This design comes from an exercise in tuning for small area, a short achievable clock period and few clock cycles on the open sky130 flow, not from production work. In this exercise RTL edits were held to simulation tests only and were not proved equivalent to the original. Some runs may be left out. An edit can pass the tests and still lose a function that they never use.

===== design/flow/design.v =====
module Register #(N = 16)
(
    input   logic           Clk, Reset,
    input   logic           Load,
    input   logic   [N-1:0] In,
    output  logic   [N-1:0] Out
);
    logic   [N-1:0] Next;
    always_ff @(posedge Clk) begin
        Out <= Next;
    end
    always_comb begin
        Next = Out;
        if (Reset)
            Next = {N{1'b0}};
        else if (Load)
            Next = In;
    end
endmodule
module RShiftRegister #(N = 16)
(
    input   logic           Clk, Reset,
    input   logic           Load,
    input   logic           ShiftEnable,
    input   logic           ShiftIn,
    input   logic   [N-1:0] In,
    output  logic           ShiftOut,
    output  logic   [N-1:0] Out
);
    logic   [N-1:0] Next;
    always_ff @(posedge Clk) begin
        Out <= Next;
    end
    always_comb begin
        Next = Out;
        if (Reset)
            Next = {N{1'b0}};
        else if (Load)
            Next = In;
        else if (ShiftEnable)
            Next = { ShiftIn, Out[N-1:1] };
    end
    assign ShiftOut = Out[0];
endmodule
module Mux_2to1 #(N = 16)
(
    input   logic           Select,
    input   logic   [N-1:0] In0, In1,
    output  logic   [N-1:0] Out
);
    always_comb begin
        case (Select)
            1'b0:   Out = In0;
            1'b1:   Out = In1;
        endcase
    end
endmodule
module Mux_4to1 #(N = 16)
(
    input   logic   [1:0]   Select,
    input   logic   [N-1:0] In0, In1, In2, In3,
    output  logic   [N-1:0] Out
);
    always_comb begin
        case (Select)
            2'b00:  Out = In0;
            2'b01:  Out = In1;
            2'b10:  Out = In2;
            2'b11:  Out = In3;
        endcase
    end
endmodule
module Mux_8to1 #(N = 16)
(
    input   logic   [2:0]   Select,
    input   logic   [N-1:0] In0, In1, In2, In3, In4, In5, In6, In7,
    output  logic   [N-1:0] Out
);
    always_comb begin
        case (Select)
            3'b000: Out = In0;
            3'b001: Out = In1;
            3'b010: Out = In2;
            3'b011: Out = In3;
            3'b100: Out = In4;
            3'b101: Out = In5;
            3'b110: Out = In6;
            3'b111: Out = In7;
        endcase
    end
endmodule
module DeMux_1to8 #(N = 16)
(
    input   logic   [2:0]   Select,
    input   logic   [N-1:0] In,
    output  logic   [N-1:0] Out0, Out1, Out2, Out3, Out4, Out5, Out6, Out7
);
    always_comb begin
        Out0 = {N{1'b0}};
        Out1 = {N{1'b0}};
        Out2 = {N{1'b0}};
        Out3 = {N{1'b0}};
        Out4 = {N{1'b0}};
        Out5 = {N{1'b0}};
        Out6 = {N{1'b0}};
        Out7 = {N{1'b0}};
        case (Select)
            3'b000: Out0 = In;
            3'b001: Out1 = In;
            3'b010: Out2 = In;
            3'b011: Out3 = In;
            3'b100: Out4 = In;
            3'b101: Out5 = In;
            3'b110: Out6 = In;
            3'b111: Out7 = In;
        endcase
    end
endmodule
module MuxOneHot_5to1 #(N = 16)
(
    input   logic   [4:0]   Select,
    input   logic   [N-1:0] In0, In1, In2, In3, In4,
    output  logic   [N-1:0] Out
);
    always_comb begin
        unique case (Select)
            5'b00001:   Out = In0;
            5'b00010:   Out = In1;
            5'b00100:   Out = In2;
            5'b01000:   Out = In3;
            5'b10000:   Out = In4;
            default:    Out = {N{1'b0}};
        endcase
    end
endmodule
module ALU
(
    input   logic   [1:0]   Fn,
    input   logic   [15:0]  A, B,
    output  logic   [15:0]  Out
);
    always_comb begin
        case (Fn)
            2'b00:  Out = A + B;     
            2'b01:  Out = A & B;     
            2'b10:  Out = ~A;        
            2'b11:  Out = A;         
        endcase
    end
endmodule
module RegisterFile
(
    input   logic           Clk, Reset,
    input   logic           LD_REG,              
    input   logic   [2:0]   DR, SR1, SR2,        
    input   logic   [15:0]  In,                  
    output  logic   [15:0]  SR1_Out, SR2_Out     
);
    logic           R0_Ld,  R1_Ld,  R2_Ld,  R3_Ld,  R4_Ld,  R5_Ld,  R6_Ld,  R7_Ld;
    logic   [15:0]  R0_In,  R1_In,  R2_In,  R3_In,  R4_In,  R5_In,  R6_In,  R7_In;
    logic   [15:0]  R0_Out, R1_Out, R2_Out, R3_Out, R4_Out, R5_Out, R6_Out, R7_Out;
    Register        _R0(.Clk(Clk), .Reset(Reset), .In(R0_In), .Out(R0_Out), .Load(R0_Ld));
    Register        _R1(.Clk(Clk), .Reset(Reset), .In(R1_In), .Out(R1_Out), .Load(R1_Ld));
    Register        _R2(.Clk(Clk), .Reset(Reset), .In(R2_In), .Out(R2_Out), .Load(R2_Ld));
    Register        _R3(.Clk(Clk), .Reset(Reset), .In(R3_In), .Out(R3_Out), .Load(R3_Ld));
    Register        _R4(.Clk(Clk), .Reset(Reset), .In(R4_In), .Out(R4_Out), .Load(R4_Ld));
    Register        _R5(.Clk(Clk), .Reset(Reset), .In(R5_In), .Out(R5_Out), .Load(R5_Ld));
    Register        _R6(.Clk(Clk), .Reset(Reset), .In(R6_In), .Out(R6_Out), .Load(R6_Ld));
    Register        _R7(.Clk(Clk), .Reset(Reset), .In(R7_In), .Out(R7_Out), .Load(R7_Ld));
    DeMux_1to8      _DRSelect
    (
        .In(In),
        .Out0(R0_In),
        .Out1(R1_In),
        .Out2(R2_In),
        .Out3(R3_In),
        .Out4(R4_In),
        .Out5(R5_In),
        .Out6(R6_In),
        .Out7(R7_In),
        .Select(DR)
    );
    DeMux_1to8 #(1) _LDSelect
    (
        .In(LD_REG),
        .Out0(R0_Ld),
        .Out1(R1_Ld),
        .Out2(R2_Ld),
        .Out3(R3_Ld),
        .Out4(R4_Ld),
        .Out5(R5_Ld),
        .Out6(R6_Ld),
        .Out7(R7_Ld),
        .Select(DR)
    );
    Mux_8to1        _SR1_OutMux
    (
        .In0(R0_Out),
        .In1(R1_Out),
        .In2(R2_Out),
        .In3(R3_Out),
        .In4(R4_Out),
        .In5(R5_Out),
        .In6(R6_Out),
        .In7(R7_Out),
        .Out(SR1_Out),
        .Select(SR1)
    );
    Mux_8to1        _SR2_OutMux
    (
        .In0(R0_Out),
        .In1(R1_Out),
        .In2(R2_Out),
        .In3(R3_Out),
        .In4(R4_Out),
        .In5(R5_Out),
        .In6(R6_Out),
        .In7(R7_Out),
        .Out(SR2_Out),
        .Select(SR2)
    );
endmodule
module Multiplier
(
    input   logic           Clk, Reset,
    input   logic           Run,
    input   logic   [7:0]   A, B,
    output  logic           Ready,
    output  logic   [15:0]  Out
);
    logic   [8:0]   Sum;             
    logic   [8:0]   MUL;             
    logic   [7:0]   A_Out, B_Out;    
    logic   [8:0]   A_Out_SEXT;      
    logic   [7:0]   AMUX_Out;        
    logic           A0;              
    logic           X;               
    logic           M;               
    logic           LD_A;            
    logic           LD_B;            
    logic           LD_MUL;          
    logic           LD_X;            
    logic           CLR_A;           
    logic           SH;              
    logic           AMUX;            
    logic           ADDMUX;          
    assign LD_X = M & LD_A;          
    assign AMUX = M;                 
    assign Out = { A_Out, B_Out };   
    RShiftRegister #(8) _A
    (
        .Clk(Clk),
        .Reset(Reset | CLR_A),   
        .In(AMUX_Out),
        .Out(A_Out),
        .Load(LD_A),             
        .ShiftIn(X),
        .ShiftOut(A0),
        .ShiftEnable(SH)
    );
    RShiftRegister #(8) _B
    (
        .Clk(Clk),
        .Reset(Reset),
        .In(B),
        .Out(B_Out),
        .Load(LD_B),             
        .ShiftIn(A0),
        .ShiftOut(M),
        .ShiftEnable(SH)
    );
    Register #(9)       _MUL
    (
        .Clk(Clk),
        .Reset(Reset),
        .In({ {1{A[7]}}, A }),    
        .Out(MUL),
        .Load(LD_MUL)
    );
    Register #(1)       _X
    (
        .Clk(Clk),
        .Reset(Reset | CLR_A),   
        .In(Sum[8]),
        .Out(X),
        .Load(LD_X)
    );
    Mux_2to1 #(8)       _AMUX
    (
        .In0(A_Out),
        .In1(Sum[7:0]),
        .Out(AMUX_Out),
        .Select(AMUX)
    );
    assign A_Out_SEXT = { {1{A_Out[7]}}, A_Out };    
    Mux_2to1 #(9)       _ADDMUX
    (
        .In0(A_Out_SEXT + MUL),  
        .In1(A_Out_SEXT - MUL),  
        .Out(Sum),
        .Select(ADDMUX)
    );
    logic   [3:0]   Counter, Counter_Next;
    logic           Done;
    enum logic [1:0]
    {
        Wait,
        Load,
        Multiply,
        Halt
    } State, Next_State;
    always_ff @(posedge Clk) begin
        if (Reset) begin
            Counter <= 4'h0;
            State <= Wait;
        end
        else begin
            Counter <= Counter_Next;
            State <= Next_State;
        end
    end
    always_comb begin
        Next_State = State;
        case (State)
            Wait:       Next_State = (Run) ? Load : Wait;
            Load:       Next_State = Multiply;
            Multiply:   Next_State = (Done) ? Halt : Multiply;
            Halt:       Next_State = Wait;
        endcase
    end
    always_comb begin
        CLR_A = 1'b0;
        LD_A = 1'b0;
        LD_B = 1'b0;
        LD_MUL = 1'b0;
        ADDMUX = 1'b0;
        SH = 1'b0;
        Ready = 1'b0;
        Done = 1'b0;
        Counter_Next = Counter;
        case (State)
            Wait: begin
            end
            Load: begin
                CLR_A = 1'b1;
                LD_B = 1'b1;
                LD_MUL = 1'b1;
                Counter_Next = 4'h0;
            end
            Multiply: begin
                if (Counter == 4'hE) begin
                    ADDMUX = 1'b1;
                end
                if (Counter == 4'hF) begin
                    Done = 1'b1;
                    SH = 1'b1;
                end
                else begin
                    Counter_Next = Counter + 4'h1;
                    if (Counter % 2 == 0)
                        LD_A = 1'b1;
                    else
                        SH = 1'b1;
                end
            end
            Halt: begin
                Ready = 1'b1;
            end
        endcase
    end
endmodule
module Datapath
(
    input   logic           Clk, Reset,
    input   logic   [15:0]  In,                                                   
    input   logic           LD_MAR, LD_MDR, LD_IR, LD_BEN, LD_REG, LD_CC, LD_PC,  
    input   logic           GatePC, GateMDR, GateMUL, GateALU, GateMARMUX,        
    input   logic           ADDR1MUX,                                             
    input   logic   [1:0]   ADDR2MUX, PCMUX, DRMUX, SR1MUX,                       
    input   logic           SR2MUX, MARMUX,                                       
    input   logic   [1:0]   ALUK,                                                 
    input   logic           MIO_EN,                                               
    input   logic           MUL_EN,                                               
    output  logic   [15:0]  Out,                                                  
    output  logic   [15:0]  Address,                                              
    output  logic           MUL_R,                                                
    output  logic           BEN,                                                  
    output  logic           IR_5,                                                 
	output  logic           IR_11,												  
    output  logic   [3:0]   IR_15_12,                                             
    output  logic   [15:0]  PC, IR,  
    input   logic   [15:0]  PC_In    
);
    logic   [15:0]  Bus;                                 
    logic   [3:0]   Gate;                                
    logic   [15:0]  MAR, MDR ;                    
    logic   [2:0]   SR1MUX_Out, DRMUX_Out;               
    logic   [15:0]  SR2MUX_Out;                          
    logic   [15:0]  MARMUX_Out, MDRMUX_Out, PCMUX_Out;   
    logic   [15:0]  ADDR1MUX_Out, ADDR2MUX_Out;          
    logic   [15:0]  ALU;                                 
    logic   [15:0]  MUL;                                 
    logic   [15:0]  SR1, SR2;                            
    logic           BEN_In;                              
    logic           N, Z, P;                             
    logic           N_In, Z_In, P_In;                    
    assign IR_5     = IR[5];
	assign IR_11	= IR[11];
    assign IR_15_12 = IR[15:12];
    assign Out      = MDR;                               
    assign Address  = MAR;                               
    assign N_In = Bus[15];
    assign Z_In = (Bus == 16'h0000) ? 1'b1 : 1'b0;
    assign P_In = ~N_In & ~Z_In;
    assign BEN_In = (IR[11] & N) | (IR[10] & Z) | (IR[9] & P);
    Register        _MAR
    (
        .Clk(Clk),
        .Reset(Reset),
        .In(Bus),
        .Out(MAR),
        .Load(LD_MAR)
    );
    Register        _MDR
    (
        .Clk(Clk),
        .Reset(Reset),
        .In(MDRMUX_Out),
        .Out(MDR),
        .Load(LD_MDR)
    );
    Register        _IR
    (
        .Clk(Clk),
        .Reset(Reset),
        .In(Bus),
        .Out(IR),
        .Load(LD_IR)
    );
    Register        _PC
    (
        .Clk(Clk),
        .Reset(Reset),
        .In(PCMUX_Out),
        .Out(PC),
        .Load(LD_PC)
    );
    Register #(1)   _BEN
    (
        .Clk(Clk),
        .Reset(Reset),
        .In(BEN_In),
        .Out(BEN),
        .Load(LD_BEN)
    );
    Register #(1)   _N
    (
        .Clk(Clk),
        .Reset(Reset),
        .In(N_In),
        .Out(N),
        .Load(LD_CC)
    );
    Register #(1)   _Z
    (
        .Clk(Clk),
        .Reset(Reset),
        .In(Z_In),
        .Out(Z),
        .Load(LD_CC)
    );
    Register #(1)   _P
    (
        .Clk(Clk),
        .Reset(Reset),
        .In(P_In),
        .Out(P),
        .Load(LD_CC)
    );
    RegisterFile    _GenPurposeRegs
    (
        .Clk(Clk),
        .Reset(Reset),
        .In(Bus),
        .LD_REG(LD_REG),
        .DR(DRMUX_Out),
        .SR1(SR1MUX_Out),
        .SR2(IR[2:0]),
        .SR1_Out(SR1),
        .SR2_Out(SR2)
    );
    ALU             _ALU
    (
        .A(SR1),
        .B(SR2MUX_Out),
        .Fn(ALUK),
        .Out(ALU)
    );
    Multiplier      _MUL
    (
        .Clk(Clk),
        .Reset(Reset),
        .A(SR1[7:0]),
        .B(SR2MUX_Out[7:0]),
        .Out(MUL),
        .Run(MUL_EN),
        .Ready(MUL_R)
    );
    Mux_4to1 #(3)   _DRMUX
    (
        .In0(IR[11:9]),
        .In1(3'b111),
        .In2(3'b110),
        .In3(3'b000),    
        .Out(DRMUX_Out),
        .Select(DRMUX)
    );
    Mux_4to1 #(3)   _SR1MUX
    (
        .In0(IR[11:9]),
        .In1(IR[8:6]),
        .In2(3'b110),
        .In3(3'b000),    
        .Out(SR1MUX_Out),
        .Select(SR1MUX)
    );
    Mux_2to1        _SR2MUX
    (
        .In0(SR2),
        .In1({ {11{IR[4]}}, IR[4:0] }),  
        .Out(SR2MUX_Out),
        .Select(SR2MUX)
    );
    Mux_4to1        _PCMUX
    (
        .In0(PC + 16'd1),
        .In1(Bus),
        .In2(ADDR1MUX_Out + ADDR2MUX_Out),
        .In3(PC_In),      
        .Out(PCMUX_Out),
        .Select(PCMUX)
    );
    Mux_2to1        _ADDR1MUX
    (
        .In0(PC),
        .In1(SR1),
        .Out(ADDR1MUX_Out),
        .Select(ADDR1MUX)
    );
    Mux_4to1        _ADDR2MUX
    (
        .In0(16'h0000),
        .In1({ {10{IR[ 5]}}, IR[ 5:0] }),    
        .In2({ { 7{IR[ 8]}}, IR[ 8:0] }),    
        .In3({ { 5{IR[10]}}, IR[10:0] }),    
        .Out(ADDR2MUX_Out),
        .Select(ADDR2MUX)
    );
    Mux_2to1        _MARMUX
    (
        .In0({ {8{1'b0}}, IR[7:0] }),        
        .In1(ADDR1MUX_Out + ADDR2MUX_Out),
        .Out(MARMUX_Out),
        .Select(MARMUX)
    );
    Mux_2to1        _MDRMUX
    (
        .In0(Bus),
        .In1(In),
        .Out(MDRMUX_Out),
        .Select(MIO_EN)
    );
    MuxOneHot_5to1  _GateMux
    (
        .In0(MARMUX_Out),
        .In1(ALU),
        .In2(MUL),
        .In3(MDR),
        .In4(PC),
        .Out(Bus),
        .Select({ GatePC, GateMDR, GateMUL, GateALU, GateMARMUX })
    );
endmodule
module ControlUnit
(
    input   logic           Clk, Reset,
    input   logic           Run, Continue, Step,
    input   logic           DoHalt,
    input   logic           MUL_R,
    input   logic           BEN,
    input   logic           IR_5,
    input   logic           IR_11,
    input   logic   [3:0]   IR_15_12,
    output  logic           LD_MAR, LD_MDR, LD_IR, LD_BEN, LD_REG, LD_CC, LD_PC,
    output  logic           GatePC, GateMDR, GateMUL, GateALU, GateMARMUX,
    output  logic           ADDR1MUX,
    output  logic   [1:0]   ADDR2MUX, PCMUX, DRMUX, SR1MUX,
    output  logic           SR2MUX, MARMUX,
    output  logic   [1:0]   ALUK,
    output  logic           MIO_EN, R_W,
    output  logic           MUL_EN,
    output  logic           Halted, Paused, InvalidOp,   
    output  logic   [3:0]   Opcode   
);
    assign Opcode = IR_15_12;
    assign SR2MUX = IR_5;
    enum logic [7:0]
    {
        State_00        = 8'd0,
        State_01        = 8'd1,
        State_02        = 8'd2,
        State_03        = 8'd3,
        State_04        = 8'd4,
        State_05        = 8'd5,
        State_06        = 8'd6,
        State_07        = 8'd7,
        State_09        = 8'd9,
        State_10        = 8'd10,
        State_11        = 8'd11,
        State_12        = 8'd12,
        State_13        = 8'd013,
        State_13_nR     = 8'd113,
        State_13_R      = 8'd213,
        State_14        = 8'd14,
        State_15        = 8'd15,
        State_16_nR1    = 8'd016,    
        State_16_nR2    = 8'd116,
        State_16_R      = 8'd216,    
        State_18        = 8'd18,
        State_20        = 8'd20,
        State_21        = 8'd21,
        State_22        = 8'd22,
        State_23        = 8'd23,
        State_24_nR1    = 8'd024,
        State_24_nR2    = 8'd124,
        State_24_R      = 8'd224,
        State_25_nR1    = 8'd025,
        State_25_nR2    = 8'd125,
        State_25_R      = 8'd225,
        State_26        = 8'd26,
        State_27        = 8'd27,
        State_28_nR1    = 8'd028,
        State_28_nR2    = 8'd128,
        State_28_R      = 8'd228,
        State_29_nR1    = 8'd029,
        State_29_nR2    = 8'd129,
        State_29_R      = 8'd229,
        State_30        = 8'd30,
        State_31        = 8'd31,
        State_32        = 8'd32,
        State_33_nR1    = 8'd033,
        State_33_nR2    = 8'd133,
        State_33_R      = 8'd233,
        State_35        = 8'd35,
        INVALID         = 8'd253,
        START           = 8'd254,
        HALT            = 8'd255
    } State, Next_State;
    always_ff @(posedge Clk) begin
        if (Reset || DoHalt)
            State <= HALT;
        else
            State <= Next_State;
    end
    always_comb begin
        Next_State = State;      
        case (State)
            State_18:       Next_State = State_33_nR1;
            State_33_nR1:   Next_State = State_33_nR2;
            State_33_nR2:   Next_State = State_33_R;
            State_33_R:     Next_State = State_35;
            State_35: begin
                if (Step && ~Continue)
                    Next_State = State_35;
                else
                    Next_State = State_32;
            end
            State_32: begin
                if (Step && Continue)
                    Next_State = State_32;
                else begin
                    case (Opcode)
                        4'b0000:    Next_State = State_00;       
                        4'b0001:    Next_State = State_01;       
                        4'b0010:    Next_State = State_02;       
                        4'b0011:    Next_State = State_03;       
                        4'b0100:    Next_State = State_04;       
                        4'b0101:    Next_State = State_05;       
                        4'b0110:    Next_State = State_06;       
                        4'b0111:    Next_State = State_07;       
                        4'b1001:    Next_State = State_09;       
                        4'b1010:    Next_State = State_10;       
                        4'b1011:    Next_State = State_11;       
                        4'b1100:    Next_State = State_12;       
                        4'b1101:    Next_State = State_13;       
                        4'b1110:    Next_State = State_14;       
                        4'b1111:    Next_State = State_15;       
                        default:    Next_State = INVALID;        
                    endcase
                end
            end
            State_00:       Next_State = (BEN) ? State_22 : State_18;    
            State_22:       Next_State = State_18;
            State_01:       Next_State = State_18;
            State_02:       Next_State = State_25_nR1;
            State_03:       Next_State = State_23;
            State_04:       Next_State = (IR_11) ? State_21 : State_20;  
            State_20:       Next_State = State_18;
            State_21:       Next_State = State_18;
            State_05:       Next_State = State_18;
            State_06:       Next_State = State_25_nR1;
            State_07:       Next_State = State_23;
            State_09:       Next_State = State_18;
            State_10:       Next_State = State_24_nR1;
            State_24_nR1:   Next_State = State_24_nR2;
            State_24_nR2:   Next_State = State_24_R;
            State_24_R:     Next_State = State_26;
            State_26:       Next_State = State_25_nR1;
            State_11:       Next_State = State_29_nR1;
            State_29_nR1:   Next_State = State_29_nR2;
            State_29_nR2:   Next_State = State_29_R;
            State_29_R:     Next_State = State_31;
            State_31:       Next_State = State_23;
            State_12:       Next_State = State_18;
            State_13:       Next_State = State_13_nR;
            State_13_nR:    Next_State = (MUL_R) ? State_13_R : State_13_nR;
            State_13_R:     Next_State = State_18;
            State_14:       Next_State = State_18;
            State_15:       Next_State = State_28_nR1;
            State_28_nR1:   Next_State = State_28_nR2;
            State_28_nR2:   Next_State = State_28_R;
            State_28_R:     Next_State = State_30;
            State_30:       Next_State = State_18;
            State_23:       Next_State = State_16_nR1;
            State_16_nR1:   Next_State = State_16_nR2;
            State_16_nR2:   Next_State = State_16_R;
            State_16_R:     Next_State = State_18;
            State_25_nR1:   Next_State = State_25_nR2;
            State_25_nR2:   Next_State = State_25_R;
            State_25_R:     Next_State = State_27;
            State_27:       Next_State = State_18;
            INVALID: begin
                if (Continue)
                    Next_State = HALT;
                else
                    Next_State = INVALID;
            end
            START: begin
                if (~Run)
                    Next_State = State_18;
                else
                    Next_State = START;
            end
            HALT: begin
                if (Run)
                    Next_State = START;
                else
                    Next_State = HALT;
            end
        endcase
    end
    always_comb begin
        LD_MAR      = 1'b0;
        LD_MDR      = 1'b0;
        LD_IR       = 1'b0;
        LD_BEN      = 1'b0;
        LD_REG      = 1'b0;
        LD_CC       = 1'b0;
        LD_PC       = 1'b0;
        GatePC      = 1'b0;
        GateMDR     = 1'b0;
        GateMUL     = 1'b0;
        GateALU     = 1'b0;
        GateMARMUX  = 1'b0;
        ADDR1MUX    = 1'b0;
        ADDR2MUX    = 2'b00;
        PCMUX       = 2'b00;
        DRMUX       = 2'b00;
        SR1MUX      = 2'b00;
        MARMUX      = 1'b0;
        ALUK        = 2'b00;
        MIO_EN      = 1'b0;
        R_W         = 1'b0;
        MUL_EN      = 1'b0;
        Halted      = 1'b0;
        Paused      = 1'b0;
        InvalidOp   = 1'b0;
        case (State)
            State_18: begin 
                GatePC = 1'b1;       
                LD_MAR = 1'b1;       
                PCMUX = 2'b00;       
                LD_PC = 1'b1;        
            end
            State_33_nR1:
                MIO_EN = 1'b1;       
            State_33_nR2:
                MIO_EN = 1'b1;       
            State_33_R: begin 
                MIO_EN = 1'b1;       
                LD_MDR = 1'b1;       
            end
            State_35: begin 
                GateMDR = 1'b1;      
                LD_IR = 1'b1;        
                Paused = 1'b1;
            end
            State_32:
                LD_BEN = 1'b1;       
            State_00: begin
            end
            State_22: begin
                ADDR1MUX = 1'b0;
                ADDR2MUX = 2'b10;
                PCMUX = 2'b10;
                LD_PC = 1'b1;
            end
            State_01: begin
                DRMUX = 2'b00;
                SR1MUX = 2'b01;
                ALUK = 2'b00;
                GateALU = 1'b1;
                LD_REG = 1'b1;
                LD_CC = 1'b1;
            end
            State_02: begin
                ADDR1MUX = 1'b0;
                ADDR2MUX = 2'b10;
                MARMUX = 1'b1;
                GateMARMUX = 1'b1;
                LD_MAR = 1'b1;
            end
            State_03: begin
                ADDR1MUX = 1'b0;
                ADDR2MUX = 2'b10;
                MARMUX = 1'b1;
                GateMARMUX = 1'b1;
                LD_MAR = 1'b1;
            end
            State_04: begin
                DRMUX = 2'b01;
                GatePC = 1'b1;
                LD_REG = 1'b1;
            end
            State_20: begin
                SR1MUX = 2'b01;
                ADDR1MUX = 1'b1;
                ADDR2MUX = 2'b00;
                PCMUX = 2'b10;
                LD_PC = 1'b1;
            end
            State_21: begin
                PCMUX = 2'b10;
                ADDR1MUX = 1'b0;
                ADDR2MUX = 2'b11;
                LD_PC = 1'b1;
            end
            State_05: begin
                DRMUX = 2'b00;
                SR1MUX = 2'b01;
                ALUK = 2'b01;
                GateALU = 1'b1;
                LD_REG = 1'b1;
                LD_CC = 1'b1;
            end
            State_06: begin
                SR1MUX = 2'b01;
                ADDR1MUX = 1'b1;
                ADDR2MUX = 2'b01;
                MARMUX = 1'b1;
                GateMARMUX = 1'b1;
                LD_MAR = 1'b1;
            end
            State_07: begin
                SR1MUX = 2'b01;
                ADDR1MUX = 1'b1;
                ADDR2MUX = 2'b01;
                MARMUX = 1'b1;
                GateMARMUX = 1'b1;
                LD_MAR = 1'b1;
            end
            State_09: begin
                DRMUX = 2'b00;
                SR1MUX = 2'b01;
                ALUK = 2'b10;
                GateALU = 1'b1;
                LD_REG = 1'b1;
                LD_CC = 1'b1;
            end
            State_10: begin
                ADDR1MUX = 1'b0;
                ADDR2MUX = 2'b10;
                MARMUX = 1'b1;
                GateMARMUX = 1'b1;
                LD_MAR = 1'b1;
            end
            State_24_nR1: begin
                MIO_EN = 1'b1;
            end
            State_24_nR2: begin
                MIO_EN = 1'b1;
            end
            State_24_R: begin
                MIO_EN = 1'b1;
                LD_MDR = 1'b1;
            end
            State_26: begin
                GateMDR = 1'b1;
                LD_MAR = 1'b1;
            end
            State_11: begin
                ADDR1MUX = 1'b0;
                ADDR2MUX = 2'b10;
                MARMUX = 1'b1;
                GateMARMUX = 1'b1;
                LD_MAR = 1'b1;
            end
            State_29_nR1: begin
                MIO_EN = 1'b1;
            end
            State_29_nR2: begin
                MIO_EN = 1'b1;
            end
            State_29_R: begin
                MIO_EN = 1'b1;
                LD_MDR = 1'b1;
            end
            State_31: begin
                LD_MAR = 1'b1;
                GateMDR = 1'b1;
            end
            State_12: begin
                SR1MUX = 2'b01;
                ADDR1MUX = 1'b1;
                ADDR2MUX = 2'b00;
                PCMUX = 2'b10;
                LD_PC = 1'b1;
            end
            State_13: begin
                SR1MUX = 2'b01;
                MUL_EN = 1'b1;
            end
            State_13_nR: begin
                SR1MUX = 2'b01;
            end
            State_13_R: begin
                DRMUX = 2'b00;
                GateMUL = 1'b1;
                LD_REG = 1'b1;
                LD_CC = 1'b1;
            end
            State_14: begin
                DRMUX = 2'b00;
                ADDR1MUX = 1'b0;
                ADDR2MUX = 2'b10;
                MARMUX = 1'b1;
                GateMARMUX = 1'b1;
                LD_REG = 1'b1;
                LD_CC = 1'b1;
            end
            State_15: begin
                MARMUX = 1'b0;
                GateMARMUX = 1'b1;
                LD_MAR = 1'b1;
            end
            State_28_nR1: begin
                MIO_EN = 1'b1;
                DRMUX = 2'b01;
                GatePC = 1'b1;
                LD_REG = 1'b1;
            end
            State_28_nR2: begin
                MIO_EN = 1'b1;
                DRMUX = 2'b01;
                GatePC = 1'b1;
                LD_REG = 1'b1;
            end
            State_28_R: begin
                MIO_EN = 1'b1;
                DRMUX = 2'b01;
                GatePC = 1'b1;
                LD_REG = 1'b1;
                LD_MDR = 1'b1;
            end
            State_30: begin
                GateMDR = 1'b1;
                PCMUX = 2'b01;
                LD_PC = 1'b1;
            end
            State_23: begin
                SR1MUX = 2'b00;
                ALUK = 2'b11;
                GateALU = 1'b1;
                LD_MDR = 1'b1;
            end
            State_16_nR1: begin
                MIO_EN = 1'b1;
                R_W = 1'b1;
            end
            State_16_nR2: begin
                MIO_EN = 1'b1;
                R_W = 1'b1;
            end
            State_16_R: begin
                MIO_EN = 1'b0;
                R_W = 1'b0;
            end
            State_25_nR1: begin
                MIO_EN = 1'b1;
            end
            State_25_nR2: begin
                MIO_EN = 1'b1;
            end
            State_25_R: begin
                MIO_EN = 1'b1;
                LD_MDR = 1'b1;
            end
            State_27: begin
                GateMDR = 1'b1;
                LD_REG = 1'b1;
                LD_CC = 1'b1;
            end
            INVALID:
                InvalidOp = 1'b1;
            HALT: begin
                Halted = 1'b1;
                PCMUX = 2'b11;   
                LD_PC = 1'b1;
                LD_CC = 1'b1;
            end
        endcase
    end
endmodule
module MemoryControlUnit
(
    input   logic           Clk, Reset,
    input   logic           MIO_EN,
    input   logic           R_W,
    input   logic   [15:0]  Address,
    input   logic   [15:0]  Data_FromSRAM,
    input   logic   [15:0]  Data_FromCPU,
    input   logic   [15:0]  Data_FromKeyboard,
    input   logic           Keypress,
    input   logic           DisplayReady,
    output  logic           DisplayWE,
    output  logic           Mem_CE, Mem_OE, Mem_WE,
    output  logic           Mem_LB, Mem_UB,
    output  logic           DoHalt,
    output  logic   [15:0]  Data_ToSRAM,
    output  logic   [15:0]  Data_ToCPU,
    output  logic   [15:0]  Data_ToVideo
);
    logic           LD_KBSR;
    logic           LD_DDR;
    logic           LD_DSR;
    logic           CLR_KBSR;
    logic           CLR_DSR;
    logic   [15:0]  KBDR, KBSR;
    logic   [15:0]  DDR, DSR;
    logic           DisplayWE_Out;
    assign LD_KBSR = Keypress && Data_FromKeyboard != 16'h0000;
    assign LD_DSR = DisplayReady;
    logic   [1:0]   INMUX;
    assign Data_ToSRAM = Data_FromCPU;
    assign Data_ToVideo = DDR;
    assign Mem_CE = 1'b1;
    assign Mem_LB = 1'b1;
    assign Mem_UB = 1'b1;
    always_ff @(posedge Clk) begin
        if (Reset)
            DisplayWE <= 1'b0;
        else
            DisplayWE <= DisplayWE_Out;
    end
    always_comb begin
        CLR_KBSR        = 1'b0;
        CLR_DSR         = 1'b0;
        LD_DDR          = 1'b0;
        INMUX           = 2'b00;
        Mem_OE          = 1'b0;
        Mem_WE          = 1'b0;
        DisplayWE_Out   = 1'b0;
        DoHalt          = 1'b0;
        unique case (Address)
            16'hFE00: begin
                if (MIO_EN) begin
                    INMUX = 2'b01;
                end
            end
            16'hFE02: begin
                if (MIO_EN && !R_W) begin
                    INMUX = 2'b10;
                    CLR_KBSR = 1'b1;
                end
            end
            16'hFE04: begin
                if (MIO_EN && !R_W) begin
                    INMUX = 2'b11;
                end
            end
            16'hFE06: begin
                if (MIO_EN && R_W) begin
                    LD_DDR = 1'b1;
                    CLR_DSR = 1'b1;
                    DisplayWE_Out = 1'b1;
                end
            end
            16'hFFFF: begin
                if (MIO_EN && R_W)
                    DoHalt = 1'b1;
            end
            default : begin
                if (MIO_EN) begin
                    if (R_W)
                        Mem_WE = 1'b1;
                    else begin
                        Mem_OE = 1'b1;
                        INMUX = 2'b00;
                    end
                end
            end
        endcase
    end
    Register        _KBDR
    (
        .Clk(Clk),
        .Reset(Reset),
        .In(Data_FromKeyboard),
        .Out(KBDR),
        .Load(~KBSR[15])
    );
    Register        _KBSR
    (
        .Clk(Clk),
        .Reset(Reset | CLR_KBSR),
        .In(16'h8000),
        .Out(KBSR),
        .Load(LD_KBSR)
    );
    Register        _DDR
    (
        .Clk(Clk),
        .Reset(Reset),
        .In(Data_FromCPU),
        .Out(DDR),
        .Load(LD_DDR)
    );
    Register        _DSR
    (
        .Clk(Clk),
        .Reset(Reset | CLR_DSR),
        .In(16'h8000),
        .Out(DSR),
        .Load(LD_DSR)
    );
    Mux_4to1        _INMUX
    (
        .In0(Data_FromSRAM),
        .In1(KBSR),
        .In2(KBDR),
        .In3(DSR),
        .Out(Data_ToCPU),
        .Select(INMUX)
    );
endmodule
module Synchronizer #(N = 1)
(
    input   logic           Clk,
    input   logic   [N-1:0] In,
    output  logic   [N-1:0] Out
);
    always_ff @(posedge Clk) begin
        Out <= In;
    end
endmodule
module elc3_core
(
    input   logic           clk,
    input   logic           reset,           
    input   logic           run,             
    input   logic           cont,            
    input   logic           step,            
    input   logic   [15:0]  start_pc,        
    output  logic           halted,          
    output  logic           paused,          
    output  logic           invalid_op,      
    output  logic   [15:0]  pc,              
    output  logic   [15:0]  ir,              
    output  logic   [15:0]  mem_addr,
    output  logic           mem_oe,          
    output  logic           mem_we,          
    output  logic   [15:0]  mem_wdata,
    input   logic   [15:0]  mem_rdata,
    input   logic   [7:0]   key_data,
    input   logic           key_valid,
    input   logic           disp_ready,
    output  logic           disp_we,
    output  logic   [7:0]   disp_data
);
    logic           Reset, Run, Continue, Step;
    logic           DoHalt;
    logic   [3:0]   Opcode;
    logic           LD_MAR, LD_MDR, LD_IR, LD_BEN, LD_REG, LD_CC, LD_PC;
    logic           GatePC, GateMDR, GateMUL, GateALU, GateMARMUX;
    logic           ADDR1MUX;
    logic   [1:0]   ADDR2MUX, PCMUX, DRMUX, SR1MUX;
    logic           SR2MUX, MARMUX;
    logic   [1:0]   ALUK;
    logic           MIO_EN, R_W;
    logic           MUL_EN;
    logic           MUL_R;
    logic           BEN;
    logic           IR_5;
    logic           IR_11;
    logic   [3:0]   IR_15_12;
    logic   [15:0]  Address;
    logic           Mem_CE, Mem_OE, Mem_WE, Mem_LB, Mem_UB;
    logic   [15:0]  Data_FromCPU, Data_ToCPU;
    logic   [15:0]  Data_FromSRAM, Data_ToSRAM;
    logic   [15:0]  Data_ToVideo;
    logic           DisplayWE;
    assign Step      = step;
    assign mem_addr  = Address;
    assign disp_data = Data_ToVideo[7:0];
    assign disp_we   = DisplayWE;
    Datapath dp
    (
        .Clk(clk),
        .Reset(Reset),
        .In(Data_ToCPU),
        .LD_MAR(LD_MAR), .LD_MDR(LD_MDR), .LD_IR(LD_IR), .LD_BEN(LD_BEN),
        .LD_REG(LD_REG), .LD_CC(LD_CC), .LD_PC(LD_PC),
        .GatePC(GatePC), .GateMDR(GateMDR), .GateMUL(GateMUL),
        .GateALU(GateALU), .GateMARMUX(GateMARMUX),
        .ADDR1MUX(ADDR1MUX), .ADDR2MUX(ADDR2MUX), .PCMUX(PCMUX),
        .DRMUX(DRMUX), .SR1MUX(SR1MUX), .SR2MUX(SR2MUX), .MARMUX(MARMUX),
        .ALUK(ALUK),
        .MIO_EN(MIO_EN),
        .MUL_EN(MUL_EN),
        .Out(Data_FromCPU),
        .Address(Address),
        .MUL_R(MUL_R),
        .BEN(BEN),
        .IR_5(IR_5),
        .IR_11(IR_11),
        .IR_15_12(IR_15_12),
        .PC(pc),
        .IR(ir),
        .PC_In(start_pc)
    );
    ControlUnit ctl
    (
        .Clk(clk),
        .Reset(Reset),
        .Run(Run), .Continue(Continue), .Step(Step),
        .DoHalt(DoHalt),
        .MUL_R(MUL_R),
        .BEN(BEN),
        .IR_5(IR_5),
        .IR_11(IR_11),
        .IR_15_12(IR_15_12),
        .LD_MAR(LD_MAR), .LD_MDR(LD_MDR), .LD_IR(LD_IR), .LD_BEN(LD_BEN),
        .LD_REG(LD_REG), .LD_CC(LD_CC), .LD_PC(LD_PC),
        .GatePC(GatePC), .GateMDR(GateMDR), .GateMUL(GateMUL),
        .GateALU(GateALU), .GateMARMUX(GateMARMUX),
        .ADDR1MUX(ADDR1MUX), .ADDR2MUX(ADDR2MUX), .PCMUX(PCMUX),
        .DRMUX(DRMUX), .SR1MUX(SR1MUX), .SR2MUX(SR2MUX), .MARMUX(MARMUX),
        .ALUK(ALUK),
        .MIO_EN(MIO_EN), .R_W(R_W),
        .MUL_EN(MUL_EN),
        .Halted(halted), .Paused(paused), .InvalidOp(invalid_op),
        .Opcode(Opcode)
    );
    MemoryControlUnit memCtl
    (
        .Clk(clk),
        .Reset(Reset),
        .MIO_EN(MIO_EN),
        .R_W(R_W),
        .Address(Address),
        .Data_FromSRAM(Data_FromSRAM),
        .Data_FromCPU(Data_FromCPU),
        .Data_FromKeyboard({ 8'h00, key_data }),
        .Keypress(key_valid),
        .DisplayReady(disp_ready),
        .DisplayWE(DisplayWE),
        .Mem_CE(Mem_CE), .Mem_OE(Mem_OE), .Mem_WE(Mem_WE),
        .Mem_LB(Mem_LB), .Mem_UB(Mem_UB),
        .DoHalt(DoHalt),
        .Data_ToSRAM(Data_ToSRAM),
        .Data_ToCPU(Data_ToCPU),
        .Data_ToVideo(Data_ToVideo)
    );
    logic   [15:0]  DataIn_Buffer, DataOut_Buffer;
    always_ff @(posedge clk) begin
        DataIn_Buffer  <= mem_rdata;
        DataOut_Buffer <= Data_ToSRAM;
    end
    assign Data_FromSRAM = DataIn_Buffer;
    assign mem_wdata     = DataOut_Buffer;
    Synchronizer syncReset(.Clk(clk), .In(reset), .Out(Reset));
    Synchronizer syncRun(.Clk(clk), .In(run), .Out(Run));
    Synchronizer syncContinue(.Clk(clk), .In(cont), .Out(Continue));
    Synchronizer syncOE(.Clk(clk), .In(Mem_OE), .Out(mem_oe));
    Synchronizer syncWE(.Clk(clk), .In(Mem_WE), .Out(mem_we));
endmodule

===== design/flow/run.sh =====
#!/bin/bash
# synth_recipe.tcl (not shown) runs the flow's synth.tcl, then flattens the netlist and writes it again
# the make line also repeats each setting of config.mk as NAME=value (left out here)
make -C /OpenROAD-flow-scripts/flow DESIGN_CONFIG=/design/flow/config.mk WORK_HOME=/design/flow/orfs CLKGATE_MAP_FILE= SYNTH_SCRIPT=/design/flow/synth_recipe.tcl finish

===== design/flow/config.mk =====
export PLATFORM = sky130hd
export DESIGN_NAME = elc3_core
export DESIGN_NICKNAME = elc3_core
export VERILOG_FILES = /design/flow/design.v
export SDC_FILE = /design/flow/constraint.sdc
export NUM_CORES = 4
export LEC_CHECK = 0
export CAP_MARGIN = 20
export CORE_MARGIN = 2
export CORE_UTILIZATION = 40
export PLACE_DENSITY = 0.6
export SLEW_MARGIN = 20

===== design/flow/constraint.sdc =====
create_clock -name core_clock -period 10.0 [get_ports {clk}]
set_input_delay 2.0000 -clock core_clock [delete_from_list [all_inputs] [get_ports {clk}]]
set_output_delay 2.0000 -clock core_clock [all_outputs]
set_load 0.01 [all_outputs]

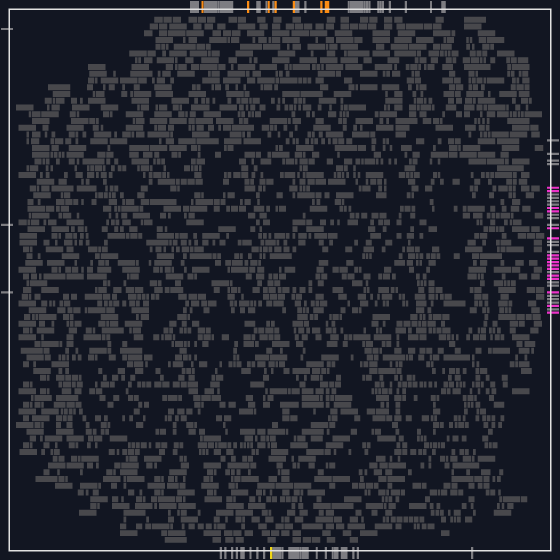
**Above:** run 1 (ports around the boundary).
Pins as bars across the die edge, other pins in gray.
[magenta] pc | pins: 16 | direction: output | edge: right
[yellow] paused | pins: 1 | direction: output | edge: bottom
[orange] disp_data | pins: 8 | direction: output | edge: top
all pins by edge: 50 top, 37 right, 35 bottom, 3 left
number of input and output port buffers inserted: 124
Die W: 217 um
vertical die dimension: 217 um

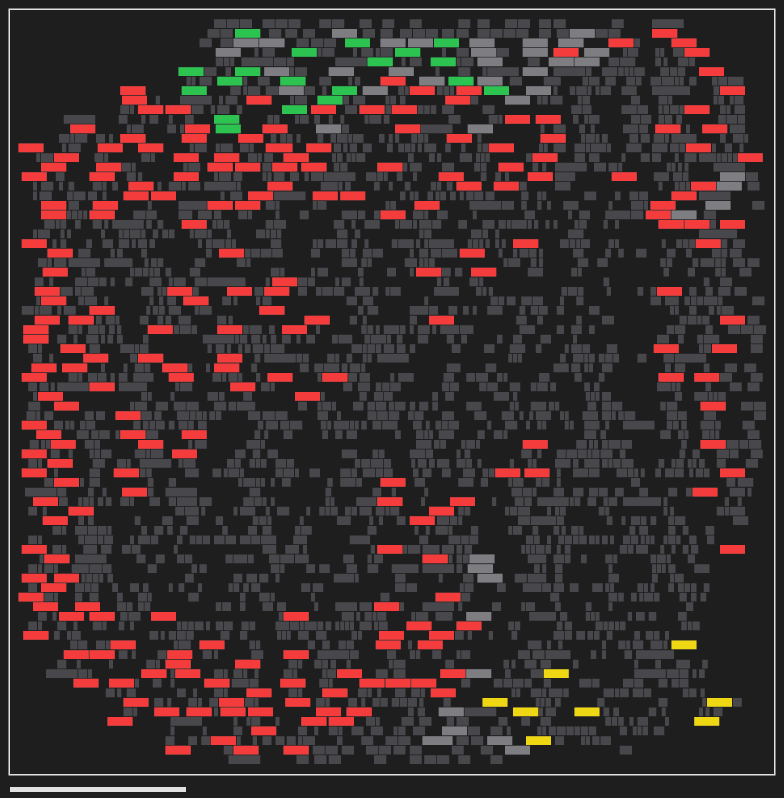
**Above:** run 1 (flops by top-level scope).
Bar = 50 um. Other sequential cells in the stronger gray, the rest of the logic in the fainter gray.
[green] memCtl | flops: 19
[yellow] ctl | flops: 8 | where: bottom right
[red] dp | flops: 227 | where: widely spread
not colored: 42
Post-Layout Cell Count: 3009
area enclosed by the die boundary: 47300 um2
fraction of the core area covered by cells at the end of the flow: 47.2%

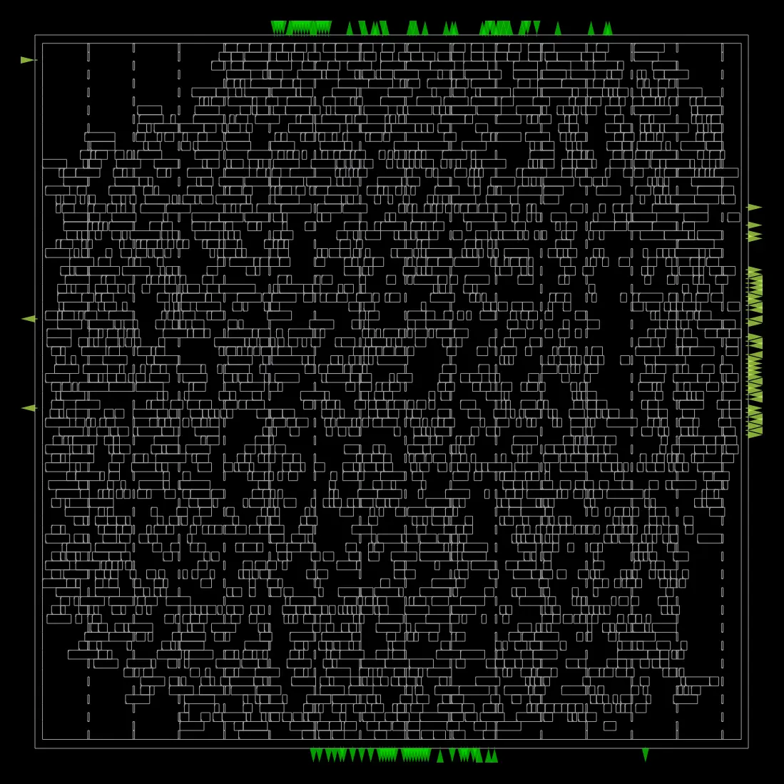
**Above:** run 1 (cell outlines without signal wires).
layout filler cell count: 4420
number of flip-flops and latches: 296
number of core rows: 78
Floorplan Core Area: 45200 um2
# Taps: 600

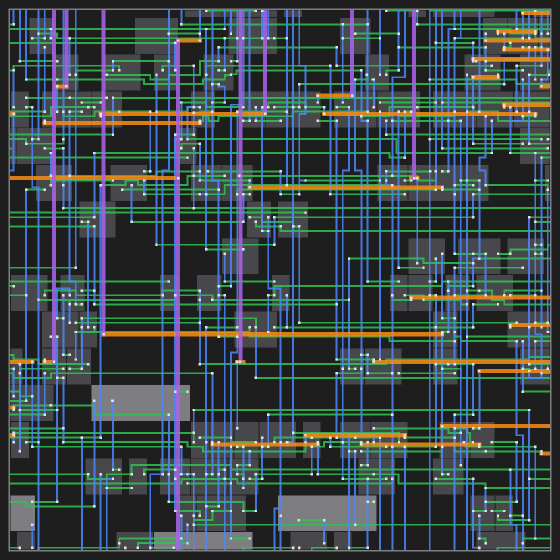
**Above:** run 1 (close-up of the layout).
Window x 34 to 74, y 34 to 74 um. Cells in gray, sequential cells in the stronger gray; small squares are vias.
[green] metal 1
[blue] metal 2
[orange] metal 3
[purple] metal 4
sequential cells in the window: 3
cells with their middle in the window: 94
most frequent: o21ai_0 (13), nor2_1 (8), nand2_1 (7)

==> out/metrics.cfg, run 1 <==
[yosys]
yosys_register_bits = 296
cell_type_contributing_the_most_total_cell_area_after_synthesis = dfxtp_1
synth_cells = 2334
yosys.cell_count.top_type = nor2_1
synth-warning-count = 19
syn_area_per_cell_um2 = 7.81
synth_nets = 2431
synth-edff-count = 0
synthDominantCellAreaShare_pct = 32.5
synth.lib_cells_used.distinct = 99
yosysSeqAreaShare_pct = 32.5
mappedNetlistArea_um2 = 18200
async_reset_ff_share_pct = 0
post_synth_main_area_contributors = dfxtp_1 (33%), nor2_1 (7.4%), a211oi_1 (5.8%)
ys_top_cells_by_count = nor2_1 (360), dfxtp_1 (296), nand2_1 (199)

[setup_path]
worstRegToRegCells = 20
path_delay_family = compound AO/OA/AOI/OAI gates
critical_path_class = reg -> reg
critical_path.n_buffers_inverters = 2
critPathMostFrequentCell = buf_4
timing.critical_path.slowest_cell_delay_ps = 840
timing.rr.start = ctl.State[2]$_SDFFE_PP1P_
crit_cells = 20
worst_r2r_setup_slack_ps = 2160
worst-path-max-fanout = 39
critical_path_required_ps = 10490
critical_path.cell_chain = buf_4, or4b_1, o21ai_2, a32o_1, a221oi_1, a31oi_1, ha_1, nor2_1, o2111ai_1, a41oi_1, nand2b_1, or4_1, o22ai_2, o21ai_0, and3_1, nor4_1, a211oi_2, buf_4, or3_1, a21oi_1
timing.critical_path.from_type = flip-flop
timing.critical_path.from = ctl.State[2]$_SDFFE_PP1P_
timing.critical_path.to_type = flip-flop
crit_path_top_delay_cell = or4b_1

[layout]
num-multi-input-gates = 1810
nonClockInverterCount = 51
clkCellAreaFrac_pct = 5.95
area.growth.synth_to_final_pct = 17.1
finalInstanceArea_um2 = 21300
layout-drive-gt1-share_pct = 8.18
clock_buffers = 48
signal_buffers = 187
multi_input_comb_area_um2 = 11500
ff_latch_area_um2 = 5930
non_clock_buffer_contribution_to_total_cell_area_pct = 8.03
multi_input_area_share_pct = 53.8
biggestCellCategory = multi-input combinational cells
insertedDiodeCount = 1
seq_area_share_pct = 27.8
final_common_cell = nor2_1
layout.cells.most_common_list = nor2_1 (354), dfxtp_1 (294), nand2_1 (199)

[timing]
fin_setup_tns_ps = 0
timing_max_transition_violations_final = 0
worst_pin_slew_ps = 1160
maxClockFrequency_mhz = 127
setup_repair_after_global_routing_missed_its_margin = false
period_share_pct = 78.4
finalSetupViolations = 0
max_slew_margin_pct = 22.4
finalHoldViolations = 0
hold_ws_ps = 375
fin_ws_ps = 2160
skew_ps = 27.2
finalCriticalPeriod_ps = 7840

[hold_path]
hold_end = DataOut_Buffer[8]$_DFF_P_
worstHoldStart = dp._MDR.Out[8]$_SDFFE_PP0P_
worst_hold_path.num_cells = 0

[grt]
met2_use_gr_pct = 52.2
global_route_wire_length_before_repair_um = 119000
grt_remaining_overflow = 0
grt_pass1_vias = 17783
groute.layer.met1.usage_pct = 45.3
globalRoute.busiestLayer = met2
grt_antenna_before_repair = 0
met3_usage_pct = 5.23
maximum_number_of_pins_on_one_net_before_global_route_repair = 98
grt_usage_pct = 33.4

[floorplanning]
initial_utilization_pct = 40.3
ios = 125

[clock_tree]
cts.reportedPaths.clkPinSlew_ps = 70
cts.htree.levels = 2
clock-root-buffer = clkbuf_16
post-cts-setup-buffer-count = 0
cts_tree = done
ctsHoldBuffers = 0
clock_tree.buffer_depth = 3
clock_insertion_delay_worst_skew_ps = 570
ctsResizeCount = 0
tritoncts.num_buffers = 36
cts_sink_cnt = 296

[outcome]
outcome = complete, no violations

[placement]
detailedPlacementHpwl_um = 59300
placed_area_um2 = 20100
place_congestion = 1.02
numPlacedInstances = 2944
placement.setup.worst_slack_ps = 2520

[detailed_routing]
route.met3.wl_um = 6800
route.detailed.drc = 0
route.top_layer_used = met4
wirelength_met1_um = 34100
vias_per_cell = 6.33
detailedRoute.firstIterationViolations = 2301
detailroute.wirelength.met2_um = 35800
firstDrtPassIters = 8
drt-wirelength-per-cell_um = 26.8
drt-total-wl_um = 80500

[flow_run]
drv_cap = 0

Testbench counts for the RTL of run 1, summed over its fixed seeds: cycles 1,307,949.
==> run 1: state kept, by name, summed over array words and instances, names as in the netlist, 2 cells and up, named ones only <==
name	cells
DataIn_Buffer	16
DataOut_Buffer	16
dp._GenPurposeRegs._R0.Out	16
dp._GenPurposeRegs._R1.Out	16
dp._GenPurposeRegs._R2.Out	16
dp._GenPurposeRegs._R3.Out	16
dp._GenPurposeRegs._R4.Out	16
dp._GenPurposeRegs._R5.Out	16
dp._GenPurposeRegs._R6.Out	16
dp._GenPurposeRegs._R7.Out	16
dp._IR.Out	16
dp._MAR.Out	16
dp._MDR.Out	16
dp._PC.Out	16
ctl.State	8
dp._MUL._A.Out	8
dp._MUL._B.Out	8
dp._MUL._MUL.Out	8
memCtl._DDR.Out	8
memCtl._KBDR.Out	8
dp._MUL.Counter	4
dp._MUL.State	2
==> run 1: cell families after synthesis <==
group                      after synthesis  share of synthesized area (%)
AOI/OAI and AO/OA                      766                           29.4
and+or+nand+nor                        840                           21.0
adders and majority gates               50                           3.56
muxes                                  114                           6.53
buffers and inverters                  228                           5.09
DFF                                    296                           32.5
xor gates and xnor gates                40                           1.92
==> run 2, diff against run 1 <==
--- a/design/flow/design.v
+++ b/design/flow/design.v
@@ -1176,19 +1176,19 @@
 module elc3_core
 (
     input   logic           clk,
-    input   logic           reset,           
-    input   logic           run,             
-    input   logic           cont,            
-    input   logic           step,            
-    input   logic   [15:0]  start_pc,        
-    output  logic           halted,          
-    output  logic           paused,          
-    output  logic           invalid_op,      
-    output  logic   [15:0]  pc,              
-    output  logic   [15:0]  ir,              
+    input   logic           reset,
+    input   logic           run,
+    input   logic           cont,
+    input   logic           step,
+    input   logic   [15:0]  start_pc,
+    output  logic           halted,
+    output  logic           paused,
+    output  logic           invalid_op,
+    output  logic   [15:0]  pc,
+    output  logic   [15:0]  ir,
     output  logic   [15:0]  mem_addr,
-    output  logic           mem_oe,          
-    output  logic           mem_we,          
+    output  logic           mem_oe,
+    output  logic           mem_we,
     output  logic   [15:0]  mem_wdata,
     input   logic   [15:0]  mem_rdata,
     input   logic   [7:0]   key_data,
@@ -1197,110 +1197,228 @@
     output  logic           disp_we,
     output  logic   [7:0]   disp_data
 );
-    logic           Reset, Run, Continue, Step;
-    logic           DoHalt;
-    logic   [3:0]   Opcode;
-    logic           LD_MAR, LD_MDR, LD_IR, LD_BEN, LD_REG, LD_CC, LD_PC;
-    logic           GatePC, GateMDR, GateMUL, GateALU, GateMARMUX;
-    logic           ADDR1MUX;
-    logic   [1:0]   ADDR2MUX, PCMUX, DRMUX, SR1MUX;
-    logic           SR2MUX, MARMUX;
-    logic   [1:0]   ALUK;
-    logic           MIO_EN, R_W;
-    logic           MUL_EN;
-    logic           MUL_R;
-    logic           BEN;
-    logic           IR_5;
-    logic           IR_11;
-    logic   [3:0]   IR_15_12;
-    logic   [15:0]  Address;
-    logic           Mem_CE, Mem_OE, Mem_WE, Mem_LB, Mem_UB;
-    logic   [15:0]  Data_FromCPU, Data_ToCPU;
-    logic   [15:0]  Data_FromSRAM, Data_ToSRAM;
-    logic   [15:0]  Data_ToVideo;
-    logic           DisplayWE;
-    assign Step      = step;
-    assign mem_addr  = Address;
-    assign disp_data = Data_ToVideo[7:0];
-    assign disp_we   = DisplayWE;
-    Datapath dp
-    (
-        .Clk(clk),
-        .Reset(Reset),
-        .In(Data_ToCPU),
-        .LD_MAR(LD_MAR), .LD_MDR(LD_MDR), .LD_IR(LD_IR), .LD_BEN(LD_BEN),
-        .LD_REG(LD_REG), .LD_CC(LD_CC), .LD_PC(LD_PC),
-        .GatePC(GatePC), .GateMDR(GateMDR), .GateMUL(GateMUL),
-        .GateALU(GateALU), .GateMARMUX(GateMARMUX),
-        .ADDR1MUX(ADDR1MUX), .ADDR2MUX(ADDR2MUX), .PCMUX(PCMUX),
-        .DRMUX(DRMUX), .SR1MUX(SR1MUX), .SR2MUX(SR2MUX), .MARMUX(MARMUX),
-        .ALUK(ALUK),
-        .MIO_EN(MIO_EN),
-        .MUL_EN(MUL_EN),
-        .Out(Data_FromCPU),
-        .Address(Address),
-        .MUL_R(MUL_R),
-        .BEN(BEN),
-        .IR_5(IR_5),
-        .IR_11(IR_11),
-        .IR_15_12(IR_15_12),
-        .PC(pc),
-        .IR(ir),
-        .PC_In(start_pc)
-    );
-    ControlUnit ctl
-    (
-        .Clk(clk),
-        .Reset(Reset),
-        .Run(Run), .Continue(Continue), .Step(Step),
-        .DoHalt(DoHalt),
-        .MUL_R(MUL_R),
-        .BEN(BEN),
-        .IR_5(IR_5),
-        .IR_11(IR_11),
-        .IR_15_12(IR_15_12),
-        .LD_MAR(LD_MAR), .LD_MDR(LD_MDR), .LD_IR(LD_IR), .LD_BEN(LD_BEN),
-        .LD_REG(LD_REG), .LD_CC(LD_CC), .LD_PC(LD_PC),
-        .GatePC(GatePC), .GateMDR(GateMDR), .GateMUL(GateMUL),
-        .GateALU(GateALU), .GateMARMUX(GateMARMUX),
-        .ADDR1MUX(ADDR1MUX), .ADDR2MUX(ADDR2MUX), .PCMUX(PCMUX),
-        .DRMUX(DRMUX), .SR1MUX(SR1MUX), .SR2MUX(SR2MUX), .MARMUX(MARMUX),
-        .ALUK(ALUK),
-        .MIO_EN(MIO_EN), .R_W(R_W),
-        .MUL_EN(MUL_EN),
-        .Halted(halted), .Paused(paused), .InvalidOp(invalid_op),
-        .Opcode(Opcode)
-    );
-    MemoryControlUnit memCtl
-    (
-        .Clk(clk),
-        .Reset(Reset),
-        .MIO_EN(MIO_EN),
-        .R_W(R_W),
-        .Address(Address),
-        .Data_FromSRAM(Data_FromSRAM),
-        .Data_FromCPU(Data_FromCPU),
-        .Data_FromKeyboard({ 8'h00, key_data }),
-        .Keypress(key_valid),
-        .DisplayReady(disp_ready),
-        .DisplayWE(DisplayWE),
-        .Mem_CE(Mem_CE), .Mem_OE(Mem_OE), .Mem_WE(Mem_WE),
-        .Mem_LB(Mem_LB), .Mem_UB(Mem_UB),
-        .DoHalt(DoHalt),
-        .Data_ToSRAM(Data_ToSRAM),
-        .Data_ToCPU(Data_ToCPU),
-        .Data_ToVideo(Data_ToVideo)
-    );
-    logic   [15:0]  DataIn_Buffer, DataOut_Buffer;
+    logic s_halt, s_f, s_e, s_p, s_ml, s_ms, s_mi, s_mt, s_inv;
+    logic n_halt, n_f, n_e, n_p, n_ml, n_ms, n_mi, n_mt, n_inv;
+    logic [15:0] PC, A, IR, WD;
+    logic [7:0][15:0] R;
+    logic N, Z, P;
+    logic [2:0] pdr;         
+    logic       pst;         
+    logic       oe, we, dwe, haltf;
+    logic [1:0] rsel;        
+    logic       kbsr, dsr;
+    assign halted     = s_halt;
+    assign paused     = s_p;
+    assign invalid_op = s_inv;
+    assign pc         = PC;
+    assign ir         = IR;
+    assign mem_addr   = A;
+    assign mem_oe     = oe;
+    assign mem_we     = we;
+    assign mem_wdata  = WD;
+    assign disp_we    = dwe;
+    assign disp_data  = WD[7:0];
+    logic [15:0] mem_in;
+    always_comb begin
+        case (rsel)
+            2'd0: mem_in = mem_rdata;
+            2'd1: mem_in = {kbsr, 15'd0};
+            2'd2: mem_in = {8'd0, key_data};
+            default: mem_in = {dsr, 15'd0};
+        endcase
+    end
+    logic [3:0] op;
+    assign op = IR[15:12];
+    logic o_br, o_add, o_ld, o_st, o_jsr, o_and, o_ldr, o_str, o_rti, o_not,
+          o_ldi, o_sti, o_jmp, o_mul, o_lea, o_trap;
+    assign o_br   = op == 4'd0;
+    assign o_add  = op == 4'd1;
+    assign o_ld   = op == 4'd2;
+    assign o_st   = op == 4'd3;
+    assign o_jsr  = op == 4'd4;
+    assign o_and  = op == 4'd5;
+    assign o_ldr  = op == 4'd6;
+    assign o_str  = op == 4'd7;
+    assign o_rti  = op == 4'd8;
+    assign o_not  = op == 4'd9;
+    assign o_ldi  = op == 4'd10;
+    assign o_sti  = op == 4'd11;
+    assign o_jmp  = op == 4'd12;
+    assign o_mul  = op == 4'd13;
+    assign o_lea  = op == 4'd14;
+    assign o_trap = op == 4'd15;
+    logic [2:0]  sr2a;
+    logic [15:0] sr1, sr2, op2;
+    assign sr2a = (op[1] & op[0]) ? IR[11:9] : IR[2:0];
+    assign sr1  = R[IR[8:6]];
+    assign sr2  = R[sr2a];
+    assign op2  = IR[5] ? {{11{IR[4]}}, IR[4:0]} : sr2;
+    logic        base_sr1;
+    logic [15:0] base, offs, sum;
+    assign base_sr1 = o_add | o_ldr | o_str | o_jmp | (o_jsr & ~IR[11]);
+    always_comb begin
+        if (o_add)               offs = op2;
+        else if (o_ldr | o_str)  offs = {{10{IR[5]}}, IR[5:0]};
+        else if (o_jsr)          offs = IR[11] ? {{5{IR[10]}}, IR[10:0]} : 16'd0;
+        else if (o_jmp)          offs = 16'd0;
+        else                     offs = {{7{IR[8]}}, IR[8:0]};
+    end
+    assign base = base_sr1 ? sr1 : PC;
+    assign sum  = base + offs;
+    logic signed [7:0]  ma, mb;
+    logic signed [15:0] prod;
+    assign ma   = sr1[7:0];
+    assign mb   = op2[7:0];
+    assign prod = ma * mb;
+    logic [15:0] eres;
+    always_comb begin
+        if (o_and)                  eres = sr1 & op2;
+        else if (o_not)             eres = ~sr1;
+        else if (o_mul)             eres = prod;
+        else if (o_jsr | o_trap)    eres = PC;
+        else                        eres = sum;      
+    end
+    logic ben;
+    assign ben = (IR[11] & N) | (IR[10] & Z) | (IR[9] & P);
+    logic e_mem, e_redirect, e_wr, e_cc;
+    assign e_mem      = o_ld | o_st | o_ldr | o_str | o_ldi | o_sti;
+    assign e_redirect = (o_br & ben) | o_jmp | (o_jsr & (IR[11] | IR[8:6] != 3'd7));
+    assign e_wr       = o_add | o_and | o_not | o_mul | o_lea | o_jsr | o_trap;
+    assign e_cc       = o_add | o_and | o_not | o_mul | o_lea;
+    logic        wr_en, cc_en;
+    logic [2:0]  wr_a;
+    logic [15:0] wr_d;
+    assign wr_en = (s_e & e_wr) | s_ml;
+    assign cc_en = (s_e & e_cc) | s_ml;
+    assign wr_a  = s_ml ? pdr : ((o_jsr | o_trap) ? 3'd7 : IR[11:9]);
+    assign wr_d  = s_ml ? mem_in : eres;
+    logic [15:0] PC1;
+    assign PC1 = PC + 16'd1;
+    logic [15:0] nA, nPC;
+    logic        ld_ir, ld_pc;
+    always_comb begin
+        n_halt = 1'b0; n_f = 1'b0; n_e = 1'b0; n_p = 1'b0; n_ml = 1'b0;
+        n_ms = 1'b0; n_mi = 1'b0; n_mt = 1'b0; n_inv = 1'b0;
+        nA = A;
+        nPC = PC1;
+        ld_ir = 1'b0;
+        ld_pc = 1'b0;
+        if (s_halt) begin
+            nA = start_pc; nPC = start_pc; ld_pc = 1'b1;
+            if (run) n_f = 1'b1; else n_halt = 1'b1;
+        end
+        if (s_f) begin
+            ld_ir = 1'b1;
+            if (run) n_f = 1'b1;
+            else begin
+                nA = PC1; ld_pc = 1'b1;
+                if (step) n_p = 1'b1; else n_e = 1'b1;
+            end
+        end
+        if (s_p) begin
+            if (cont) n_e = 1'b1; else n_p = 1'b1;
+        end
+        if (s_e) begin
+            if (o_rti) n_inv = 1'b1;
+            else if (o_trap) begin
+                nA = {8'd0, IR[7:0]};
+                n_mt = 1'b1;
+            end else if (e_mem) begin
+                nA = sum;
+                ld_ir = 1'b1;
+                if (o_ldi | o_sti) n_mi = 1'b1;
+                else if (o_ld | o_ldr) n_ml = 1'b1;
+                else n_ms = 1'b1;
+            end else if (e_redirect) begin
+                nA = sum; nPC = sum; ld_pc = 1'b1;
+                n_f = 1'b1;
+            end else begin
+                nA = PC1; ld_pc = 1'b1; ld_ir = 1'b1;
+                if (step) n_p = 1'b1; else n_e = 1'b1;
+            end
+        end
+        if (s_ml) begin
+            nA = PC1; ld_pc = 1'b1;
+            if (step) n_p = 1'b1; else n_e = 1'b1;
+        end
+        if (s_ms) begin
+            if (haltf) n_halt = 1'b1;
+            else if (A == PC) begin
+                nA = PC;     
+                n_f = 1'b1;
+            end else begin
+                nA = PC1; ld_pc = 1'b1;
+                if (step) n_p = 1'b1; else n_e = 1'b1;
+            end
+        end
+        if (s_mi) begin
+            nA = mem_in;
+            if (pst) n_ms = 1'b1; else n_ml = 1'b1;
+        end
+        if (s_mt) begin
+            nA = mem_in; nPC = mem_in; ld_pc = 1'b1;
+            n_f = 1'b1;
+        end
+        if (s_inv) begin
+            if (cont) n_halt = 1'b1; else n_inv = 1'b1;
+        end
+    end
+    logic io_kbsr, io_kbdr, io_dsr, io_ddr, io_halt, io_any;
+    assign io_kbsr = nA == 16'hFE00;
+    assign io_kbdr = nA == 16'hFE02;
+    assign io_dsr  = nA == 16'hFE04;
+    assign io_ddr  = nA == 16'hFE06;
+    assign io_halt = nA == 16'hFFFF;
+    assign io_any  = io_kbsr | io_kbdr | io_dsr | io_ddr | io_halt;
+    always_ff @(posedge clk) begin
+        if (reset) begin
+            s_halt <= 1'b1; s_f <= 1'b0; s_e <= 1'b0; s_p <= 1'b0; s_ml <= 1'b0;
+            s_ms <= 1'b0; s_mi <= 1'b0; s_mt <= 1'b0; s_inv <= 1'b0;
+            we <= 1'b0; dwe <= 1'b0;
+        end else begin
+            s_halt <= n_halt; s_f <= n_f; s_e <= n_e; s_p <= n_p; s_ml <= n_ml;
+            s_ms <= n_ms; s_mi <= n_mi; s_mt <= n_mt; s_inv <= n_inv;
+            we  <= n_ms & ~io_any;
+            dwe <= n_ms & io_ddr;
+        end
+        oe    <= ~n_ms & ~io_any;
+        haltf <= io_halt;
+        rsel  <= io_kbdr ? 2'd2 : io_dsr ? 2'd3 : (io_kbsr | io_ddr | io_halt) ? 2'd1 : 2'd0;
+        A <= nA;
+        if (ld_pc) PC <= nPC;
+        if (ld_ir) IR <= mem_in;
+        if (s_e & e_mem) begin
+            pdr <= IR[11:9];
+            pst <= o_sti;
+            WD  <= sr2;
+        end
+    end
+    always_ff @(posedge clk) begin
+        if (s_halt) begin
+            N <= 1'b0; Z <= 1'b1; P <= 1'b0;
+        end else if (cc_en) begin
+            N <= wr_d[15];
+            Z <= wr_d == 16'd0;
+            P <= ~wr_d[15] & (wr_d != 16'd0);
+        end
+    end
+    logic [15:0] wr_d0;
+    assign wr_d0 = reset ? 16'd0 : wr_d;
+    genvar gi;
+    generate
+        for (gi = 0; gi < 8; gi++) begin : g_r
+            always_ff @(posedge clk)
+                if (reset | (wr_en & wr_a == gi)) R[gi] <= wr_d0;
+        end
+    endgenerate
     always_ff @(posedge clk) begin
-        DataIn_Buffer  <= mem_rdata;
-        DataOut_Buffer <= Data_ToSRAM;
+        if (reset | (s_mi | s_ml | s_mt | s_f | s_e) & rsel == 2'd2)
+            kbsr <= 1'b0;
+        else if (key_valid && key_data != 8'd0)
+            kbsr <= 1'b1;
+        if (reset | dwe)
+            dsr <= 1'b0;
+        else if (disp_ready)
+            dsr <= 1'b1;
     end
-    assign Data_FromSRAM = DataIn_Buffer;
-    assign mem_wdata     = DataOut_Buffer;
-    Synchronizer syncReset(.Clk(clk), .In(reset), .Out(Reset));
-    Synchronizer syncRun(.Clk(clk), .In(run), .Out(Run));
-    Synchronizer syncContinue(.Clk(clk), .In(cont), .Out(Continue));
-    Synchronizer syncOE(.Clk(clk), .In(Mem_OE), .Out(mem_oe));
-    Synchronizer syncWE(.Clk(clk), .In(Mem_WE), .Out(mem_we));
 endmodule
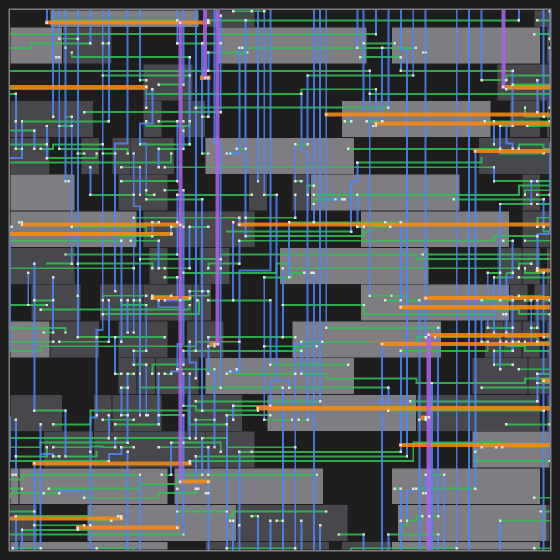
**Above:** run 2 (close-up of the layout).
Window x 32 to 72, y 32 to 72 um. Cells in gray, sequential cells in the stronger gray; small squares are vias.
[blue] metal 2
[purple] metal 4
[orange] metal 3
[green] metal 1
netlist names of flops here include: R (18)
sequential cells in the window: 18
cells with their middle in the window: 65
most frequent: edfxtp_1 (18), nand2_1 (13), mux2i_1 (8)

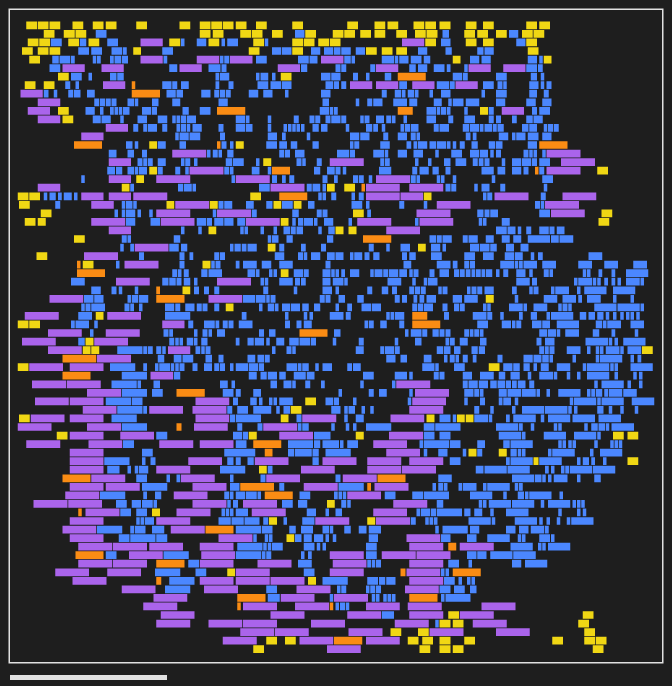
**Above:** run 2 (cells colored by class).
Bar = 50 um.
[orange] clock drivers and dummy loads | cells: 44 | share of their area: 4.2%
[purple] sequential cells | cells: 216 | share of their area: 33%
[yellow] remaining buffers and delay cells | cells: 173 | share of their area: 8.7%
[blue] combinational and other logic | cells: 1399 | share of their area: 54%
fraction of the core area covered by cells at the end of the flow: 46.8%
post-route standard cell area excluding fillers: 19100 um2
sequential portion of the cell area: 32.1%
number of core rows: 74
Floorplan Core Area: 40800 um2

==> out/metrics.cfg, run 2 <==
[outcome]
outcome = complete, no violations

[timing]
maxClockFrequency_mhz = 117
timing_max_transition_violations_final = 0
max_slew_margin_pct = 20.8
setup_repair_after_global_routing_missed_its_margin = false
worst_pin_slew_ps = 1180
period_share_pct = 85.5
finalHoldViolations = 0
skew_ps = 17.2
fin_ws_ps = 1450
fin_setup_tns_ps = 0
hold_ws_ps = 418
finalCriticalPeriod_ps = 8550
finalSetupViolations = 0

[yosys]
synth-warning-count = 1
synth_cells = 1728
async_reset_ff_share_pct = 0
synth.area.mux_share_pct = 9.55
post_synth_main_area_contributors = edfxtp_1 (33%), fa_1 (6.8%), mux4_2 (4.5%)
synth-compound-area-share_pct = 17.6
synthSimpleGateAreaFrac_pct = 15.6
syn_area_per_cell_um2 = 9.59
synth_nets = 1876
synthDominantCellAreaShare_pct = 32.6
combinational_family_with_the_most_area_after_synthesis = compound AO/OA/AOI/OAI gates
synth-edff-count = 180
yosysSeqAreaShare_pct = 37.0
yosys_register_bits = 216
synth.lib_cells_used.distinct = 94
yosys.cell_count.top_type = nor2_1
cell_type_contributing_the_most_total_cell_area_after_synthesis = edfxtp_1
yosys.area_share.xor_xnor_pct = 3.78
ys_top_cells_by_count = nor2_1 (182), edfxtp_1 (180), nand2_1 (163)
synth_adder_area_share_pct = 10.2
synth_flop_cell = edfxtp_1
mappedNetlistArea_um2 = 16600

[setup_path]
timing.critical_path.slowest_cell_delay_ps = 720
path_delay_family = compound AO/OA/AOI/OAI gates
worst-path-max-fanout = 14
timing.critical_path.from_type = flip-flop
critical_path_class = reg -> reg
arrival_ps = 9000
critical_path_required_ps = 10440
critical_path.n_buffers_inverters = 6
timing.critical_path.to_type = flip-flop
crit_path_top_delay_cell = a21boi_1
critPathMostFrequentCell = inv_1

[layout]
insertedDiodeCount = 0
layout-drive-gt1-share_pct = 9.66
ff_latch_area_um2 = 6130
number_of_flip_flops_under_the_largest_register_name = 128
design.final.nets = 1962
multi_input_comb_area_um2 = 9430
layout.filler_cells = 3802
top_register = R
area.growth.synth_to_final_pct = 15.2
layout.cells.most_common_list = nor2_1 (181), edfxtp_1 (180), nand2_1 (163)
final_common_cell = nor2_1

[floorplanning]
design.die.area_um2 = 43100
initial_utilization_pct = 40.6
vertical_die_dimension_um = 208
die_w_um = 208
ios = 125

[detailed_routing]
detailedRoute.firstIterationViolations = 1805
vias = 14914
firstDrtPassIters = 6
wirelength_met1_um = 27100
route.detailed.drc = 0
route.met3.wl_um = 6760
vias_per_cell = 6.31
drt-wirelength-per-cell_um = 27.1
route.antenna.remaining_nets = 0
route.top_layer_used = met4
drt-total-wl_um = 64100
detailroute.wirelength.met2_um = 27800

[placement]
placed_area_um2 = 18300
numPlacedInstances = 2320
detailedPlacementHpwl_um = 47500
placement.setup.worst_slack_ps = 1680
place_congestion = 0.952
buffer_ports.inserted = 124

[grt]
grt_remaining_overflow = 0
grt_pass1_vias = 14584
maximum_number_of_pins_on_one_net_before_global_route_repair = 39
grt_usage_pct = 29.3
grt_antenna_before_repair = 0
groute.layer.met1.usage_pct = 42.2
met2_use_gr_pct = 43.9
globalRoute.busiestLayer = met2
met3_usage_pct = 5.52
global_route_wire_length_before_repair_um = 95400

[clock_tree]
post-cts-setup-buffer-count = 0
ctsResizeCount = 0
clock_tree.buffer_depth = 3
clock-root-buffer = clkbuf_16
cts_sink_cnt = 216
cts.reportedPaths.clkPinSlew_ps = 60
clock_insertion_delay_worst_skew_ps = 560
cts_tree = done
ctsHoldBuffers = 0
cts.htree.levels = 1
tritoncts.num_buffers = 24

[flow_run]
drv_cap = 0

[hold_path]
worstHoldPathType = reg -> reg

Testbench counts for the RTL of run 2, summed over its fixed seeds: cycles 216,384.
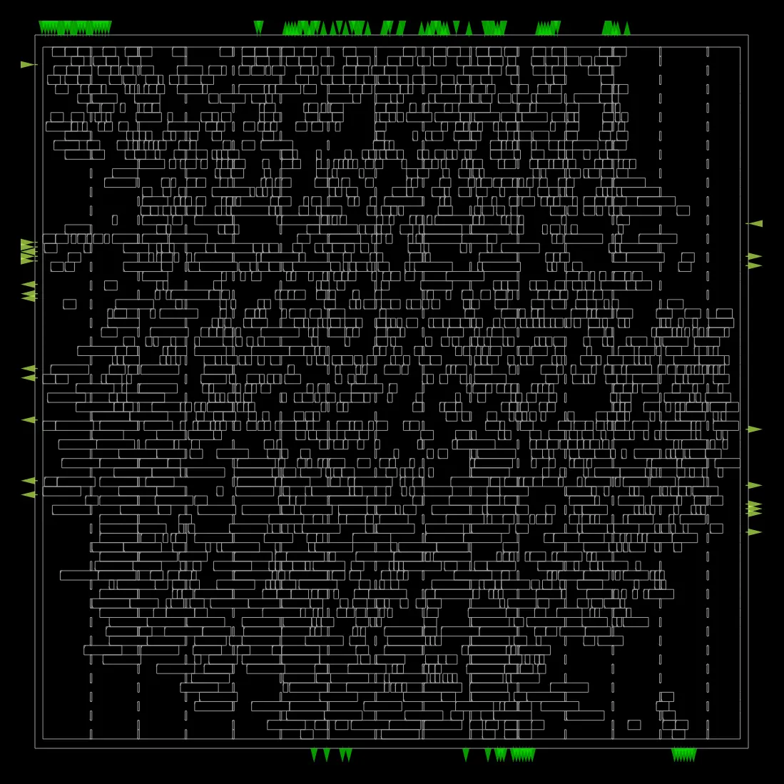
**Above:** run 2 (cell outlines without signal wires).
number of flip-flops and latches: 216
Post-Layout Cell Count: 2364
# Taps: 532

==> run 2: cell types whose count changed after synthesis, moves of 53 or more <==
cell	delta
nor2_1	-178
edfxtp_1	+180
fa_1	+53
clkbuf_1	-75
dfxtp_1	-260
a211oi_1	-115
o21ai_0	-63
inv_1	+80
==> run 2: layout make-up <==
class,count,area share [%]
clock buffer,33,3.43
clock inverter,11,0.616
inverter,131,2.58
multi-input combinational,1268,49.4
sequential,216,32.1
tap,532,3.49
timing repair buffer,173,8.41
==> run 2: cells by family after synthesis <==
group                      after synthesis
and+or+nand+nor                        556
AOI/OAI and AO/OA                      427
buffers and inverters                  244
xor gates and xnor gates                70
muxes                                  114
DFF                                    216
adders and majority gates              101
==> run 2: worst paths after layout <==
kind	start	endpoint	slack, ps	cells past startpoint
max	IR[0]$_DFFE_PP_	P$_SDFFE_PP0P_	1450	27
max reg2reg	IR[0]$_DFFE_PP_	P$_SDFFE_PP0P_	1450	27
min reg2reg	dwe$_SDFF_PP0_	dsr$_SDFFE_PP0P_	420	1
min	dwe$_SDFF_PP0_	dsr$_SDFFE_PP0P_	420	1
==> run 3, diff against run 2 <==
--- a/design/flow/design.v
+++ b/design/flow/design.v
@@ -1206,6 +1206,19 @@
     logic       pst;         
     logic       oe, we, dwe, haltf;
     logic [1:0] rsel;        
+    logic io_hi, io_kbsr, io_kbdr, io_dsr, io_ddr, io_halt, io_any;
+    assign io_hi   = A[15:9] == 7'h7F;
+    assign io_kbsr = io_hi & A[8:0] == 9'h000;
+    assign io_kbdr = io_hi & A[8:0] == 9'h002;
+    assign io_dsr  = io_hi & A[8:0] == 9'h004;
+    assign io_ddr  = io_hi & A[8:0] == 9'h006;
+    assign io_halt = io_hi & A[8:0] == 9'h1FF;
+    assign io_any  = io_hi & ((A[8:3] == 6'd0 & ~A[0]) | A[8:0] == 9'h1FF);
+    assign oe    = ~s_ms & ~io_any;
+    assign we    = s_ms & ~io_any;
+    assign dwe   = s_ms & io_ddr;
+    assign haltf = io_halt;
+    assign rsel  = io_kbdr ? 2'd2 : io_dsr ? 2'd3 : (io_kbsr | io_ddr | io_halt) ? 2'd1 : 2'd0;
     logic       kbsr, dsr;
     assign halted     = s_halt;
     assign paused     = s_p;
@@ -1264,12 +1277,30 @@
         else                     offs = {{7{IR[8]}}, IR[8:0]};
     end
     assign base = base_sr1 ? sr1 : PC;
-    assign sum  = base + offs;
-    logic signed [7:0]  ma, mb;
-    logic signed [15:0] prod;
-    assign ma   = sr1[7:0];
-    assign mb   = op2[7:0];
-    assign prod = ma * mb;
+    add16 u_add (.a(base), .b(offs), .s(sum));
+    logic [1:0]  mcnt;
+    logic        mlast;
+    logic [2:0]  mdig;
+    logic        b_one, b_two, b_neg;
+    logic [9:0]  mh, mpp, mhn;
+    logic [15:0] prod;
+    assign mlast = mcnt == 2'd3;
+    always_comb begin
+        case (mcnt)
+            2'd0: mdig = {op2[1:0], 1'b0};
+            2'd1: mdig = op2[3:1];
+            2'd2: mdig = op2[5:3];
+            default: mdig = op2[7:5];
+        endcase
+    end
+    assign b_one = mdig[1] ^ mdig[0];
+    assign b_two = (mdig[2] & ~mdig[1] & ~mdig[0]) | (~mdig[2] & mdig[1] & mdig[0]);
+    assign b_neg = mdig[2] & ~(mdig[1] & mdig[0]);
+    assign mh    = (mcnt == 2'd0) ? 10'd0 : WD[15:6];
+    assign mpp   = ((b_one ? {{2{sr1[7]}}, sr1[7:0]} : 10'd0) |
+                    (b_two ? {sr1[7], sr1[7:0], 1'b0} : 10'd0)) ^ {10{b_neg}};
+    add10 u_madd (.a(mh), .b(mpp), .cin(b_neg), .s(mhn));
+    assign prod  = {mhn, WD[5:0]};
     logic [15:0] eres;
     always_comb begin
         if (o_and)                  eres = sr1 & op2;
@@ -1288,12 +1319,12 @@
     logic        wr_en, cc_en;
     logic [2:0]  wr_a;
     logic [15:0] wr_d;
-    assign wr_en = (s_e & e_wr) | s_ml;
-    assign cc_en = (s_e & e_cc) | s_ml;
+    assign wr_en = (s_e & e_wr & (~o_mul | mlast)) | s_ml;
+    assign cc_en = (s_e & e_cc & (~o_mul | mlast)) | s_ml;
     assign wr_a  = s_ml ? pdr : ((o_jsr | o_trap) ? 3'd7 : IR[11:9]);
     assign wr_d  = s_ml ? mem_in : eres;
     logic [15:0] PC1;
-    assign PC1 = PC + 16'd1;
+    inc16 u_inc (.a(PC), .s(PC1));
     logic [15:0] nA, nPC;
     logic        ld_ir, ld_pc;
     always_comb begin
@@ -1332,6 +1363,8 @@
             end else if (e_redirect) begin
                 nA = sum; nPC = sum; ld_pc = 1'b1;
                 n_f = 1'b1;
+            end else if (o_mul & ~mlast) begin
+                n_e = 1'b1;
             end else begin
                 nA = PC1; ld_pc = 1'b1; ld_ir = 1'b1;
                 if (step) n_p = 1'b1; else n_e = 1'b1;
@@ -1363,35 +1396,26 @@
             if (cont) n_halt = 1'b1; else n_inv = 1'b1;
         end
     end
-    logic io_kbsr, io_kbdr, io_dsr, io_ddr, io_halt, io_any;
-    assign io_kbsr = nA == 16'hFE00;
-    assign io_kbdr = nA == 16'hFE02;
-    assign io_dsr  = nA == 16'hFE04;
-    assign io_ddr  = nA == 16'hFE06;
-    assign io_halt = nA == 16'hFFFF;
-    assign io_any  = io_kbsr | io_kbdr | io_dsr | io_ddr | io_halt;
     always_ff @(posedge clk) begin
         if (reset) begin
             s_halt <= 1'b1; s_f <= 1'b0; s_e <= 1'b0; s_p <= 1'b0; s_ml <= 1'b0;
             s_ms <= 1'b0; s_mi <= 1'b0; s_mt <= 1'b0; s_inv <= 1'b0;
-            we <= 1'b0; dwe <= 1'b0;
         end else begin
             s_halt <= n_halt; s_f <= n_f; s_e <= n_e; s_p <= n_p; s_ml <= n_ml;
             s_ms <= n_ms; s_mi <= n_mi; s_mt <= n_mt; s_inv <= n_inv;
-            we  <= n_ms & ~io_any;
-            dwe <= n_ms & io_ddr;
         end
-        oe    <= ~n_ms & ~io_any;
-        haltf <= io_halt;
-        rsel  <= io_kbdr ? 2'd2 : io_dsr ? 2'd3 : (io_kbsr | io_ddr | io_halt) ? 2'd1 : 2'd0;
         A <= nA;
         if (ld_pc) PC <= nPC;
         if (ld_ir) IR <= mem_in;
         if (s_e & e_mem) begin
             pdr <= IR[11:9];
             pst <= o_sti;
-            WD  <= sr2;
         end
+        if (s_e & e_mem)
+            WD <= sr2;
+        else if (s_e & o_mul)
+            WD <= {mhn[9], mhn[9], mhn[9:2], mhn[1:0], WD[5:2]};
+        mcnt <= (s_e & o_mul) ? mcnt + 2'd1 : 2'd0;
     end
     always_ff @(posedge clk) begin
         if (s_halt) begin
@@ -1422,3 +1446,51 @@
             dsr <= 1'b1;
     end
 endmodule
+module add16
+(
+    input   logic   [15:0]  a, b,
+    output  logic   [15:0]  s
+);
+    logic [15:0] g0, p0, g1, p1, g2, p2, g3, p3, g4;
+    assign g0 = a & b;
+    assign p0 = a ^ b;
+    assign g1 = g0 | (p0 & {g0[14:0], 1'b0});
+    assign p1 = p0 & {p0[14:0], 1'b0};
+    assign g2 = g1 | (p1 & {g1[13:0], 2'b0});
+    assign p2 = p1 & {p1[13:0], 2'b0};
+    assign g3 = g2 | (p2 & {g2[11:0], 4'b0});
+    assign p3 = p2 & {p2[11:0], 4'b0};
+    assign g4 = g3 | (p3 & {g3[7:0], 8'b0});
+    assign s  = p0 ^ {g4[14:0], 1'b0};
+endmodule
+module add10
+(
+    input   logic   [9:0]   a, b,
+    input   logic           cin,
+    output  logic   [9:0]   s
+);
+    logic [10:0] g0, p0, g1, p1, g2, p2, g3, p3, g4;
+    assign g0 = {a & b, cin};
+    assign p0 = {a ^ b, 1'b0};
+    assign g1 = g0 | (p0 & {g0[9:0], 1'b0});
+    assign p1 = p0 & {p0[9:0], 1'b0};
+    assign g2 = g1 | (p1 & {g1[8:0], 2'b0});
+    assign p2 = p1 & {p1[8:0], 2'b0};
+    assign g3 = g2 | (p2 & {g2[6:0], 4'b0});
+    assign p3 = p2 & {p2[6:0], 4'b0};
+    assign g4 = g3 | (p3 & {g3[2:0], 8'b0});
+    assign s  = p0[10:1] ^ g4[9:0];
+endmodule
+module inc16
+(
+    input   logic   [15:0]  a,
+    output  logic   [15:0]  s
+);
+    logic [15:0] c;
+    always_comb begin
+        c[0] = 1'b1;
+        for (int i = 1; i < 16; i++)
+            c[i] = c[i-1] & a[i-1];
+    end
+    assign s = a ^ c;
+endmodule
==> design/flow/flow/run.sh (new file) <==
#!/bin/bash
set -euo pipefail
export SETUP_SLACK_MARGIN=5.6
export BUFFER_PORTS_ARGS="-buffer_cell sky130_fd_sc_hd__buf_2"
bash standard.sh > standard.log 2>&1
==> design/flow/standard.sh (new file) <==
#!/bin/bash
# synth_recipe.tcl (not shown) runs the flow's synth.tcl, then flattens the netlist and writes it again
# the make line also repeats each setting of config.mk as NAME=value (left out here)
make -C /OpenROAD-flow-scripts/flow DESIGN_CONFIG=/design/flow/config.mk WORK_HOME=/design/flow/orfs CLKGATE_MAP_FILE= SYNTH_SCRIPT=/design/flow/synth_recipe.tcl "${@:-finish}"
--- a/design/flow/config.mk
+++ b/design/flow/config.mk
@@ -5,8 +5,10 @@
 export SDC_FILE = /design/flow/constraint.sdc
 export NUM_CORES = 4
 export LEC_CHECK = 0
+export ABC_AREA = 1
 export CAP_MARGIN = 20
 export CORE_MARGIN = 2
 export CORE_UTILIZATION = 40
 export PLACE_DENSITY = 0.6
 export SLEW_MARGIN = 20
+export TNS_END_PERCENT = 100
removed: design/flow/run.sh
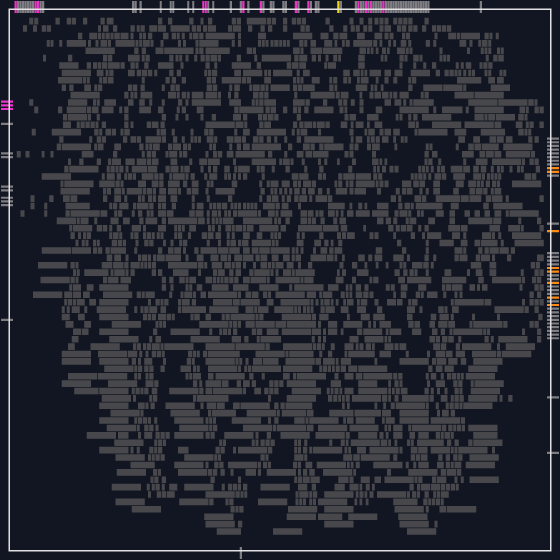
**Above:** run 3 (ports around the boundary).
Pins as bars across the die edge, other pins in gray.
[magenta] pc | pins: 16 | direction: output | edge: 13 top, 3 left
[yellow] paused | pins: 1 | direction: output | edge: top
[orange] disp_data | pins: 8 | direction: output | edge: right
vertical die dimension: 199 um
Die W: 199 um

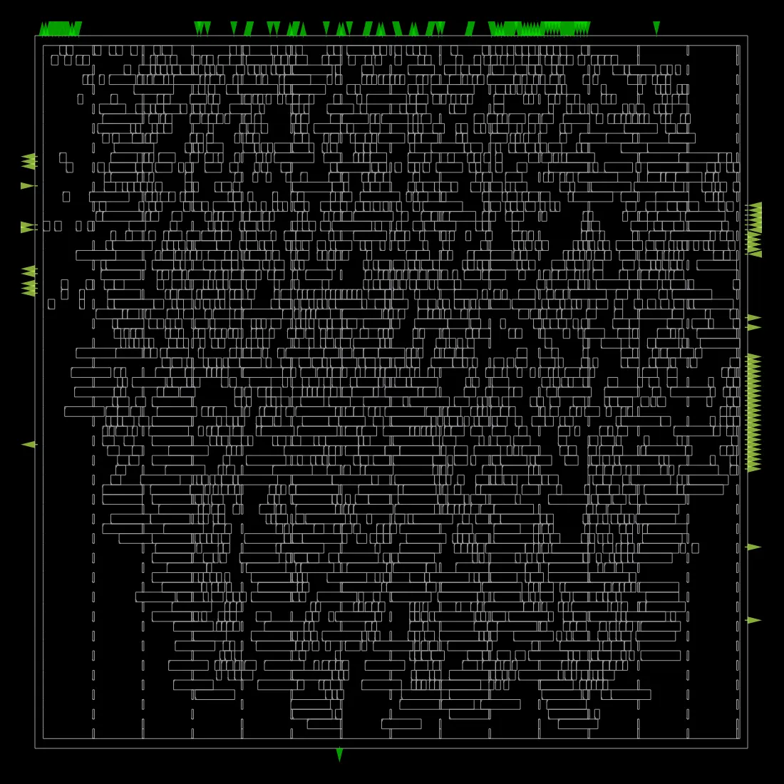
**Above:** run 3 (cell outlines without signal wires).
number of flip-flops and latches: 212
Post-Layout Cell Count: 2743
layout filler cell count: 3641
Floorplan Core Area: 37500 um2
fraction of the core area covered by cells at the end of the flow: 51.2%

==> out/metrics.cfg, run 3 <==
[timing]
finalHoldViolations = 0
maxClockFrequency_mhz = 209
finalCriticalPeriod_ps = 4790
timing_max_transition_violations_final = 0
fin_ws_ps = 5210
max_slew_margin_pct = 31.1
fin_setup_tns_ps = 0
finalSetupViolations = 0
setup_repair_after_global_routing_missed_its_margin = true
period_share_pct = 47.9
hold_ws_ps = 480
worst_pin_slew_ps = 1030

[detailed_routing]
detailroute.wirelength.met2_um = 28400
firstDrtPassIters = 6
route.met3.wl_um = 7330
detailedRoute.firstIterationViolations = 2052
route.detailed.drc = 0
vias_per_cell = 5.95
route.top_layer_used = met5
route.antenna.remaining_nets = 0
drt-wirelength-per-cell_um = 23.6
drt-total-wl_um = 64700
wirelength_met1_um = 26300
vias = 16330

[setup_path]
worst_r2r_setup_slack_ps = 5210
timing.critical_path.from = IR[12]$_DFFE_PP_
crit_cells = 37
arrival_ps = 5230
timing.rr.start = IR[12]$_DFFE_PP_
last_element_of_the_critical_path = P$_SDFFE_PP0P_
critical_path_class = reg -> reg
timing.critical_path.from_type = flip-flop
crit_path_top_delay_cell = edfxtp_1
timing.critical_path.to_type = flip-flop
timing.critical_path.slowest_cell_delay_ps = 470
worst-path-max-fanout = 6
path_delay_family = simple AND/OR/NAND/NOR gates
critical_path.n_buffers_inverters = 7
critical_path_required_ps = 10440
critPathMostFrequentCell = nand2_1
rr_endpoint = P$_SDFFE_PP0P_
worstRegToRegCells = 37

[yosys]
synth-warning-count = 2
combinational_family_with_the_most_area_after_synthesis = simple AND/OR/NAND/NOR gates
synth_flop_cell = edfxtp_1
yosys.area_share.xor_xnor_pct = 2.08
synth_nets = 2114
ys_top_cells_by_count = nand2_1 (514), inv_1 (195), a21oi_1 (181)
synth-edff-count = 180
synth.area.mux_share_pct = 0
mappedNetlistArea_um2 = 15100
synth-compound-area-share_pct = 20.0
post_synth_main_area_contributors = edfxtp_1 (36%), nand2_1 (13%), a21oi_1 (6.0%)
synth.lib_cells_used.distinct = 55
synthSimpleGateAreaFrac_pct = 25.6
yosys.cell_count.top_type = nand2_1
yosysSeqAreaShare_pct = 39.9
synth_cells = 2023
synth_adder_area_share_pct = 3.68
syn_area_per_cell_um2 = 7.49
yosys_register_bits = 212
async_reset_ff_share_pct = 0
synthDominantCellAreaShare_pct = 35.7
cell_type_contributing_the_most_total_cell_area_after_synthesis = edfxtp_1

[layout]
area.growth.synth_to_final_pct = 26.6
design.final.nets = 2307
final_common_cell = nand2_1
insertedDiodeCount = 0
number_of_flip_flops_under_the_largest_register_name = 128
layout-drive-gt1-share_pct = 24.8
top_register = R
layout.cells.most_common_list = nand2_1 (467), inv_1 (185), edfxtp_1 (180)
finalInstanceArea_um2 = 19200

[grt]
groute.layer.met1.usage_pct = 44.1
grt_remaining_overflow = 0
maximum_number_of_pins_on_one_net_before_global_route_repair = 77
met2_use_gr_pct = 49.2
grt_pass1_vias = 15085
grt_usage_pct = 31.9
globalRoute.busiestLayer = met2
met3_usage_pct = 6.65
global_route_wire_length_before_repair_um = 93800
grt_antenna_before_repair = 2

[clock_tree]
cts.htree.levels = 1
clock_tree.buffer_depth = 3
ctsResizeCount = 145
post-cts-setup-buffer-count = 82
clock-root-buffer = clkbuf_16
cts_tree = done
cts.reportedPaths.clkPinSlew_ps = 60
ctsHoldBuffers = 0
tritoncts.num_buffers = 24
cts_sink_cnt = 212

[hold_path]
worstHoldStart = Z$_SDFFE_PP1P_
hold_end = Z$_SDFFE_PP1P_
worst_hold_path.num_cells = 2
worstHoldPathType = reg -> reg

[placement]
placed_area_um2 = 16100
place_congestion = 0.965
numPlacedInstances = 2579
placement.setup.worst_slack_ps = 3640
buffer_ports.inserted = 124
detailedPlacementHpwl_um = 43000

[floorplanning]
design.die.area_um2 = 39400
num_rows = 71
initial_utilization_pct = 40.4
ios = 125

[flow_run]
drv_cap = 0

[outcome]
outcome = complete, no violations

Testbench counts for the RTL of run 3, summed over its fixed seeds: cycles 232,092.
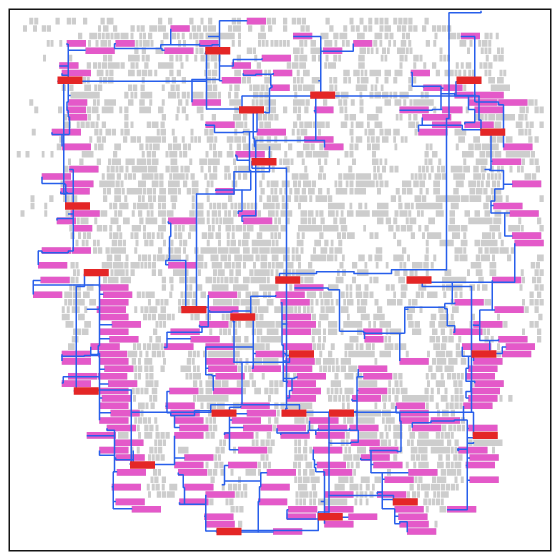
**Above:** run 3 (clock wires, drivers and flops).
[magenta] flip-flops | count: 212
[blue] clock wires | length: 3140 um
[red] clock drivers | count: 24
routed clock nets: 25
flops lie: widely spread
source-to-sink clock delay at the later pin of the worst-skew pair: 580 ps
final clock skew: 25.4 ps

run 3: cell count changes in the layout (fill, tap and decap cells not counted), moves of 45 or more:
cell	change
nor2_1	-75
nand3_2	+45
mux2i_1	-66
nand3_1	+86
a21oi_1	+52
fa_1	-55
clkdlybuf4s50_1	-124
buf_4	+74
nand2_2	+51
inv_1	+56
nand2_1	+304
buf_2	+123
o21ai_0	+65
run 3: kinds of logic (layout without fill, tap and decap cells):
group | Yosys count | after routing
flops | 212 | 212
fa+ha+maj | 44 | 44
xor+xnor | 36 | 36
compound gates | 514 | 515
buf+inv | 319 | 523
simple gates | 898 | 902
run 3: tightest hold or removal path, cell delays in order (launching register included):
cell and delay, ps:
dfxtp_1 330, nand2_1 60, nand3_1 70
run 3: layout make-up:
cell class | count | area, um2 | share of cell area [%]
multi-input cells | 1497 | 8740 | 45.6
flip-flops and latches | 212 | 6050 | 31.5
repair buffers | 275 | 2090 | 10.9
inverters | 206 | 807 | 4.21
well taps | 511 | 639 | 3.33
clock buffers | 26 | 608 | 3.17
clock inverters | 16 | 240 | 1.25
==> run 4, diff against run 3 <==
==> design/flow/run.sh (new file) <==
#!/bin/bash
# synth_recipe.tcl (not shown) runs the flow's synth.tcl, then flattens the netlist and writes it again
# the make line also repeats each setting of config.mk as NAME=value (left out here)
make -C /OpenROAD-flow-scripts/flow DESIGN_CONFIG=/design/flow/config.mk WORK_HOME=/design/flow/orfs CLKGATE_MAP_FILE= SYNTH_SCRIPT=/design/flow/synth_recipe.tcl finish
--- a/design/flow/config.mk
+++ b/design/flow/config.mk
@@ -11,4 +11,3 @@
 export CORE_UTILIZATION = 40
 export PLACE_DENSITY = 0.6
 export SLEW_MARGIN = 20
-export TNS_END_PERCENT = 100
removed: design/flow/flow/run.sh
removed: design/flow/standard.sh
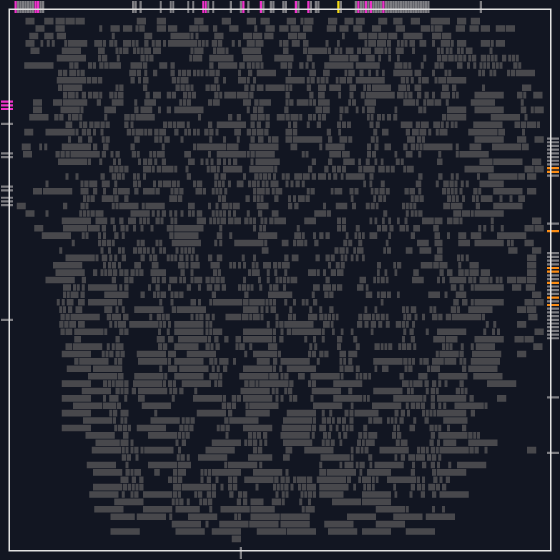
**Above:** run 4 (ports around the boundary).
Pins as bars across the die edge, other pins in gray.
[magenta] pc | pins: 16 | direction: output | edge: 13 top, 3 left
[yellow] paused | pins: 1 | direction: output | edge: top
[orange] disp_data | pins: 8 | direction: output | edge: right

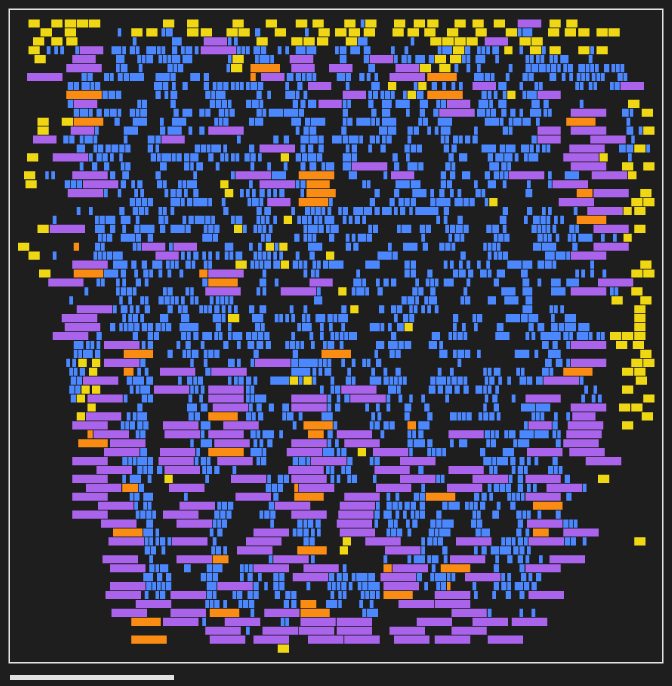
**Above:** run 4 (cells colored by class).
Bar = 50 um.
[purple] sequential cells | cells: 212 | share of their area: 35%
[orange] clock drivers and dummy loads | cells: 46 | share of their area: 5.5%
[yellow] remaining buffers and delay cells | cells: 160 | share of their area: 8.9%
[blue] combinational and other logic | cells: 1698 | share of their area: 50%
fraction of the core area covered by cells at the end of the flow: 47.2%
post-route standard cell area excluding fillers: 17700 um2

==> out/metrics.cfg, run 4 <==
[detailed_routing]
route.top_layer_used = met4
vias = 15596
drt-total-wl_um = 60900
wirelength_met1_um = 25800
route.antenna.remaining_nets = 0
route.met3.wl_um = 5850
detailedRoute.firstIterationViolations = 2146
route.detailed.drc = 0
vias_per_cell = 5.94
firstDrtPassIters = 5
detailroute.wirelength.met2_um = 27100
drt-wirelength-per-cell_um = 23.2

[grt]
met2_use_gr_pct = 47.7
globalRoute.busiestLayer = met2
grt_antenna_before_repair = 0
grt_pass1_vias = 14559
met3_usage_pct = 3.78
groute.layer.met1.usage_pct = 43.9
grt_remaining_overflow = 0
grt_usage_pct = 30.6
maximum_number_of_pins_on_one_net_before_global_route_repair = 55
global_route_wire_length_before_repair_um = 90200

[setup_path]
critical_path_required_ps = 10300
path_delay_family = simple AND/OR/NAND/NOR gates
rr_endpoint = R[126]$_DFFE_PP_
worst_r2r_setup_slack_ps = 3710
critPathMostFrequentCell = nand2_1
critical_path.n_buffers_inverters = 7
critical_path_class = reg -> reg
timing.critical_path.from = IR[13]$_DFFE_PP_
crit_cells = 34
last_element_of_the_critical_path = R[126]$_DFFE_PP_
timing.rr.start = IR[13]$_DFFE_PP_
worst-path-max-fanout = 54
timing.critical_path.from_type = flip-flop
worstRegToRegCells = 34
timing.critical_path.slowest_cell_delay_ps = 580
arrival_ps = 6590
timing.critical_path.to_type = flip-flop
crit_path_top_delay_cell = buf_4

[floorplanning]
initial_utilization_pct = 40.4
ios = 125
design.die.area_um2 = 39400
vertical_die_dimension_um = 199
die_w_um = 199
fp.coreArea_um2 = 37500
num_rows = 71

[layout]
number_of_flip_flops_under_the_largest_register_name = 128
final_common_cell = nand2_1
layout.cells.most_common_list = nand2_1 (514), inv_1 (195), a21oi_1 (181)
post_layout_cell_count = 2627
layout-drive-gt1-share_pct = 6.76
top_register = R
insertedDiodeCount = 0
design.final.nets = 2188
area.growth.synth_to_final_pct = 16.8

[yosys]
post_synth_main_area_contributors = edfxtp_1 (36%), nand2_1 (13%), a21oi_1 (6.0%)
cell_type_contributing_the_most_total_cell_area_after_synthesis = edfxtp_1
synth_nets = 2114
ys_top_cells_by_count = nand2_1 (514), inv_1 (195), a21oi_1 (181)
syn_area_per_cell_um2 = 7.49
synthDominantCellAreaShare_pct = 35.7
yosysSeqAreaShare_pct = 39.9
yosys_register_bits = 212
yosys.cell_count.top_type = nand2_1
synth-warning-count = 2
async_reset_ff_share_pct = 0
synth_flop_cell = edfxtp_1
synth_cells = 2023
synth-edff-count = 180
mappedNetlistArea_um2 = 15100
synth.lib_cells_used.distinct = 55

[clock_tree]
cts_sink_cnt = 212
clock_insertion_delay_worst_skew_ps = 560
ctsHoldBuffers = 0
tritoncts.num_buffers = 25
ctsResizeCount = 0
clock-root-buffer = clkbuf_16
cts_tree = done
cts.htree.levels = 1
post-cts-setup-buffer-count = 0
clock_tree.buffer_depth = 3
cts.reportedPaths.clkPinSlew_ps = 60

[timing]
period_share_pct = 62.9
fin_ws_ps = 3710
max_slew_margin_pct = 22.3
maxClockFrequency_mhz = 159
hold_ws_ps = 479
worst_pin_slew_ps = 1160
skew_ps = 10.2
fin_setup_tns_ps = 0
setup_repair_after_global_routing_missed_its_margin = false
finalHoldViolations = 0
finalSetupViolations = 0
timing_max_transition_violations_final = 0
finalCriticalPeriod_ps = 6290

[outcome]
outcome = complete, no violations

[placement]
placement.setup.worst_slack_ps = 3910
numPlacedInstances = 2581
buffer_ports.inserted = 124
place_congestion = 1.01
placed_area_um2 = 16800
detailedPlacementHpwl_um = 43600

[hold_path]
worst_hold_path.num_cells = 1
worstHoldPathType = reg -> reg
hold_end = mcnt[0]$_SDFF_PN0_
worstHoldStart = mcnt[0]$_SDFF_PN0_

[flow_run]
drv_cap = 0

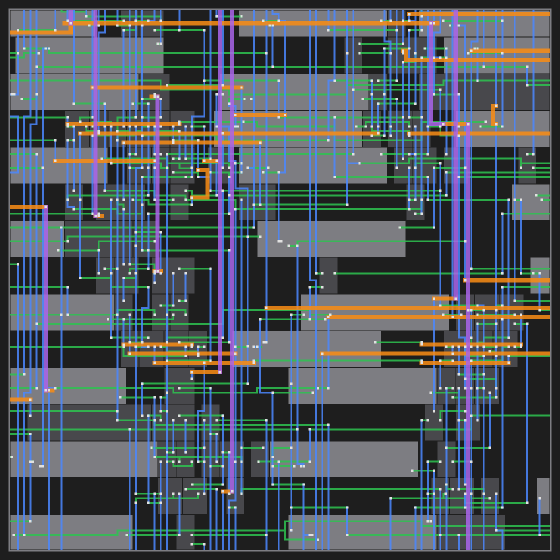
**Above:** run 4 (close-up of the layout).
Window x 30 to 70, y 30 to 70 um. Cells in gray, sequential cells in the stronger gray; small squares are vias.
[green] metal 1
[blue] metal 2
[purple] metal 4
[orange] metal 3
cells with their middle in the window: 92
most frequent: nand2_1 (31), edfxtp_1 (21), a21oi_1 (15)
sequential cells in the window: 21
netlist names of flops here include: R (21)

## run 4: cell counts after synthesis
No cell type changed its count.
## run 4: layout make-up
type / instances / area (um2)
clock buffer: 33 / 716
clock inverter: 13 / 216
fill: 3840 / 19800
inverter: 206 / 776
multi-input combinational: 1492 / 7790
sequential: 212 / 6050
tap: 511 / 639
timing repair buffer: 160 / 1510
## run 4: logic make-up (layout without fill, tap and decap cells)
group | Yosys count | after routing | synth area share, %
AOI/OAI and AO/OA | 514 | 514 | 20.0
xor gates and xnor gates | 36 | 36 | 2.08
adders and majority gates | 44 | 44 | 3.68
buffers and inverters | 319 | 412 | 8.74
DFF | 212 | 212 | 39.9
and+or+nand+nor | 898 | 898 | 25.6
==> run 5, diff against run 4 <==
--- a/design/flow/design.v
+++ b/design/flow/design.v
@@ -1202,6 +1202,7 @@
     logic [15:0] PC, A, IR, WD;
     logic [7:0][15:0] R;
     logic N, Z, P;
+    assign P = ~N & ~Z;
     logic [2:0] pdr;         
     logic       pst;         
     logic       oe, we, dwe, haltf;
@@ -1260,24 +1261,30 @@
     assign o_mul  = op == 4'd13;
     assign o_lea  = op == 4'd14;
     assign o_trap = op == 4'd15;
-    logic [2:0]  sr2a;
+    logic [7:0]  sr1h, sr2h;     
     logic [15:0] sr1, sr2, op2;
-    assign sr2a = (op[1] & op[0]) ? IR[11:9] : IR[2:0];
-    assign sr1  = R[IR[8:6]];
-    assign sr2  = R[sr2a];
-    assign op2  = IR[5] ? {{11{IR[4]}}, IR[4:0]} : sr2;
-    logic        base_sr1;
-    logic [15:0] base, offs, sum;
-    assign base_sr1 = o_add | o_ldr | o_str | o_jmp | (o_jsr & ~IR[11]);
     always_comb begin
-        if (o_add)               offs = op2;
-        else if (o_ldr | o_str)  offs = {{10{IR[5]}}, IR[5:0]};
-        else if (o_jsr)          offs = IR[11] ? {{5{IR[10]}}, IR[10:0]} : 16'd0;
-        else if (o_jmp)          offs = 16'd0;
-        else                     offs = {{7{IR[8]}}, IR[8:0]};
+        sr1 = 16'd0;
+        sr2 = 16'd0;
+        for (int i = 0; i < 8; i++) begin
+            sr1 = sr1 | ({16{sr1h[i]}} & R[i]);
+            sr2 = sr2 | ({16{sr2h[i]}} & R[i]);
+        end
     end
-    assign base = base_sr1 ? sr1 : PC;
+    assign op2  = IR[5] ? {{11{IR[4]}}, IR[4:0]} : sr2;
+    logic        pd_base_sr1, pd_sr2;
+    logic [15:0] base, offs, immv, sum;
+    logic [3:0]  pd_imm;     
+    assign immv = ({16{pd_imm[0]}} & {{11{IR[4]}}, IR[4:0]}) |
+                  ({16{pd_imm[1]}} & {{10{IR[5]}}, IR[5:0]}) |
+                  ({16{pd_imm[2]}} & {{7{IR[8]}}, IR[8:0]}) |
+                  ({16{pd_imm[3]}} & {{5{IR[10]}}, IR[10:0]});
+    assign offs = pd_sr2 ? sr2 : immv;
+    assign base = pd_base_sr1 ? sr1 : PC;
     add16 u_add (.a(base), .b(offs), .s(sum));
+    logic [15:0] a_xor_b, a_or_b;
+    assign a_xor_b = base ^ offs;
+    assign a_or_b  = base | offs;
     logic [1:0]  mcnt;
     logic        mlast;
     logic [2:0]  mdig;
@@ -1301,13 +1308,29 @@
                     (b_two ? {sr1[7], sr1[7:0], 1'b0} : 10'd0)) ^ {10{b_neg}};
     add10 u_madd (.a(mh), .b(mpp), .cin(b_neg), .s(mhn));
     assign prod  = {mhn, WD[5:0]};
-    logic [15:0] eres;
+    logic [15:0] eres, andv;
+    logic        sel_sum, sel_and, sel_not, sel_mul, sel_pc, sel_ld;
+    assign andv    = sr1 & op2;
+    assign sel_ld  = s_ml & ~reset;
+    assign sel_and = s_e & o_and & ~reset;
+    assign sel_not = s_e & o_not & ~reset;
+    assign sel_mul = s_e & o_mul & ~reset;
+    assign sel_pc  = s_e & (o_jsr | o_trap) & ~reset;
+    assign sel_sum = s_e & (o_add | o_lea) & ~reset;
+    assign eres = ({16{sel_and}} & andv) | ({16{sel_not}} & ~sr1) |
+                  ({16{sel_mul}} & prod) | ({16{sel_pc}} & PC);
+    logic z_sum, z_and, z_not, z_mul, z_ld, z_n;
+    assign z_sum = &(~(a_xor_b ^ {a_or_b[14:0], 1'b0}));    
+    assign z_and = ~|andv;
+    assign z_not = &sr1;
+    assign z_mul = ~|prod;
+    assign z_ld  = ~|mem_in;
     always_comb begin
-        if (o_and)                  eres = sr1 & op2;
-        else if (o_not)             eres = ~sr1;
-        else if (o_mul)             eres = prod;
-        else if (o_jsr | o_trap)    eres = PC;
-        else                        eres = sum;      
+        if (s_ml)                   z_n = z_ld;
+        else if (o_and)             z_n = z_and;
+        else if (o_not)             z_n = z_not;
+        else if (o_mul)             z_n = z_mul;
+        else                        z_n = z_sum;
     end
     logic ben;
     assign ben = (IR[11] & N) | (IR[10] & Z) | (IR[9] & P);
@@ -1322,7 +1345,7 @@
     assign wr_en = (s_e & e_wr & (~o_mul | mlast)) | s_ml;
     assign cc_en = (s_e & e_cc & (~o_mul | mlast)) | s_ml;
     assign wr_a  = s_ml ? pdr : ((o_jsr | o_trap) ? 3'd7 : IR[11:9]);
-    assign wr_d  = s_ml ? mem_in : eres;
+    assign wr_d  = eres | ({16{sel_ld}} & mem_in) | ({16{sel_sum}} & sum);
     logic [15:0] PC1;
     inc16 u_inc (.a(PC), .s(PC1));
     logic [15:0] nA, nPC;
@@ -1406,7 +1429,21 @@
         end
         A <= nA;
         if (ld_pc) PC <= nPC;
-        if (ld_ir) IR <= mem_in;
+        if (ld_ir) begin
+            IR   <= mem_in;
+            sr1h <= 8'd1 << mem_in[8:6];
+            sr2h <= 8'd1 << ((mem_in[13] & mem_in[12]) ? mem_in[11:9] : mem_in[2:0]);
+            pd_sr2 <= mem_in[15:12] == 4'd1 && !mem_in[5];
+            pd_imm[0] <= mem_in[15:12] == 4'd1;
+            pd_imm[1] <= mem_in[15:12] == 4'd6 || mem_in[15:12] == 4'd7;
+            pd_imm[2] <= mem_in[15:12] != 4'd1 && mem_in[15:12] != 4'd6 &&
+                         mem_in[15:12] != 4'd7 && mem_in[15:12] != 4'd4 &&
+                         mem_in[15:12] != 4'd12;
+            pd_imm[3] <= mem_in[15:12] == 4'd4 && mem_in[11];
+            pd_base_sr1 <= mem_in[15:12] == 4'd1 || mem_in[15:12] == 4'd6 ||
+                           mem_in[15:12] == 4'd7 || mem_in[15:12] == 4'd12 ||
+                           (mem_in[15:12] == 4'd4 && !mem_in[11]);
+        end
         if (s_e & e_mem) begin
             pdr <= IR[11:9];
             pst <= o_sti;
@@ -1419,15 +1456,14 @@
     end
     always_ff @(posedge clk) begin
         if (s_halt) begin
-            N <= 1'b0; Z <= 1'b1; P <= 1'b0;
+            N <= 1'b0; Z <= 1'b1;
         end else if (cc_en) begin
             N <= wr_d[15];
-            Z <= wr_d == 16'd0;
-            P <= ~wr_d[15] & (wr_d != 16'd0);
+            Z <= z_n;
         end
     end
     logic [15:0] wr_d0;
-    assign wr_d0 = reset ? 16'd0 : wr_d;
+    assign wr_d0 = wr_d;     
     genvar gi;
     generate
         for (gi = 0; gi < 8; gi++) begin : g_r
@@ -1486,11 +1522,10 @@
     input   logic   [15:0]  a,
     output  logic   [15:0]  s
 );
-    logic [15:0] c;
-    always_comb begin
-        c[0] = 1'b1;
-        for (int i = 1; i < 16; i++)
-            c[i] = c[i-1] & a[i-1];
-    end
-    assign s = a ^ c;
+    logic [15:0] c1, c2, c4, c8;
+    assign c1 = {a[14:0], 1'b1};
+    assign c2 = c1 & {c1[14:0], 1'b1};
+    assign c4 = c2 & {c2[13:0], 2'b11};
+    assign c8 = c4 & {c4[11:0], 4'hF};
+    assign s  = a ^ (c8 & {c8[7:0], 8'hFF});
 endmodule
==> design/flow/flow/run.sh (new file) <==
#!/bin/bash
set -euo pipefail
export SETUP_SLACK_MARGIN=6.5
export BUFFER_PORTS_ARGS="-buffer_cell sky130_fd_sc_hd__buf_4"
bash standard.sh > standard.log 2>&1
==> design/flow/standard.sh (new file) <==
#!/bin/bash
# synth_recipe.tcl (not shown) runs the flow's synth.tcl, then flattens the netlist and writes it again
# the make line also repeats each setting of config.mk as NAME=value (left out here)
make -C /OpenROAD-flow-scripts/flow DESIGN_CONFIG=/design/flow/config.mk WORK_HOME=/design/flow/orfs CLKGATE_MAP_FILE= SYNTH_SCRIPT=/design/flow/synth_recipe.tcl "${@:-finish}"
--- a/design/flow/config.mk
+++ b/design/flow/config.mk
@@ -11,3 +11,4 @@
 export CORE_UTILIZATION = 40
 export PLACE_DENSITY = 0.6
 export SLEW_MARGIN = 20
+export TNS_END_PERCENT = 100
removed: design/flow/run.sh
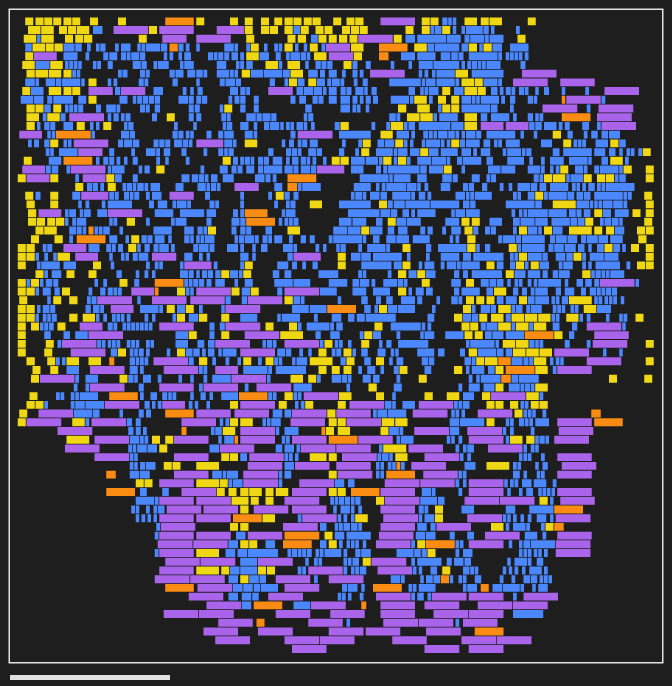
**Above:** run 5 (cells colored by class).
Bar = 50 um.
[purple] sequential cells | cells: 233 | share of their area: 30%
[blue] combinational and other logic | cells: 1699 | share of their area: 49%
[orange] clock drivers and dummy loads | cells: 50 | share of their area: 4.0%
[yellow] remaining buffers and delay cells | cells: 441 | share of their area: 17%
post-route standard cell area excluding fillers: 22900 um2
sequential portion of the cell area: 29.4%
number of core rows: 73
fraction of the core area covered by cells at the end of the flow: 58.0%

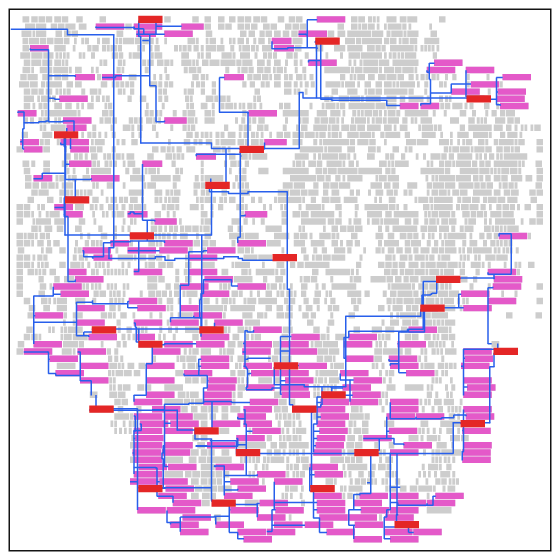
**Above:** run 5 (clock wires, drivers and flops).
[red] clock drivers | count: 27
[magenta] flip-flops | count: 233
[blue] clock wires | length: 3320 um
flops lie: widely spread
final clock skew: 15.8 ps

==> out/metrics.cfg, run 5 <==
[detailed_routing]
vias = 17581
detailedRoute.firstIterationViolations = 2315
drt-wirelength-per-cell_um = 24.9
firstDrtPassIters = 6
route.detailed.drc = 0

[setup_path]
timing.critical_path.from_type = flip-flop
critical_path.n_buffers_inverters = 3
timing.critical_path.slowest_cell_delay_ps = 520
crit_path_top_delay_cell = edfxtp_1
arrival_ps = 4760
critPathMostFrequentCell = nand2_1

[clock_tree]
ctsHoldBuffers = 0
cts_sink_cnt = 233
tritoncts.num_buffers = 27
cts.reportedPaths.clkPinSlew_ps = 70
clock-root-buffer = clkbuf_16
cts.htree.levels = 1
clock_insertion_delay_worst_skew_ps = 580
cts_tree = done

[placement]
detailedPlacementHpwl_um = 48600
placement.setup.worst_slack_ps = 5090
buffer_ports.inserted = 124

[layout]
biggestCellCategory = multi-input combinational cells
ff_latch_area_um2 = 6720
design.final.nets = 2495
signal_buffers = 441
non_clock_buffer_contribution_to_total_cell_area_pct = 16.5
num-multi-input-gates = 1416
nonClockInverterCount = 283
clkCellAreaFrac_pct = 3.88
design.seq.count = 233
layout-drive-gt1-share_pct = 37.9

[yosys]
yosys.cell_count.top_type = nand2_1
synth_adder_area_share_pct = 3.66
synth-warning-count = 1
synth_flop_cell = edfxtp_1
cell_type_contributing_the_most_total_cell_area_after_synthesis = edfxtp_1
post_synth_main_area_contributors = edfxtp_1 (38%), nand2_1 (12%), inv_1 (6.3%)
yosysSeqAreaShare_pct = 42.0
synth_cells = 2020

[outcome]
outcome = complete, no violations

[floorplanning]
fp.coreArea_um2 = 39500
design.die.area_um2 = 41400
ios = 125
num_tap_cells = 525

[timing]
fin_ws_ps = 5760
max_slew_margin_pct = 21.7
worst_pin_slew_ps = 1170
period_share_pct = 42.4
fin_setup_tns_ps = 0
setup_repair_after_global_routing_missed_its_margin = true
hold_ws_ps = 476

[grt]
grt_pass1_vias = 16388
grt_remaining_overflow = 0

Testbench counts for the RTL of run 5, summed over its fixed seeds: cycles 232,092.
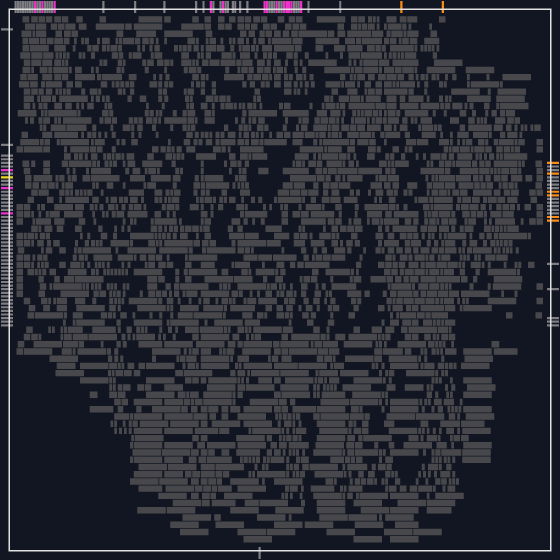
**Above:** run 5 (ports around the boundary).
Pins as bars across the die edge, other pins in gray.
[magenta] pc | pins: 16 | direction: output | edge: 13 top, 3 left
[orange] disp_data | pins: 8 | direction: output | edge: 6 right, 2 top
[yellow] paused | pins: 1 | direction: output | edge: left
all pins by edge: 52 top, 50 left, 22 right, 1 bottom
Die W: 203 um
vertical die dimension: 203 um

==> run 5: final timing paths <==
| path | cells past startpoint | from | slack (ps) | end |
|---|---|---|---|---|
| hold reg to reg | 1 | mcnt[0]$_SDFF_PN0_ | 480 | mcnt[0]$_SDFF_PN0_ |
| setup reg to reg | 33 | sr2h[3]$_SDFFCE_PP0P_ | 5760 | Z$_SDFFE_PP1P_ |
| setup / recovery | 33 | sr2h[3]$_SDFFCE_PP0P_ | 5760 | Z$_SDFFE_PP1P_ |
| hold / removal | 1 | mcnt[0]$_SDFF_PN0_ | 480 | mcnt[0]$_SDFF_PN0_ |
==> run 5: timing repair <==
item | CTS | global route
endpoints found under the setup margin | 187 | 248
gates resized for setup | 279 | 303
gates cloned | 2 | 2
setup buffers | 198 | 91
pin swaps | 86 | 129
==> run 5: layer usage <==
layer  vias to the layer above  GRT usage (%)  share of wire, %
li1                       7712              -                 -
met1                      8349           44.2                38
met2                      1241           51.7                44
met3                       277           7.70                12
met4                         2           18.7               6.6
met5                         -              0             0.020
==> run 6, diff against run 5 <==
==> design/flow/run.sh (new file) <==
#!/bin/bash
# synth_recipe.tcl (not shown) runs the flow's synth.tcl, then flattens the netlist and writes it again
# the make line also repeats each setting of config.mk as NAME=value (left out here)
make -C /OpenROAD-flow-scripts/flow DESIGN_CONFIG=/design/flow/config.mk WORK_HOME=/design/flow/orfs CLKGATE_MAP_FILE= SYNTH_SCRIPT=/design/flow/synth_recipe.tcl finish
--- a/design/flow/config.mk
+++ b/design/flow/config.mk
@@ -10,5 +10,6 @@
 export CORE_MARGIN = 2
 export CORE_UTILIZATION = 40
 export PLACE_DENSITY = 0.6
+export SETUP_SLACK_MARGIN = 5
 export SLEW_MARGIN = 20
 export TNS_END_PERCENT = 100
removed: design/flow/flow/run.sh
removed: design/flow/standard.sh
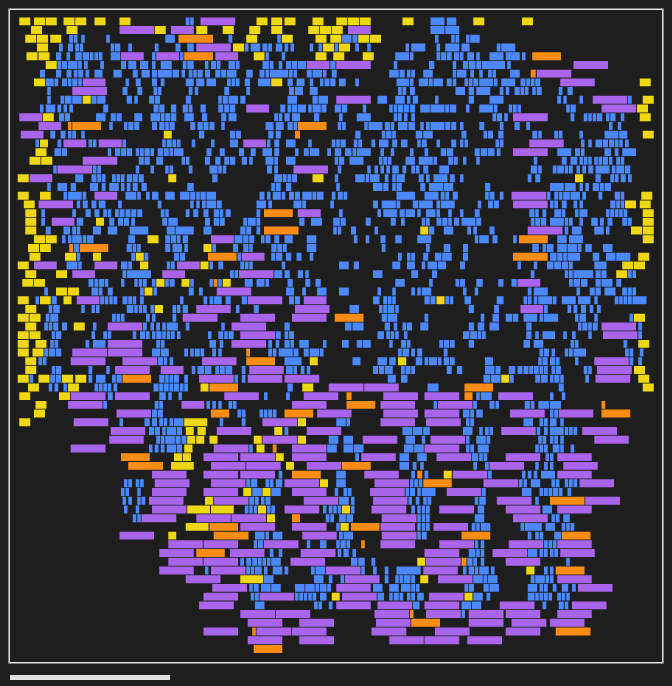
**Above:** run 6 (cells colored by class).
Bar = 50 um.
[purple] sequential cells | cells: 233 | share of their area: 37%
[yellow] remaining buffers and delay cells | cells: 183 | share of their area: 9.6%
[orange] clock drivers and dummy loads | cells: 52 | share of their area: 5.5%
[blue] combinational and other logic | cells: 1695 | share of their area: 48%
fraction of the core area covered by cells at the end of the flow: 47.9%
post-route standard cell area excluding fillers: 18900 um2
sequential portion of the cell area: 35.4%
Floorplan Core Area: 39500 um2

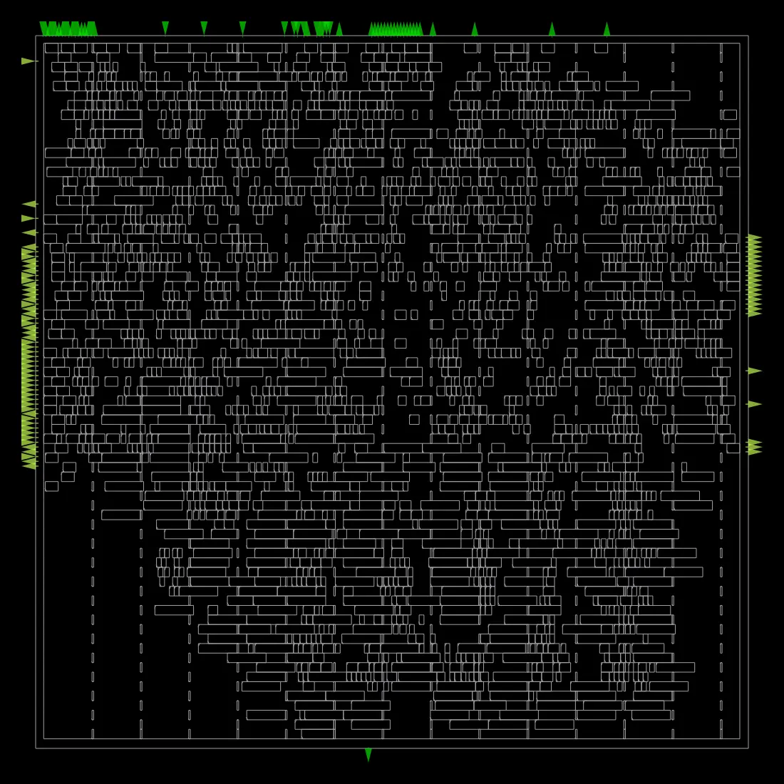
**Above:** run 6 (cell outlines without signal wires).
number of flip-flops and latches: 233
# Taps: 525
Post-Layout Cell Count: 2690
layout filler cell count: 3868

==> out/metrics.cfg, run 6 <==
[outcome]
outcome = complete, no violations

[hold_path]
hold_end = mcnt[0]$_SDFF_PN0_
worstHoldPathType = reg -> reg
worstHoldStart = mcnt[0]$_SDFF_PN0_

[timing]
worst_pin_slew_ps = 1000
setup_repair_after_global_routing_missed_its_margin = false
max_slew_margin_pct = 33.3
finalHoldViolations = 0
timing_max_transition_violations_final = 0
finalCriticalPeriod_ps = 4840
fin_ws_ps = 5160
skew_ps = 21.1
maxClockFrequency_mhz = 207
hold_ws_ps = 477

[clock_tree]
cts_tree = done
clock_insertion_delay_worst_skew_ps = 590
cts.htree.levels = 1
cts.reportedPaths.clkPinSlew_ps = 70
clock-root-buffer = clkbuf_16
clock_tree.buffer_depth = 3
tritoncts.num_buffers = 28
ctsHoldBuffers = 0

[yosys]
cell_type_contributing_the_most_total_cell_area_after_synthesis = edfxtp_1
synth-warning-count = 1
synthSimpleGateAreaFrac_pct = 22.9
synth_adder_area_share_pct = 3.66
async_reset_ff_share_pct = 0
synth-compound-area-share_pct = 19.0
yosys_register_bits = 233
ys_top_cells_by_count = nand2_1 (497), inv_1 (265), edfxtp_1 (202)
yosys.area_share.xor_xnor_pct = 2.47
synth_flop_cell = edfxtp_1
synth-edff-count = 202
yosys.cell_count.top_type = nand2_1
mappedNetlistArea_um2 = 15900
synth.lib_cells_used.distinct = 62
syn_area_per_cell_um2 = 7.88
combinational_family_with_the_most_area_after_synthesis = simple AND/OR/NAND/NOR gates
synth_nets = 2113
synth.area.mux_share_pct = 0
synthDominantCellAreaShare_pct = 38.1
post_synth_main_area_contributors = edfxtp_1 (38%), nand2_1 (12%), inv_1 (6.3%)

[detailed_routing]
detailedRoute.firstIterationViolations = 1881
firstDrtPassIters = 6
drt-total-wl_um = 65800
vias = 15932
route.antenna.remaining_nets = 0
drt-wirelength-per-cell_um = 24.5
vias_per_cell = 5.92
route.detailed.drc = 0

[floorplanning]
design.die.area_um2 = 41400
die_w_um = 203
initial_utilization_pct = 40.3
num_rows = 73
vertical_die_dimension_um = 203

[layout]
top_register = R
area.growth.synth_to_final_pct = 18.8
design.final.nets = 2234
layout-drive-gt1-share_pct = 9.06
number_of_flip_flops_under_the_largest_register_name = 128
final_common_cell = nand2_1

[placement]
placement.setup.worst_slack_ps = 4430
placed_area_um2 = 17600
place_congestion = 1.04
detailedPlacementHpwl_um = 48400
buffer_ports.inserted = 124
numPlacedInstances = 2614

[setup_path]
worstRegToRegCells = 23
timing.rr.start = sr2h[4]$_SDFFCE_PN0P_
rr_endpoint = R[28]$_DFFE_PP_
worst-path-max-fanout = 9
timing.critical_path.from = A[8]$_DFF_P_
arrival_ps = 2840
timing.critical_path.to_type = primary output
critical_path_class = reg -> out
critical_path_required_ps = 8000

[grt]
grt_remaining_overflow = 0
global_route_wire_length_before_repair_um = 96000
grt_usage_pct = 31.4
grt_antenna_before_repair = 1

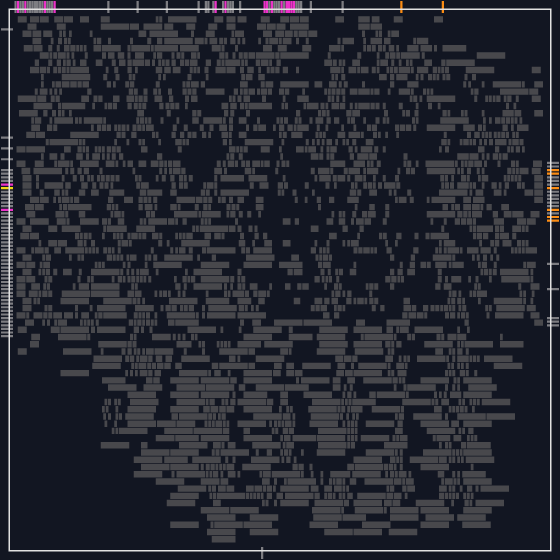
**Above:** run 6 (ports around the boundary).
Pins as bars across the die edge, other pins in gray.
[orange] disp_data | pins: 8 | direction: output | edge: 6 right, 2 top
[magenta] pc | pins: 16 | direction: output | edge: 14 top, 2 left
[yellow] paused | pins: 1 | direction: output | edge: left
all pins by edge: 51 left, 51 top, 22 right, 1 bottom

[run 6: per-layer routing]
metal / vias to the layer above / wire (um) / track usage [%] / part of all wire, %
li1: 7173 / - / - / -
met1: 7549 / 26000 / 41.7 / 40
met2: 1031 / 29300 / 49.3 / 45
met3: 179 / 6930 / 6.01 / 11
met4: 0 / 3530 / 15.5 / 5.4
met5: - / 0 / 0 / 0
[run 6: cell type report]
class / instances / area [um2]
Clock inverter: 20 / 285
Multi-Input combinational cell: 1415 / 7750
Fill cell: 3868 / 20500
Tap cell: 525 / 657
Clock buffer: 32 / 716
Timing Repair Buffer: 183 / 1760
Antenna cell: 2 / 5.00
Sequential cell: 233 / 6690
Inverter: 280 / 1060
[run 6: repair_timing]
item	CTS	global route
gates cloned	0	0
pin swaps	0	3
gates resized for setup	1	17
buffers inserted	10	12
setup endpoints to repair	2	120
[run 6: worst max-delay path, cell delays in order, from the launching register on]
cell and delay (ps):
dfxtp_1 550, inv_1 250, nor4_1 340, nand2_1 140, inv_1 90, nor2_1 50, buf_4 190, clkinvlp_4 110
a21oi_1 50, clkdlybuf4s50_1 490
==> run 7, diff against run 6 <==
--- a/design/flow/design.v
+++ b/design/flow/design.v
@@ -1261,16 +1261,10 @@
     assign o_mul  = op == 4'd13;
     assign o_lea  = op == 4'd14;
     assign o_trap = op == 4'd15;
-    logic [7:0]  sr1h, sr2h;     
+    logic [2:0]  sr2a;       
     logic [15:0] sr1, sr2, op2;
-    always_comb begin
-        sr1 = 16'd0;
-        sr2 = 16'd0;
-        for (int i = 0; i < 8; i++) begin
-            sr1 = sr1 | ({16{sr1h[i]}} & R[i]);
-            sr2 = sr2 | ({16{sr2h[i]}} & R[i]);
-        end
-    end
+    assign sr1  = R[IR[8:6]];
+    assign sr2  = R[sr2a];
     assign op2  = IR[5] ? {{11{IR[4]}}, IR[4:0]} : sr2;
     logic        pd_base_sr1, pd_sr2;
     logic [15:0] base, offs, immv, sum;
@@ -1319,19 +1313,9 @@
     assign sel_sum = s_e & (o_add | o_lea) & ~reset;
     assign eres = ({16{sel_and}} & andv) | ({16{sel_not}} & ~sr1) |
                   ({16{sel_mul}} & prod) | ({16{sel_pc}} & PC);
-    logic z_sum, z_and, z_not, z_mul, z_ld, z_n;
+    logic z_sum, z_oth;
     assign z_sum = &(~(a_xor_b ^ {a_or_b[14:0], 1'b0}));    
-    assign z_and = ~|andv;
-    assign z_not = &sr1;
-    assign z_mul = ~|prod;
-    assign z_ld  = ~|mem_in;
-    always_comb begin
-        if (s_ml)                   z_n = z_ld;
-        else if (o_and)             z_n = z_and;
-        else if (o_not)             z_n = z_not;
-        else if (o_mul)             z_n = z_mul;
-        else                        z_n = z_sum;
-    end
+    assign z_oth = ~|(eres | ({16{sel_ld}} & mem_in));
     logic ben;
     assign ben = (IR[11] & N) | (IR[10] & Z) | (IR[9] & P);
     logic e_mem, e_redirect, e_wr, e_cc;
@@ -1431,8 +1415,7 @@
         if (ld_pc) PC <= nPC;
         if (ld_ir) begin
             IR   <= mem_in;
-            sr1h <= 8'd1 << mem_in[8:6];
-            sr2h <= 8'd1 << ((mem_in[13] & mem_in[12]) ? mem_in[11:9] : mem_in[2:0]);
+            sr2a <= (mem_in[13] & mem_in[12]) ? mem_in[11:9] : mem_in[2:0];
             pd_sr2 <= mem_in[15:12] == 4'd1 && !mem_in[5];
             pd_imm[0] <= mem_in[15:12] == 4'd1;
             pd_imm[1] <= mem_in[15:12] == 4'd6 || mem_in[15:12] == 4'd7;
@@ -1459,7 +1442,7 @@
             N <= 1'b0; Z <= 1'b1;
         end else if (cc_en) begin
             N <= wr_d[15];
-            Z <= z_n;
+            Z <= sel_sum ? z_sum : z_oth;
         end
     end
     logic [15:0] wr_d0;
--- a/design/flow/config.mk
+++ b/design/flow/config.mk
@@ -10,6 +10,4 @@
 export CORE_MARGIN = 2
 export CORE_UTILIZATION = 40
 export PLACE_DENSITY = 0.6
-export SETUP_SLACK_MARGIN = 5
 export SLEW_MARGIN = 20
-export TNS_END_PERCENT = 100
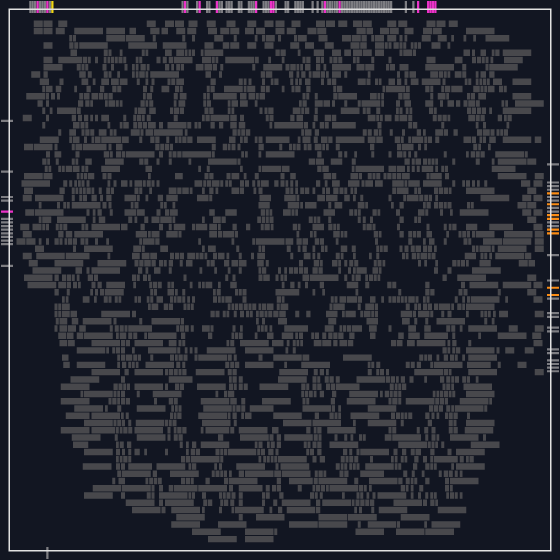
**Above:** run 7 (ports around the boundary).
Pins as bars across the die edge, other pins in gray.
[magenta] pc | pins: 16 | direction: output | edge: 15 top, 1 left
[orange] disp_data | pins: 8 | direction: output | edge: right
[yellow] paused | pins: 1 | direction: output | edge: top
all pins by edge: 79 top, 31 right, 14 left, 1 bottom
Die W: 202 um
vertical die dimension: 202 um

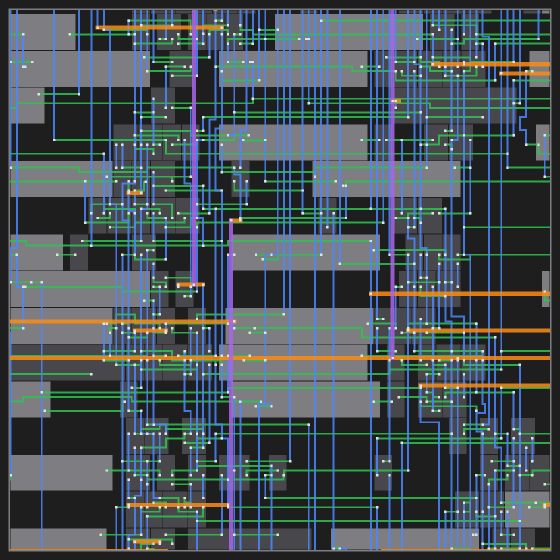
**Above:** run 7 (close-up of the layout).
Window x 31 to 71, y 31 to 71 um. Cells in gray, sequential cells in the stronger gray; small squares are vias.
[blue] metal 2
[green] metal 1
[purple] metal 4
[orange] metal 3
cells with their middle in the window: 105
most frequent: nand2_1 (36), o21ai_0 (17), edfxtp_1 (15)
sequential cells in the window: 15
netlist names of flops here include: R (15)

==> out/metrics.cfg, run 7 <==
[floorplanning]
ios = 125
initial_utilization_pct = 40.6
design.die.area_um2 = 40900

[layout]
layout.cells.most_common_list = nand2_1 (465), inv_1 (305), o21ai_0 (243)
design.final.nets = 2312
number_of_flip_flops_under_the_largest_register_name = 128
layout-drive-gt1-share_pct = 5.45
area.growth.synth_to_final_pct = 16.1
post_layout_cell_count = 2758
final_common_cell = nand2_1
insertedDiodeCount = 0
top_register = R

[clock_tree]
cts_sink_cnt = 220
clock_insertion_delay_worst_skew_ps = 590
ctsHoldBuffers = 0
post-cts-setup-buffer-count = 0
clock-root-buffer = clkbuf_16
ctsResizeCount = 0
clock_tree.buffer_depth = 3
cts.reportedPaths.clkPinSlew_ps = 60
cts.htree.levels = 1
cts_tree = done
tritoncts.num_buffers = 27

[detailed_routing]
vias = 15996
vias_per_cell = 5.80
route.detailed.drc = 0
drt-total-wl_um = 61600
firstDrtPassIters = 6
detailedRoute.firstIterationViolations = 1850
route.antenna.remaining_nets = 0
drt-wirelength-per-cell_um = 22.3

[timing]
finalCriticalPeriod_ps = 5670
period_share_pct = 56.7
skew_ps = 29.5
worst_pin_slew_ps = 1210
fin_ws_ps = 4330
finalSetupViolations = 0
hold_ws_ps = 477
timing_max_transition_violations_final = 0
max_slew_margin_pct = 18.4
maxClockFrequency_mhz = 176
fin_setup_tns_ps = 0
finalHoldViolations = 0
setup_repair_after_global_routing_missed_its_margin = false

[hold_path]
worst_hold_path.num_cells = 1
hold_end = mcnt[0]$_SDFF_PN0_
worstHoldStart = mcnt[0]$_SDFF_PN0_
worstHoldPathType = reg -> reg

[yosys]
ys_top_cells_by_count = nand2_1 (465), inv_1 (305), o21ai_0 (253)
async_reset_ff_share_pct = 0
yosys_register_bits = 220
cell_type_contributing_the_most_total_cell_area_after_synthesis = edfxtp_1
synthSimpleGateAreaFrac_pct = 23.1
synth-edff-count = 189
synthDominantCellAreaShare_pct = 36.1
synth_flop_cell = edfxtp_1
synth-compound-area-share_pct = 19.7
synth-warning-count = 1
synth.lib_cells_used.distinct = 54
yosys.area_share.xor_xnor_pct = 2.67
combinational_family_with_the_most_area_after_synthesis = simple AND/OR/NAND/NOR gates
synth_cells = 2140
synth_adder_area_share_pct = 3.71
synth_nets = 2233
post_synth_main_area_contributors = edfxtp_1 (36%), nand2_1 (11%), o21ai_0 (8.0%)
synth.area.mux_share_pct = 0
mappedNetlistArea_um2 = 15700
yosys.cell_count.top_type = nand2_1
syn_area_per_cell_um2 = 7.35
yosysSeqAreaShare_pct = 40.0

[setup_path]
critical_path_class = reg -> out
worst-path-max-fanout = 13
worstRegToRegCells = 22
last_element_of_the_critical_path = mem_we
critical_path_required_ps = 8000
rr_endpoint = R[10]$_DFFE_PP_
arrival_ps = 3670
timing.critical_path.from = A[13]$_DFF_P_
timing.critical_path.from_type = flip-flop
timing.critical_path.to_type = primary output
timing.rr.start = sr2a[0]$_DFFE_PP_
worst_r2r_setup_slack_ps = 4420

[grt]
global_route_wire_length_before_repair_um = 91300
grt_pass1_vias = 14741
grt_usage_pct = 29.4
grt_antenna_before_repair = 0
maximum_number_of_pins_on_one_net_before_global_route_repair = 80
grt_remaining_overflow = 0

[placement]
numPlacedInstances = 2708
detailedPlacementHpwl_um = 45500
place_congestion = 0.981
buffer_ports.inserted = 124
placed_area_um2 = 17400
placement.setup.worst_slack_ps = 4640

[flow_run]
drv_cap = 0

[outcome]
outcome = complete, no violations

Testbench counts for the RTL of run 7, summed over its fixed seeds: cycles 232,092.
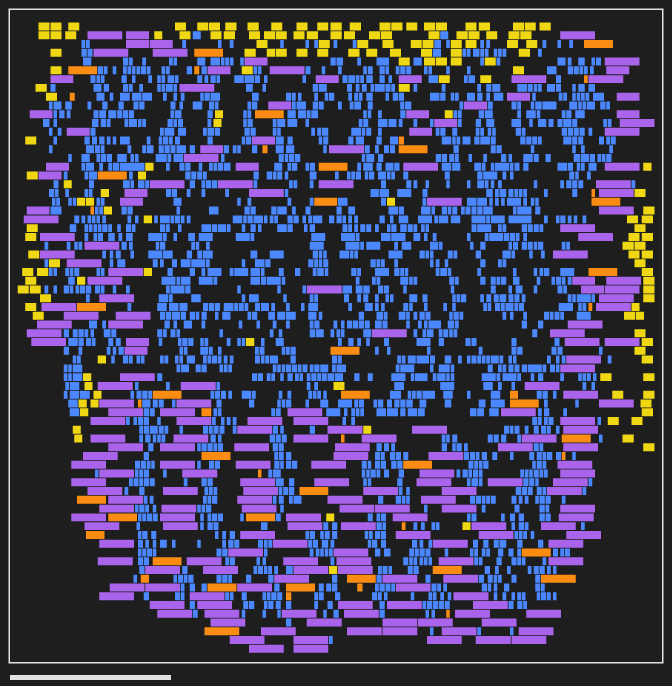
**Above:** run 7 (cells colored by class).
Bar = 50 um.
[purple] sequential cells | cells: 220 | share of their area: 36%
[yellow] remaining buffers and delay cells | cells: 157 | share of their area: 8.5%
[orange] clock drivers and dummy loads | cells: 50 | share of their area: 4.9%
[blue] combinational and other logic | cells: 1813 | share of their area: 51%
post-route standard cell area excluding fillers: 18300 um2
fraction of the core area covered by cells at the end of the flow: 47.2%
sequential portion of the cell area: 34.5%
number of core rows: 72
Floorplan Core Area: 38700 um2

## run 7: cell types whose count changed in the layout (fill, tap and decap cells not counted), moves of 11 or more
cell,change
nand3_1,+86
edfxtp_1,-13
a22o_1,-26
nand2_1,-32
o21ai_1,-31
a21oi_1,+64
nor2_1,+11
nand4_1,-13
a221oi_1,-34
buf_4,-20
o21ai_0,+82
inv_1,+42
## run 7: layer usage
layer	global-route usage (%)	vias to the layer above	routed length, um
met5	0	-	0
met4	8.26	0	1620
met3	4.32	110	6250
met2	45.2	925	27000
met1	43.0	7580	26700
li1	-	7381	-
## run 7: area by class of cell
cell class              count  area [um2]
fillers                  3934       20500
multi-input cells        1496        7780
flip-flops and latches    220        6300
repair buffers            157        1490
inverters                 317        1190
clock buffers              29         683
well taps                 518         648
clock inverters            21         180
## run 7: worst max-delay path, cell delays in order (launching register included)
cell	delay, ps
dfxtp_1	340
inv_1	130
nor2_1	80
nand2_1	170
inv_1	90
nand2_1	160
inv_1	70
nor2_1	660
inv_1	570
nor2_1	240
clkdlybuf4s50_1	560
==> run 8, diff against run 7 <==
--- a/design/flow/config.mk
+++ b/design/flow/config.mk
@@ -10,4 +10,6 @@
 export CORE_MARGIN = 2
 export CORE_UTILIZATION = 40
 export PLACE_DENSITY = 0.6
+export SETUP_SLACK_MARGIN = 5
 export SLEW_MARGIN = 20
+export TNS_END_PERCENT = 100
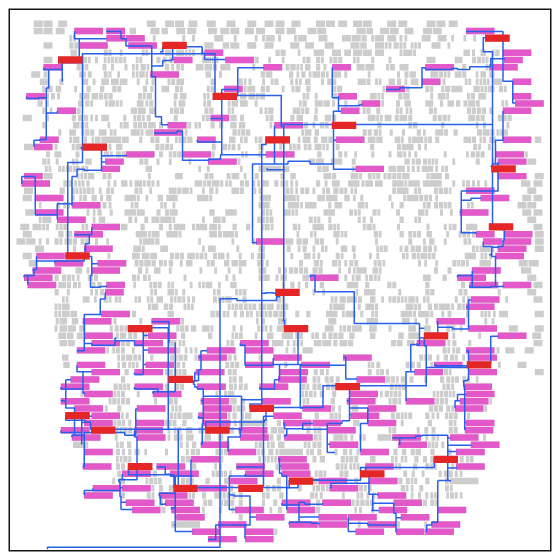
**Above:** run 8 (clock wires, drivers and flops).
[red] clock drivers | count: 27
[blue] clock wires | length: 3320 um
[magenta] flip-flops | count: 220
flops lie: widely spread
routed clock nets: 28
source-to-sink clock delay at the later pin of the worst-skew pair: 590 ps
final clock skew: 28.3 ps

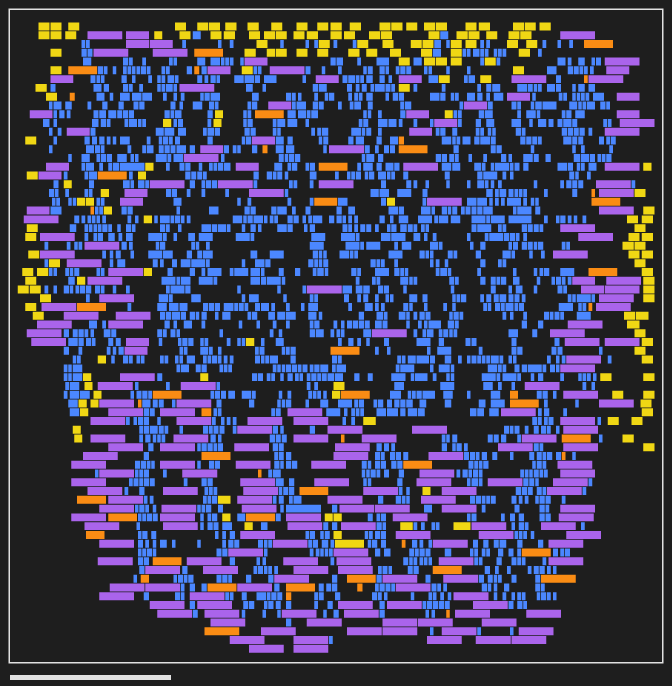
**Above:** run 8 (cells colored by class).
Bar = 50 um.
[purple] sequential cells | cells: 220 | share of their area: 35%
[orange] clock drivers and dummy loads | cells: 50 | share of their area: 4.8%
[blue] combinational and other logic | cells: 1813 | share of their area: 51%
[yellow] remaining buffers and delay cells | cells: 167 | share of their area: 9.0%
fraction of the core area covered by cells at the end of the flow: 47.6%
post-route standard cell area excluding fillers: 18500 um2
sequential portion of the cell area: 34.1%

==> out/metrics.cfg, run 8 <==
[floorplanning]
design.die.area_um2 = 40900
die_w_um = 202
num_rows = 72
num_tap_cells = 518
fp.coreArea_um2 = 38700
vertical_die_dimension_um = 202
initial_utilization_pct = 40.6

[setup_path]
path_delay_family = buffers and inverters
timing.critical_path.slowest_cell_delay_ps = 550
timing.critical_path.from_type = flip-flop
arrival_ps = 2840
critical_path_class = reg -> out
crit_cells = 10
worst_r2r_setup_slack_ps = 5240
critical_path_required_ps = 8000

[placement]
placed_area_um2 = 17400
placement.setup.worst_slack_ps = 4640
detailedPlacementHpwl_um = 45500
place_congestion = 0.981
buffer_ports.inserted = 124
numPlacedInstances = 2708

[clock_tree]
cts.reportedPaths.clkPinSlew_ps = 60
cts_tree = done
ctsHoldBuffers = 0
cts_sink_cnt = 220
clock_tree.buffer_depth = 3

[layout]
layout.cells.most_common_list = nand2_1 (464), inv_1 (302), o21ai_0 (242)
ff_latch_area_um2 = 6300
non_clock_buffer_contribution_to_total_cell_area_pct = 8.71
clock_buffers = 29
signal_buffers = 167
multi_input_comb_area_um2 = 7800
final_common_cell = nand2_1
biggestCellCategory = multi-input combinational cells
nonClockInverterCount = 317
top_register = R
design.final.nets = 2322
area.growth.synth_to_final_pct = 17.3
number_of_flip_flops_under_the_largest_register_name = 128
layout-drive-gt1-share_pct = 6.27
clkCellAreaFrac_pct = 4.68
post_layout_cell_count = 2769

[detailed_routing]
route.detailed.drc = 0
detailroute.wirelength.met2_um = 27200
drt-wirelength-per-cell_um = 22.5
vias_per_cell = 5.84
vias = 16168
route.top_layer_used = met4
route.antenna.remaining_nets = 0
wirelength_met1_um = 27200
detailedRoute.firstIterationViolations = 1940

[outcome]
outcome = complete, no violations

[timing]
fin_ws_ps = 5160
hold_ws_ps = 479
worst_pin_slew_ps = 1280
fin_setup_tns_ps = 0
finalHoldViolations = 0
period_share_pct = 48.4
maxClockFrequency_mhz = 207
max_slew_margin_pct = 14.1

[grt]
global_route_wire_length_before_repair_um = 91400
met3_usage_pct = 4.29
grt_antenna_before_repair = 0
maximum_number_of_pins_on_one_net_before_global_route_repair = 80
grt_remaining_overflow = 0

[yosys]
yosysSeqAreaShare_pct = 40.0
synth_flop_cell = edfxtp_1
syn_area_per_cell_um2 = 7.35
mappedNetlistArea_um2 = 15700
cell_type_contributing_the_most_total_cell_area_after_synthesis = edfxtp_1
synth-warning-count = 1
yosys.cell_count.top_type = nand2_1
synth_nets = 2233
synth.lib_cells_used.distinct = 54
synth_cells = 2140
async_reset_ff_share_pct = 0

[hold_path]
worstHoldPathType = reg -> reg

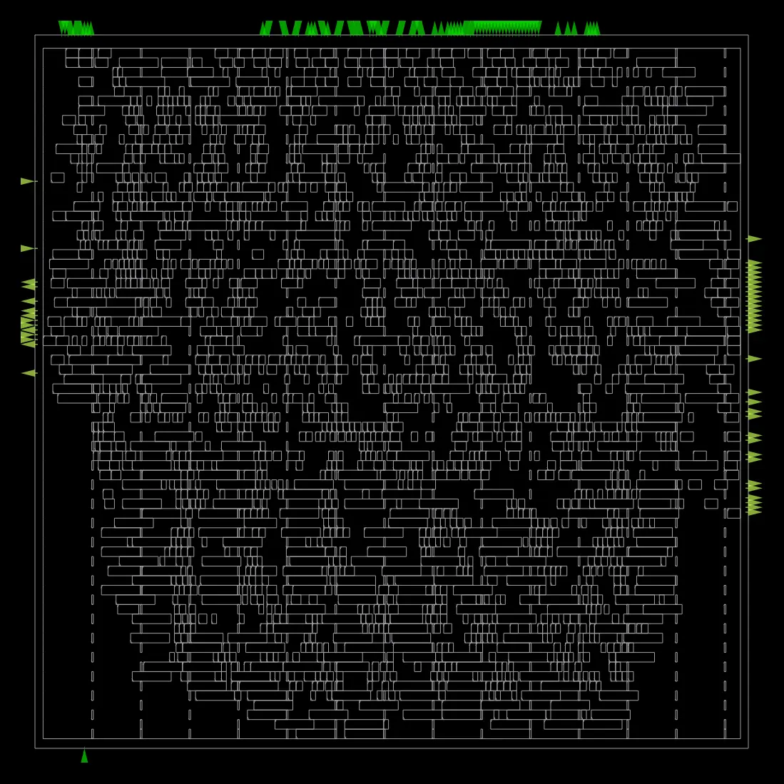
**Above:** run 8 (cell outlines without signal wires).
layout filler cell count: 3925
number of flip-flops and latches: 220

-- run 8: cell types whose count changed in the layout (fill, tap and decap cells not counted), moves of 2 or more --
cell and change:
buf_6 +5, clkinvlp_4 +3, inv_2 -2, inv_6 +2, a21oi_1 -2, a21oi_2 +2, inv_1 -3, buf_4 +3
-- run 8: worst max-delay path by stage --
stage                      startpoint  slack, ps          endpoint
floorplan           sr2a[0]$_DFFE_PP_       6140  R[111]$_DFFE_PP_
global placement                reset       4700    Z$_SDFFE_PP1P_
detailed placement  sr2a[0]$_DFFE_PP_       4640  R[127]$_DFFE_PP_
CTS                     A[13]$_DFF_P_       5010            mem_we
global route          IR[7]$_DFFE_PP_       4910     A[11]$_DFF_P_
finish                  A[13]$_DFF_P_       5160            mem_we
-- run 8: cell families (layout without fill, tap and decap cells) --
| group | after synthesis | in the layout | share of synthesized area [%] |
|---|---|---|---|
| other cells | 0 | 1 | 0 |
| flops | 220 | 220 | 40.0 |
| xor+xnor | 48 | 48 | 2.67 |
| fa+ha+maj | 46 | 46 | 3.71 |
| compound gates | 549 | 549 | 19.7 |
| simple gates | 853 | 853 | 23.1 |
| buf+inv | 424 | 534 | 10.9 |
==> run 9, diff against run 8 <==
==> design/flow/flow/run.sh (new file) <==
#!/bin/bash
set -euo pipefail
export SETUP_SLACK_MARGIN=5
export BUFFER_PORTS_ARGS="-buffer_cell sky130_fd_sc_hd__buf_2"
bash standard.sh > standard.log 2>&1
==> design/flow/standard.sh (new file) <==
#!/bin/bash
# synth_recipe.tcl (not shown) runs the flow's synth.tcl, then flattens the netlist and writes it again
# the make line also repeats each setting of config.mk as NAME=value (left out here)
make -C /OpenROAD-flow-scripts/flow DESIGN_CONFIG=/design/flow/config.mk WORK_HOME=/design/flow/orfs CLKGATE_MAP_FILE= SYNTH_SCRIPT=/design/flow/synth_recipe.tcl "${@:-finish}"
--- a/design/flow/config.mk
+++ b/design/flow/config.mk
@@ -10,6 +10,5 @@
 export CORE_MARGIN = 2
 export CORE_UTILIZATION = 40
 export PLACE_DENSITY = 0.6
-export SETUP_SLACK_MARGIN = 5
 export SLEW_MARGIN = 20
 export TNS_END_PERCENT = 100
removed: design/flow/run.sh
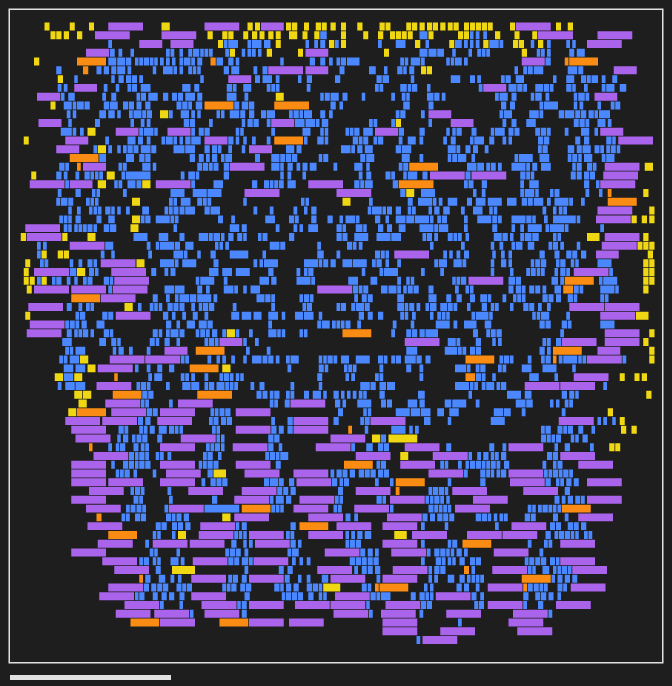
**Above:** run 9 (cells colored by class).
Bar = 50 um.
[yellow] remaining buffers and delay cells | cells: 164 | share of their area: 5.7%
[blue] combinational and other logic | cells: 1813 | share of their area: 53%
[orange] clock drivers and dummy loads | cells: 47 | share of their area: 4.9%
[purple] sequential cells | cells: 220 | share of their area: 37%
sequential portion of the cell area: 35.4%
fraction of the core area covered by cells at the end of the flow: 45.9%
post-route standard cell area excluding fillers: 17800 um2

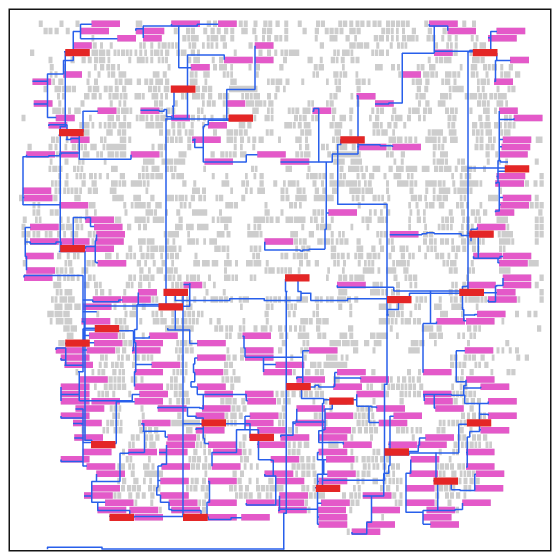
**Above:** run 9 (clock wires, drivers and flops).
[red] clock drivers | count: 27
[blue] clock wires | length: 3450 um
[magenta] flip-flops | count: 220
flops lie: widely spread
routed clock nets: 28
final clock skew: 18.9 ps
source-to-sink clock delay at the later pin of the worst-skew pair: 570 ps

==> out/metrics.cfg, run 9 <==
[placement]
place_congestion = 0.974
buffer_ports.inserted = 124
numPlacedInstances = 2708
detailedPlacementHpwl_um = 45300
placed_area_um2 = 16800

[layout]
layout.cells.most_common_list = nand2_1 (465), inv_1 (303), o21ai_0 (242)
top_register = R
design.final.nets = 2319
clkCellAreaFrac_pct = 4.75
number_of_flip_flops_under_the_largest_register_name = 128
design.seq.count = 220
signal_buffers = 164
nonClockInverterCount = 317
multi_input_area_share_pct = 43.8
biggestCellCategory = multi-input combinational cells
multi_input_comb_area_um2 = 7790
layout-drive-gt1-share_pct = 11.4
clock_buffers = 35
ff_latch_area_um2 = 6300

[yosys]
yosys.cell_count.top_type = nand2_1
synth.lib_cells_used.distinct = 54
syn_area_per_cell_um2 = 7.35
async_reset_ff_share_pct = 0
cell_type_contributing_the_most_total_cell_area_after_synthesis = edfxtp_1
synth_flop_cell = edfxtp_1
ys_top_cells_by_count = nand2_1 (465), inv_1 (305), o21ai_0 (253)
yosysSeqAreaShare_pct = 40.0
synth_nets = 2233
synth-warning-count = 1
synth_cells = 2140
synth-edff-count = 189
yosys_register_bits = 220
post_synth_main_area_contributors = edfxtp_1 (36%), nand2_1 (11%), o21ai_0 (8.0%)

[setup_path]
crit_path_top_delay_cell = nor3_1
critical_path_class = reg -> reg
worst-path-max-fanout = 5
critPathMostFrequentCell = o21ai_0
timing.critical_path.slowest_cell_delay_ps = 640
timing.critical_path.to_type = flip-flop
critical_path.cell_chain = nor2_1, inv_1, nor3_1, nor2_1, o21ai_0, inv_1, ha_1, fa_1, nand3_1, nand2_1, nand3_1, o2111ai_1, xnor2_1, o22ai_1, a22oi_1, o21ai_0, o21ai_0, o21ai_0
arrival_ps = 5070
path_delay_family = simple AND/OR/NAND/NOR gates
timing.critical_path.from_type = flip-flop

[timing]
worst_pin_slew_ps = 1120
finalSetupViolations = 0
hold_ws_ps = 480
period_share_pct = 46.7
timing_max_transition_violations_final = 0
finalCriticalPeriod_ps = 4670
setup_repair_after_global_routing_missed_its_margin = false
max_slew_margin_pct = 24.4
finalHoldViolations = 0
maxClockFrequency_mhz = 214

[grt]
maximum_number_of_pins_on_one_net_before_global_route_repair = 80
met3_usage_pct = 4.00
met2_use_gr_pct = 44.1
grt_antenna_before_repair = 0
globalRoute.busiestLayer = met2
grt_pass1_vias = 14751
grt_remaining_overflow = 0
global_route_wire_length_before_repair_um = 90800

[floorplanning]
design.die.area_um2 = 40900
num_rows = 72
initial_utilization_pct = 40.6
fp.coreArea_um2 = 38700
ios = 125
vertical_die_dimension_um = 202

[detailed_routing]
route.met3.wl_um = 5140
vias_per_cell = 5.72
route.antenna.remaining_nets = 0
firstDrtPassIters = 5
vias = 15790
route.top_layer_used = met4
detailedRoute.firstIterationViolations = 1699
route.detailed.drc = 0
drt-wirelength-per-cell_um = 22.4
detailroute.wirelength.met2_um = 26500

[clock_tree]
clock-root-buffer = clkbuf_16
tritoncts.num_buffers = 27
ctsResizeCount = 9
cts_sink_cnt = 220
clock_tree.buffer_depth = 3
post-cts-setup-buffer-count = 0
cts.htree.levels = 1
cts_tree = done
ctsHoldBuffers = 0
cts.reportedPaths.clkPinSlew_ps = 60

[outcome]
outcome = complete, no violations

[hold_path]
worstHoldPathType = reg -> reg

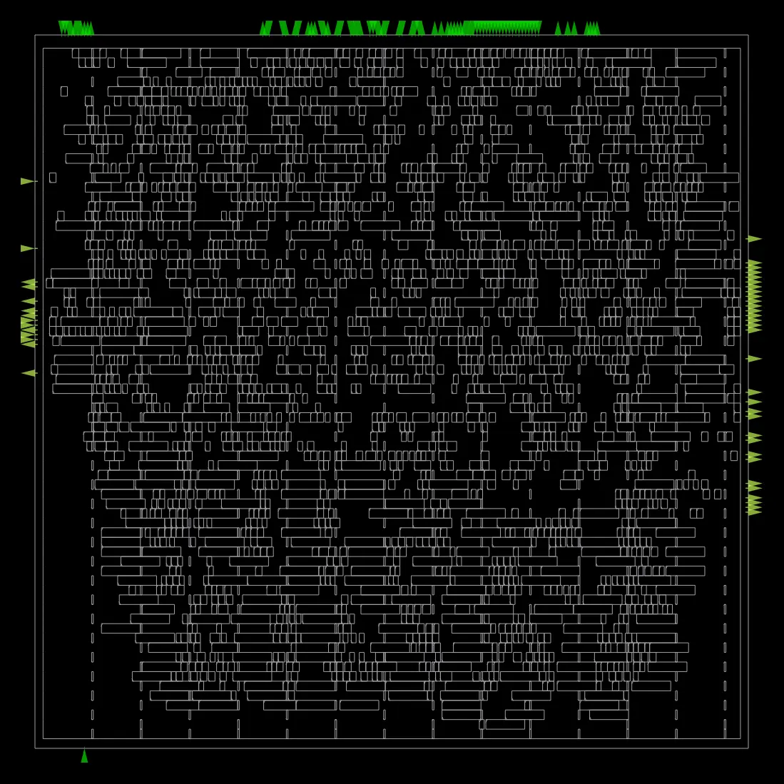
**Above:** run 9 (cell outlines without signal wires).
layout filler cell count: 3955
Post-Layout Cell Count: 2762
# Taps: 518

[run 9: cell count changes in the layout (fill, tap and decap cells not counted), sizes merged]
cell and delta:
diode -1, clkinvlp -4, buf +121, clkinv -6
clkdlybuf4s50 -124, bufinv +1, clkbuf +6
[run 9: final timing paths]
check                 startpoint                 end  slack (ps)  cells after the start
max          pd_imm[3]$_DFFE_PP_       A[12]$_DFF_P_        5330                     18
min reg2reg   mcnt[0]$_SDFF_PN0_  mcnt[0]$_SDFF_PN0_         480                      1
min           mcnt[0]$_SDFF_PN0_  mcnt[0]$_SDFF_PN0_         480                      1
max reg2reg  pd_imm[3]$_DFFE_PP_       A[12]$_DFF_P_        5330                     18
[run 9: cell families after synthesis]
family                   after synthesis  synth area share, %
AND/OR/NAND/NOR                      853                 23.1
XOR/XNOR                              48                 2.67
flip-flops                           220                 40.0
AO/OA/AOI/OAI                        549                 19.7
buffers and inverters                424                 10.9
adder cells (fa/ha/maj)               46                 3.71
==> run 10, diff against run 9 <==
==> design/flow/flow/run.sh (replaced) <==
#!/bin/bash
set -euo pipefail
export SETUP_SLACK_MARGIN=5.6
export BUFFER_PORTS_ARGS="-buffer_cell sky130_fd_sc_hd__buf_2"
bash standard.sh > standard.log 2>&1
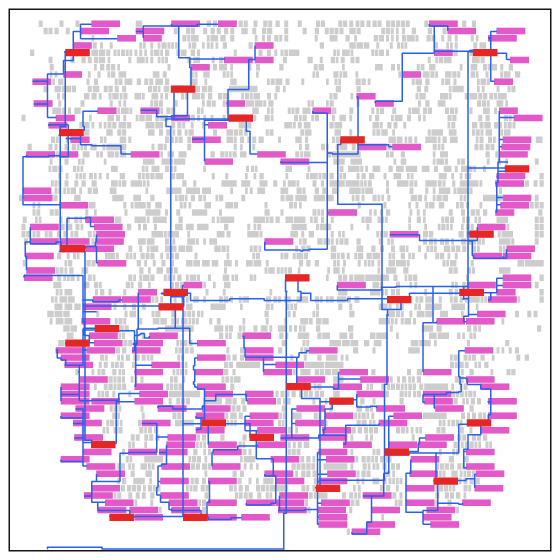
**Above:** run 10 (clock wires, drivers and flops).
[red] clock drivers | count: 27
[magenta] flip-flops | count: 220
[blue] clock wires | length: 3430 um
routed clock nets: 28
final clock skew: 16.6 ps

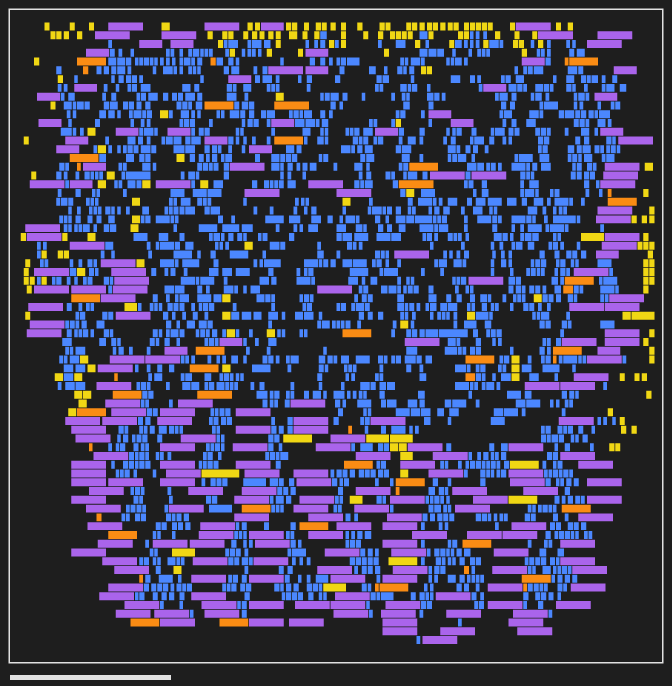
**Above:** run 10 (cells colored by class).
Bar = 50 um.
[blue] combinational and other logic | cells: 1814 | share of their area: 52%
[yellow] remaining buffers and delay cells | cells: 183 | share of their area: 7.1%
[purple] sequential cells | cells: 220 | share of their area: 36%
[orange] clock drivers and dummy loads | cells: 47 | share of their area: 4.8%
sequential portion of the cell area: 34.4%
fraction of the core area covered by cells at the end of the flow: 47.2%
post-route standard cell area excluding fillers: 18300 um2

==> out/metrics.cfg, run 10 <==
[timing]
finalHoldViolations = 0
finalCriticalPeriod_ps = 4400
fin_ws_ps = 5600
setup_repair_after_global_routing_missed_its_margin = true
timing_max_transition_violations_final = 0
hold_ws_ps = 475
fin_setup_tns_ps = 0
finalSetupViolations = 0
max_slew_margin_pct = 21.6
maxClockFrequency_mhz = 227
period_share_pct = 44.0
worst_pin_slew_ps = 1160

[yosys]
async_reset_ff_share_pct = 0
cell_type_contributing_the_most_total_cell_area_after_synthesis = edfxtp_1
synth_adder_area_share_pct = 3.71
yosysSeqAreaShare_pct = 40.0
post_synth_main_area_contributors = edfxtp_1 (36%), nand2_1 (11%), o21ai_0 (8.0%)
synthSimpleGateAreaFrac_pct = 23.1
yosys_register_bits = 220
synth_cells = 2140
synthDominantCellAreaShare_pct = 36.1
synth_flop_cell = edfxtp_1
mappedNetlistArea_um2 = 15700
yosys.area_share.xor_xnor_pct = 2.67
yosys.cell_count.top_type = nand2_1
synth-warning-count = 1
synth-edff-count = 189
combinational_family_with_the_most_area_after_synthesis = simple AND/OR/NAND/NOR gates
synth_nets = 2233
synth-compound-area-share_pct = 19.7
ys_top_cells_by_count = nand2_1 (465), inv_1 (305), o21ai_0 (253)
syn_area_per_cell_um2 = 7.35
synth.lib_cells_used.distinct = 54
synth.area.mux_share_pct = 0

[setup_path]
critical_path_required_ps = 10460
path_delay_family = simple AND/OR/NAND/NOR gates
critPathMostFrequentCell = nand2_1
critical_path_class = reg -> reg
crit_path_top_delay_cell = edfxtp_1
timing.critical_path.to_type = flip-flop
worst-path-max-fanout = 25
timing.rr.start = sr2a[0]$_DFFE_PP_
arrival_ps = 4860
timing.critical_path.from_type = flip-flop
timing.critical_path.from = sr2a[0]$_DFFE_PP_
timing.critical_path.slowest_cell_delay_ps = 470
critical_path.n_buffers_inverters = 4

[floorplanning]
vertical_die_dimension_um = 202
die_w_um = 202
fp.coreArea_um2 = 38700
ios = 125
num_rows = 72
initial_utilization_pct = 40.6
design.die.area_um2 = 40900

[layout]
area.growth.synth_to_final_pct = 16.2
layout-drive-gt1-share_pct = 14.1
top_register = R
final_common_cell = nand2_1
number_of_flip_flops_under_the_largest_register_name = 128
post_layout_cell_count = 2782
layout.cells.most_common_list = nand2_1 (453), inv_1 (299), o21ai_0 (231)
insertedDiodeCount = 0
design.final.nets = 2339

[placement]
place_congestion = 0.974
buffer_ports.inserted = 124
placement.setup.worst_slack_ps = 4660
placed_area_um2 = 16800
numPlacedInstances = 2708
detailedPlacementHpwl_um = 45300

[clock_tree]
cts_tree = done
clock_tree.buffer_depth = 3
cts_sink_cnt = 220
tritoncts.num_buffers = 27
cts.reportedPaths.clkPinSlew_ps = 60
clock-root-buffer = clkbuf_16
ctsHoldBuffers = 0
clock_insertion_delay_worst_skew_ps = 570
ctsResizeCount = 36
post-cts-setup-buffer-count = 5
cts.htree.levels = 1

[grt]
grt_pass1_vias = 14779
grt_antenna_before_repair = 1
global_route_wire_length_before_repair_um = 91300
grt_usage_pct = 29.6
grt_remaining_overflow = 0
maximum_number_of_pins_on_one_net_before_global_route_repair = 67

[detailed_routing]
drt-wirelength-per-cell_um = 22.6
vias = 16024
firstDrtPassIters = 6
route.antenna.remaining_nets = 0
route.detailed.drc = 0
vias_per_cell = 5.76
detailedRoute.firstIterationViolations = 1762
drt-total-wl_um = 62800

[hold_path]
worstHoldPathType = reg -> reg
worstHoldStart = mcnt[0]$_SDFF_PN0_

[flow_run]
drv_cap = 0

[outcome]
outcome = complete, no violations

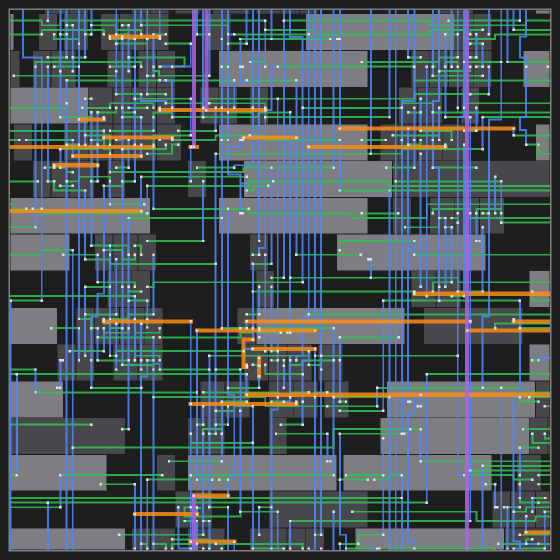
**Above:** run 10 (close-up of the layout).
Window x 31 to 71, y 31 to 71 um. Cells in gray, sequential cells in the stronger gray; small squares are vias.
[green] metal 1
[purple] metal 4
[orange] metal 3
[blue] metal 2
cells with their middle in the window: 115
sequential cells in the window: 16
most frequent: nand2_1 (37), o21ai_0 (18), a21oi_1 (17)
netlist names of flops here include: R (16)

-- run 10: cell count changes in the layout (fill, tap and decap cells not counted), moves of 9 or more --
cell	before	now
o21ai_1	15	24
nand2_2	10	22
o21ai_0	242	231
nand2_1	465	453
buf_4	33	45
-- run 10: kinds of logic after synthesis --
kind of cell	Yosys count
AOI/OAI and AO/OA	549
xor gates and xnor gates	48
adders and majority gates	46
buffers and inverters	424
DFF	220
and+or+nand+nor	853
-- run 10: layout make-up --
cell class,count,area (um2)
multi-input cells,1496,7980
inverters,317,1250
repair inverters,1,20.0
clock buffers,35,706
flip-flops and latches,220,6300
clock inverters,12,139
well taps,518,648
fillers,3922,20500
repair buffers,183,1240
-- run 10: worst paths after layout --
check,endpoint,slack (ps),cells after the start
max,Z$_SDFFE_PP1P_,5600,32
min,mcnt[0]$_SDFF_PN0_,480,1
max reg2reg,Z$_SDFFE_PP1P_,5600,32
min reg2reg,mcnt[0]$_SDFF_PN0_,480,1
-- run 10: per-layer routing --
metal	track usage (%)	vias to the layer above	routed length [um]
li1	-	7444	-
met4	9.05	0	1940
met3	3.98	123	5720
met5	0	-	0
met2	44.1	841	27000
met1	44.2	7616	28200
==> run 11, diff against run 10 <==
--- a/design/flow/design.v
+++ b/design/flow/design.v
@@ -1333,23 +1333,37 @@
     logic [15:0] PC1;
     inc16 u_inc (.a(PC), .s(PC1));
     logic [15:0] nA, nPC;
+    logic refetch;
+    logic a_start, a_pc1, a_sum, a_pc, a_min, a_vect, a_hold;
+    assign refetch = A == PC;
+    assign a_start = s_halt;
+    assign a_pc1   = (s_f & ~run) | s_ml | (s_ms & ~haltf & ~refetch) |
+                     (s_e & ~o_rti & ~o_trap & ~e_mem & ~e_redirect & (~o_mul | mlast));
+    assign a_sum   = s_e & ~o_rti & ~o_trap & (e_mem | e_redirect);
+    assign a_pc    = s_ms & ~haltf & refetch;
+    assign a_min   = s_mi | s_mt;
+    assign a_vect  = s_e & o_trap;
+    assign a_hold  = ~(a_start | a_pc1 | a_sum | a_pc | a_min | a_vect);
+    assign nPC = ({16{a_start}} & start_pc) | ({16{a_pc1}} & PC1) |
+                 ({16{a_sum & e_redirect}} & sum) | ({16{s_mt}} & mem_in);
+    assign nA = ({16{a_start}} & start_pc) | ({16{a_pc1}} & PC1) | ({16{a_sum}} & sum) |
+                ({16{a_pc}} & PC) | ({16{a_min}} & mem_in) | ({16{a_vect}} & {8'd0, IR[7:0]}) |
+                ({16{a_hold}} & A);
     logic        ld_ir, ld_pc;
     always_comb begin
         n_halt = 1'b0; n_f = 1'b0; n_e = 1'b0; n_p = 1'b0; n_ml = 1'b0;
         n_ms = 1'b0; n_mi = 1'b0; n_mt = 1'b0; n_inv = 1'b0;
-        nA = A;
-        nPC = PC1;
         ld_ir = 1'b0;
         ld_pc = 1'b0;
         if (s_halt) begin
-            nA = start_pc; nPC = start_pc; ld_pc = 1'b1;
+            ld_pc = 1'b1;
             if (run) n_f = 1'b1; else n_halt = 1'b1;
         end
         if (s_f) begin
             ld_ir = 1'b1;
             if (run) n_f = 1'b1;
             else begin
-                nA = PC1; ld_pc = 1'b1;
+                ld_pc = 1'b1;
                 if (step) n_p = 1'b1; else n_e = 1'b1;
             end
         end
@@ -1359,44 +1373,40 @@
         if (s_e) begin
             if (o_rti) n_inv = 1'b1;
             else if (o_trap) begin
-                nA = {8'd0, IR[7:0]};
                 n_mt = 1'b1;
             end else if (e_mem) begin
-                nA = sum;
                 ld_ir = 1'b1;
                 if (o_ldi | o_sti) n_mi = 1'b1;
                 else if (o_ld | o_ldr) n_ml = 1'b1;
                 else n_ms = 1'b1;
             end else if (e_redirect) begin
-                nA = sum; nPC = sum; ld_pc = 1'b1;
+                ld_pc = 1'b1;
                 n_f = 1'b1;
             end else if (o_mul & ~mlast) begin
                 n_e = 1'b1;
             end else begin
-                nA = PC1; ld_pc = 1'b1; ld_ir = 1'b1;
+                ld_pc = 1'b1; ld_ir = 1'b1;
                 if (step) n_p = 1'b1; else n_e = 1'b1;
             end
         end
         if (s_ml) begin
-            nA = PC1; ld_pc = 1'b1;
+            ld_pc = 1'b1;
             if (step) n_p = 1'b1; else n_e = 1'b1;
         end
         if (s_ms) begin
             if (haltf) n_halt = 1'b1;
-            else if (A == PC) begin
-                nA = PC;     
-                n_f = 1'b1;
+            else if (refetch) begin
+                n_f = 1'b1;      
             end else begin
-                nA = PC1; ld_pc = 1'b1;
+                ld_pc = 1'b1;
                 if (step) n_p = 1'b1; else n_e = 1'b1;
             end
         end
         if (s_mi) begin
-            nA = mem_in;
             if (pst) n_ms = 1'b1; else n_ml = 1'b1;
         end
         if (s_mt) begin
-            nA = mem_in; nPC = mem_in; ld_pc = 1'b1;
+            ld_pc = 1'b1;
             n_f = 1'b1;
         end
         if (s_inv) begin
==> design/flow/flow/run.sh (replaced) <==
#!/bin/bash
set -euo pipefail
export SETUP_SLACK_MARGIN=6.0
export BUFFER_PORTS_ARGS="-buffer_cell sky130_fd_sc_hd__buf_2"
bash standard.sh > standard.log 2>&1
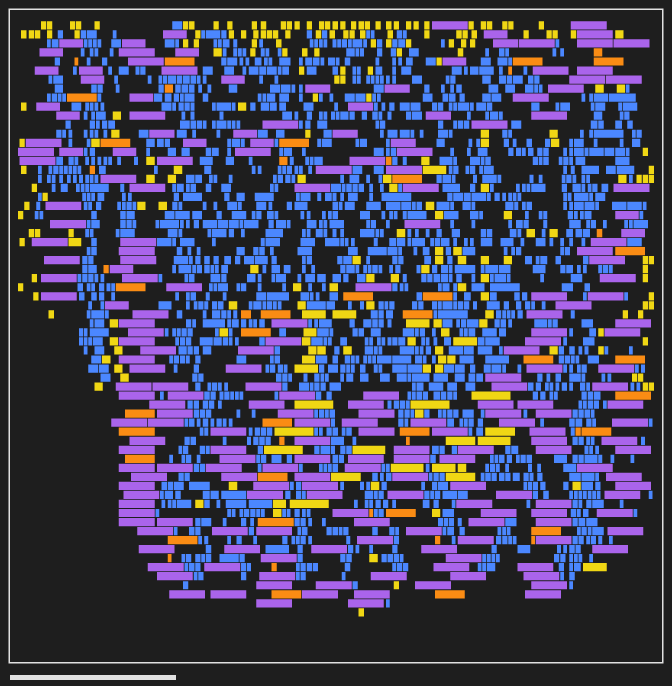
**Above:** run 11 (cells colored by class).
Bar = 50 um.
[orange] clock drivers and dummy loads | cells: 48 | share of their area: 4.8%
[purple] sequential cells | cells: 220 | share of their area: 35%
[yellow] remaining buffers and delay cells | cells: 230 | share of their area: 10%
[blue] combinational and other logic | cells: 1613 | share of their area: 50%
fraction of the core area covered by cells at the end of the flow: 50.4%
number of core rows: 70

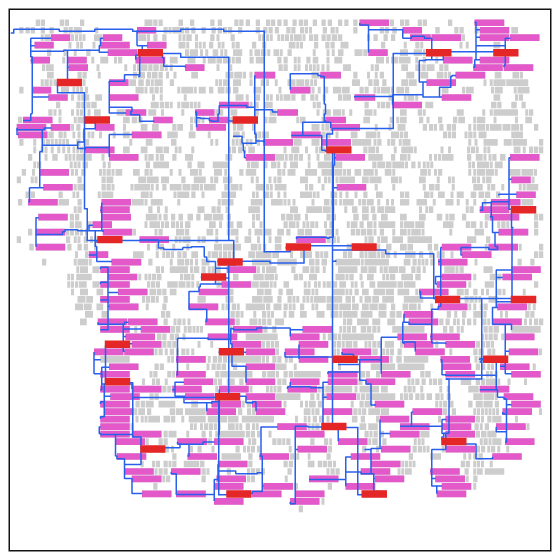
**Above:** run 11 (clock wires, drivers and flops).
[magenta] flip-flops | count: 220
[red] clock drivers | count: 26
[blue] clock wires | length: 3120 um
flops lie: widely spread
final clock skew: 15.5 ps
source-to-sink clock delay at the later pin of the worst-skew pair: 550 ps

==> out/metrics.cfg, run 11 <==
[grt]
grt_remaining_overflow = 0
grt_antenna_before_repair = 0
grt_pass1_vias = 13692
global_route_wire_length_before_repair_um = 84400
maximum_number_of_pins_on_one_net_before_global_route_repair = 47
grt_usage_pct = 29.2

[clock_tree]
cts_tree = done
clock_tree.buffer_depth = 3
cts_sink_cnt = 220
clock-root-buffer = clkbuf_16
post-cts-setup-buffer-count = 28
tritoncts.num_buffers = 26
cts.reportedPaths.clkPinSlew_ps = 60
cts.htree.levels = 1
ctsResizeCount = 116

[setup_path]
timing.critical_path.to_type = flip-flop
worst-path-max-fanout = 19
last_element_of_the_critical_path = Z$_SDFFE_PP1P_
crit_path_top_delay_cell = edfxtp_1
timing.critical_path.from = sr2a[0]$_DFFE_PP_
timing.critical_path.from_type = flip-flop
critPathMostFrequentCell = nand2_1
critical_path.n_buffers_inverters = 5
timing.rr.start = sr2a[0]$_DFFE_PP_
rr_endpoint = Z$_SDFFE_PP1P_
path_delay_family = simple AND/OR/NAND/NOR gates
critical_path_class = reg -> reg
arrival_ps = 4740
worst_r2r_setup_slack_ps = 5750
critical_path_required_ps = 10490

[hold_path]
worstHoldPathType = reg -> reg
hold_end = kbsr$_SDFFE_PP0P_
worst_hold_path.num_cells = 2
worstHoldStart = kbsr$_SDFFE_PP0P_

[layout]
signal_buffers = 230
ff_latch_area_um2 = 6310
top_register = R
clkCellAreaFrac_pct = 4.67
non_clock_buffer_contribution_to_total_cell_area_pct = 9.84
area.growth.synth_to_final_pct = 24.3
clock_buffers = 29
final_common_cell = nand2_1
layout-drive-gt1-share_pct = 22.8
biggestCellCategory = multi-input combinational cells
layout.cells.most_common_list = nand2_1 (344), inv_1 (280), edfxtp_1 (189)
design.seq.count = 220
number_of_flip_flops_under_the_largest_register_name = 128

[timing]
worst_pin_slew_ps = 991
max_slew_margin_pct = 32.2
timing_max_transition_violations_final = 0
setup_repair_after_global_routing_missed_its_margin = true
fin_setup_tns_ps = 0
maxClockFrequency_mhz = 235
finalSetupViolations = 0
finalCriticalPeriod_ps = 4250
hold_ws_ps = 473
period_share_pct = 42.5

[detailed_routing]
route.top_layer_used = met4
detailedRoute.firstIterationViolations = 1829
drt-wirelength-per-cell_um = 22.8
vias = 15072
route.met3.wl_um = 6550
wirelength_met1_um = 24700
route.detailed.drc = 0
route.antenna.remaining_nets = 0
drt-total-wl_um = 58900

[placement]
place_congestion = 0.968
detailedPlacementHpwl_um = 39900

[yosys]
syn_area_per_cell_um2 = 7.73
yosys.area_share.xor_xnor_pct = 2.43
yosys.cell_count.top_type = nand2_1
synth_cells = 1916
synth.lib_cells_used.distinct = 60
synth-compound-area-share_pct = 18.8
synth_flop_cell = edfxtp_1
combinational_family_with_the_most_area_after_synthesis = simple AND/OR/NAND/NOR gates
synth-edff-count = 189
yosys_register_bits = 220
async_reset_ff_share_pct = 0
synth_nets = 2009
synth_adder_area_share_pct = 3.94

[floorplanning]
design.die.area_um2 = 38600
die_w_um = 196
initial_utilization_pct = 40.5

[outcome]
outcome = complete, no violations

Testbench counts for the RTL of run 11, summed over its fixed seeds: cycles 232,092.
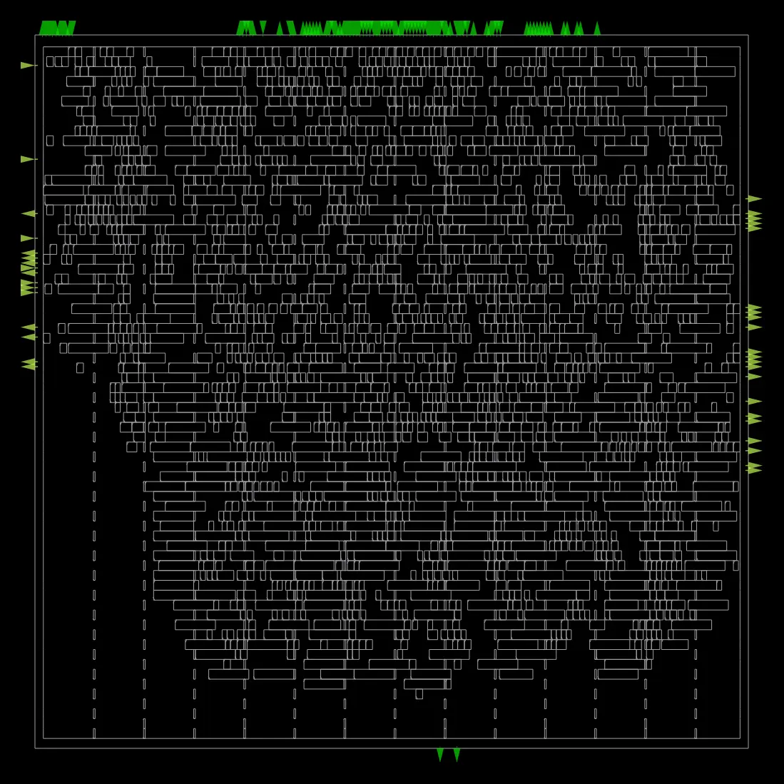
**Above:** run 11 (cell outlines without signal wires).
# Taps: 468
layout filler cell count: 3452
Floorplan Core Area: 36500 um2
sequential portion of the cell area: 34.3%

run 11: changes by cell type after synthesis, moves of 7 or more:
cell,before,now
o21ai_0,253,172
nand2_1,465,388
nand3_1,161,139
o211ai_1,51,31
clkbuf_1,54,38
inv_1,305,291
a31oi_1,11,2
a32oi_1,0,8
nand4_1,15,7
nor2_1,144,151
o221ai_1,9,16
run 11: cell families after synthesis:
kind of cell / after synthesis
AO/OA/AOI/OAI: 472
adder cells (fa/ha/maj): 46
XOR/XNOR: 41
AND/OR/NAND/NOR: 748
flip-flops: 220
buffers and inverters: 389
run 11: worst register-to-register path, delay by kind of cell (launching register included):
family	cells	cell delay, ps
adders and majority gates	2	590
and+or+nand+nor	20	1850
DFF	1	520
buffers and inverters	5	520
AOI/OAI and AO/OA	3	560
xor gates and xnor gates	1	170
run 11: metrics by stage:
step,instance area [um2],setup slack [ps],std cells
after floorplan,14800,6180,1916
after global placement,15800,4700,2450
after detailed placement,15800,4560,2450
after CTS,17600,5980,2537
after global routing,18400,5510,2579
final,18400,5750,2579
run 11: metal layers:
layer,track usage [%],vias to the layer above
met2,44.1,939
met1,42.4,7133
met4,9.82,0
met3,4.69,151
met5,0,-
li1,-,6849
==> run 12, diff against run 11 <==
==> design/flow/flow/run.sh (replaced) <==
#!/bin/bash
set -euo pipefail
export SETUP_SLACK_MARGIN=5.6
export BUFFER_PORTS_ARGS="-buffer_cell sky130_fd_sc_hd__buf_2"
bash standard.sh > standard.log 2>&1
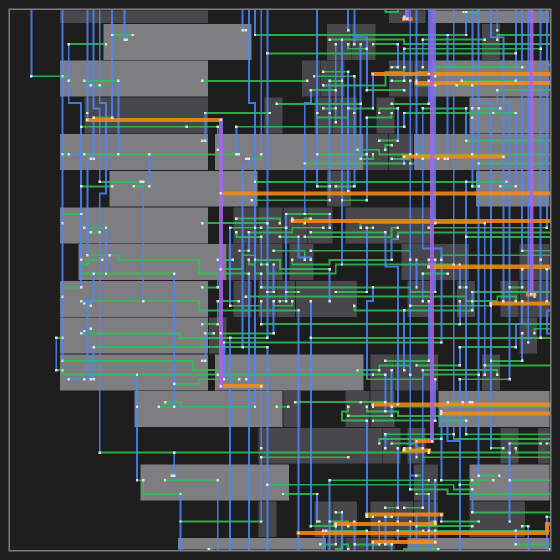
**Above:** run 12 (close-up of the layout).
Window x 29 to 69, y 29 to 69 um. Cells in gray, sequential cells in the stronger gray; small squares are vias.
[green] metal 1
[purple] metal 4
[orange] metal 3
[blue] metal 2
most frequent: edfxtp_1 (18), nand2_1 (13), a21oi_1 (11)
netlist names of flops here include: R (18)
sequential cells in the window: 18
cells with their middle in the window: 71

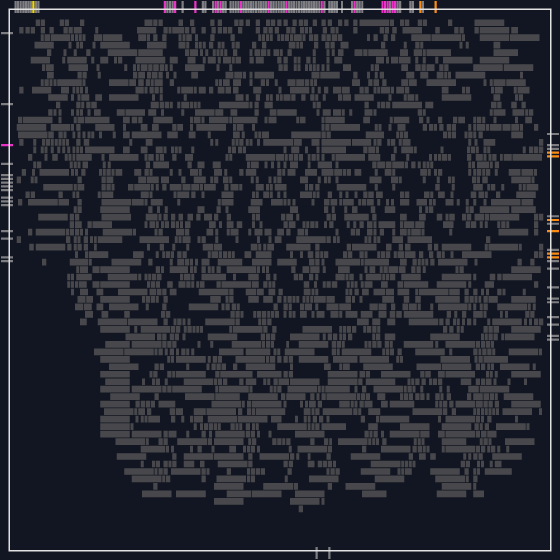
**Above:** run 12 (ports around the boundary).
Pins as bars across the die edge, other pins in gray.
[orange] disp_data | pins: 8 | direction: output | edge: 6 right, 2 top
[yellow] paused | pins: 1 | direction: output | edge: top
[magenta] pc | pins: 16 | direction: output | edge: 15 top, 1 left
vertical die dimension: 196 um
Die W: 196 um

==> out/metrics.cfg, run 12 <==
[outcome]
outcome = complete, no violations

[hold_path]
hold_end = kbsr$_SDFFE_PP0P_
worstHoldStart = kbsr$_SDFFE_PP0P_
worst_hold_path.num_cells = 2

[timing]
fin_setup_tns_ps = 0
finalSetupViolations = 0
finalHoldViolations = 0
maxClockFrequency_mhz = 234
period_share_pct = 42.8
finalCriticalPeriod_ps = 4280
max_slew_margin_pct = 22.2
setup_repair_after_global_routing_missed_its_margin = true
timing_max_transition_violations_final = 0
worst_pin_slew_ps = 1150

[clock_tree]
cts_tree = done
clock_tree.buffer_depth = 3
clock-root-buffer = clkbuf_16
tritoncts.num_buffers = 26
cts.reportedPaths.clkPinSlew_ps = 60
cts_sink_cnt = 220
clock_insertion_delay_worst_skew_ps = 550
cts.htree.levels = 1

[layout]
layout.cells.most_common_list = nand2_1 (362), inv_1 (283), edfxtp_1 (189)
insertedDiodeCount = 0
design.final.nets = 2148
final_common_cell = nand2_1
finalInstanceArea_um2 = 17700
top_register = R
layout-drive-gt1-share_pct = 18.2

[yosys]
synth.lib_cells_used.distinct = 60
yosys.cell_count.top_type = nand2_1
syn_area_per_cell_um2 = 7.73
synth-edff-count = 189
synth_cells = 1916
synth_nets = 2009
post_synth_main_area_contributors = edfxtp_1 (38%), nand2_1 (9.8%), inv_1 (7.4%)
synthDominantCellAreaShare_pct = 38.3
cell_type_contributing_the_most_total_cell_area_after_synthesis = edfxtp_1
yosysSeqAreaShare_pct = 42.5
ys_top_cells_by_count = nand2_1 (388), inv_1 (291), edfxtp_1 (189)
yosys_register_bits = 220
synth-warning-count = 1
mappedNetlistArea_um2 = 14800
async_reset_ff_share_pct = 0

[setup_path]
worstRegToRegCells = 17
critical_path.n_buffers_inverters = 2
critical_path_class = reg -> reg
last_element_of_the_critical_path = Z$_SDFFE_PP1P_
worst_r2r_setup_slack_ps = 5720
arrival_ps = 4770
path_delay_family = compound AO/OA/AOI/OAI gates
crit_path_top_delay_cell = a2111oi_0
critPathMostFrequentCell = nand2_1
rr_endpoint = Z$_SDFFE_PP1P_
worst-path-max-fanout = 16
critical_path_required_ps = 10490
crit_cells = 17
timing.critical_path.from = IR[6]$_DFFE_PP_
timing.rr.start = IR[6]$_DFFE_PP_
timing.critical_path.slowest_cell_delay_ps = 840
timing.critical_path.from_type = flip-flop

[floorplanning]
num_rows = 70
initial_utilization_pct = 40.5
ios = 125
fp.coreArea_um2 = 36500
design.die.area_um2 = 38600

[flow_run]
drv_cap = 0

[detailed_routing]
vias = 14727
route.detailed.drc = 0
firstDrtPassIters = 7
drt-wirelength-per-cell_um = 22.5
route.antenna.remaining_nets = 0
drt-total-wl_um = 57200
detailedRoute.firstIterationViolations = 1744

[grt]
met2_use_gr_pct = 41.9
met3_usage_pct = 4.71
grt_antenna_before_repair = 1
groute.layer.met1.usage_pct = 40.8
globalRoute.busiestLayer = met2
grt_pass1_vias = 13310
global_route_wire_length_before_repair_um = 81100
maximum_number_of_pins_on_one_net_before_global_route_repair = 76

[placement]
detailedPlacementHpwl_um = 39900
place_congestion = 0.968
buffer_ports.inserted = 124
placed_area_um2 = 15800

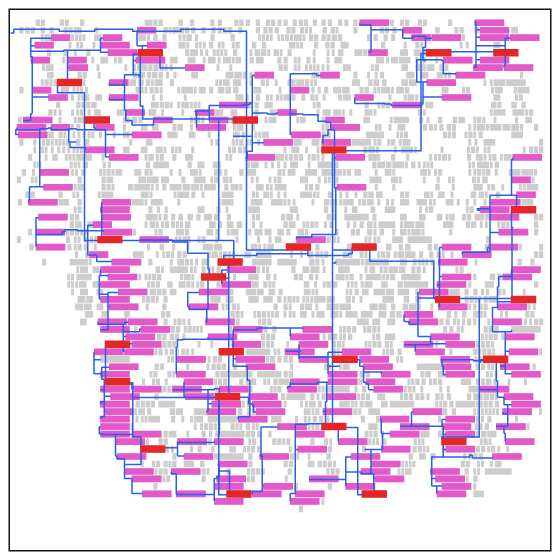
**Above:** run 12 (clock wires, drivers and flops).
[magenta] flip-flops | count: 220
[red] clock drivers | count: 26
[blue] clock wires | length: 3080 um
flops lie: widely spread
routed clock nets: 27
final clock skew: 13.6 ps

-- run 12: logic make-up after synthesis --
family	synth area share [%]
compound gates	18.8
flops	42.5
simple gates	21.6
buf+inv	10.7
xor+xnor	2.43
fa+ha+maj	3.94
-- run 12: timing repair --
item | CTS | global route
resized for setup | 49 | 107
setup endpoints to repair | 140 | 89
buffers inserted | 7 | 26
gates cloned | 1 | 11
pin swaps | 1 | 41
hold buffers | 0 | 0
-- run 12: cell type report --
cell class,count,area (um2)
inverters,304,1230
repair inverters,1,11.3
fillers,3522,18800
flip-flops and latches,220,6300
repair buffers,194,1390
multi-input cells,1308,7360
well taps,468,586
clock buffers,29,683
clock inverters,19,176
-- run 12: metrics by stage --
step                std cells  hold slack [ps]  setup slack (ps)
floorplan                1916              433              6180
global route             2543              514              5550
detailed placement       2450              462              4560
global placement         2450              445              4700
CTS                      2506              475              5610
finish                   2543              476              5720
-- run 12: metal layers --
layer	share of wire, %	up-vias
met5	0	-
met4	3.5	0
li1	-	6770
met2	43	865
met3	11	130
met1	43	6962
==> run 13, diff against run 12 <==
--- a/design/flow/config.mk
+++ b/design/flow/config.mk
@@ -9,6 +9,7 @@
 export CAP_MARGIN = 20
 export CORE_MARGIN = 2
 export CORE_UTILIZATION = 40
+export CTS_BUF_LIST = sky130_fd_sc_hd__clkbuf_4
 export PLACE_DENSITY = 0.6
 export SLEW_MARGIN = 20
 export TNS_END_PERCENT = 100
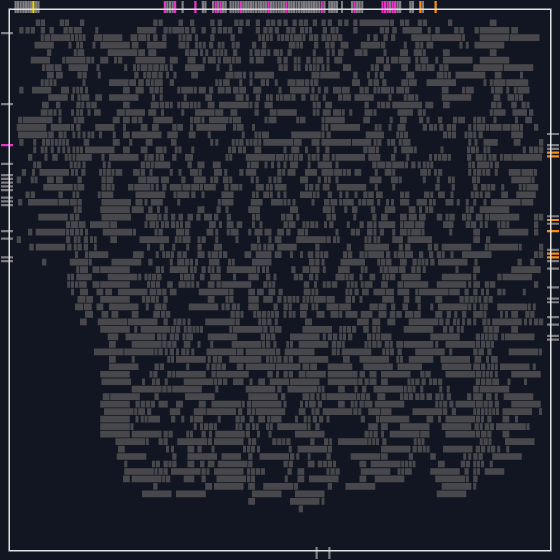
**Above:** run 13 (ports around the boundary).
Pins as bars across the die edge, other pins in gray.
[orange] disp_data | pins: 8 | direction: output | edge: 6 right, 2 top
[magenta] pc | pins: 16 | direction: output | edge: 15 top, 1 left
[yellow] paused | pins: 1 | direction: output | edge: top
all pins by edge: 86 top, 21 right, 16 left, 2 bottom

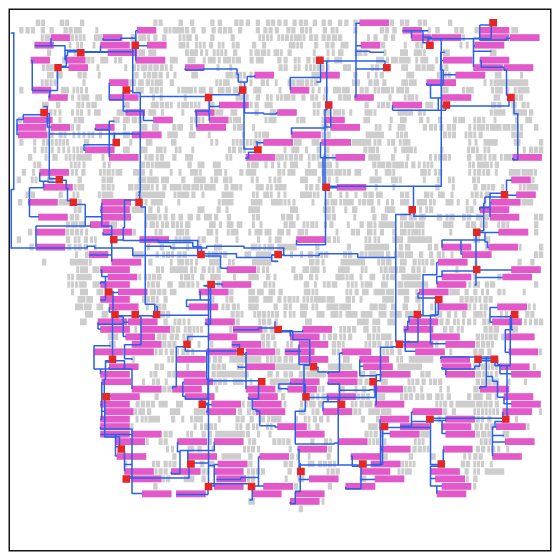
**Above:** run 13 (clock wires, drivers and flops).
[blue] clock wires | length: 3520 um
[red] clock drivers | count: 60
[magenta] flip-flops | count: 220
routed clock nets: 61
final clock skew: 47.4 ps
source-to-sink clock delay at the later pin of the worst-skew pair: 770 ps

==> out/metrics.cfg, run 13 <==
[outcome]
outcome = complete, no violations

[clock_tree]
cts.htree.levels = 2
ctsResizeCount = 53
cts_sink_cnt = 220
cts.reportedPaths.clkPinSlew_ps = 60
post-cts-setup-buffer-count = 6
clock-root-buffer = clkbuf_4
clock_tree.buffer_depth = 3
tritoncts.num_buffers = 60

[placement]
place_congestion = 0.968
placement.setup.worst_slack_ps = 4560
buffer_ports.inserted = 124

[hold_path]
worst_hold_path.num_cells = 2
worstHoldPathType = reg -> reg
worstHoldStart = kbsr$_SDFFE_PP0P_

[setup_path]
worstRegToRegCells = 25
rr_endpoint = R[15]$_DFFE_PP_
critical_path.n_buffers_inverters = 4
crit_cells = 25
worst-path-max-fanout = 11
timing.critical_path.to_type = flip-flop
crit_path_top_delay_cell = edfxtp_1
critPathMostFrequentCell = nand2_2
arrival_ps = 4760
critical_path_class = reg -> reg
critical_path_required_ps = 10460
timing.critical_path.from = sr2a[0]$_DFFE_PP_
worst_r2r_setup_slack_ps = 5700
timing.critical_path.slowest_cell_delay_ps = 500
timing.critical_path.from_type = flip-flop
timing.rr.start = sr2a[0]$_DFFE_PP_

[detailed_routing]
route.detailed.drc = 0
detailedRoute.firstIterationViolations = 1893
vias_per_cell = 5.76
route.antenna.remaining_nets = 0
route.top_layer_used = met4
drt-total-wl_um = 57600
detailroute.wirelength.met2_um = 25000
vias = 14994
firstDrtPassIters = 6
wirelength_met1_um = 24600

[grt]
grt_remaining_overflow = 0
grt_usage_pct = 28.4
maximum_number_of_pins_on_one_net_before_global_route_repair = 76
grt_pass1_vias = 13700
global_route_wire_length_before_repair_um = 82500
globalRoute.busiestLayer = met2

[yosys]
synth_flop_cell = edfxtp_1
synthDominantCellAreaShare_pct = 38.3
mappedNetlistArea_um2 = 14800
synth_nets = 2009
syn_area_per_cell_um2 = 7.73
synth-edff-count = 189
synth-warning-count = 1
synth_cells = 1916
yosys.cell_count.top_type = nand2_1
cell_type_contributing_the_most_total_cell_area_after_synthesis = edfxtp_1
yosys_register_bits = 220
async_reset_ff_share_pct = 0

[floorplanning]
ios = 125
die_w_um = 196
initial_utilization_pct = 40.5
num_rows = 70

[timing]
fin_setup_tns_ps = 0
finalSetupViolations = 0
maxClockFrequency_mhz = 233
finalCriticalPeriod_ps = 4300
period_share_pct = 43.0
finalHoldViolations = 0
timing_max_transition_violations_final = 0

[layout]
number_of_flip_flops_under_the_largest_register_name = 128
final_common_cell = nand2_1
area.growth.synth_to_final_pct = 19.2

[flow_run]
drv_cap = 0

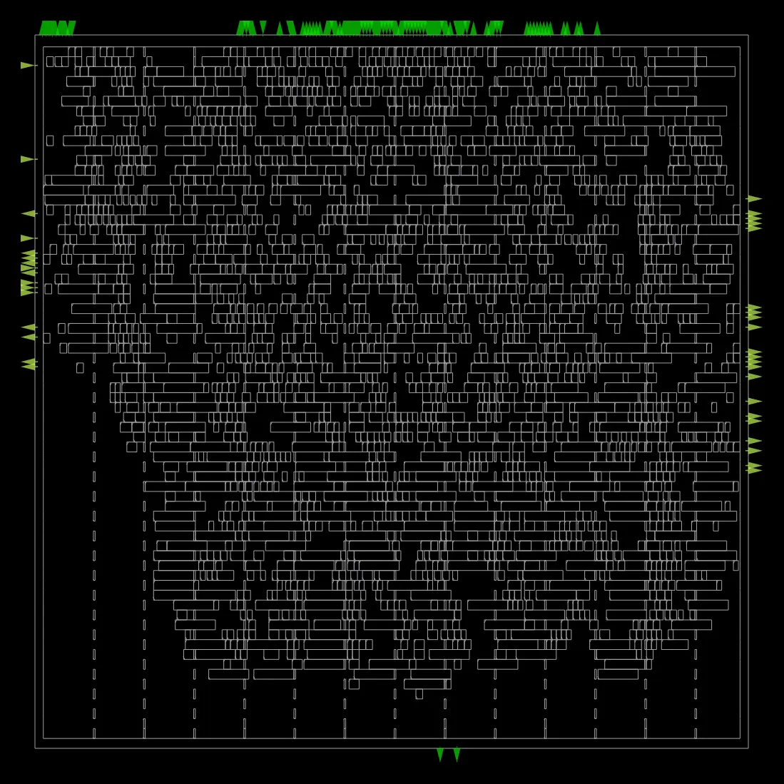
**Above:** run 13 (cell outlines without signal wires).
fraction of the core area covered by cells at the end of the flow: 48.3%
Post-Layout Cell Count: 2604

[run 13: cell types whose count changed in the layout (fill, tap and decap cells not counted), moves of 3 or more]
cell,previous run,this run
clkinvlp_4,5,2
clkinv_2,8,3
clkbuf_4,0,94
clkinv_1,6,10
clkbuf_16,33,5
nand3_1,129,134
nand2_1,362,359
nand3_2,16,12
[run 13: cell families (layout without fill, tap and decap cells)]
kind of cell,count (synthesis),in the layout,share of synthesized area [%]
flip-flops,220,220,42.5
buffers and inverters,389,607,10.7
adder cells (fa/ha/maj),46,46,3.94
XOR/XNOR,41,41,2.43
other,0,1,0
AO/OA/AOI/OAI,472,472,18.8
AND/OR/NAND/NOR,748,749,21.6
[run 13: area by class of cell]
class	count	area (um2)
Timing Repair Buffer	195	1400
Inverter	304	1220
Tap cell	468	586
Multi-Input combinational cell	1308	7330
Timing Repair inverter	1	11.3
Clock inverter	13	83.8
Fill cell	3586	18900
Sequential cell	220	6300
Clock buffer	94	706
Antenna cell	1	2.50
==> run 14, diff against run 13 <==
--- a/design/flow/config.mk
+++ b/design/flow/config.mk
@@ -9,7 +9,7 @@
 export CAP_MARGIN = 20
 export CORE_MARGIN = 2
 export CORE_UTILIZATION = 40
-export CTS_BUF_LIST = sky130_fd_sc_hd__clkbuf_4
+export CTS_BUF_LIST = sky130_fd_sc_hd__clkbuf_8
 export PLACE_DENSITY = 0.6
 export SLEW_MARGIN = 20
 export TNS_END_PERCENT = 100
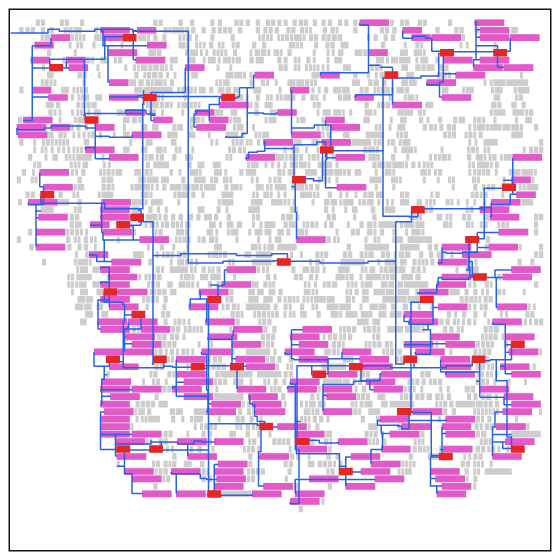
**Above:** run 14 (clock wires, drivers and flops).
[magenta] flip-flops | count: 220
[red] clock drivers | count: 40
[blue] clock wires | length: 3230 um
routed clock nets: 41
flops lie: widely spread
source-to-sink clock delay at the later pin of the worst-skew pair: 580 ps
final clock skew: 26.4 ps

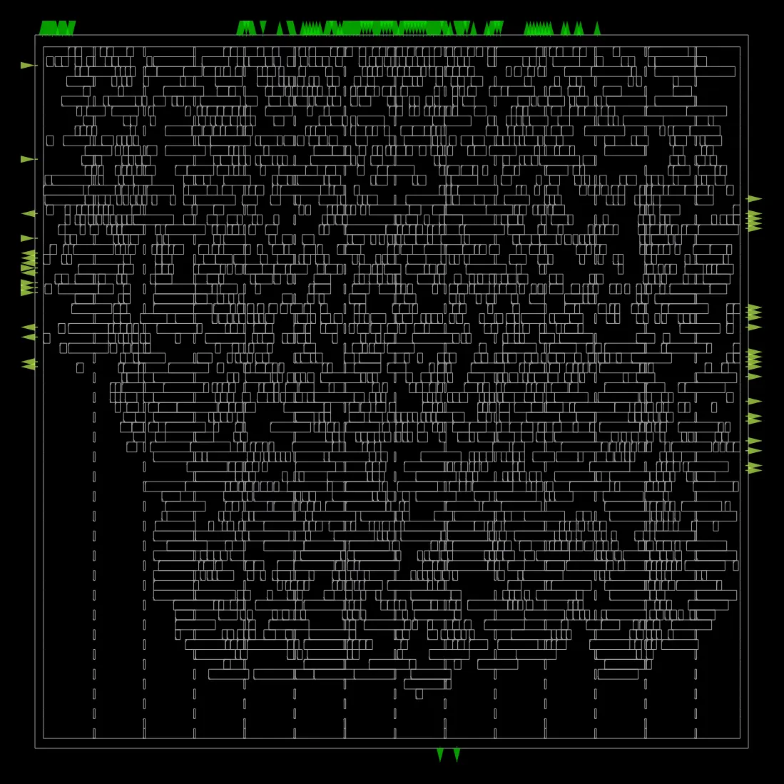
**Above:** run 14 (cell outlines without signal wires).
fraction of the core area covered by cells at the end of the flow: 47.9%
sequential portion of the cell area: 36.0%
layout filler cell count: 3541
Post-Layout Cell Count: 2558

==> out/metrics.cfg, run 14 <==
[setup_path]
timing.critical_path.slowest_cell_delay_ps = 850
critical_path_class = reg -> reg
worst-path-max-fanout = 16
crit_path_top_delay_cell = a2111oi_0
timing.critical_path.to_type = flip-flop
timing.critical_path.from_type = flip-flop

[yosys]
synth_flop_cell = edfxtp_1
synth.lib_cells_used.distinct = 60
yosys_register_bits = 220
synth_nets = 2009
cell_type_contributing_the_most_total_cell_area_after_synthesis = edfxtp_1
synthDominantCellAreaShare_pct = 38.3
synth-compound-area-share_pct = 18.8
ys_top_cells_by_count = nand2_1 (388), inv_1 (291), edfxtp_1 (189)
synth_cells = 1916
yosysSeqAreaShare_pct = 42.5
async_reset_ff_share_pct = 0
mappedNetlistArea_um2 = 14800

[detailed_routing]
route.met3.wl_um = 6260
detailroute.wirelength.met2_um = 24200
route.detailed.drc = 0
detailedRoute.firstIterationViolations = 1728
firstDrtPassIters = 5
vias = 14708

[layout]
insertedDiodeCount = 0
design.final.nets = 2153
layout.cells.most_common_list = nand2_1 (370), inv_1 (297), edfxtp_1 (189)
number_of_flip_flops_under_the_largest_register_name = 128
finalInstanceArea_um2 = 17500

[timing]
finalHoldViolations = 0
maxClockFrequency_mhz = 234
max_slew_margin_pct = 25.4
hold_ws_ps = 472
finalSetupViolations = 0
timing_max_transition_violations_final = 0

[clock_tree]
cts_sink_cnt = 220
ctsHoldBuffers = 0
post-cts-setup-buffer-count = 7
cts_tree = done
tritoncts.num_buffers = 40
clock_tree.buffer_depth = 3
ctsResizeCount = 50
clock-root-buffer = clkbuf_8

[placement]
numPlacedInstances = 2450
detailedPlacementHpwl_um = 39900
placement.setup.worst_slack_ps = 4560
placed_area_um2 = 15800
place_congestion = 0.968

[floorplanning]
design.die.area_um2 = 38600
vertical_die_dimension_um = 196
num_rows = 70
ios = 125

[outcome]
outcome = complete, no violations

[grt]
met2_use_gr_pct = 42.1
globalRoute.busiestLayer = met2
grt_antenna_before_repair = 1
global_route_wire_length_before_repair_um = 81500
maximum_number_of_pins_on_one_net_before_global_route_repair = 76

[flow_run]
drv_cap = 0

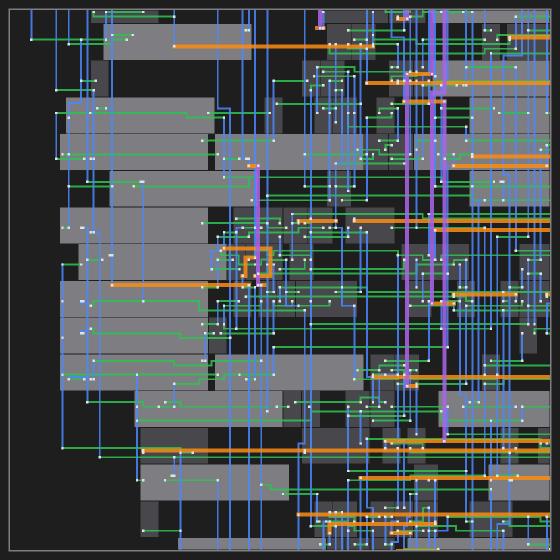
**Above:** run 14 (close-up of the layout).
Window x 29 to 69, y 29 to 69 um. Cells in gray, sequential cells in the stronger gray; small squares are vias.
[purple] metal 4
[orange] metal 3
[green] metal 1
[blue] metal 2
sequential cells in the window: 18
most frequent: edfxtp_1 (18), nand2_1 (13), a21oi_1 (11)
netlist names of flops here include: R (18)
cells with their middle in the window: 74

[run 14: cell counts after synthesis]
Identical to the previous run, type by type.
[run 14: final timing paths]
path	slack [ps]	cells past startpoint	end	start
max	5720	17	Z$_SDFFE_PP1P_	IR[6]$_DFFE_PP_
min	470	2	kbsr$_SDFFE_PP0P_	kbsr$_SDFFE_PP0P_
max reg2reg	5720	17	Z$_SDFFE_PP1P_	IR[6]$_DFFE_PP_
min reg2reg	470	2	kbsr$_SDFFE_PP0P_	kbsr$_SDFFE_PP0P_
[run 14: area by class of cell]
| cell class | count | area [um2] | share of cell area (%) |
|---|---|---|---|
| sequential | 220 | 6300 | 36.0 |
| timing repair inverter | 1 | 6.26 | 0.0358 |
| clock buffer | 44 | 606 | 3.46 |
| timing repair buffer | 186 | 1330 | 7.60 |
| inverter | 304 | 1230 | 7.01 |
| tap | 468 | 586 | 3.35 |
| clock inverter | 28 | 170 | 0.973 |
| multi-input combinational | 1307 | 7270 | 41.6 |
[run 14: critical path: cells and delay by family (launching register included)]
kind                     cells  cell delay [ps]
AO/OA/AOI/OAI                5             1500
AND/OR/NAND/NOR              9             1350
flip-flops                   1              540
buffers and inverters        2              420
adder cells (fa/ha/maj)      1              380
==> run 15, diff against run 14 <==
==> design/flow/flow/run.sh (replaced) <==
#!/bin/bash
set -euo pipefail
export SETUP_SLACK_MARGIN=5.3
export BUFFER_PORTS_ARGS="-buffer_cell sky130_fd_sc_hd__buf_2"
bash standard.sh > standard.log 2>&1
--- a/design/flow/config.mk
+++ b/design/flow/config.mk
@@ -9,7 +9,7 @@
 export CAP_MARGIN = 20
 export CORE_MARGIN = 2
 export CORE_UTILIZATION = 40
-export CTS_BUF_LIST = sky130_fd_sc_hd__clkbuf_8
+export CTS_BUF_LIST = sky130_fd_sc_hd__clkbuf_4
 export PLACE_DENSITY = 0.6
 export SLEW_MARGIN = 20
 export TNS_END_PERCENT = 100
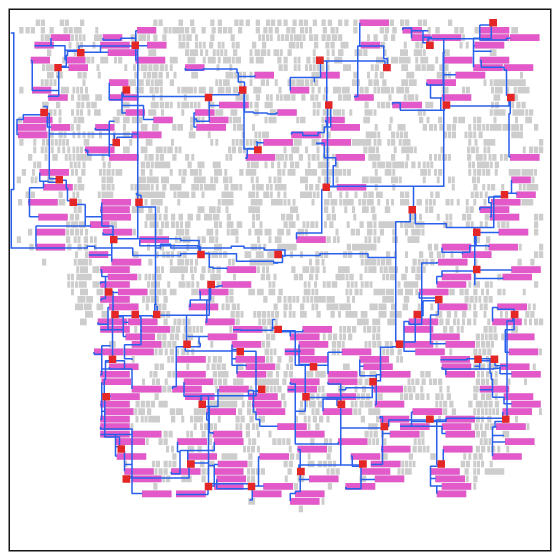
**Above:** run 15 (clock wires, drivers and flops).
[blue] clock wires | length: 3520 um
[red] clock drivers | count: 60
[magenta] flip-flops | count: 220
routed clock nets: 61
flops lie: widely spread

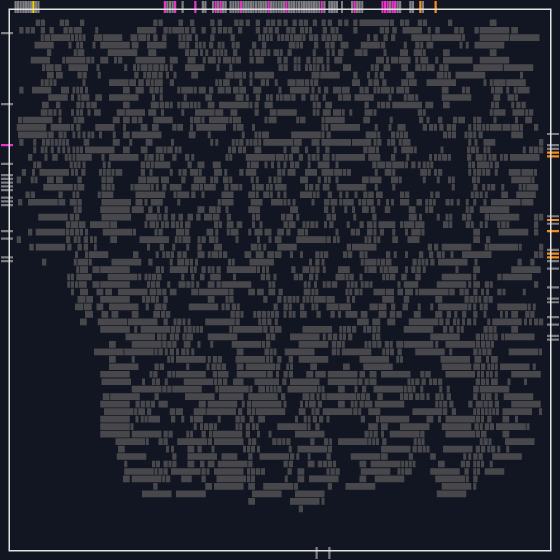
**Above:** run 15 (ports around the boundary).
Pins as bars across the die edge, other pins in gray.
[orange] disp_data | pins: 8 | direction: output | edge: 6 right, 2 top
[magenta] pc | pins: 16 | direction: output | edge: 15 top, 1 left
[yellow] paused | pins: 1 | direction: output | edge: top
all pins by edge: 86 top, 21 right, 16 left, 2 bottom

==> out/metrics.cfg, run 15 <==
[outcome]
outcome = complete, no violations

[clock_tree]
ctsHoldBuffers = 0
cts.reportedPaths.clkPinSlew_ps = 80
clock-root-buffer = clkbuf_4
tritoncts.num_buffers = 60
cts_tree = done
cts_sink_cnt = 220

[grt]
grt_pass1_vias = 13588
maximum_number_of_pins_on_one_net_before_global_route_repair = 93
grt_usage_pct = 28.1
grt_remaining_overflow = 0
globalRoute.busiestLayer = met2

[yosys]
synthDominantCellAreaShare_pct = 38.3
synthSimpleGateAreaFrac_pct = 21.6
yosys.cell_count.top_type = nand2_1
yosysSeqAreaShare_pct = 42.5
mappedNetlistArea_um2 = 14800
syn_area_per_cell_um2 = 7.73
yosys_register_bits = 220
synth-edff-count = 189
post_synth_main_area_contributors = edfxtp_1 (38%), nand2_1 (9.8%), inv_1 (7.4%)
ys_top_cells_by_count = nand2_1 (388), inv_1 (291), edfxtp_1 (189)
synth-warning-count = 1
async_reset_ff_share_pct = 0
synth_flop_cell = edfxtp_1
synth.area.mux_share_pct = 0
synth_nets = 2009
cell_type_contributing_the_most_total_cell_area_after_synthesis = edfxtp_1

[timing]
max_slew_margin_pct = 27.0
finalSetupViolations = 0
hold_ws_ps = 472
skew_ps = 46.4
period_share_pct = 44.8
timing_max_transition_violations_final = 0

[detailed_routing]
vias_per_cell = 5.72
drt-wirelength-per-cell_um = 21.7
route.antenna.remaining_nets = 0
drt-total-wl_um = 55800
firstDrtPassIters = 5
route.detailed.drc = 0

[floorplanning]
num_rows = 70
fp.coreArea_um2 = 36500
die_w_um = 196
ios = 125

[setup_path]
timing.critical_path.to_type = flip-flop
critical_path_required_ps = 10550
worst-path-max-fanout = 13
path_delay_family = compound AO/OA/AOI/OAI gates
critical_path.n_buffers_inverters = 3
timing.critical_path.slowest_cell_delay_ps = 630
critical_path_class = reg -> reg
critPathMostFrequentCell = a21oi_1
timing.critical_path.from_type = flip-flop
critical_path.cell_chain = a21oi_1, inv_1, a21oi_1, inv_1, a21oi_1, a21oi_1, ha_1, inv_2, nor3_1, nand2_1, o211ai_1, a21oi_1, o21ai_1, a21boi_2, o21ai_1, nand2_1, nand2_1, a21oi_1, xor2_2, nand2_1, nand2_2

[layout]
top_register = R
finalInstanceArea_um2 = 17000
number_of_flip_flops_under_the_largest_register_name = 128
post_layout_cell_count = 2575
final_common_cell = nand2_1

[placement]
placed_area_um2 = 15800
numPlacedInstances = 2450
buffer_ports.inserted = 124
detailedPlacementHpwl_um = 39900
place_congestion = 0.968

[flow_run]
drv_cap = 0

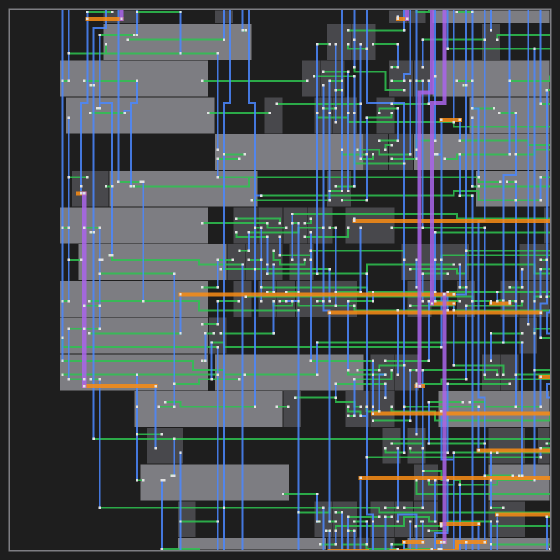
**Above:** run 15 (close-up of the layout).
Window x 29 to 69, y 29 to 69 um. Cells in gray, sequential cells in the stronger gray; small squares are vias.
[orange] metal 3
[blue] metal 2
[green] metal 1
[purple] metal 4
netlist names of flops here include: R (17)
cells with their middle in the window: 71
most frequent: edfxtp_1 (17), nand2_1 (13), a21oi_1 (11)
sequential cells in the window: 17

[run 15: final cells by class]
class / count / area (um2)
antenna: 1 / 2.50
clock buffer: 94 / 706
timing repair buffer: 168 / 1070
inverter: 304 / 1200
clock inverter: 13 / 83.8
fill: 3633 / 19500
tap: 468 / 586
sequential: 220 / 6300
multi-input combinational: 1307 / 7040
[run 15: path summary, 6_finish.rpt]
check,from,to,slack (ps),cells past startpoint
worst max-delay path,pd_sr2$_DFFE_PP_,R[31]$_DFFE_PP_,5520,21
worst min-delay path,kbsr$_SDFFE_PP0P_,kbsr$_SDFFE_PP0P_,470,2
worst max register to register,pd_sr2$_DFFE_PP_,R[31]$_DFFE_PP_,5520,21
worst min register to register,kbsr$_SDFFE_PP0P_,kbsr$_SDFFE_PP0P_,470,2
[run 15: layer usage]
layer | wire, um | up-vias
met5 | 0 | -
met4 | 1680 | 0
met3 | 5880 | 113
met2 | 24200 | 856
met1 | 24000 | 6949
li1 | - | 6813
[run 15: repair_timing]
item,4_1_cts,5_1_grt
gates cloned,0,5
buffers inserted,3,9
resized for setup,22,53
endpoints found under the setup margin,99,89
pin swaps,0,2
==> run 16, diff against run 15 <==
==> design/flow/flow/run.sh (replaced) <==
#!/bin/bash
set -euo pipefail
export SETUP_SLACK_MARGIN=5.6
export BUFFER_PORTS_ARGS="-buffer_cell sky130_fd_sc_hd__buf_2"
bash standard.sh > standard.log 2>&1
--- a/design/flow/config.mk
+++ b/design/flow/config.mk
@@ -8,8 +8,7 @@
 export ABC_AREA = 1
 export CAP_MARGIN = 20
 export CORE_MARGIN = 2
-export CORE_UTILIZATION = 40
-export CTS_BUF_LIST = sky130_fd_sc_hd__clkbuf_4
-export PLACE_DENSITY = 0.6
+export CORE_UTILIZATION = 70
+export PLACE_DENSITY = 0.85
 export SLEW_MARGIN = 20
 export TNS_END_PERCENT = 100
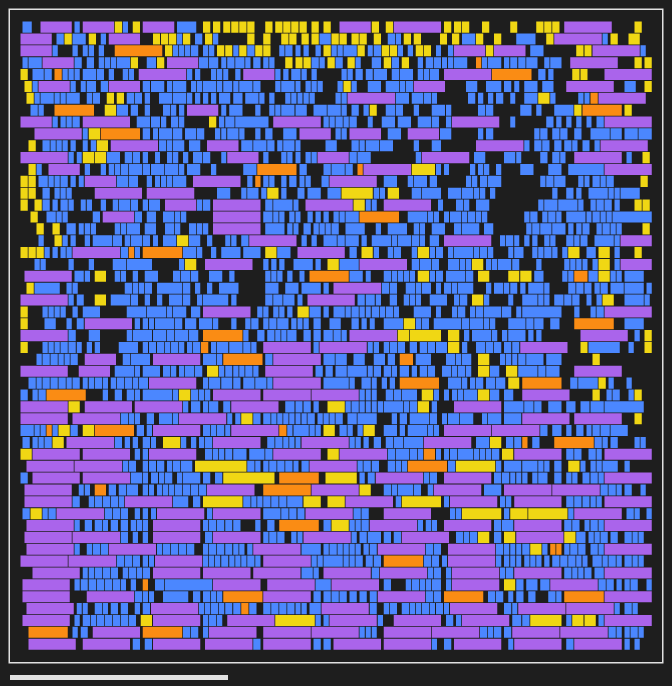
**Above:** run 16 (cells colored by class).
Bar = 50 um.
[blue] combinational and other logic | cells: 1613 | share of their area: 50%
[purple] sequential cells | cells: 220 | share of their area: 37%
[yellow] remaining buffers and delay cells | cells: 208 | share of their area: 8.7%
[orange] clock drivers and dummy loads | cells: 45 | share of their area: 4.6%
post-route standard cell area excluding fillers: 17400 um2
sequential portion of the cell area: 36.2%

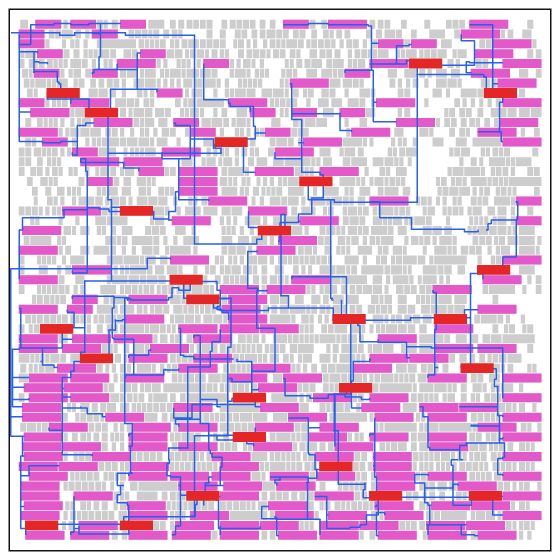
**Above:** run 16 (clock wires, drivers and flops).
[red] clock drivers | count: 25
[magenta] flip-flops | count: 220
[blue] clock wires | length: 3160 um
flops lie: widely spread
routed clock nets: 26
final clock skew: 20.3 ps
source-to-sink clock delay at the later pin of the worst-skew pair: 550 ps

==> out/metrics.cfg, run 16 <==
[clock_tree]
cts.reportedPaths.clkPinSlew_ps = 70
tritoncts.num_buffers = 25
cts_sink_cnt = 220
cts_tree = done
clock-root-buffer = clkbuf_16

[detailed_routing]
drt-wirelength-per-cell_um = 25.7
route.detailed.drc = 0
route.antenna.remaining_nets = 0
drt-total-wl_um = 60700
firstDrtPassIters = 10
route.top_layer_used = met4

[setup_path]
worst_r2r_setup_slack_ps = 5380
path_delay_family = simple AND/OR/NAND/NOR gates
timing.rr.start = sr2a[0]$_DFFE_PP_
timing.critical_path.from_type = flip-flop
critical_path_required_ps = 10490
critical_path.n_buffers_inverters = 3
timing.critical_path.from = sr2a[0]$_DFFE_PP_
arrival_ps = 5110
timing.critical_path.to_type = flip-flop
crit_cells = 32
critPathMostFrequentCell = nand2_1
worstRegToRegCells = 32

[layout]
nonClockInverterCount = 306
design.seq.count = 220
layout.cells.most_common_list = nand2_1 (367), inv_1 (284), edfxtp_1 (189)
design.final.nets = 2161
insertedDiodeCount = 1
clkCellAreaFrac_pct = 4.47
layout.filler_cells = 1273
final_common_cell = nand2_1

[timing]
finalHoldViolations = 0
fin_setup_tns_ps = 0
max_slew_margin_pct = 3.84
timing_max_transition_violations_final = 0
maxClockFrequency_mhz = 217
setup_repair_after_global_routing_missed_its_margin = true
finalSetupViolations = 0

[yosys]
cell_type_contributing_the_most_total_cell_area_after_synthesis = edfxtp_1
synth_cells = 1916
yosys_register_bits = 220
synth_flop_cell = edfxtp_1
yosysSeqAreaShare_pct = 42.5
synth-warning-count = 1
synth-edff-count = 189
async_reset_ff_share_pct = 0
mappedNetlistArea_um2 = 14800
post_synth_main_area_contributors = edfxtp_1 (38%), nand2_1 (9.8%), inv_1 (7.4%)
synth.lib_cells_used.distinct = 60

[floorplanning]
ios = 125
die_w_um = 149
fp.coreArea_um2 = 20900
vertical_die_dimension_um = 149
num_tap_cells = 275

[placement]
buffer_ports.inserted = 124
place_congestion = 1.06
detailedPlacementHpwl_um = 37500

[grt]
grt_antenna_before_repair = 0
global_route_wire_length_before_repair_um = 80800

[hold_path]
worst_hold_path.num_cells = 1

[outcome]
outcome = complete, no violations

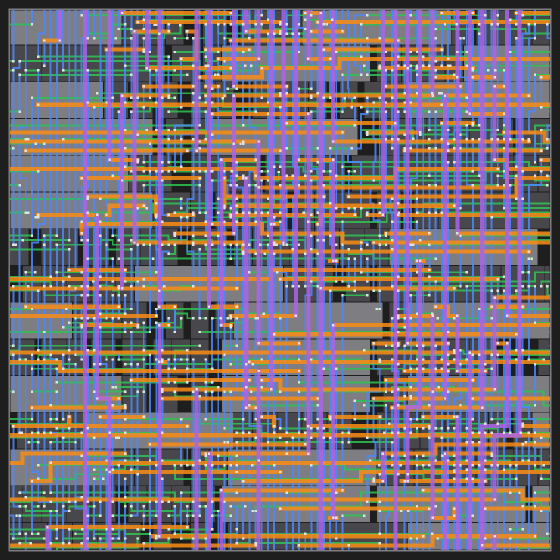
**Above:** run 16 (close-up of the layout).
Window x 17 to 57, y 17 to 57 um. Cells in gray, sequential cells in the stronger gray; small squares are vias.
[orange] metal 3
[blue] metal 2
[green] metal 1
[purple] metal 4
most frequent: nand2_1 (36), o21ai_0 (30), a21oi_1 (28)
netlist names of flops here include: R (24)
sequential cells in the window: 24
cells with their middle in the window: 178

[run 16: cell counts after synthesis]
Identical to the previous run, type by type.
[run 16: through the flow]
stage	util, %	instance area [um2]	worst slack [ps]	cells
finish	83.3	17400	5380	2362
global placement	74.2	15500	4860	2253
detailed placement	74.3	15500	4620	2254
CTS	79.3	16600	5600	2306
global route	83.3	17400	5140	2361
floorplan	-	14800	6180	1916
[run 16: cell families after synthesis]
| group | after synthesis | share of synthesized area [%] |
|---|---|---|
| AOI/OAI and AO/OA | 472 | 18.8 |
| xor gates and xnor gates | 41 | 2.43 |
| adders and majority gates | 46 | 3.94 |
| buffers and inverters | 389 | 10.7 |
| DFF | 220 | 42.5 |
| and+or+nand+nor | 748 | 21.6 |
[run 16: timing repair]
item                       CTS  global route
pin swaps                    1            45
resized for setup           44            90
hold buffers                 0             0
gates cloned                 2            10
buffers inserted             5            45
setup endpoints to repair  131            79
==> run 17, diff against run 16 <==
--- a/design/flow/config.mk
+++ b/design/flow/config.mk
@@ -8,7 +8,9 @@
 export ABC_AREA = 1
 export CAP_MARGIN = 20
 export CORE_MARGIN = 2
-export CORE_UTILIZATION = 70
-export PLACE_DENSITY = 0.85
+export CORE_UTILIZATION = 55
+export CTS_CLUSTER_DIAMETER = 60
+export CTS_CLUSTER_SIZE = 32
+export PLACE_DENSITY = 0.72
 export SLEW_MARGIN = 20
 export TNS_END_PERCENT = 100
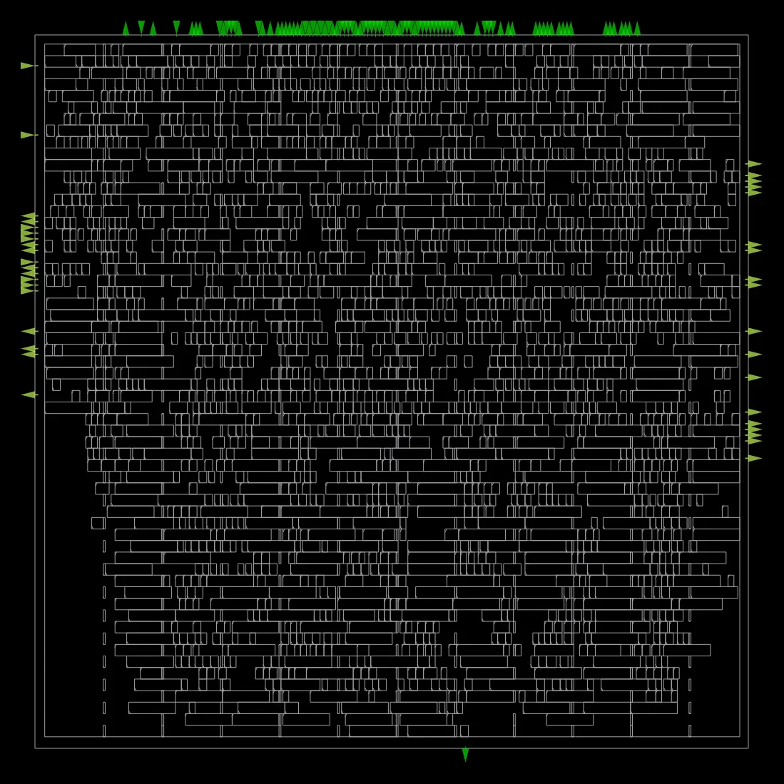
**Above:** run 17 (cell outlines without signal wires).
Floorplan Core Area: 26700 um2
Post-Layout Cell Count: 2396
sequential portion of the cell area: 36.7%

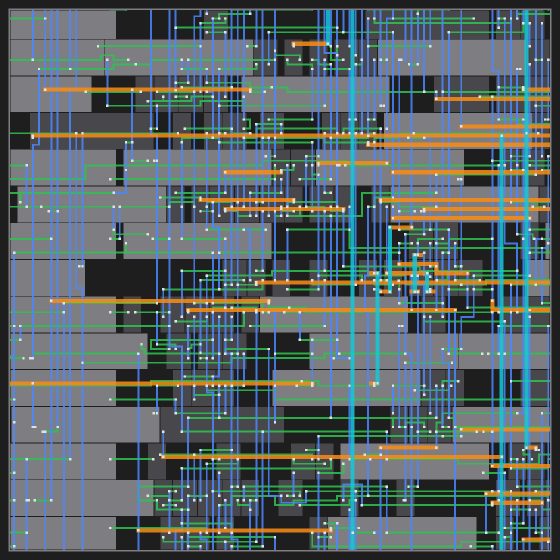
**Above:** run 17 (close-up of the layout).
Window x 22 to 62, y 22 to 62 um. Cells in gray, sequential cells in the stronger gray; small squares are vias.
[green] metal 1
[blue] metal 2
[cyan] metal 4
[orange] metal 3
sequential cells in the window: 29
netlist names of flops here include: R (29)
most frequent: edfxtp_1 (29), nand2_1 (27), o21ai_0 (18)
cells with their middle in the window: 120

==> out/metrics.cfg, run 17 <==
[outcome]
outcome = complete, no violations

[detailed_routing]
route.antenna.remaining_nets = 0
drt-total-wl_um = 53400
route.top_layer_used = met5
wirelength_met1_um = 20800
detailroute.wirelength.met2_um = 23300
vias = 15005
vias_per_cell = 6.26
firstDrtPassIters = 5

[clock_tree]
ctsHoldBuffers = 0
ctsResizeCount = 36
cts.reportedPaths.clkPinSlew_ps = 70
clock-root-buffer = clkbuf_16
cts.htree.levels = 1

[setup_path]
timing.critical_path.from_type = flip-flop
worst_r2r_setup_slack_ps = 5630
timing.critical_path.slowest_cell_delay_ps = 500
worstRegToRegCells = 30
critical_path_class = reg -> reg
timing.rr.start = sr2a[0]$_DFFE_PP_
rr_endpoint = Z$_SDFFE_PP1P_
crit_path_top_delay_cell = edfxtp_1
critPathMostFrequentCell = nand2_1
critical_path_required_ps = 10490
worst-path-max-fanout = 18
path_delay_family = simple AND/OR/NAND/NOR gates
critical_path.n_buffers_inverters = 6

[grt]
global_route_wire_length_before_repair_um = 76000
groute.layer.met1.usage_pct = 49.8
met3_usage_pct = 7.59
met2_use_gr_pct = 53.6
grt_usage_pct = 35.1
maximum_number_of_pins_on_one_net_before_global_route_repair = 93
grt_pass1_vias = 13145
grt_remaining_overflow = 0

[layout]
layout.core_utilization_pct = 64.1
design.final.nets = 2132
finalInstanceArea_um2 = 17100
non_clock_buffer_contribution_to_total_cell_area_pct = 7.26
layout.cells.most_common_list = nand2_1 (370), inv_1 (284), edfxtp_1 (189)
multi_input_comb_area_um2 = 7180
layout-drive-gt1-share_pct = 16.6
number_of_flip_flops_under_the_largest_register_name = 128
multi_input_area_share_pct = 41.9
biggestCellCategory = multi-input combinational cells
signal_buffers = 182
design.seq.count = 220
clock_buffers = 24
nonClockInverterCount = 306
clkCellAreaFrac_pct = 4.40
area.growth.synth_to_final_pct = 15.7
ff_latch_area_um2 = 6300
insertedDiodeCount = 0

[floorplanning]
design.die.area_um2 = 28200
initial_utilization_pct = 55.4
num_rows = 60
die_w_um = 168
ios = 125

[timing]
timing_max_transition_violations_final = 0
finalHoldViolations = 0
worst_pin_slew_ps = 1200
setup_repair_after_global_routing_missed_its_margin = false
maxClockFrequency_mhz = 229
max_slew_margin_pct = 18.9
hold_ws_ps = 477

[yosys]
synth_flop_cell = edfxtp_1
mappedNetlistArea_um2 = 14800
synthSimpleGateAreaFrac_pct = 21.6
synth_cells = 1916
synth-compound-area-share_pct = 18.8
synth-edff-count = 189
ys_top_cells_by_count = nand2_1 (388), inv_1 (291), edfxtp_1 (189)
cell_type_contributing_the_most_total_cell_area_after_synthesis = edfxtp_1
synth.area.mux_share_pct = 0
syn_area_per_cell_um2 = 7.73
combinational_family_with_the_most_area_after_synthesis = simple AND/OR/NAND/NOR gates
yosysSeqAreaShare_pct = 42.5
synthDominantCellAreaShare_pct = 38.3
yosys.area_share.xor_xnor_pct = 2.43

[placement]
placed_area_um2 = 15600
numPlacedInstances = 2316
detailedPlacementHpwl_um = 36600

[flow_run]
drv_cap = 0

[hold_path]
worstHoldStart = mcnt[0]$_SDFF_PN0_
worstHoldPathType = reg -> reg

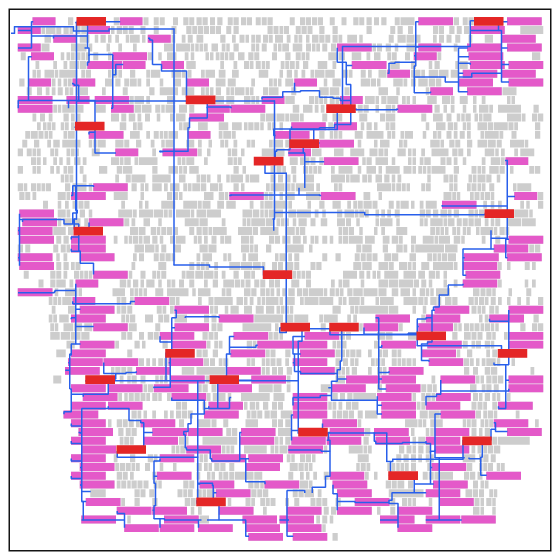
**Above:** run 17 (clock wires, drivers and flops).
[red] clock drivers | count: 22
[magenta] flip-flops | count: 220
[blue] clock wires | length: 2700 um
routed clock nets: 23
flops lie: widely spread
source-to-sink clock delay at the later pin of the worst-skew pair: 540 ps
final clock skew: 17.0 ps

==> run 17: cell counts after synthesis <==
Identical to the previous run, type by type.
==> run 17: worst max path at each step <==
| stage | from | endpoint | slack, ps | cells after the start |
|---|---|---|---|---|
| detailed placement | sr2a[0]$_DFFE_PP_ | R[108]$_DFFE_PP_ | 4590 | 27 |
| global route | sr2a[0]$_DFFE_PP_ | Z$_SDFFE_PP1P_ | 5400 | 29 |
| global placement | sr2a[0]$_DFFE_PP_ | R[108]$_DFFE_PP_ | 4690 | 27 |
| floorplan | sr2a[0]$_DFFE_PP_ | R[111]$_DFFE_PP_ | 6180 | 24 |
| CTS | IR[7]$_DFFE_PP_ | R[125]$_DFFE_PP_ | 5590 | 20 |
| finish | sr2a[0]$_DFFE_PP_ | Z$_SDFFE_PP1P_ | 5630 | 30 |
==> run 18, diff against run 17 <==
--- a/design/flow/config.mk
+++ b/design/flow/config.mk
@@ -9,8 +9,7 @@
 export CAP_MARGIN = 20
 export CORE_MARGIN = 2
 export CORE_UTILIZATION = 55
-export CTS_CLUSTER_DIAMETER = 60
-export CTS_CLUSTER_SIZE = 32
+export GPL_TIMING_DRIVEN = 1
 export PLACE_DENSITY = 0.72
 export SLEW_MARGIN = 20
 export TNS_END_PERCENT = 100
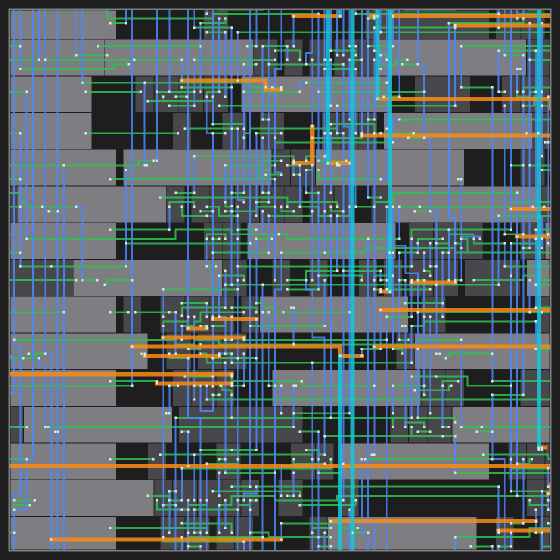
**Above:** run 18 (close-up of the layout).
Window x 22 to 62, y 22 to 62 um. Cells in gray, sequential cells in the stronger gray; small squares are vias.
[cyan] metal 4
[blue] metal 2
[orange] metal 3
[green] metal 1
netlist names of flops here include: R (29)
sequential cells in the window: 29
most frequent: edfxtp_1 (29), nand2_1 (27), o21ai_0 (18)
cells with their middle in the window: 122

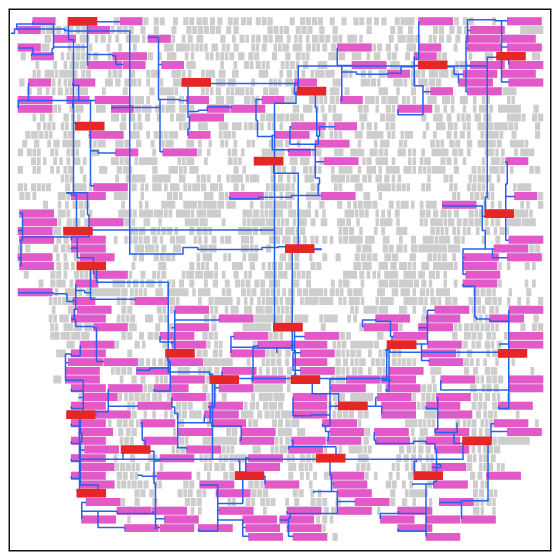
**Above:** run 18 (clock wires, drivers and flops).
[blue] clock wires | length: 2860 um
[red] clock drivers | count: 25
[magenta] flip-flops | count: 220
routed clock nets: 26
source-to-sink clock delay at the later pin of the worst-skew pair: 570 ps

==> out/metrics.cfg, run 18 <==
[setup_path]
worstRegToRegCells = 28
path_delay_family = simple AND/OR/NAND/NOR gates
timing.rr.start = sr2a[2]$_DFFE_PP_
timing.critical_path.from_type = input port
crit_path_top_delay_cell = nor3b_1
critical_path_class = in -> reg
critical_path_required_ps = 10450
timing.critical_path.slowest_cell_delay_ps = 310
critical_path.n_buffers_inverters = 3
timing.critical_path.to_type = flip-flop
critical_path.cell_chain = buf_2, nor2_2, nand2_1, nor2_2, inv_1, nor2_4, inv_1, nor3b_1, nor2_1, nand2_1, nor2_1, nand2_1, nor2_1, nand3_1, nor2_1, nand2_1, nor2_1, nand3_1, nor2_1, nand2_1, nand2_1, nand2_1, nand2_1
critPathMostFrequentCell = nand2_1
worst-path-max-fanout = 11

[layout]
ff_latch_area_um2 = 6300
multi_input_comb_area_um2 = 7160
area.growth.synth_to_final_pct = 15.0
post_layout_cell_count = 2395
layout-drive-gt1-share_pct = 15.7
insertedDiodeCount = 0
layout.filler_cells = 2371
final_common_cell = nand2_1
finalInstanceArea_um2 = 17000
layout.cells.most_common_list = nand2_1 (373), inv_1 (285), edfxtp_1 (189)
top_register = R
design.final.nets = 2128

[yosys]
yosys.cell_count.top_type = nand2_1
yosysSeqAreaShare_pct = 42.5
synth-warning-count = 1
synth_flop_cell = edfxtp_1
synth_adder_area_share_pct = 3.94
syn_area_per_cell_um2 = 7.73
async_reset_ff_share_pct = 0
post_synth_main_area_contributors = edfxtp_1 (38%), nand2_1 (9.8%), inv_1 (7.4%)
ys_top_cells_by_count = nand2_1 (388), inv_1 (291), edfxtp_1 (189)
synth.lib_cells_used.distinct = 60
synthSimpleGateAreaFrac_pct = 21.6
mappedNetlistArea_um2 = 14800
yosys.area_share.xor_xnor_pct = 2.43
cell_type_contributing_the_most_total_cell_area_after_synthesis = edfxtp_1
yosys_register_bits = 220
synth-compound-area-share_pct = 18.8
synthDominantCellAreaShare_pct = 38.3

[timing]
period_share_pct = 43.1
skew_ps = 20.2
fin_ws_ps = 5690
worst_pin_slew_ps = 1230
maxClockFrequency_mhz = 232
setup_repair_after_global_routing_missed_its_margin = true
fin_setup_tns_ps = 0
timing_max_transition_violations_final = 0
finalCriticalPeriod_ps = 4310
max_slew_margin_pct = 17.3

[detailed_routing]
route.detailed.drc = 0
drt-total-wl_um = 52900
detailedRoute.firstIterationViolations = 2209
vias = 14862
vias_per_cell = 6.21
firstDrtPassIters = 6

[grt]
groute.layer.met1.usage_pct = 49.8
grt_antenna_before_repair = 2
met2_use_gr_pct = 53.0
grt_remaining_overflow = 0
maximum_number_of_pins_on_one_net_before_global_route_repair = 93
met3_usage_pct = 7.92
global_route_wire_length_before_repair_um = 75800
grt_usage_pct = 35.2

[clock_tree]
clock_tree.buffer_depth = 3
ctsResizeCount = 36
post-cts-setup-buffer-count = 4
clock-root-buffer = clkbuf_16
ctsHoldBuffers = 0
cts.htree.levels = 1
cts.reportedPaths.clkPinSlew_ps = 60
cts_sink_cnt = 220

[placement]
numPlacedInstances = 2316
detailedPlacementHpwl_um = 36600
placed_area_um2 = 15600
placement.setup.worst_slack_ps = 4590
buffer_ports.inserted = 124

[floorplanning]
initial_utilization_pct = 55.4
ios = 125
fp.coreArea_um2 = 26700
vertical_die_dimension_um = 168
design.die.area_um2 = 28200
die_w_um = 168

[flow_run]
drv_cap = 0

[outcome]
outcome = complete, no violations

[hold_path]
hold_end = mcnt[0]$_SDFF_PN0_
worstHoldStart = mcnt[0]$_SDFF_PN0_

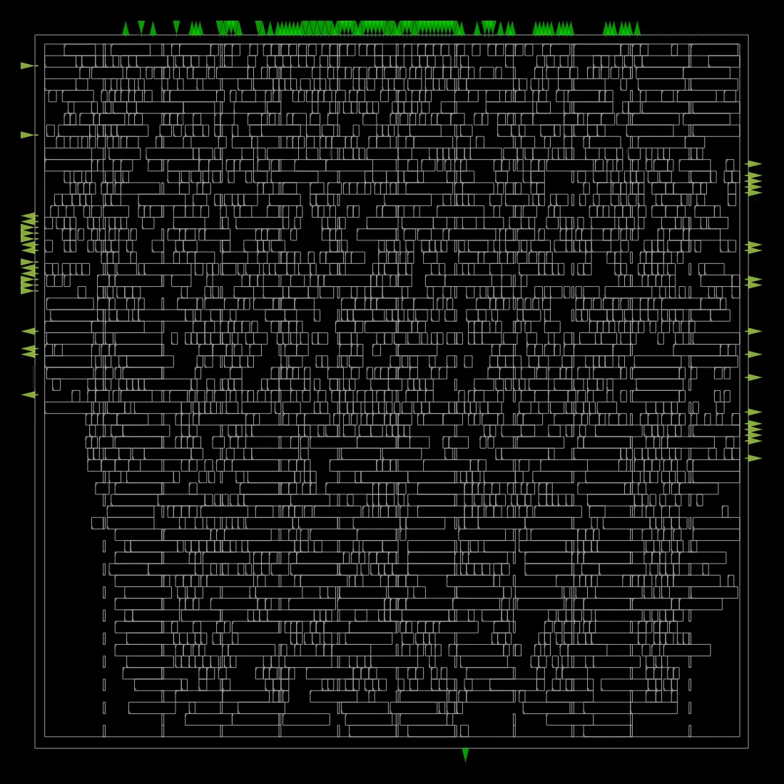
**Above:** run 18 (cell outlines without signal wires).
number of core rows: 60
fraction of the core area covered by cells at the end of the flow: 63.7%
# Taps: 341

-- run 18: changes by cell type in the layout (fill, tap and decap cells not counted), sizes merged --
cell	change
clkbuf	+6
clkinv	+11
clkinvlp	-2
buf	-6
inv	-10
-- run 18: cell type report --
class                   instances  share of cell area, %
repair buffers                175                   6.83
clock buffers                  31                   3.81
repair inverters                2                  0.103
clock inverters                15                  0.639
well taps                     341                   2.51
multi-input cells            1307                   42.0
flip-flops and latches        220                   37.0
inverters                     304                   7.12
-- run 18: worst max path at each step --
stage	from	to	slack, ps	depth (start not counted)
detailed placement	sr2a[0]$_DFFE_PP_	R[108]$_DFFE_PP_	4590	27
finish	reset	Z$_SDFFE_PP1P_	5690	23
CTS	IR[7]$_DFFE_PP_	R[29]$_DFFE_PP_	5610	20
global placement	sr2a[0]$_DFFE_PP_	R[108]$_DFFE_PP_	4690	27
floorplan	sr2a[0]$_DFFE_PP_	R[111]$_DFFE_PP_	6180	24
global route	sr2a[0]$_DFFE_PP_	Z$_SDFFE_PP1P_	5500	31
-- run 18: layer usage --
layer / vias to the layer above / routed length (um)
li1: 6726 / -
met1: 6919 / 20800
met2: 1046 / 22900
met3: 169 / 6890
met4: 2 / 2260
met5: - / 13
==> run 19, diff against run 18 <==
==> design/flow/flow/run.sh (replaced) <==
#!/bin/bash
set -euo pipefail
export SETUP_SLACK_MARGIN=5.8
export BUFFER_PORTS_ARGS="-buffer_cell sky130_fd_sc_hd__buf_2"
bash standard.sh > standard.log 2>&1
--- a/design/flow/config.mk
+++ b/design/flow/config.mk
@@ -9,7 +9,6 @@
 export CAP_MARGIN = 20
 export CORE_MARGIN = 2
 export CORE_UTILIZATION = 55
-export GPL_TIMING_DRIVEN = 1
 export PLACE_DENSITY = 0.72
 export SLEW_MARGIN = 20
 export TNS_END_PERCENT = 100
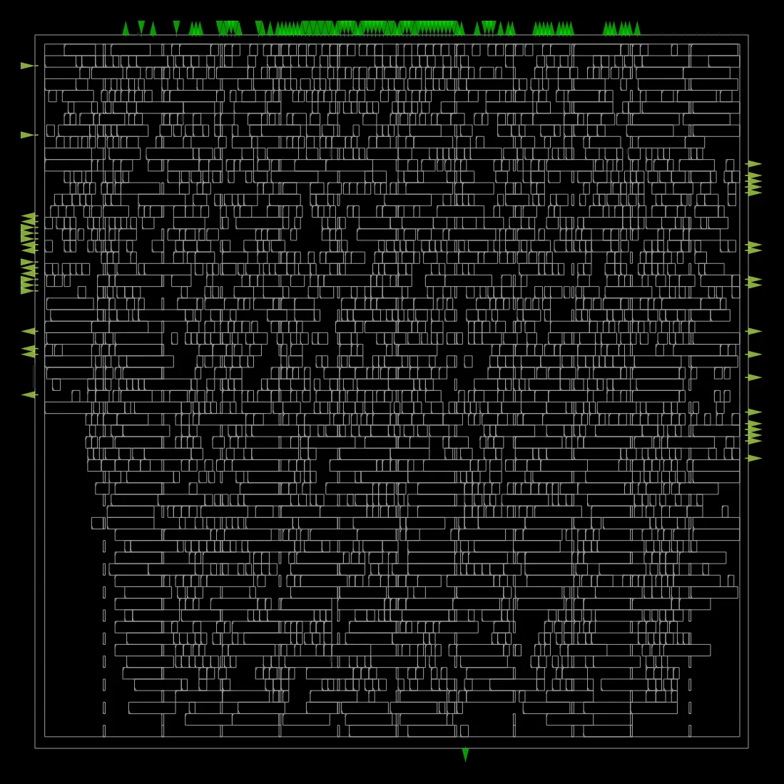
**Above:** run 19 (cell outlines without signal wires).
fraction of the core area covered by cells at the end of the flow: 66.1%
sequential portion of the cell area: 35.7%
layout filler cell count: 2270
Post-Layout Cell Count: 2421

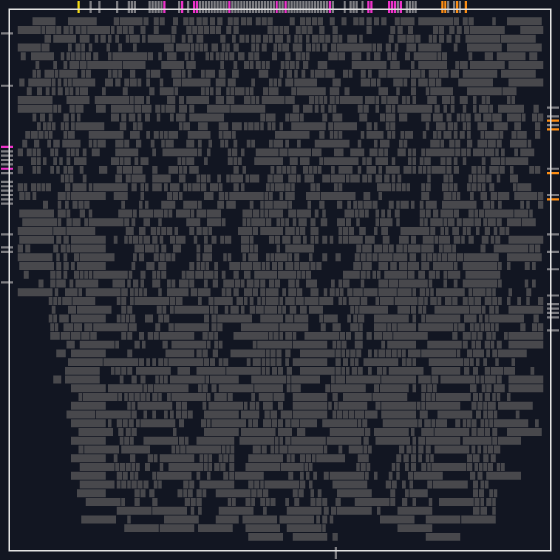
**Above:** run 19 (ports around the boundary).
Pins as bars across the die edge, other pins in gray.
[yellow] paused | pins: 1 | direction: output | edge: top
[magenta] pc | pins: 16 | direction: output | edge: 14 top, 2 left
[orange] disp_data | pins: 8 | direction: output | edge: 4 top, 4 right
all pins by edge: 87 top, 19 left, 18 right, 1 bottom
vertical die dimension: 168 um
Die W: 168 um

==> out/metrics.cfg, run 19 <==
[detailed_routing]
vias_per_cell = 6.28
detailroute.wirelength.met2_um = 23700
drt-total-wl_um = 54900
drt-wirelength-per-cell_um = 22.7
detailedRoute.firstIterationViolations = 2343
route.top_layer_used = met5
wirelength_met1_um = 21600

[timing]
worst_pin_slew_ps = 1180
hold_ws_ps = 470
fin_ws_ps = 5800
max_slew_margin_pct = 20.8
maxClockFrequency_mhz = 238
fin_setup_tns_ps = 0
finalCriticalPeriod_ps = 4200
finalHoldViolations = 0
finalSetupViolations = 0

[yosys]
synthDominantCellAreaShare_pct = 38.3
async_reset_ff_share_pct = 0
synth_cells = 1916
cell_type_contributing_the_most_total_cell_area_after_synthesis = edfxtp_1
ys_top_cells_by_count = nand2_1 (388), inv_1 (291), edfxtp_1 (189)
synth_nets = 2009
synth-edff-count = 189
synth.lib_cells_used.distinct = 60
mappedNetlistArea_um2 = 14800
post_synth_main_area_contributors = edfxtp_1 (38%), nand2_1 (9.8%), inv_1 (7.4%)
yosysSeqAreaShare_pct = 42.5
syn_area_per_cell_um2 = 7.73

[setup_path]
crit_path_top_delay_cell = edfxtp_1
arrival_ps = 4650
critical_path_required_ps = 10460
critical_path.n_buffers_inverters = 5
timing.critical_path.to_type = flip-flop
worst-path-max-fanout = 9
path_delay_family = simple AND/OR/NAND/NOR gates
timing.critical_path.from_type = flip-flop
critPathMostFrequentCell = nand2_1
timing.critical_path.slowest_cell_delay_ps = 450

[floorplanning]
initial_utilization_pct = 55.4
ios = 125
num_rows = 60
design.die.area_um2 = 28200

[layout]
layout-drive-gt1-share_pct = 19.8
insertedDiodeCount = 0
top_register = R
area.growth.synth_to_final_pct = 19.2
finalInstanceArea_um2 = 17700
number_of_flip_flops_under_the_largest_register_name = 128
design.final.nets = 2154
layout.cells.most_common_list = nand2_1 (352), inv_1 (281), edfxtp_1 (189)
final_common_cell = nand2_1

[clock_tree]
clock_tree.buffer_depth = 3
tritoncts.num_buffers = 25
clock-root-buffer = clkbuf_16
ctsResizeCount = 57
cts_sink_cnt = 220
cts.htree.levels = 1

[placement]
place_congestion = 1.04
buffer_ports.inserted = 124
placement.setup.worst_slack_ps = 4590
detailedPlacementHpwl_um = 36600

[grt]
grt_remaining_overflow = 0
met2_use_gr_pct = 53.8
global_route_wire_length_before_repair_um = 76700
grt_usage_pct = 35.6

[outcome]
outcome = complete, no violations

[flow_run]
drv_cap = 0

[hold_path]
worstHoldPathType = reg -> reg

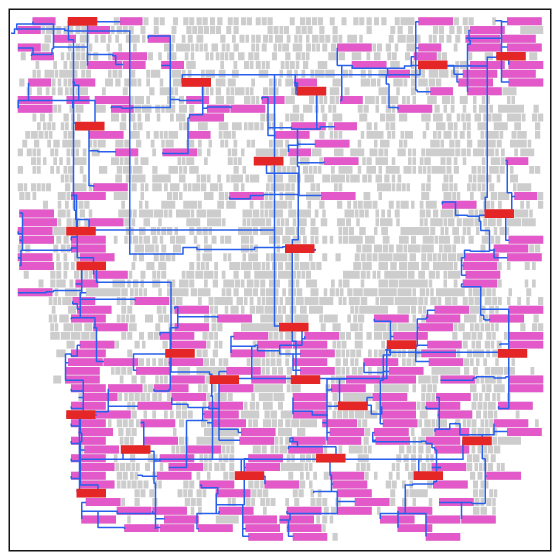
**Above:** run 19 (clock wires, drivers and flops).
[magenta] flip-flops | count: 220
[blue] clock wires | length: 2910 um
[red] clock drivers | count: 25
flops lie: widely spread
routed clock nets: 26
source-to-sink clock delay at the later pin of the worst-skew pair: 560 ps
final clock skew: 11.4 ps

==> run 19: cell counts after synthesis <==
Identical to the previous run, type by type.
==> run 19: cell type report <==
class                           count  area (um2)
Clock buffer                       31         648
Clock inverter                     15         109
Fill cell                        2270        9070
Inverter                          304        1230
Multi-Input combinational cell   1308        7460
Sequential cell                   220        6300
Tap cell                          341         427
Timing Repair Buffer              199        1460
Timing Repair inverter              3        33.8
==> run 19: path summary, 6_finish.rpt <==
kind | start | to | slack [ps] | cells after the start
worst max-delay path | sr2a[0]$_DFFE_PP_ | Z$_SDFFE_PP1P_ | 5800 | 33
worst max register to register | sr2a[0]$_DFFE_PP_ | Z$_SDFFE_PP1P_ | 5800 | 33
worst min-delay path | mcnt[0]$_SDFF_PN0_ | mcnt[0]$_SDFF_PN0_ | 470 | 1
worst min register to register | mcnt[0]$_SDFF_PN0_ | mcnt[0]$_SDFF_PN0_ | 470 | 1
==> run 19: cells by family after synthesis <==
family	synth area share, %
flops	42.5
compound gates	18.8
simple gates	21.6
xor+xnor	2.43
fa+ha+maj	3.94
buf+inv	10.7
==> run 20, diff against run 19 <==
==> design/flow/flow/run.sh (replaced) <==
#!/bin/bash
set -euo pipefail
export SETUP_SLACK_MARGIN=5.6
export BUFFER_PORTS_ARGS="-buffer_cell sky130_fd_sc_hd__buf_2"
bash standard.sh > standard.log 2>&1
--- a/design/flow/config.mk
+++ b/design/flow/config.mk
@@ -6,9 +6,9 @@
 export NUM_CORES = 4
 export LEC_CHECK = 0
 export ABC_AREA = 1
-export CAP_MARGIN = 20
+export CAP_MARGIN = 5
 export CORE_MARGIN = 2
 export CORE_UTILIZATION = 55
 export PLACE_DENSITY = 0.72
-export SLEW_MARGIN = 20
+export SLEW_MARGIN = 5
 export TNS_END_PERCENT = 100
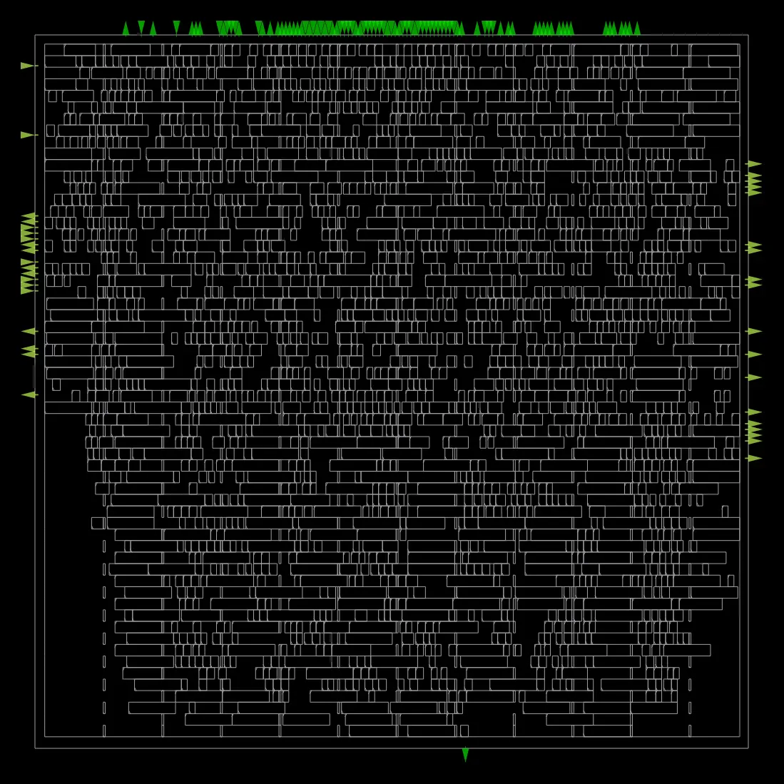
**Above:** run 20 (cell outlines without signal wires).
fraction of the core area covered by cells at the end of the flow: 63.7%
Post-Layout Cell Count: 2394
layout filler cell count: 2373
sequential portion of the cell area: 37.0%

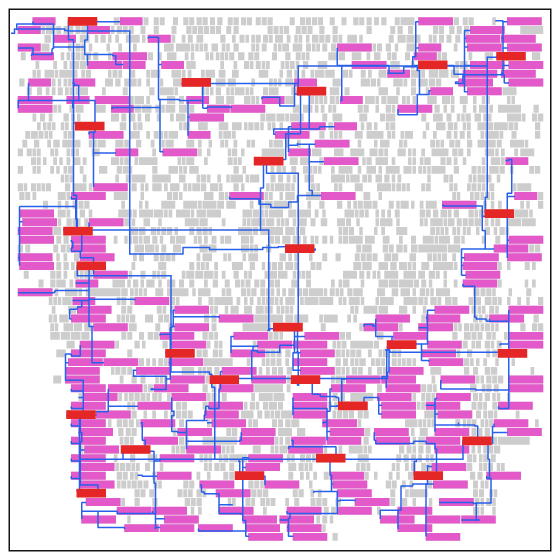
**Above:** run 20 (clock wires, drivers and flops).
[red] clock drivers | count: 25
[magenta] flip-flops | count: 220
[blue] clock wires | length: 2890 um
flops lie: widely spread
routed clock nets: 26
final clock skew: 18.8 ps
source-to-sink clock delay at the later pin of the worst-skew pair: 570 ps

==> out/metrics.cfg, run 20 <==
[yosys]
synth_nets = 2009
post_synth_main_area_contributors = edfxtp_1 (38%), nand2_1 (9.8%), inv_1 (7.4%)
yosys.cell_count.top_type = nand2_1
synth.lib_cells_used.distinct = 60
ys_top_cells_by_count = nand2_1 (388), inv_1 (291), edfxtp_1 (189)
yosys_register_bits = 220
synth-warning-count = 1
synthDominantCellAreaShare_pct = 38.3
syn_area_per_cell_um2 = 7.73
cell_type_contributing_the_most_total_cell_area_after_synthesis = edfxtp_1

[floorplanning]
fp.coreArea_um2 = 26700
initial_utilization_pct = 55.4
ios = 125
num_rows = 60
die_w_um = 168

[layout]
clkCellAreaFrac_pct = 4.45
layout.cells.most_common_list = nand2_1 (373), inv_1 (285), edfxtp_1 (189)
number_of_flip_flops_under_the_largest_register_name = 128
multi_input_area_share_pct = 42.1
biggestCellCategory = multi-input combinational cells
layout-drive-gt1-share_pct = 15.6
non_clock_buffer_contribution_to_total_cell_area_pct = 6.76
clock_buffers = 31
signal_buffers = 174
top_register = R

[detailed_routing]
drt-total-wl_um = 53100
route.antenna.remaining_nets = 0
vias = 14943
vias_per_cell = 6.24
drt-wirelength-per-cell_um = 22.2

[setup_path]
timing.critical_path.from_type = input port
rr_endpoint = Z$_SDFFE_PP1P_
critical_path.n_buffers_inverters = 3
arrival_ps = 4750
timing.critical_path.slowest_cell_delay_ps = 310
path_delay_family = simple AND/OR/NAND/NOR gates
worst-path-max-fanout = 11
critPathMostFrequentCell = nand2_1
timing.critical_path.to_type = flip-flop
critical_path.cell_chain = buf_2, nor2_2, nand2_1, nor2_2, inv_1, nor2_4, inv_1, nor3b_1, nor2_1, nand2_1, nor2_1, nand2_1, nor2_1, nand3_1, nor2_1, nand2_1, nor2_1, nand3_1, nor2_1, nand2_1, nand2_1, nand2_1, nand2_1
worstRegToRegCells = 26

[clock_tree]
clock-root-buffer = clkbuf_16
post-cts-setup-buffer-count = 4
cts.reportedPaths.clkPinSlew_ps = 60
ctsResizeCount = 36
tritoncts.num_buffers = 25
cts.htree.levels = 1

[placement]
detailedPlacementHpwl_um = 36600
placed_area_um2 = 15600
placement.setup.worst_slack_ps = 4590

[timing]
maxClockFrequency_mhz = 233
period_share_pct = 43.0
finalHoldViolations = 0
finalSetupViolations = 0
fin_ws_ps = 5700
max_slew_margin_pct = 12.8

[grt]
maximum_number_of_pins_on_one_net_before_global_route_repair = 93
grt_pass1_vias = 13127
grt_antenna_before_repair = 2
grt_remaining_overflow = 0

[flow_run]
drv_cap = 0

[hold_path]
worst_hold_path.num_cells = 1

[outcome]
outcome = complete, no violations

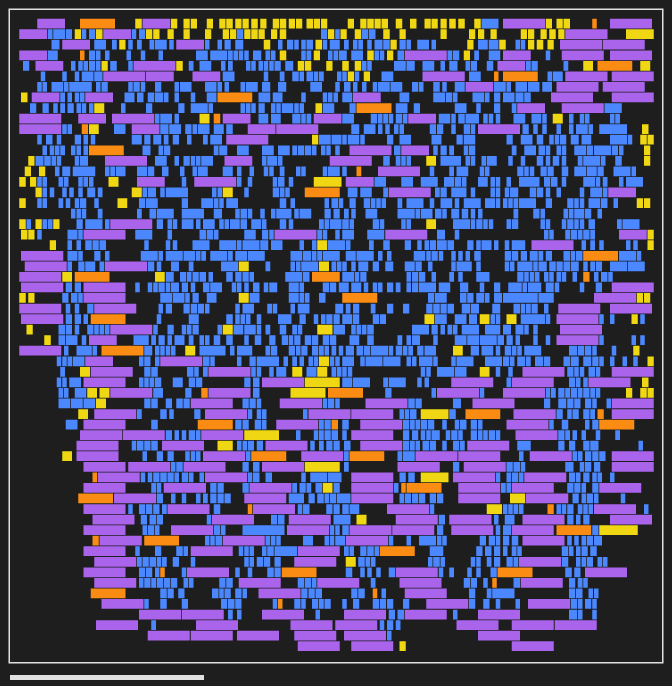
**Above:** run 20 (cells colored by class).
Bar = 50 um.
[blue] combinational and other logic | cells: 1613 | share of their area: 51%
[orange] clock drivers and dummy loads | cells: 46 | share of their area: 4.6%
[yellow] remaining buffers and delay cells | cells: 174 | share of their area: 6.9%
[purple] sequential cells | cells: 220 | share of their area: 38%
post-route standard cell area excluding fillers: 17000 um2

[run 20: cell counts after synthesis]
Identical to the previous run, type by type.
[run 20: worst reg2reg max path: cells and delay by family, from the launching register on]
kind / cells / cell delay, ps
and+or+nand+nor: 15 / 1440
adders and majority gates: 2 / 610
buffers and inverters: 4 / 640
DFF: 1 / 470
AOI/OAI and AO/OA: 4 / 820
xor gates and xnor gates: 1 / 250
[run 20: metal layers]
layer	GRT usage [%]	part of all wire (%)	vias up
met2	53.0	43	1058
met4	13.1	4.1	2
met5	0	0.025	-
met3	7.92	12	170
li1	-	-	6717
met1	49.8	40	6996
[run 20: kinds of logic (layout without fill, tap and decap cells)]
| family | after synthesis | in the layout | synth area share, % |
|---|---|---|---|
| AO/OA/AOI/OAI | 472 | 472 | 18.8 |
| XOR/XNOR | 41 | 41 | 2.43 |
| buffers and inverters | 389 | 526 | 10.7 |
| AND/OR/NAND/NOR | 748 | 748 | 21.6 |
| flip-flops | 220 | 220 | 42.5 |
| adder cells (fa/ha/maj) | 46 | 46 | 3.94 |

## port drivers added, routing unchanged
The flow's constraints put no driver on any port. The routed layouts listed below were extracted and timed again, unchanged, in two steps.
Step 1 (the two cells are an assumption about what drives the block):
set clk [get_ports {clk}]
set_driving_cell -lib_cell sky130_fd_sc_hd__clkbuf_16 $clk
set_driving_cell -lib_cell sky130_fd_sc_hd__buf_2 [delete_from_list [all_inputs] $clk]
Step 2 moves the port delays by t, midway between the first and last clock arrival at a register: inputs arrive t later, outputs are due t later. That takes back most of the time a late clock gives input paths.
Three values: ideal ports, drivers, drivers and shift; two values: the first two.
| run | shift t [ns] | slack for setup (ns) | worst data-port slew with drivers (ns) |
|---|---|---|---|
| run 1 | 0.611 | 2.157 / 2.157 / 2.157 | 0.05 |
| run 2 | 0.605 | 1.445 / 1.445 / 1.445 | 0.05 |
| run 3 | 0.618 | 5.207 / 5.207 / 5.207 | 0.04 |
| run 4 | 0.615 | 3.713 / 3.713 / 3.713 | 0.06 |
| run 5 | 0.635 | 5.765 / 5.765 / 5.659 | 0.05 |
| run 6 | 0.637 | 5.157 / 5.100 / 4.692 | 0.04 |
| run 7 | 0.623 | 4.333 / 4.282 / 4.415 | 0.06 |
| run 8 | 0.622 | 5.160 / 5.108 / 4.587 | 0.06 |
| run 9 | 0.607 | 5.325 / 5.295 / 4.847 | 0.06 |
| run 10 | 0.611 | 5.603 / 5.603 / 5.179 | 0.06 |
| run 11 | 0.601 | 5.752 / 5.752 / 5.236 | 0.05 |
| run 12 | 0.604 | 5.721 / 5.721 / 5.311 | 0.05 |
| run 13 | 0.791 | 5.702 / 5.687 / 5.069 | 0.05 |
| run 14 | 0.620 | 5.722 / 5.722 / 5.235 | 0.05 |
| run 15 | 0.793 | 5.519 / 5.519 / 5.039 | 0.05 |
| run 16 | 0.590 | 5.384 / 5.384 / 5.024 | 0.05 |
| run 17 | 0.587 | 5.634 / 5.634 / 5.176 | 0.05 |
| run 18 | 0.613 | 5.687 / 5.723 / 5.110 | 0.05 |
| run 19 | 0.613 | 5.803 / 5.803 / 5.342 | 0.05 |
| run 20 | 0.613 | 5.702 / 5.712 / 5.125 | 0.05 |
After both steps setup and hold are still met in every run listed. For run 13, which loses most, drivers alone change the setup slack by -0.015 ns; drivers and shift together by -0.633 ns.
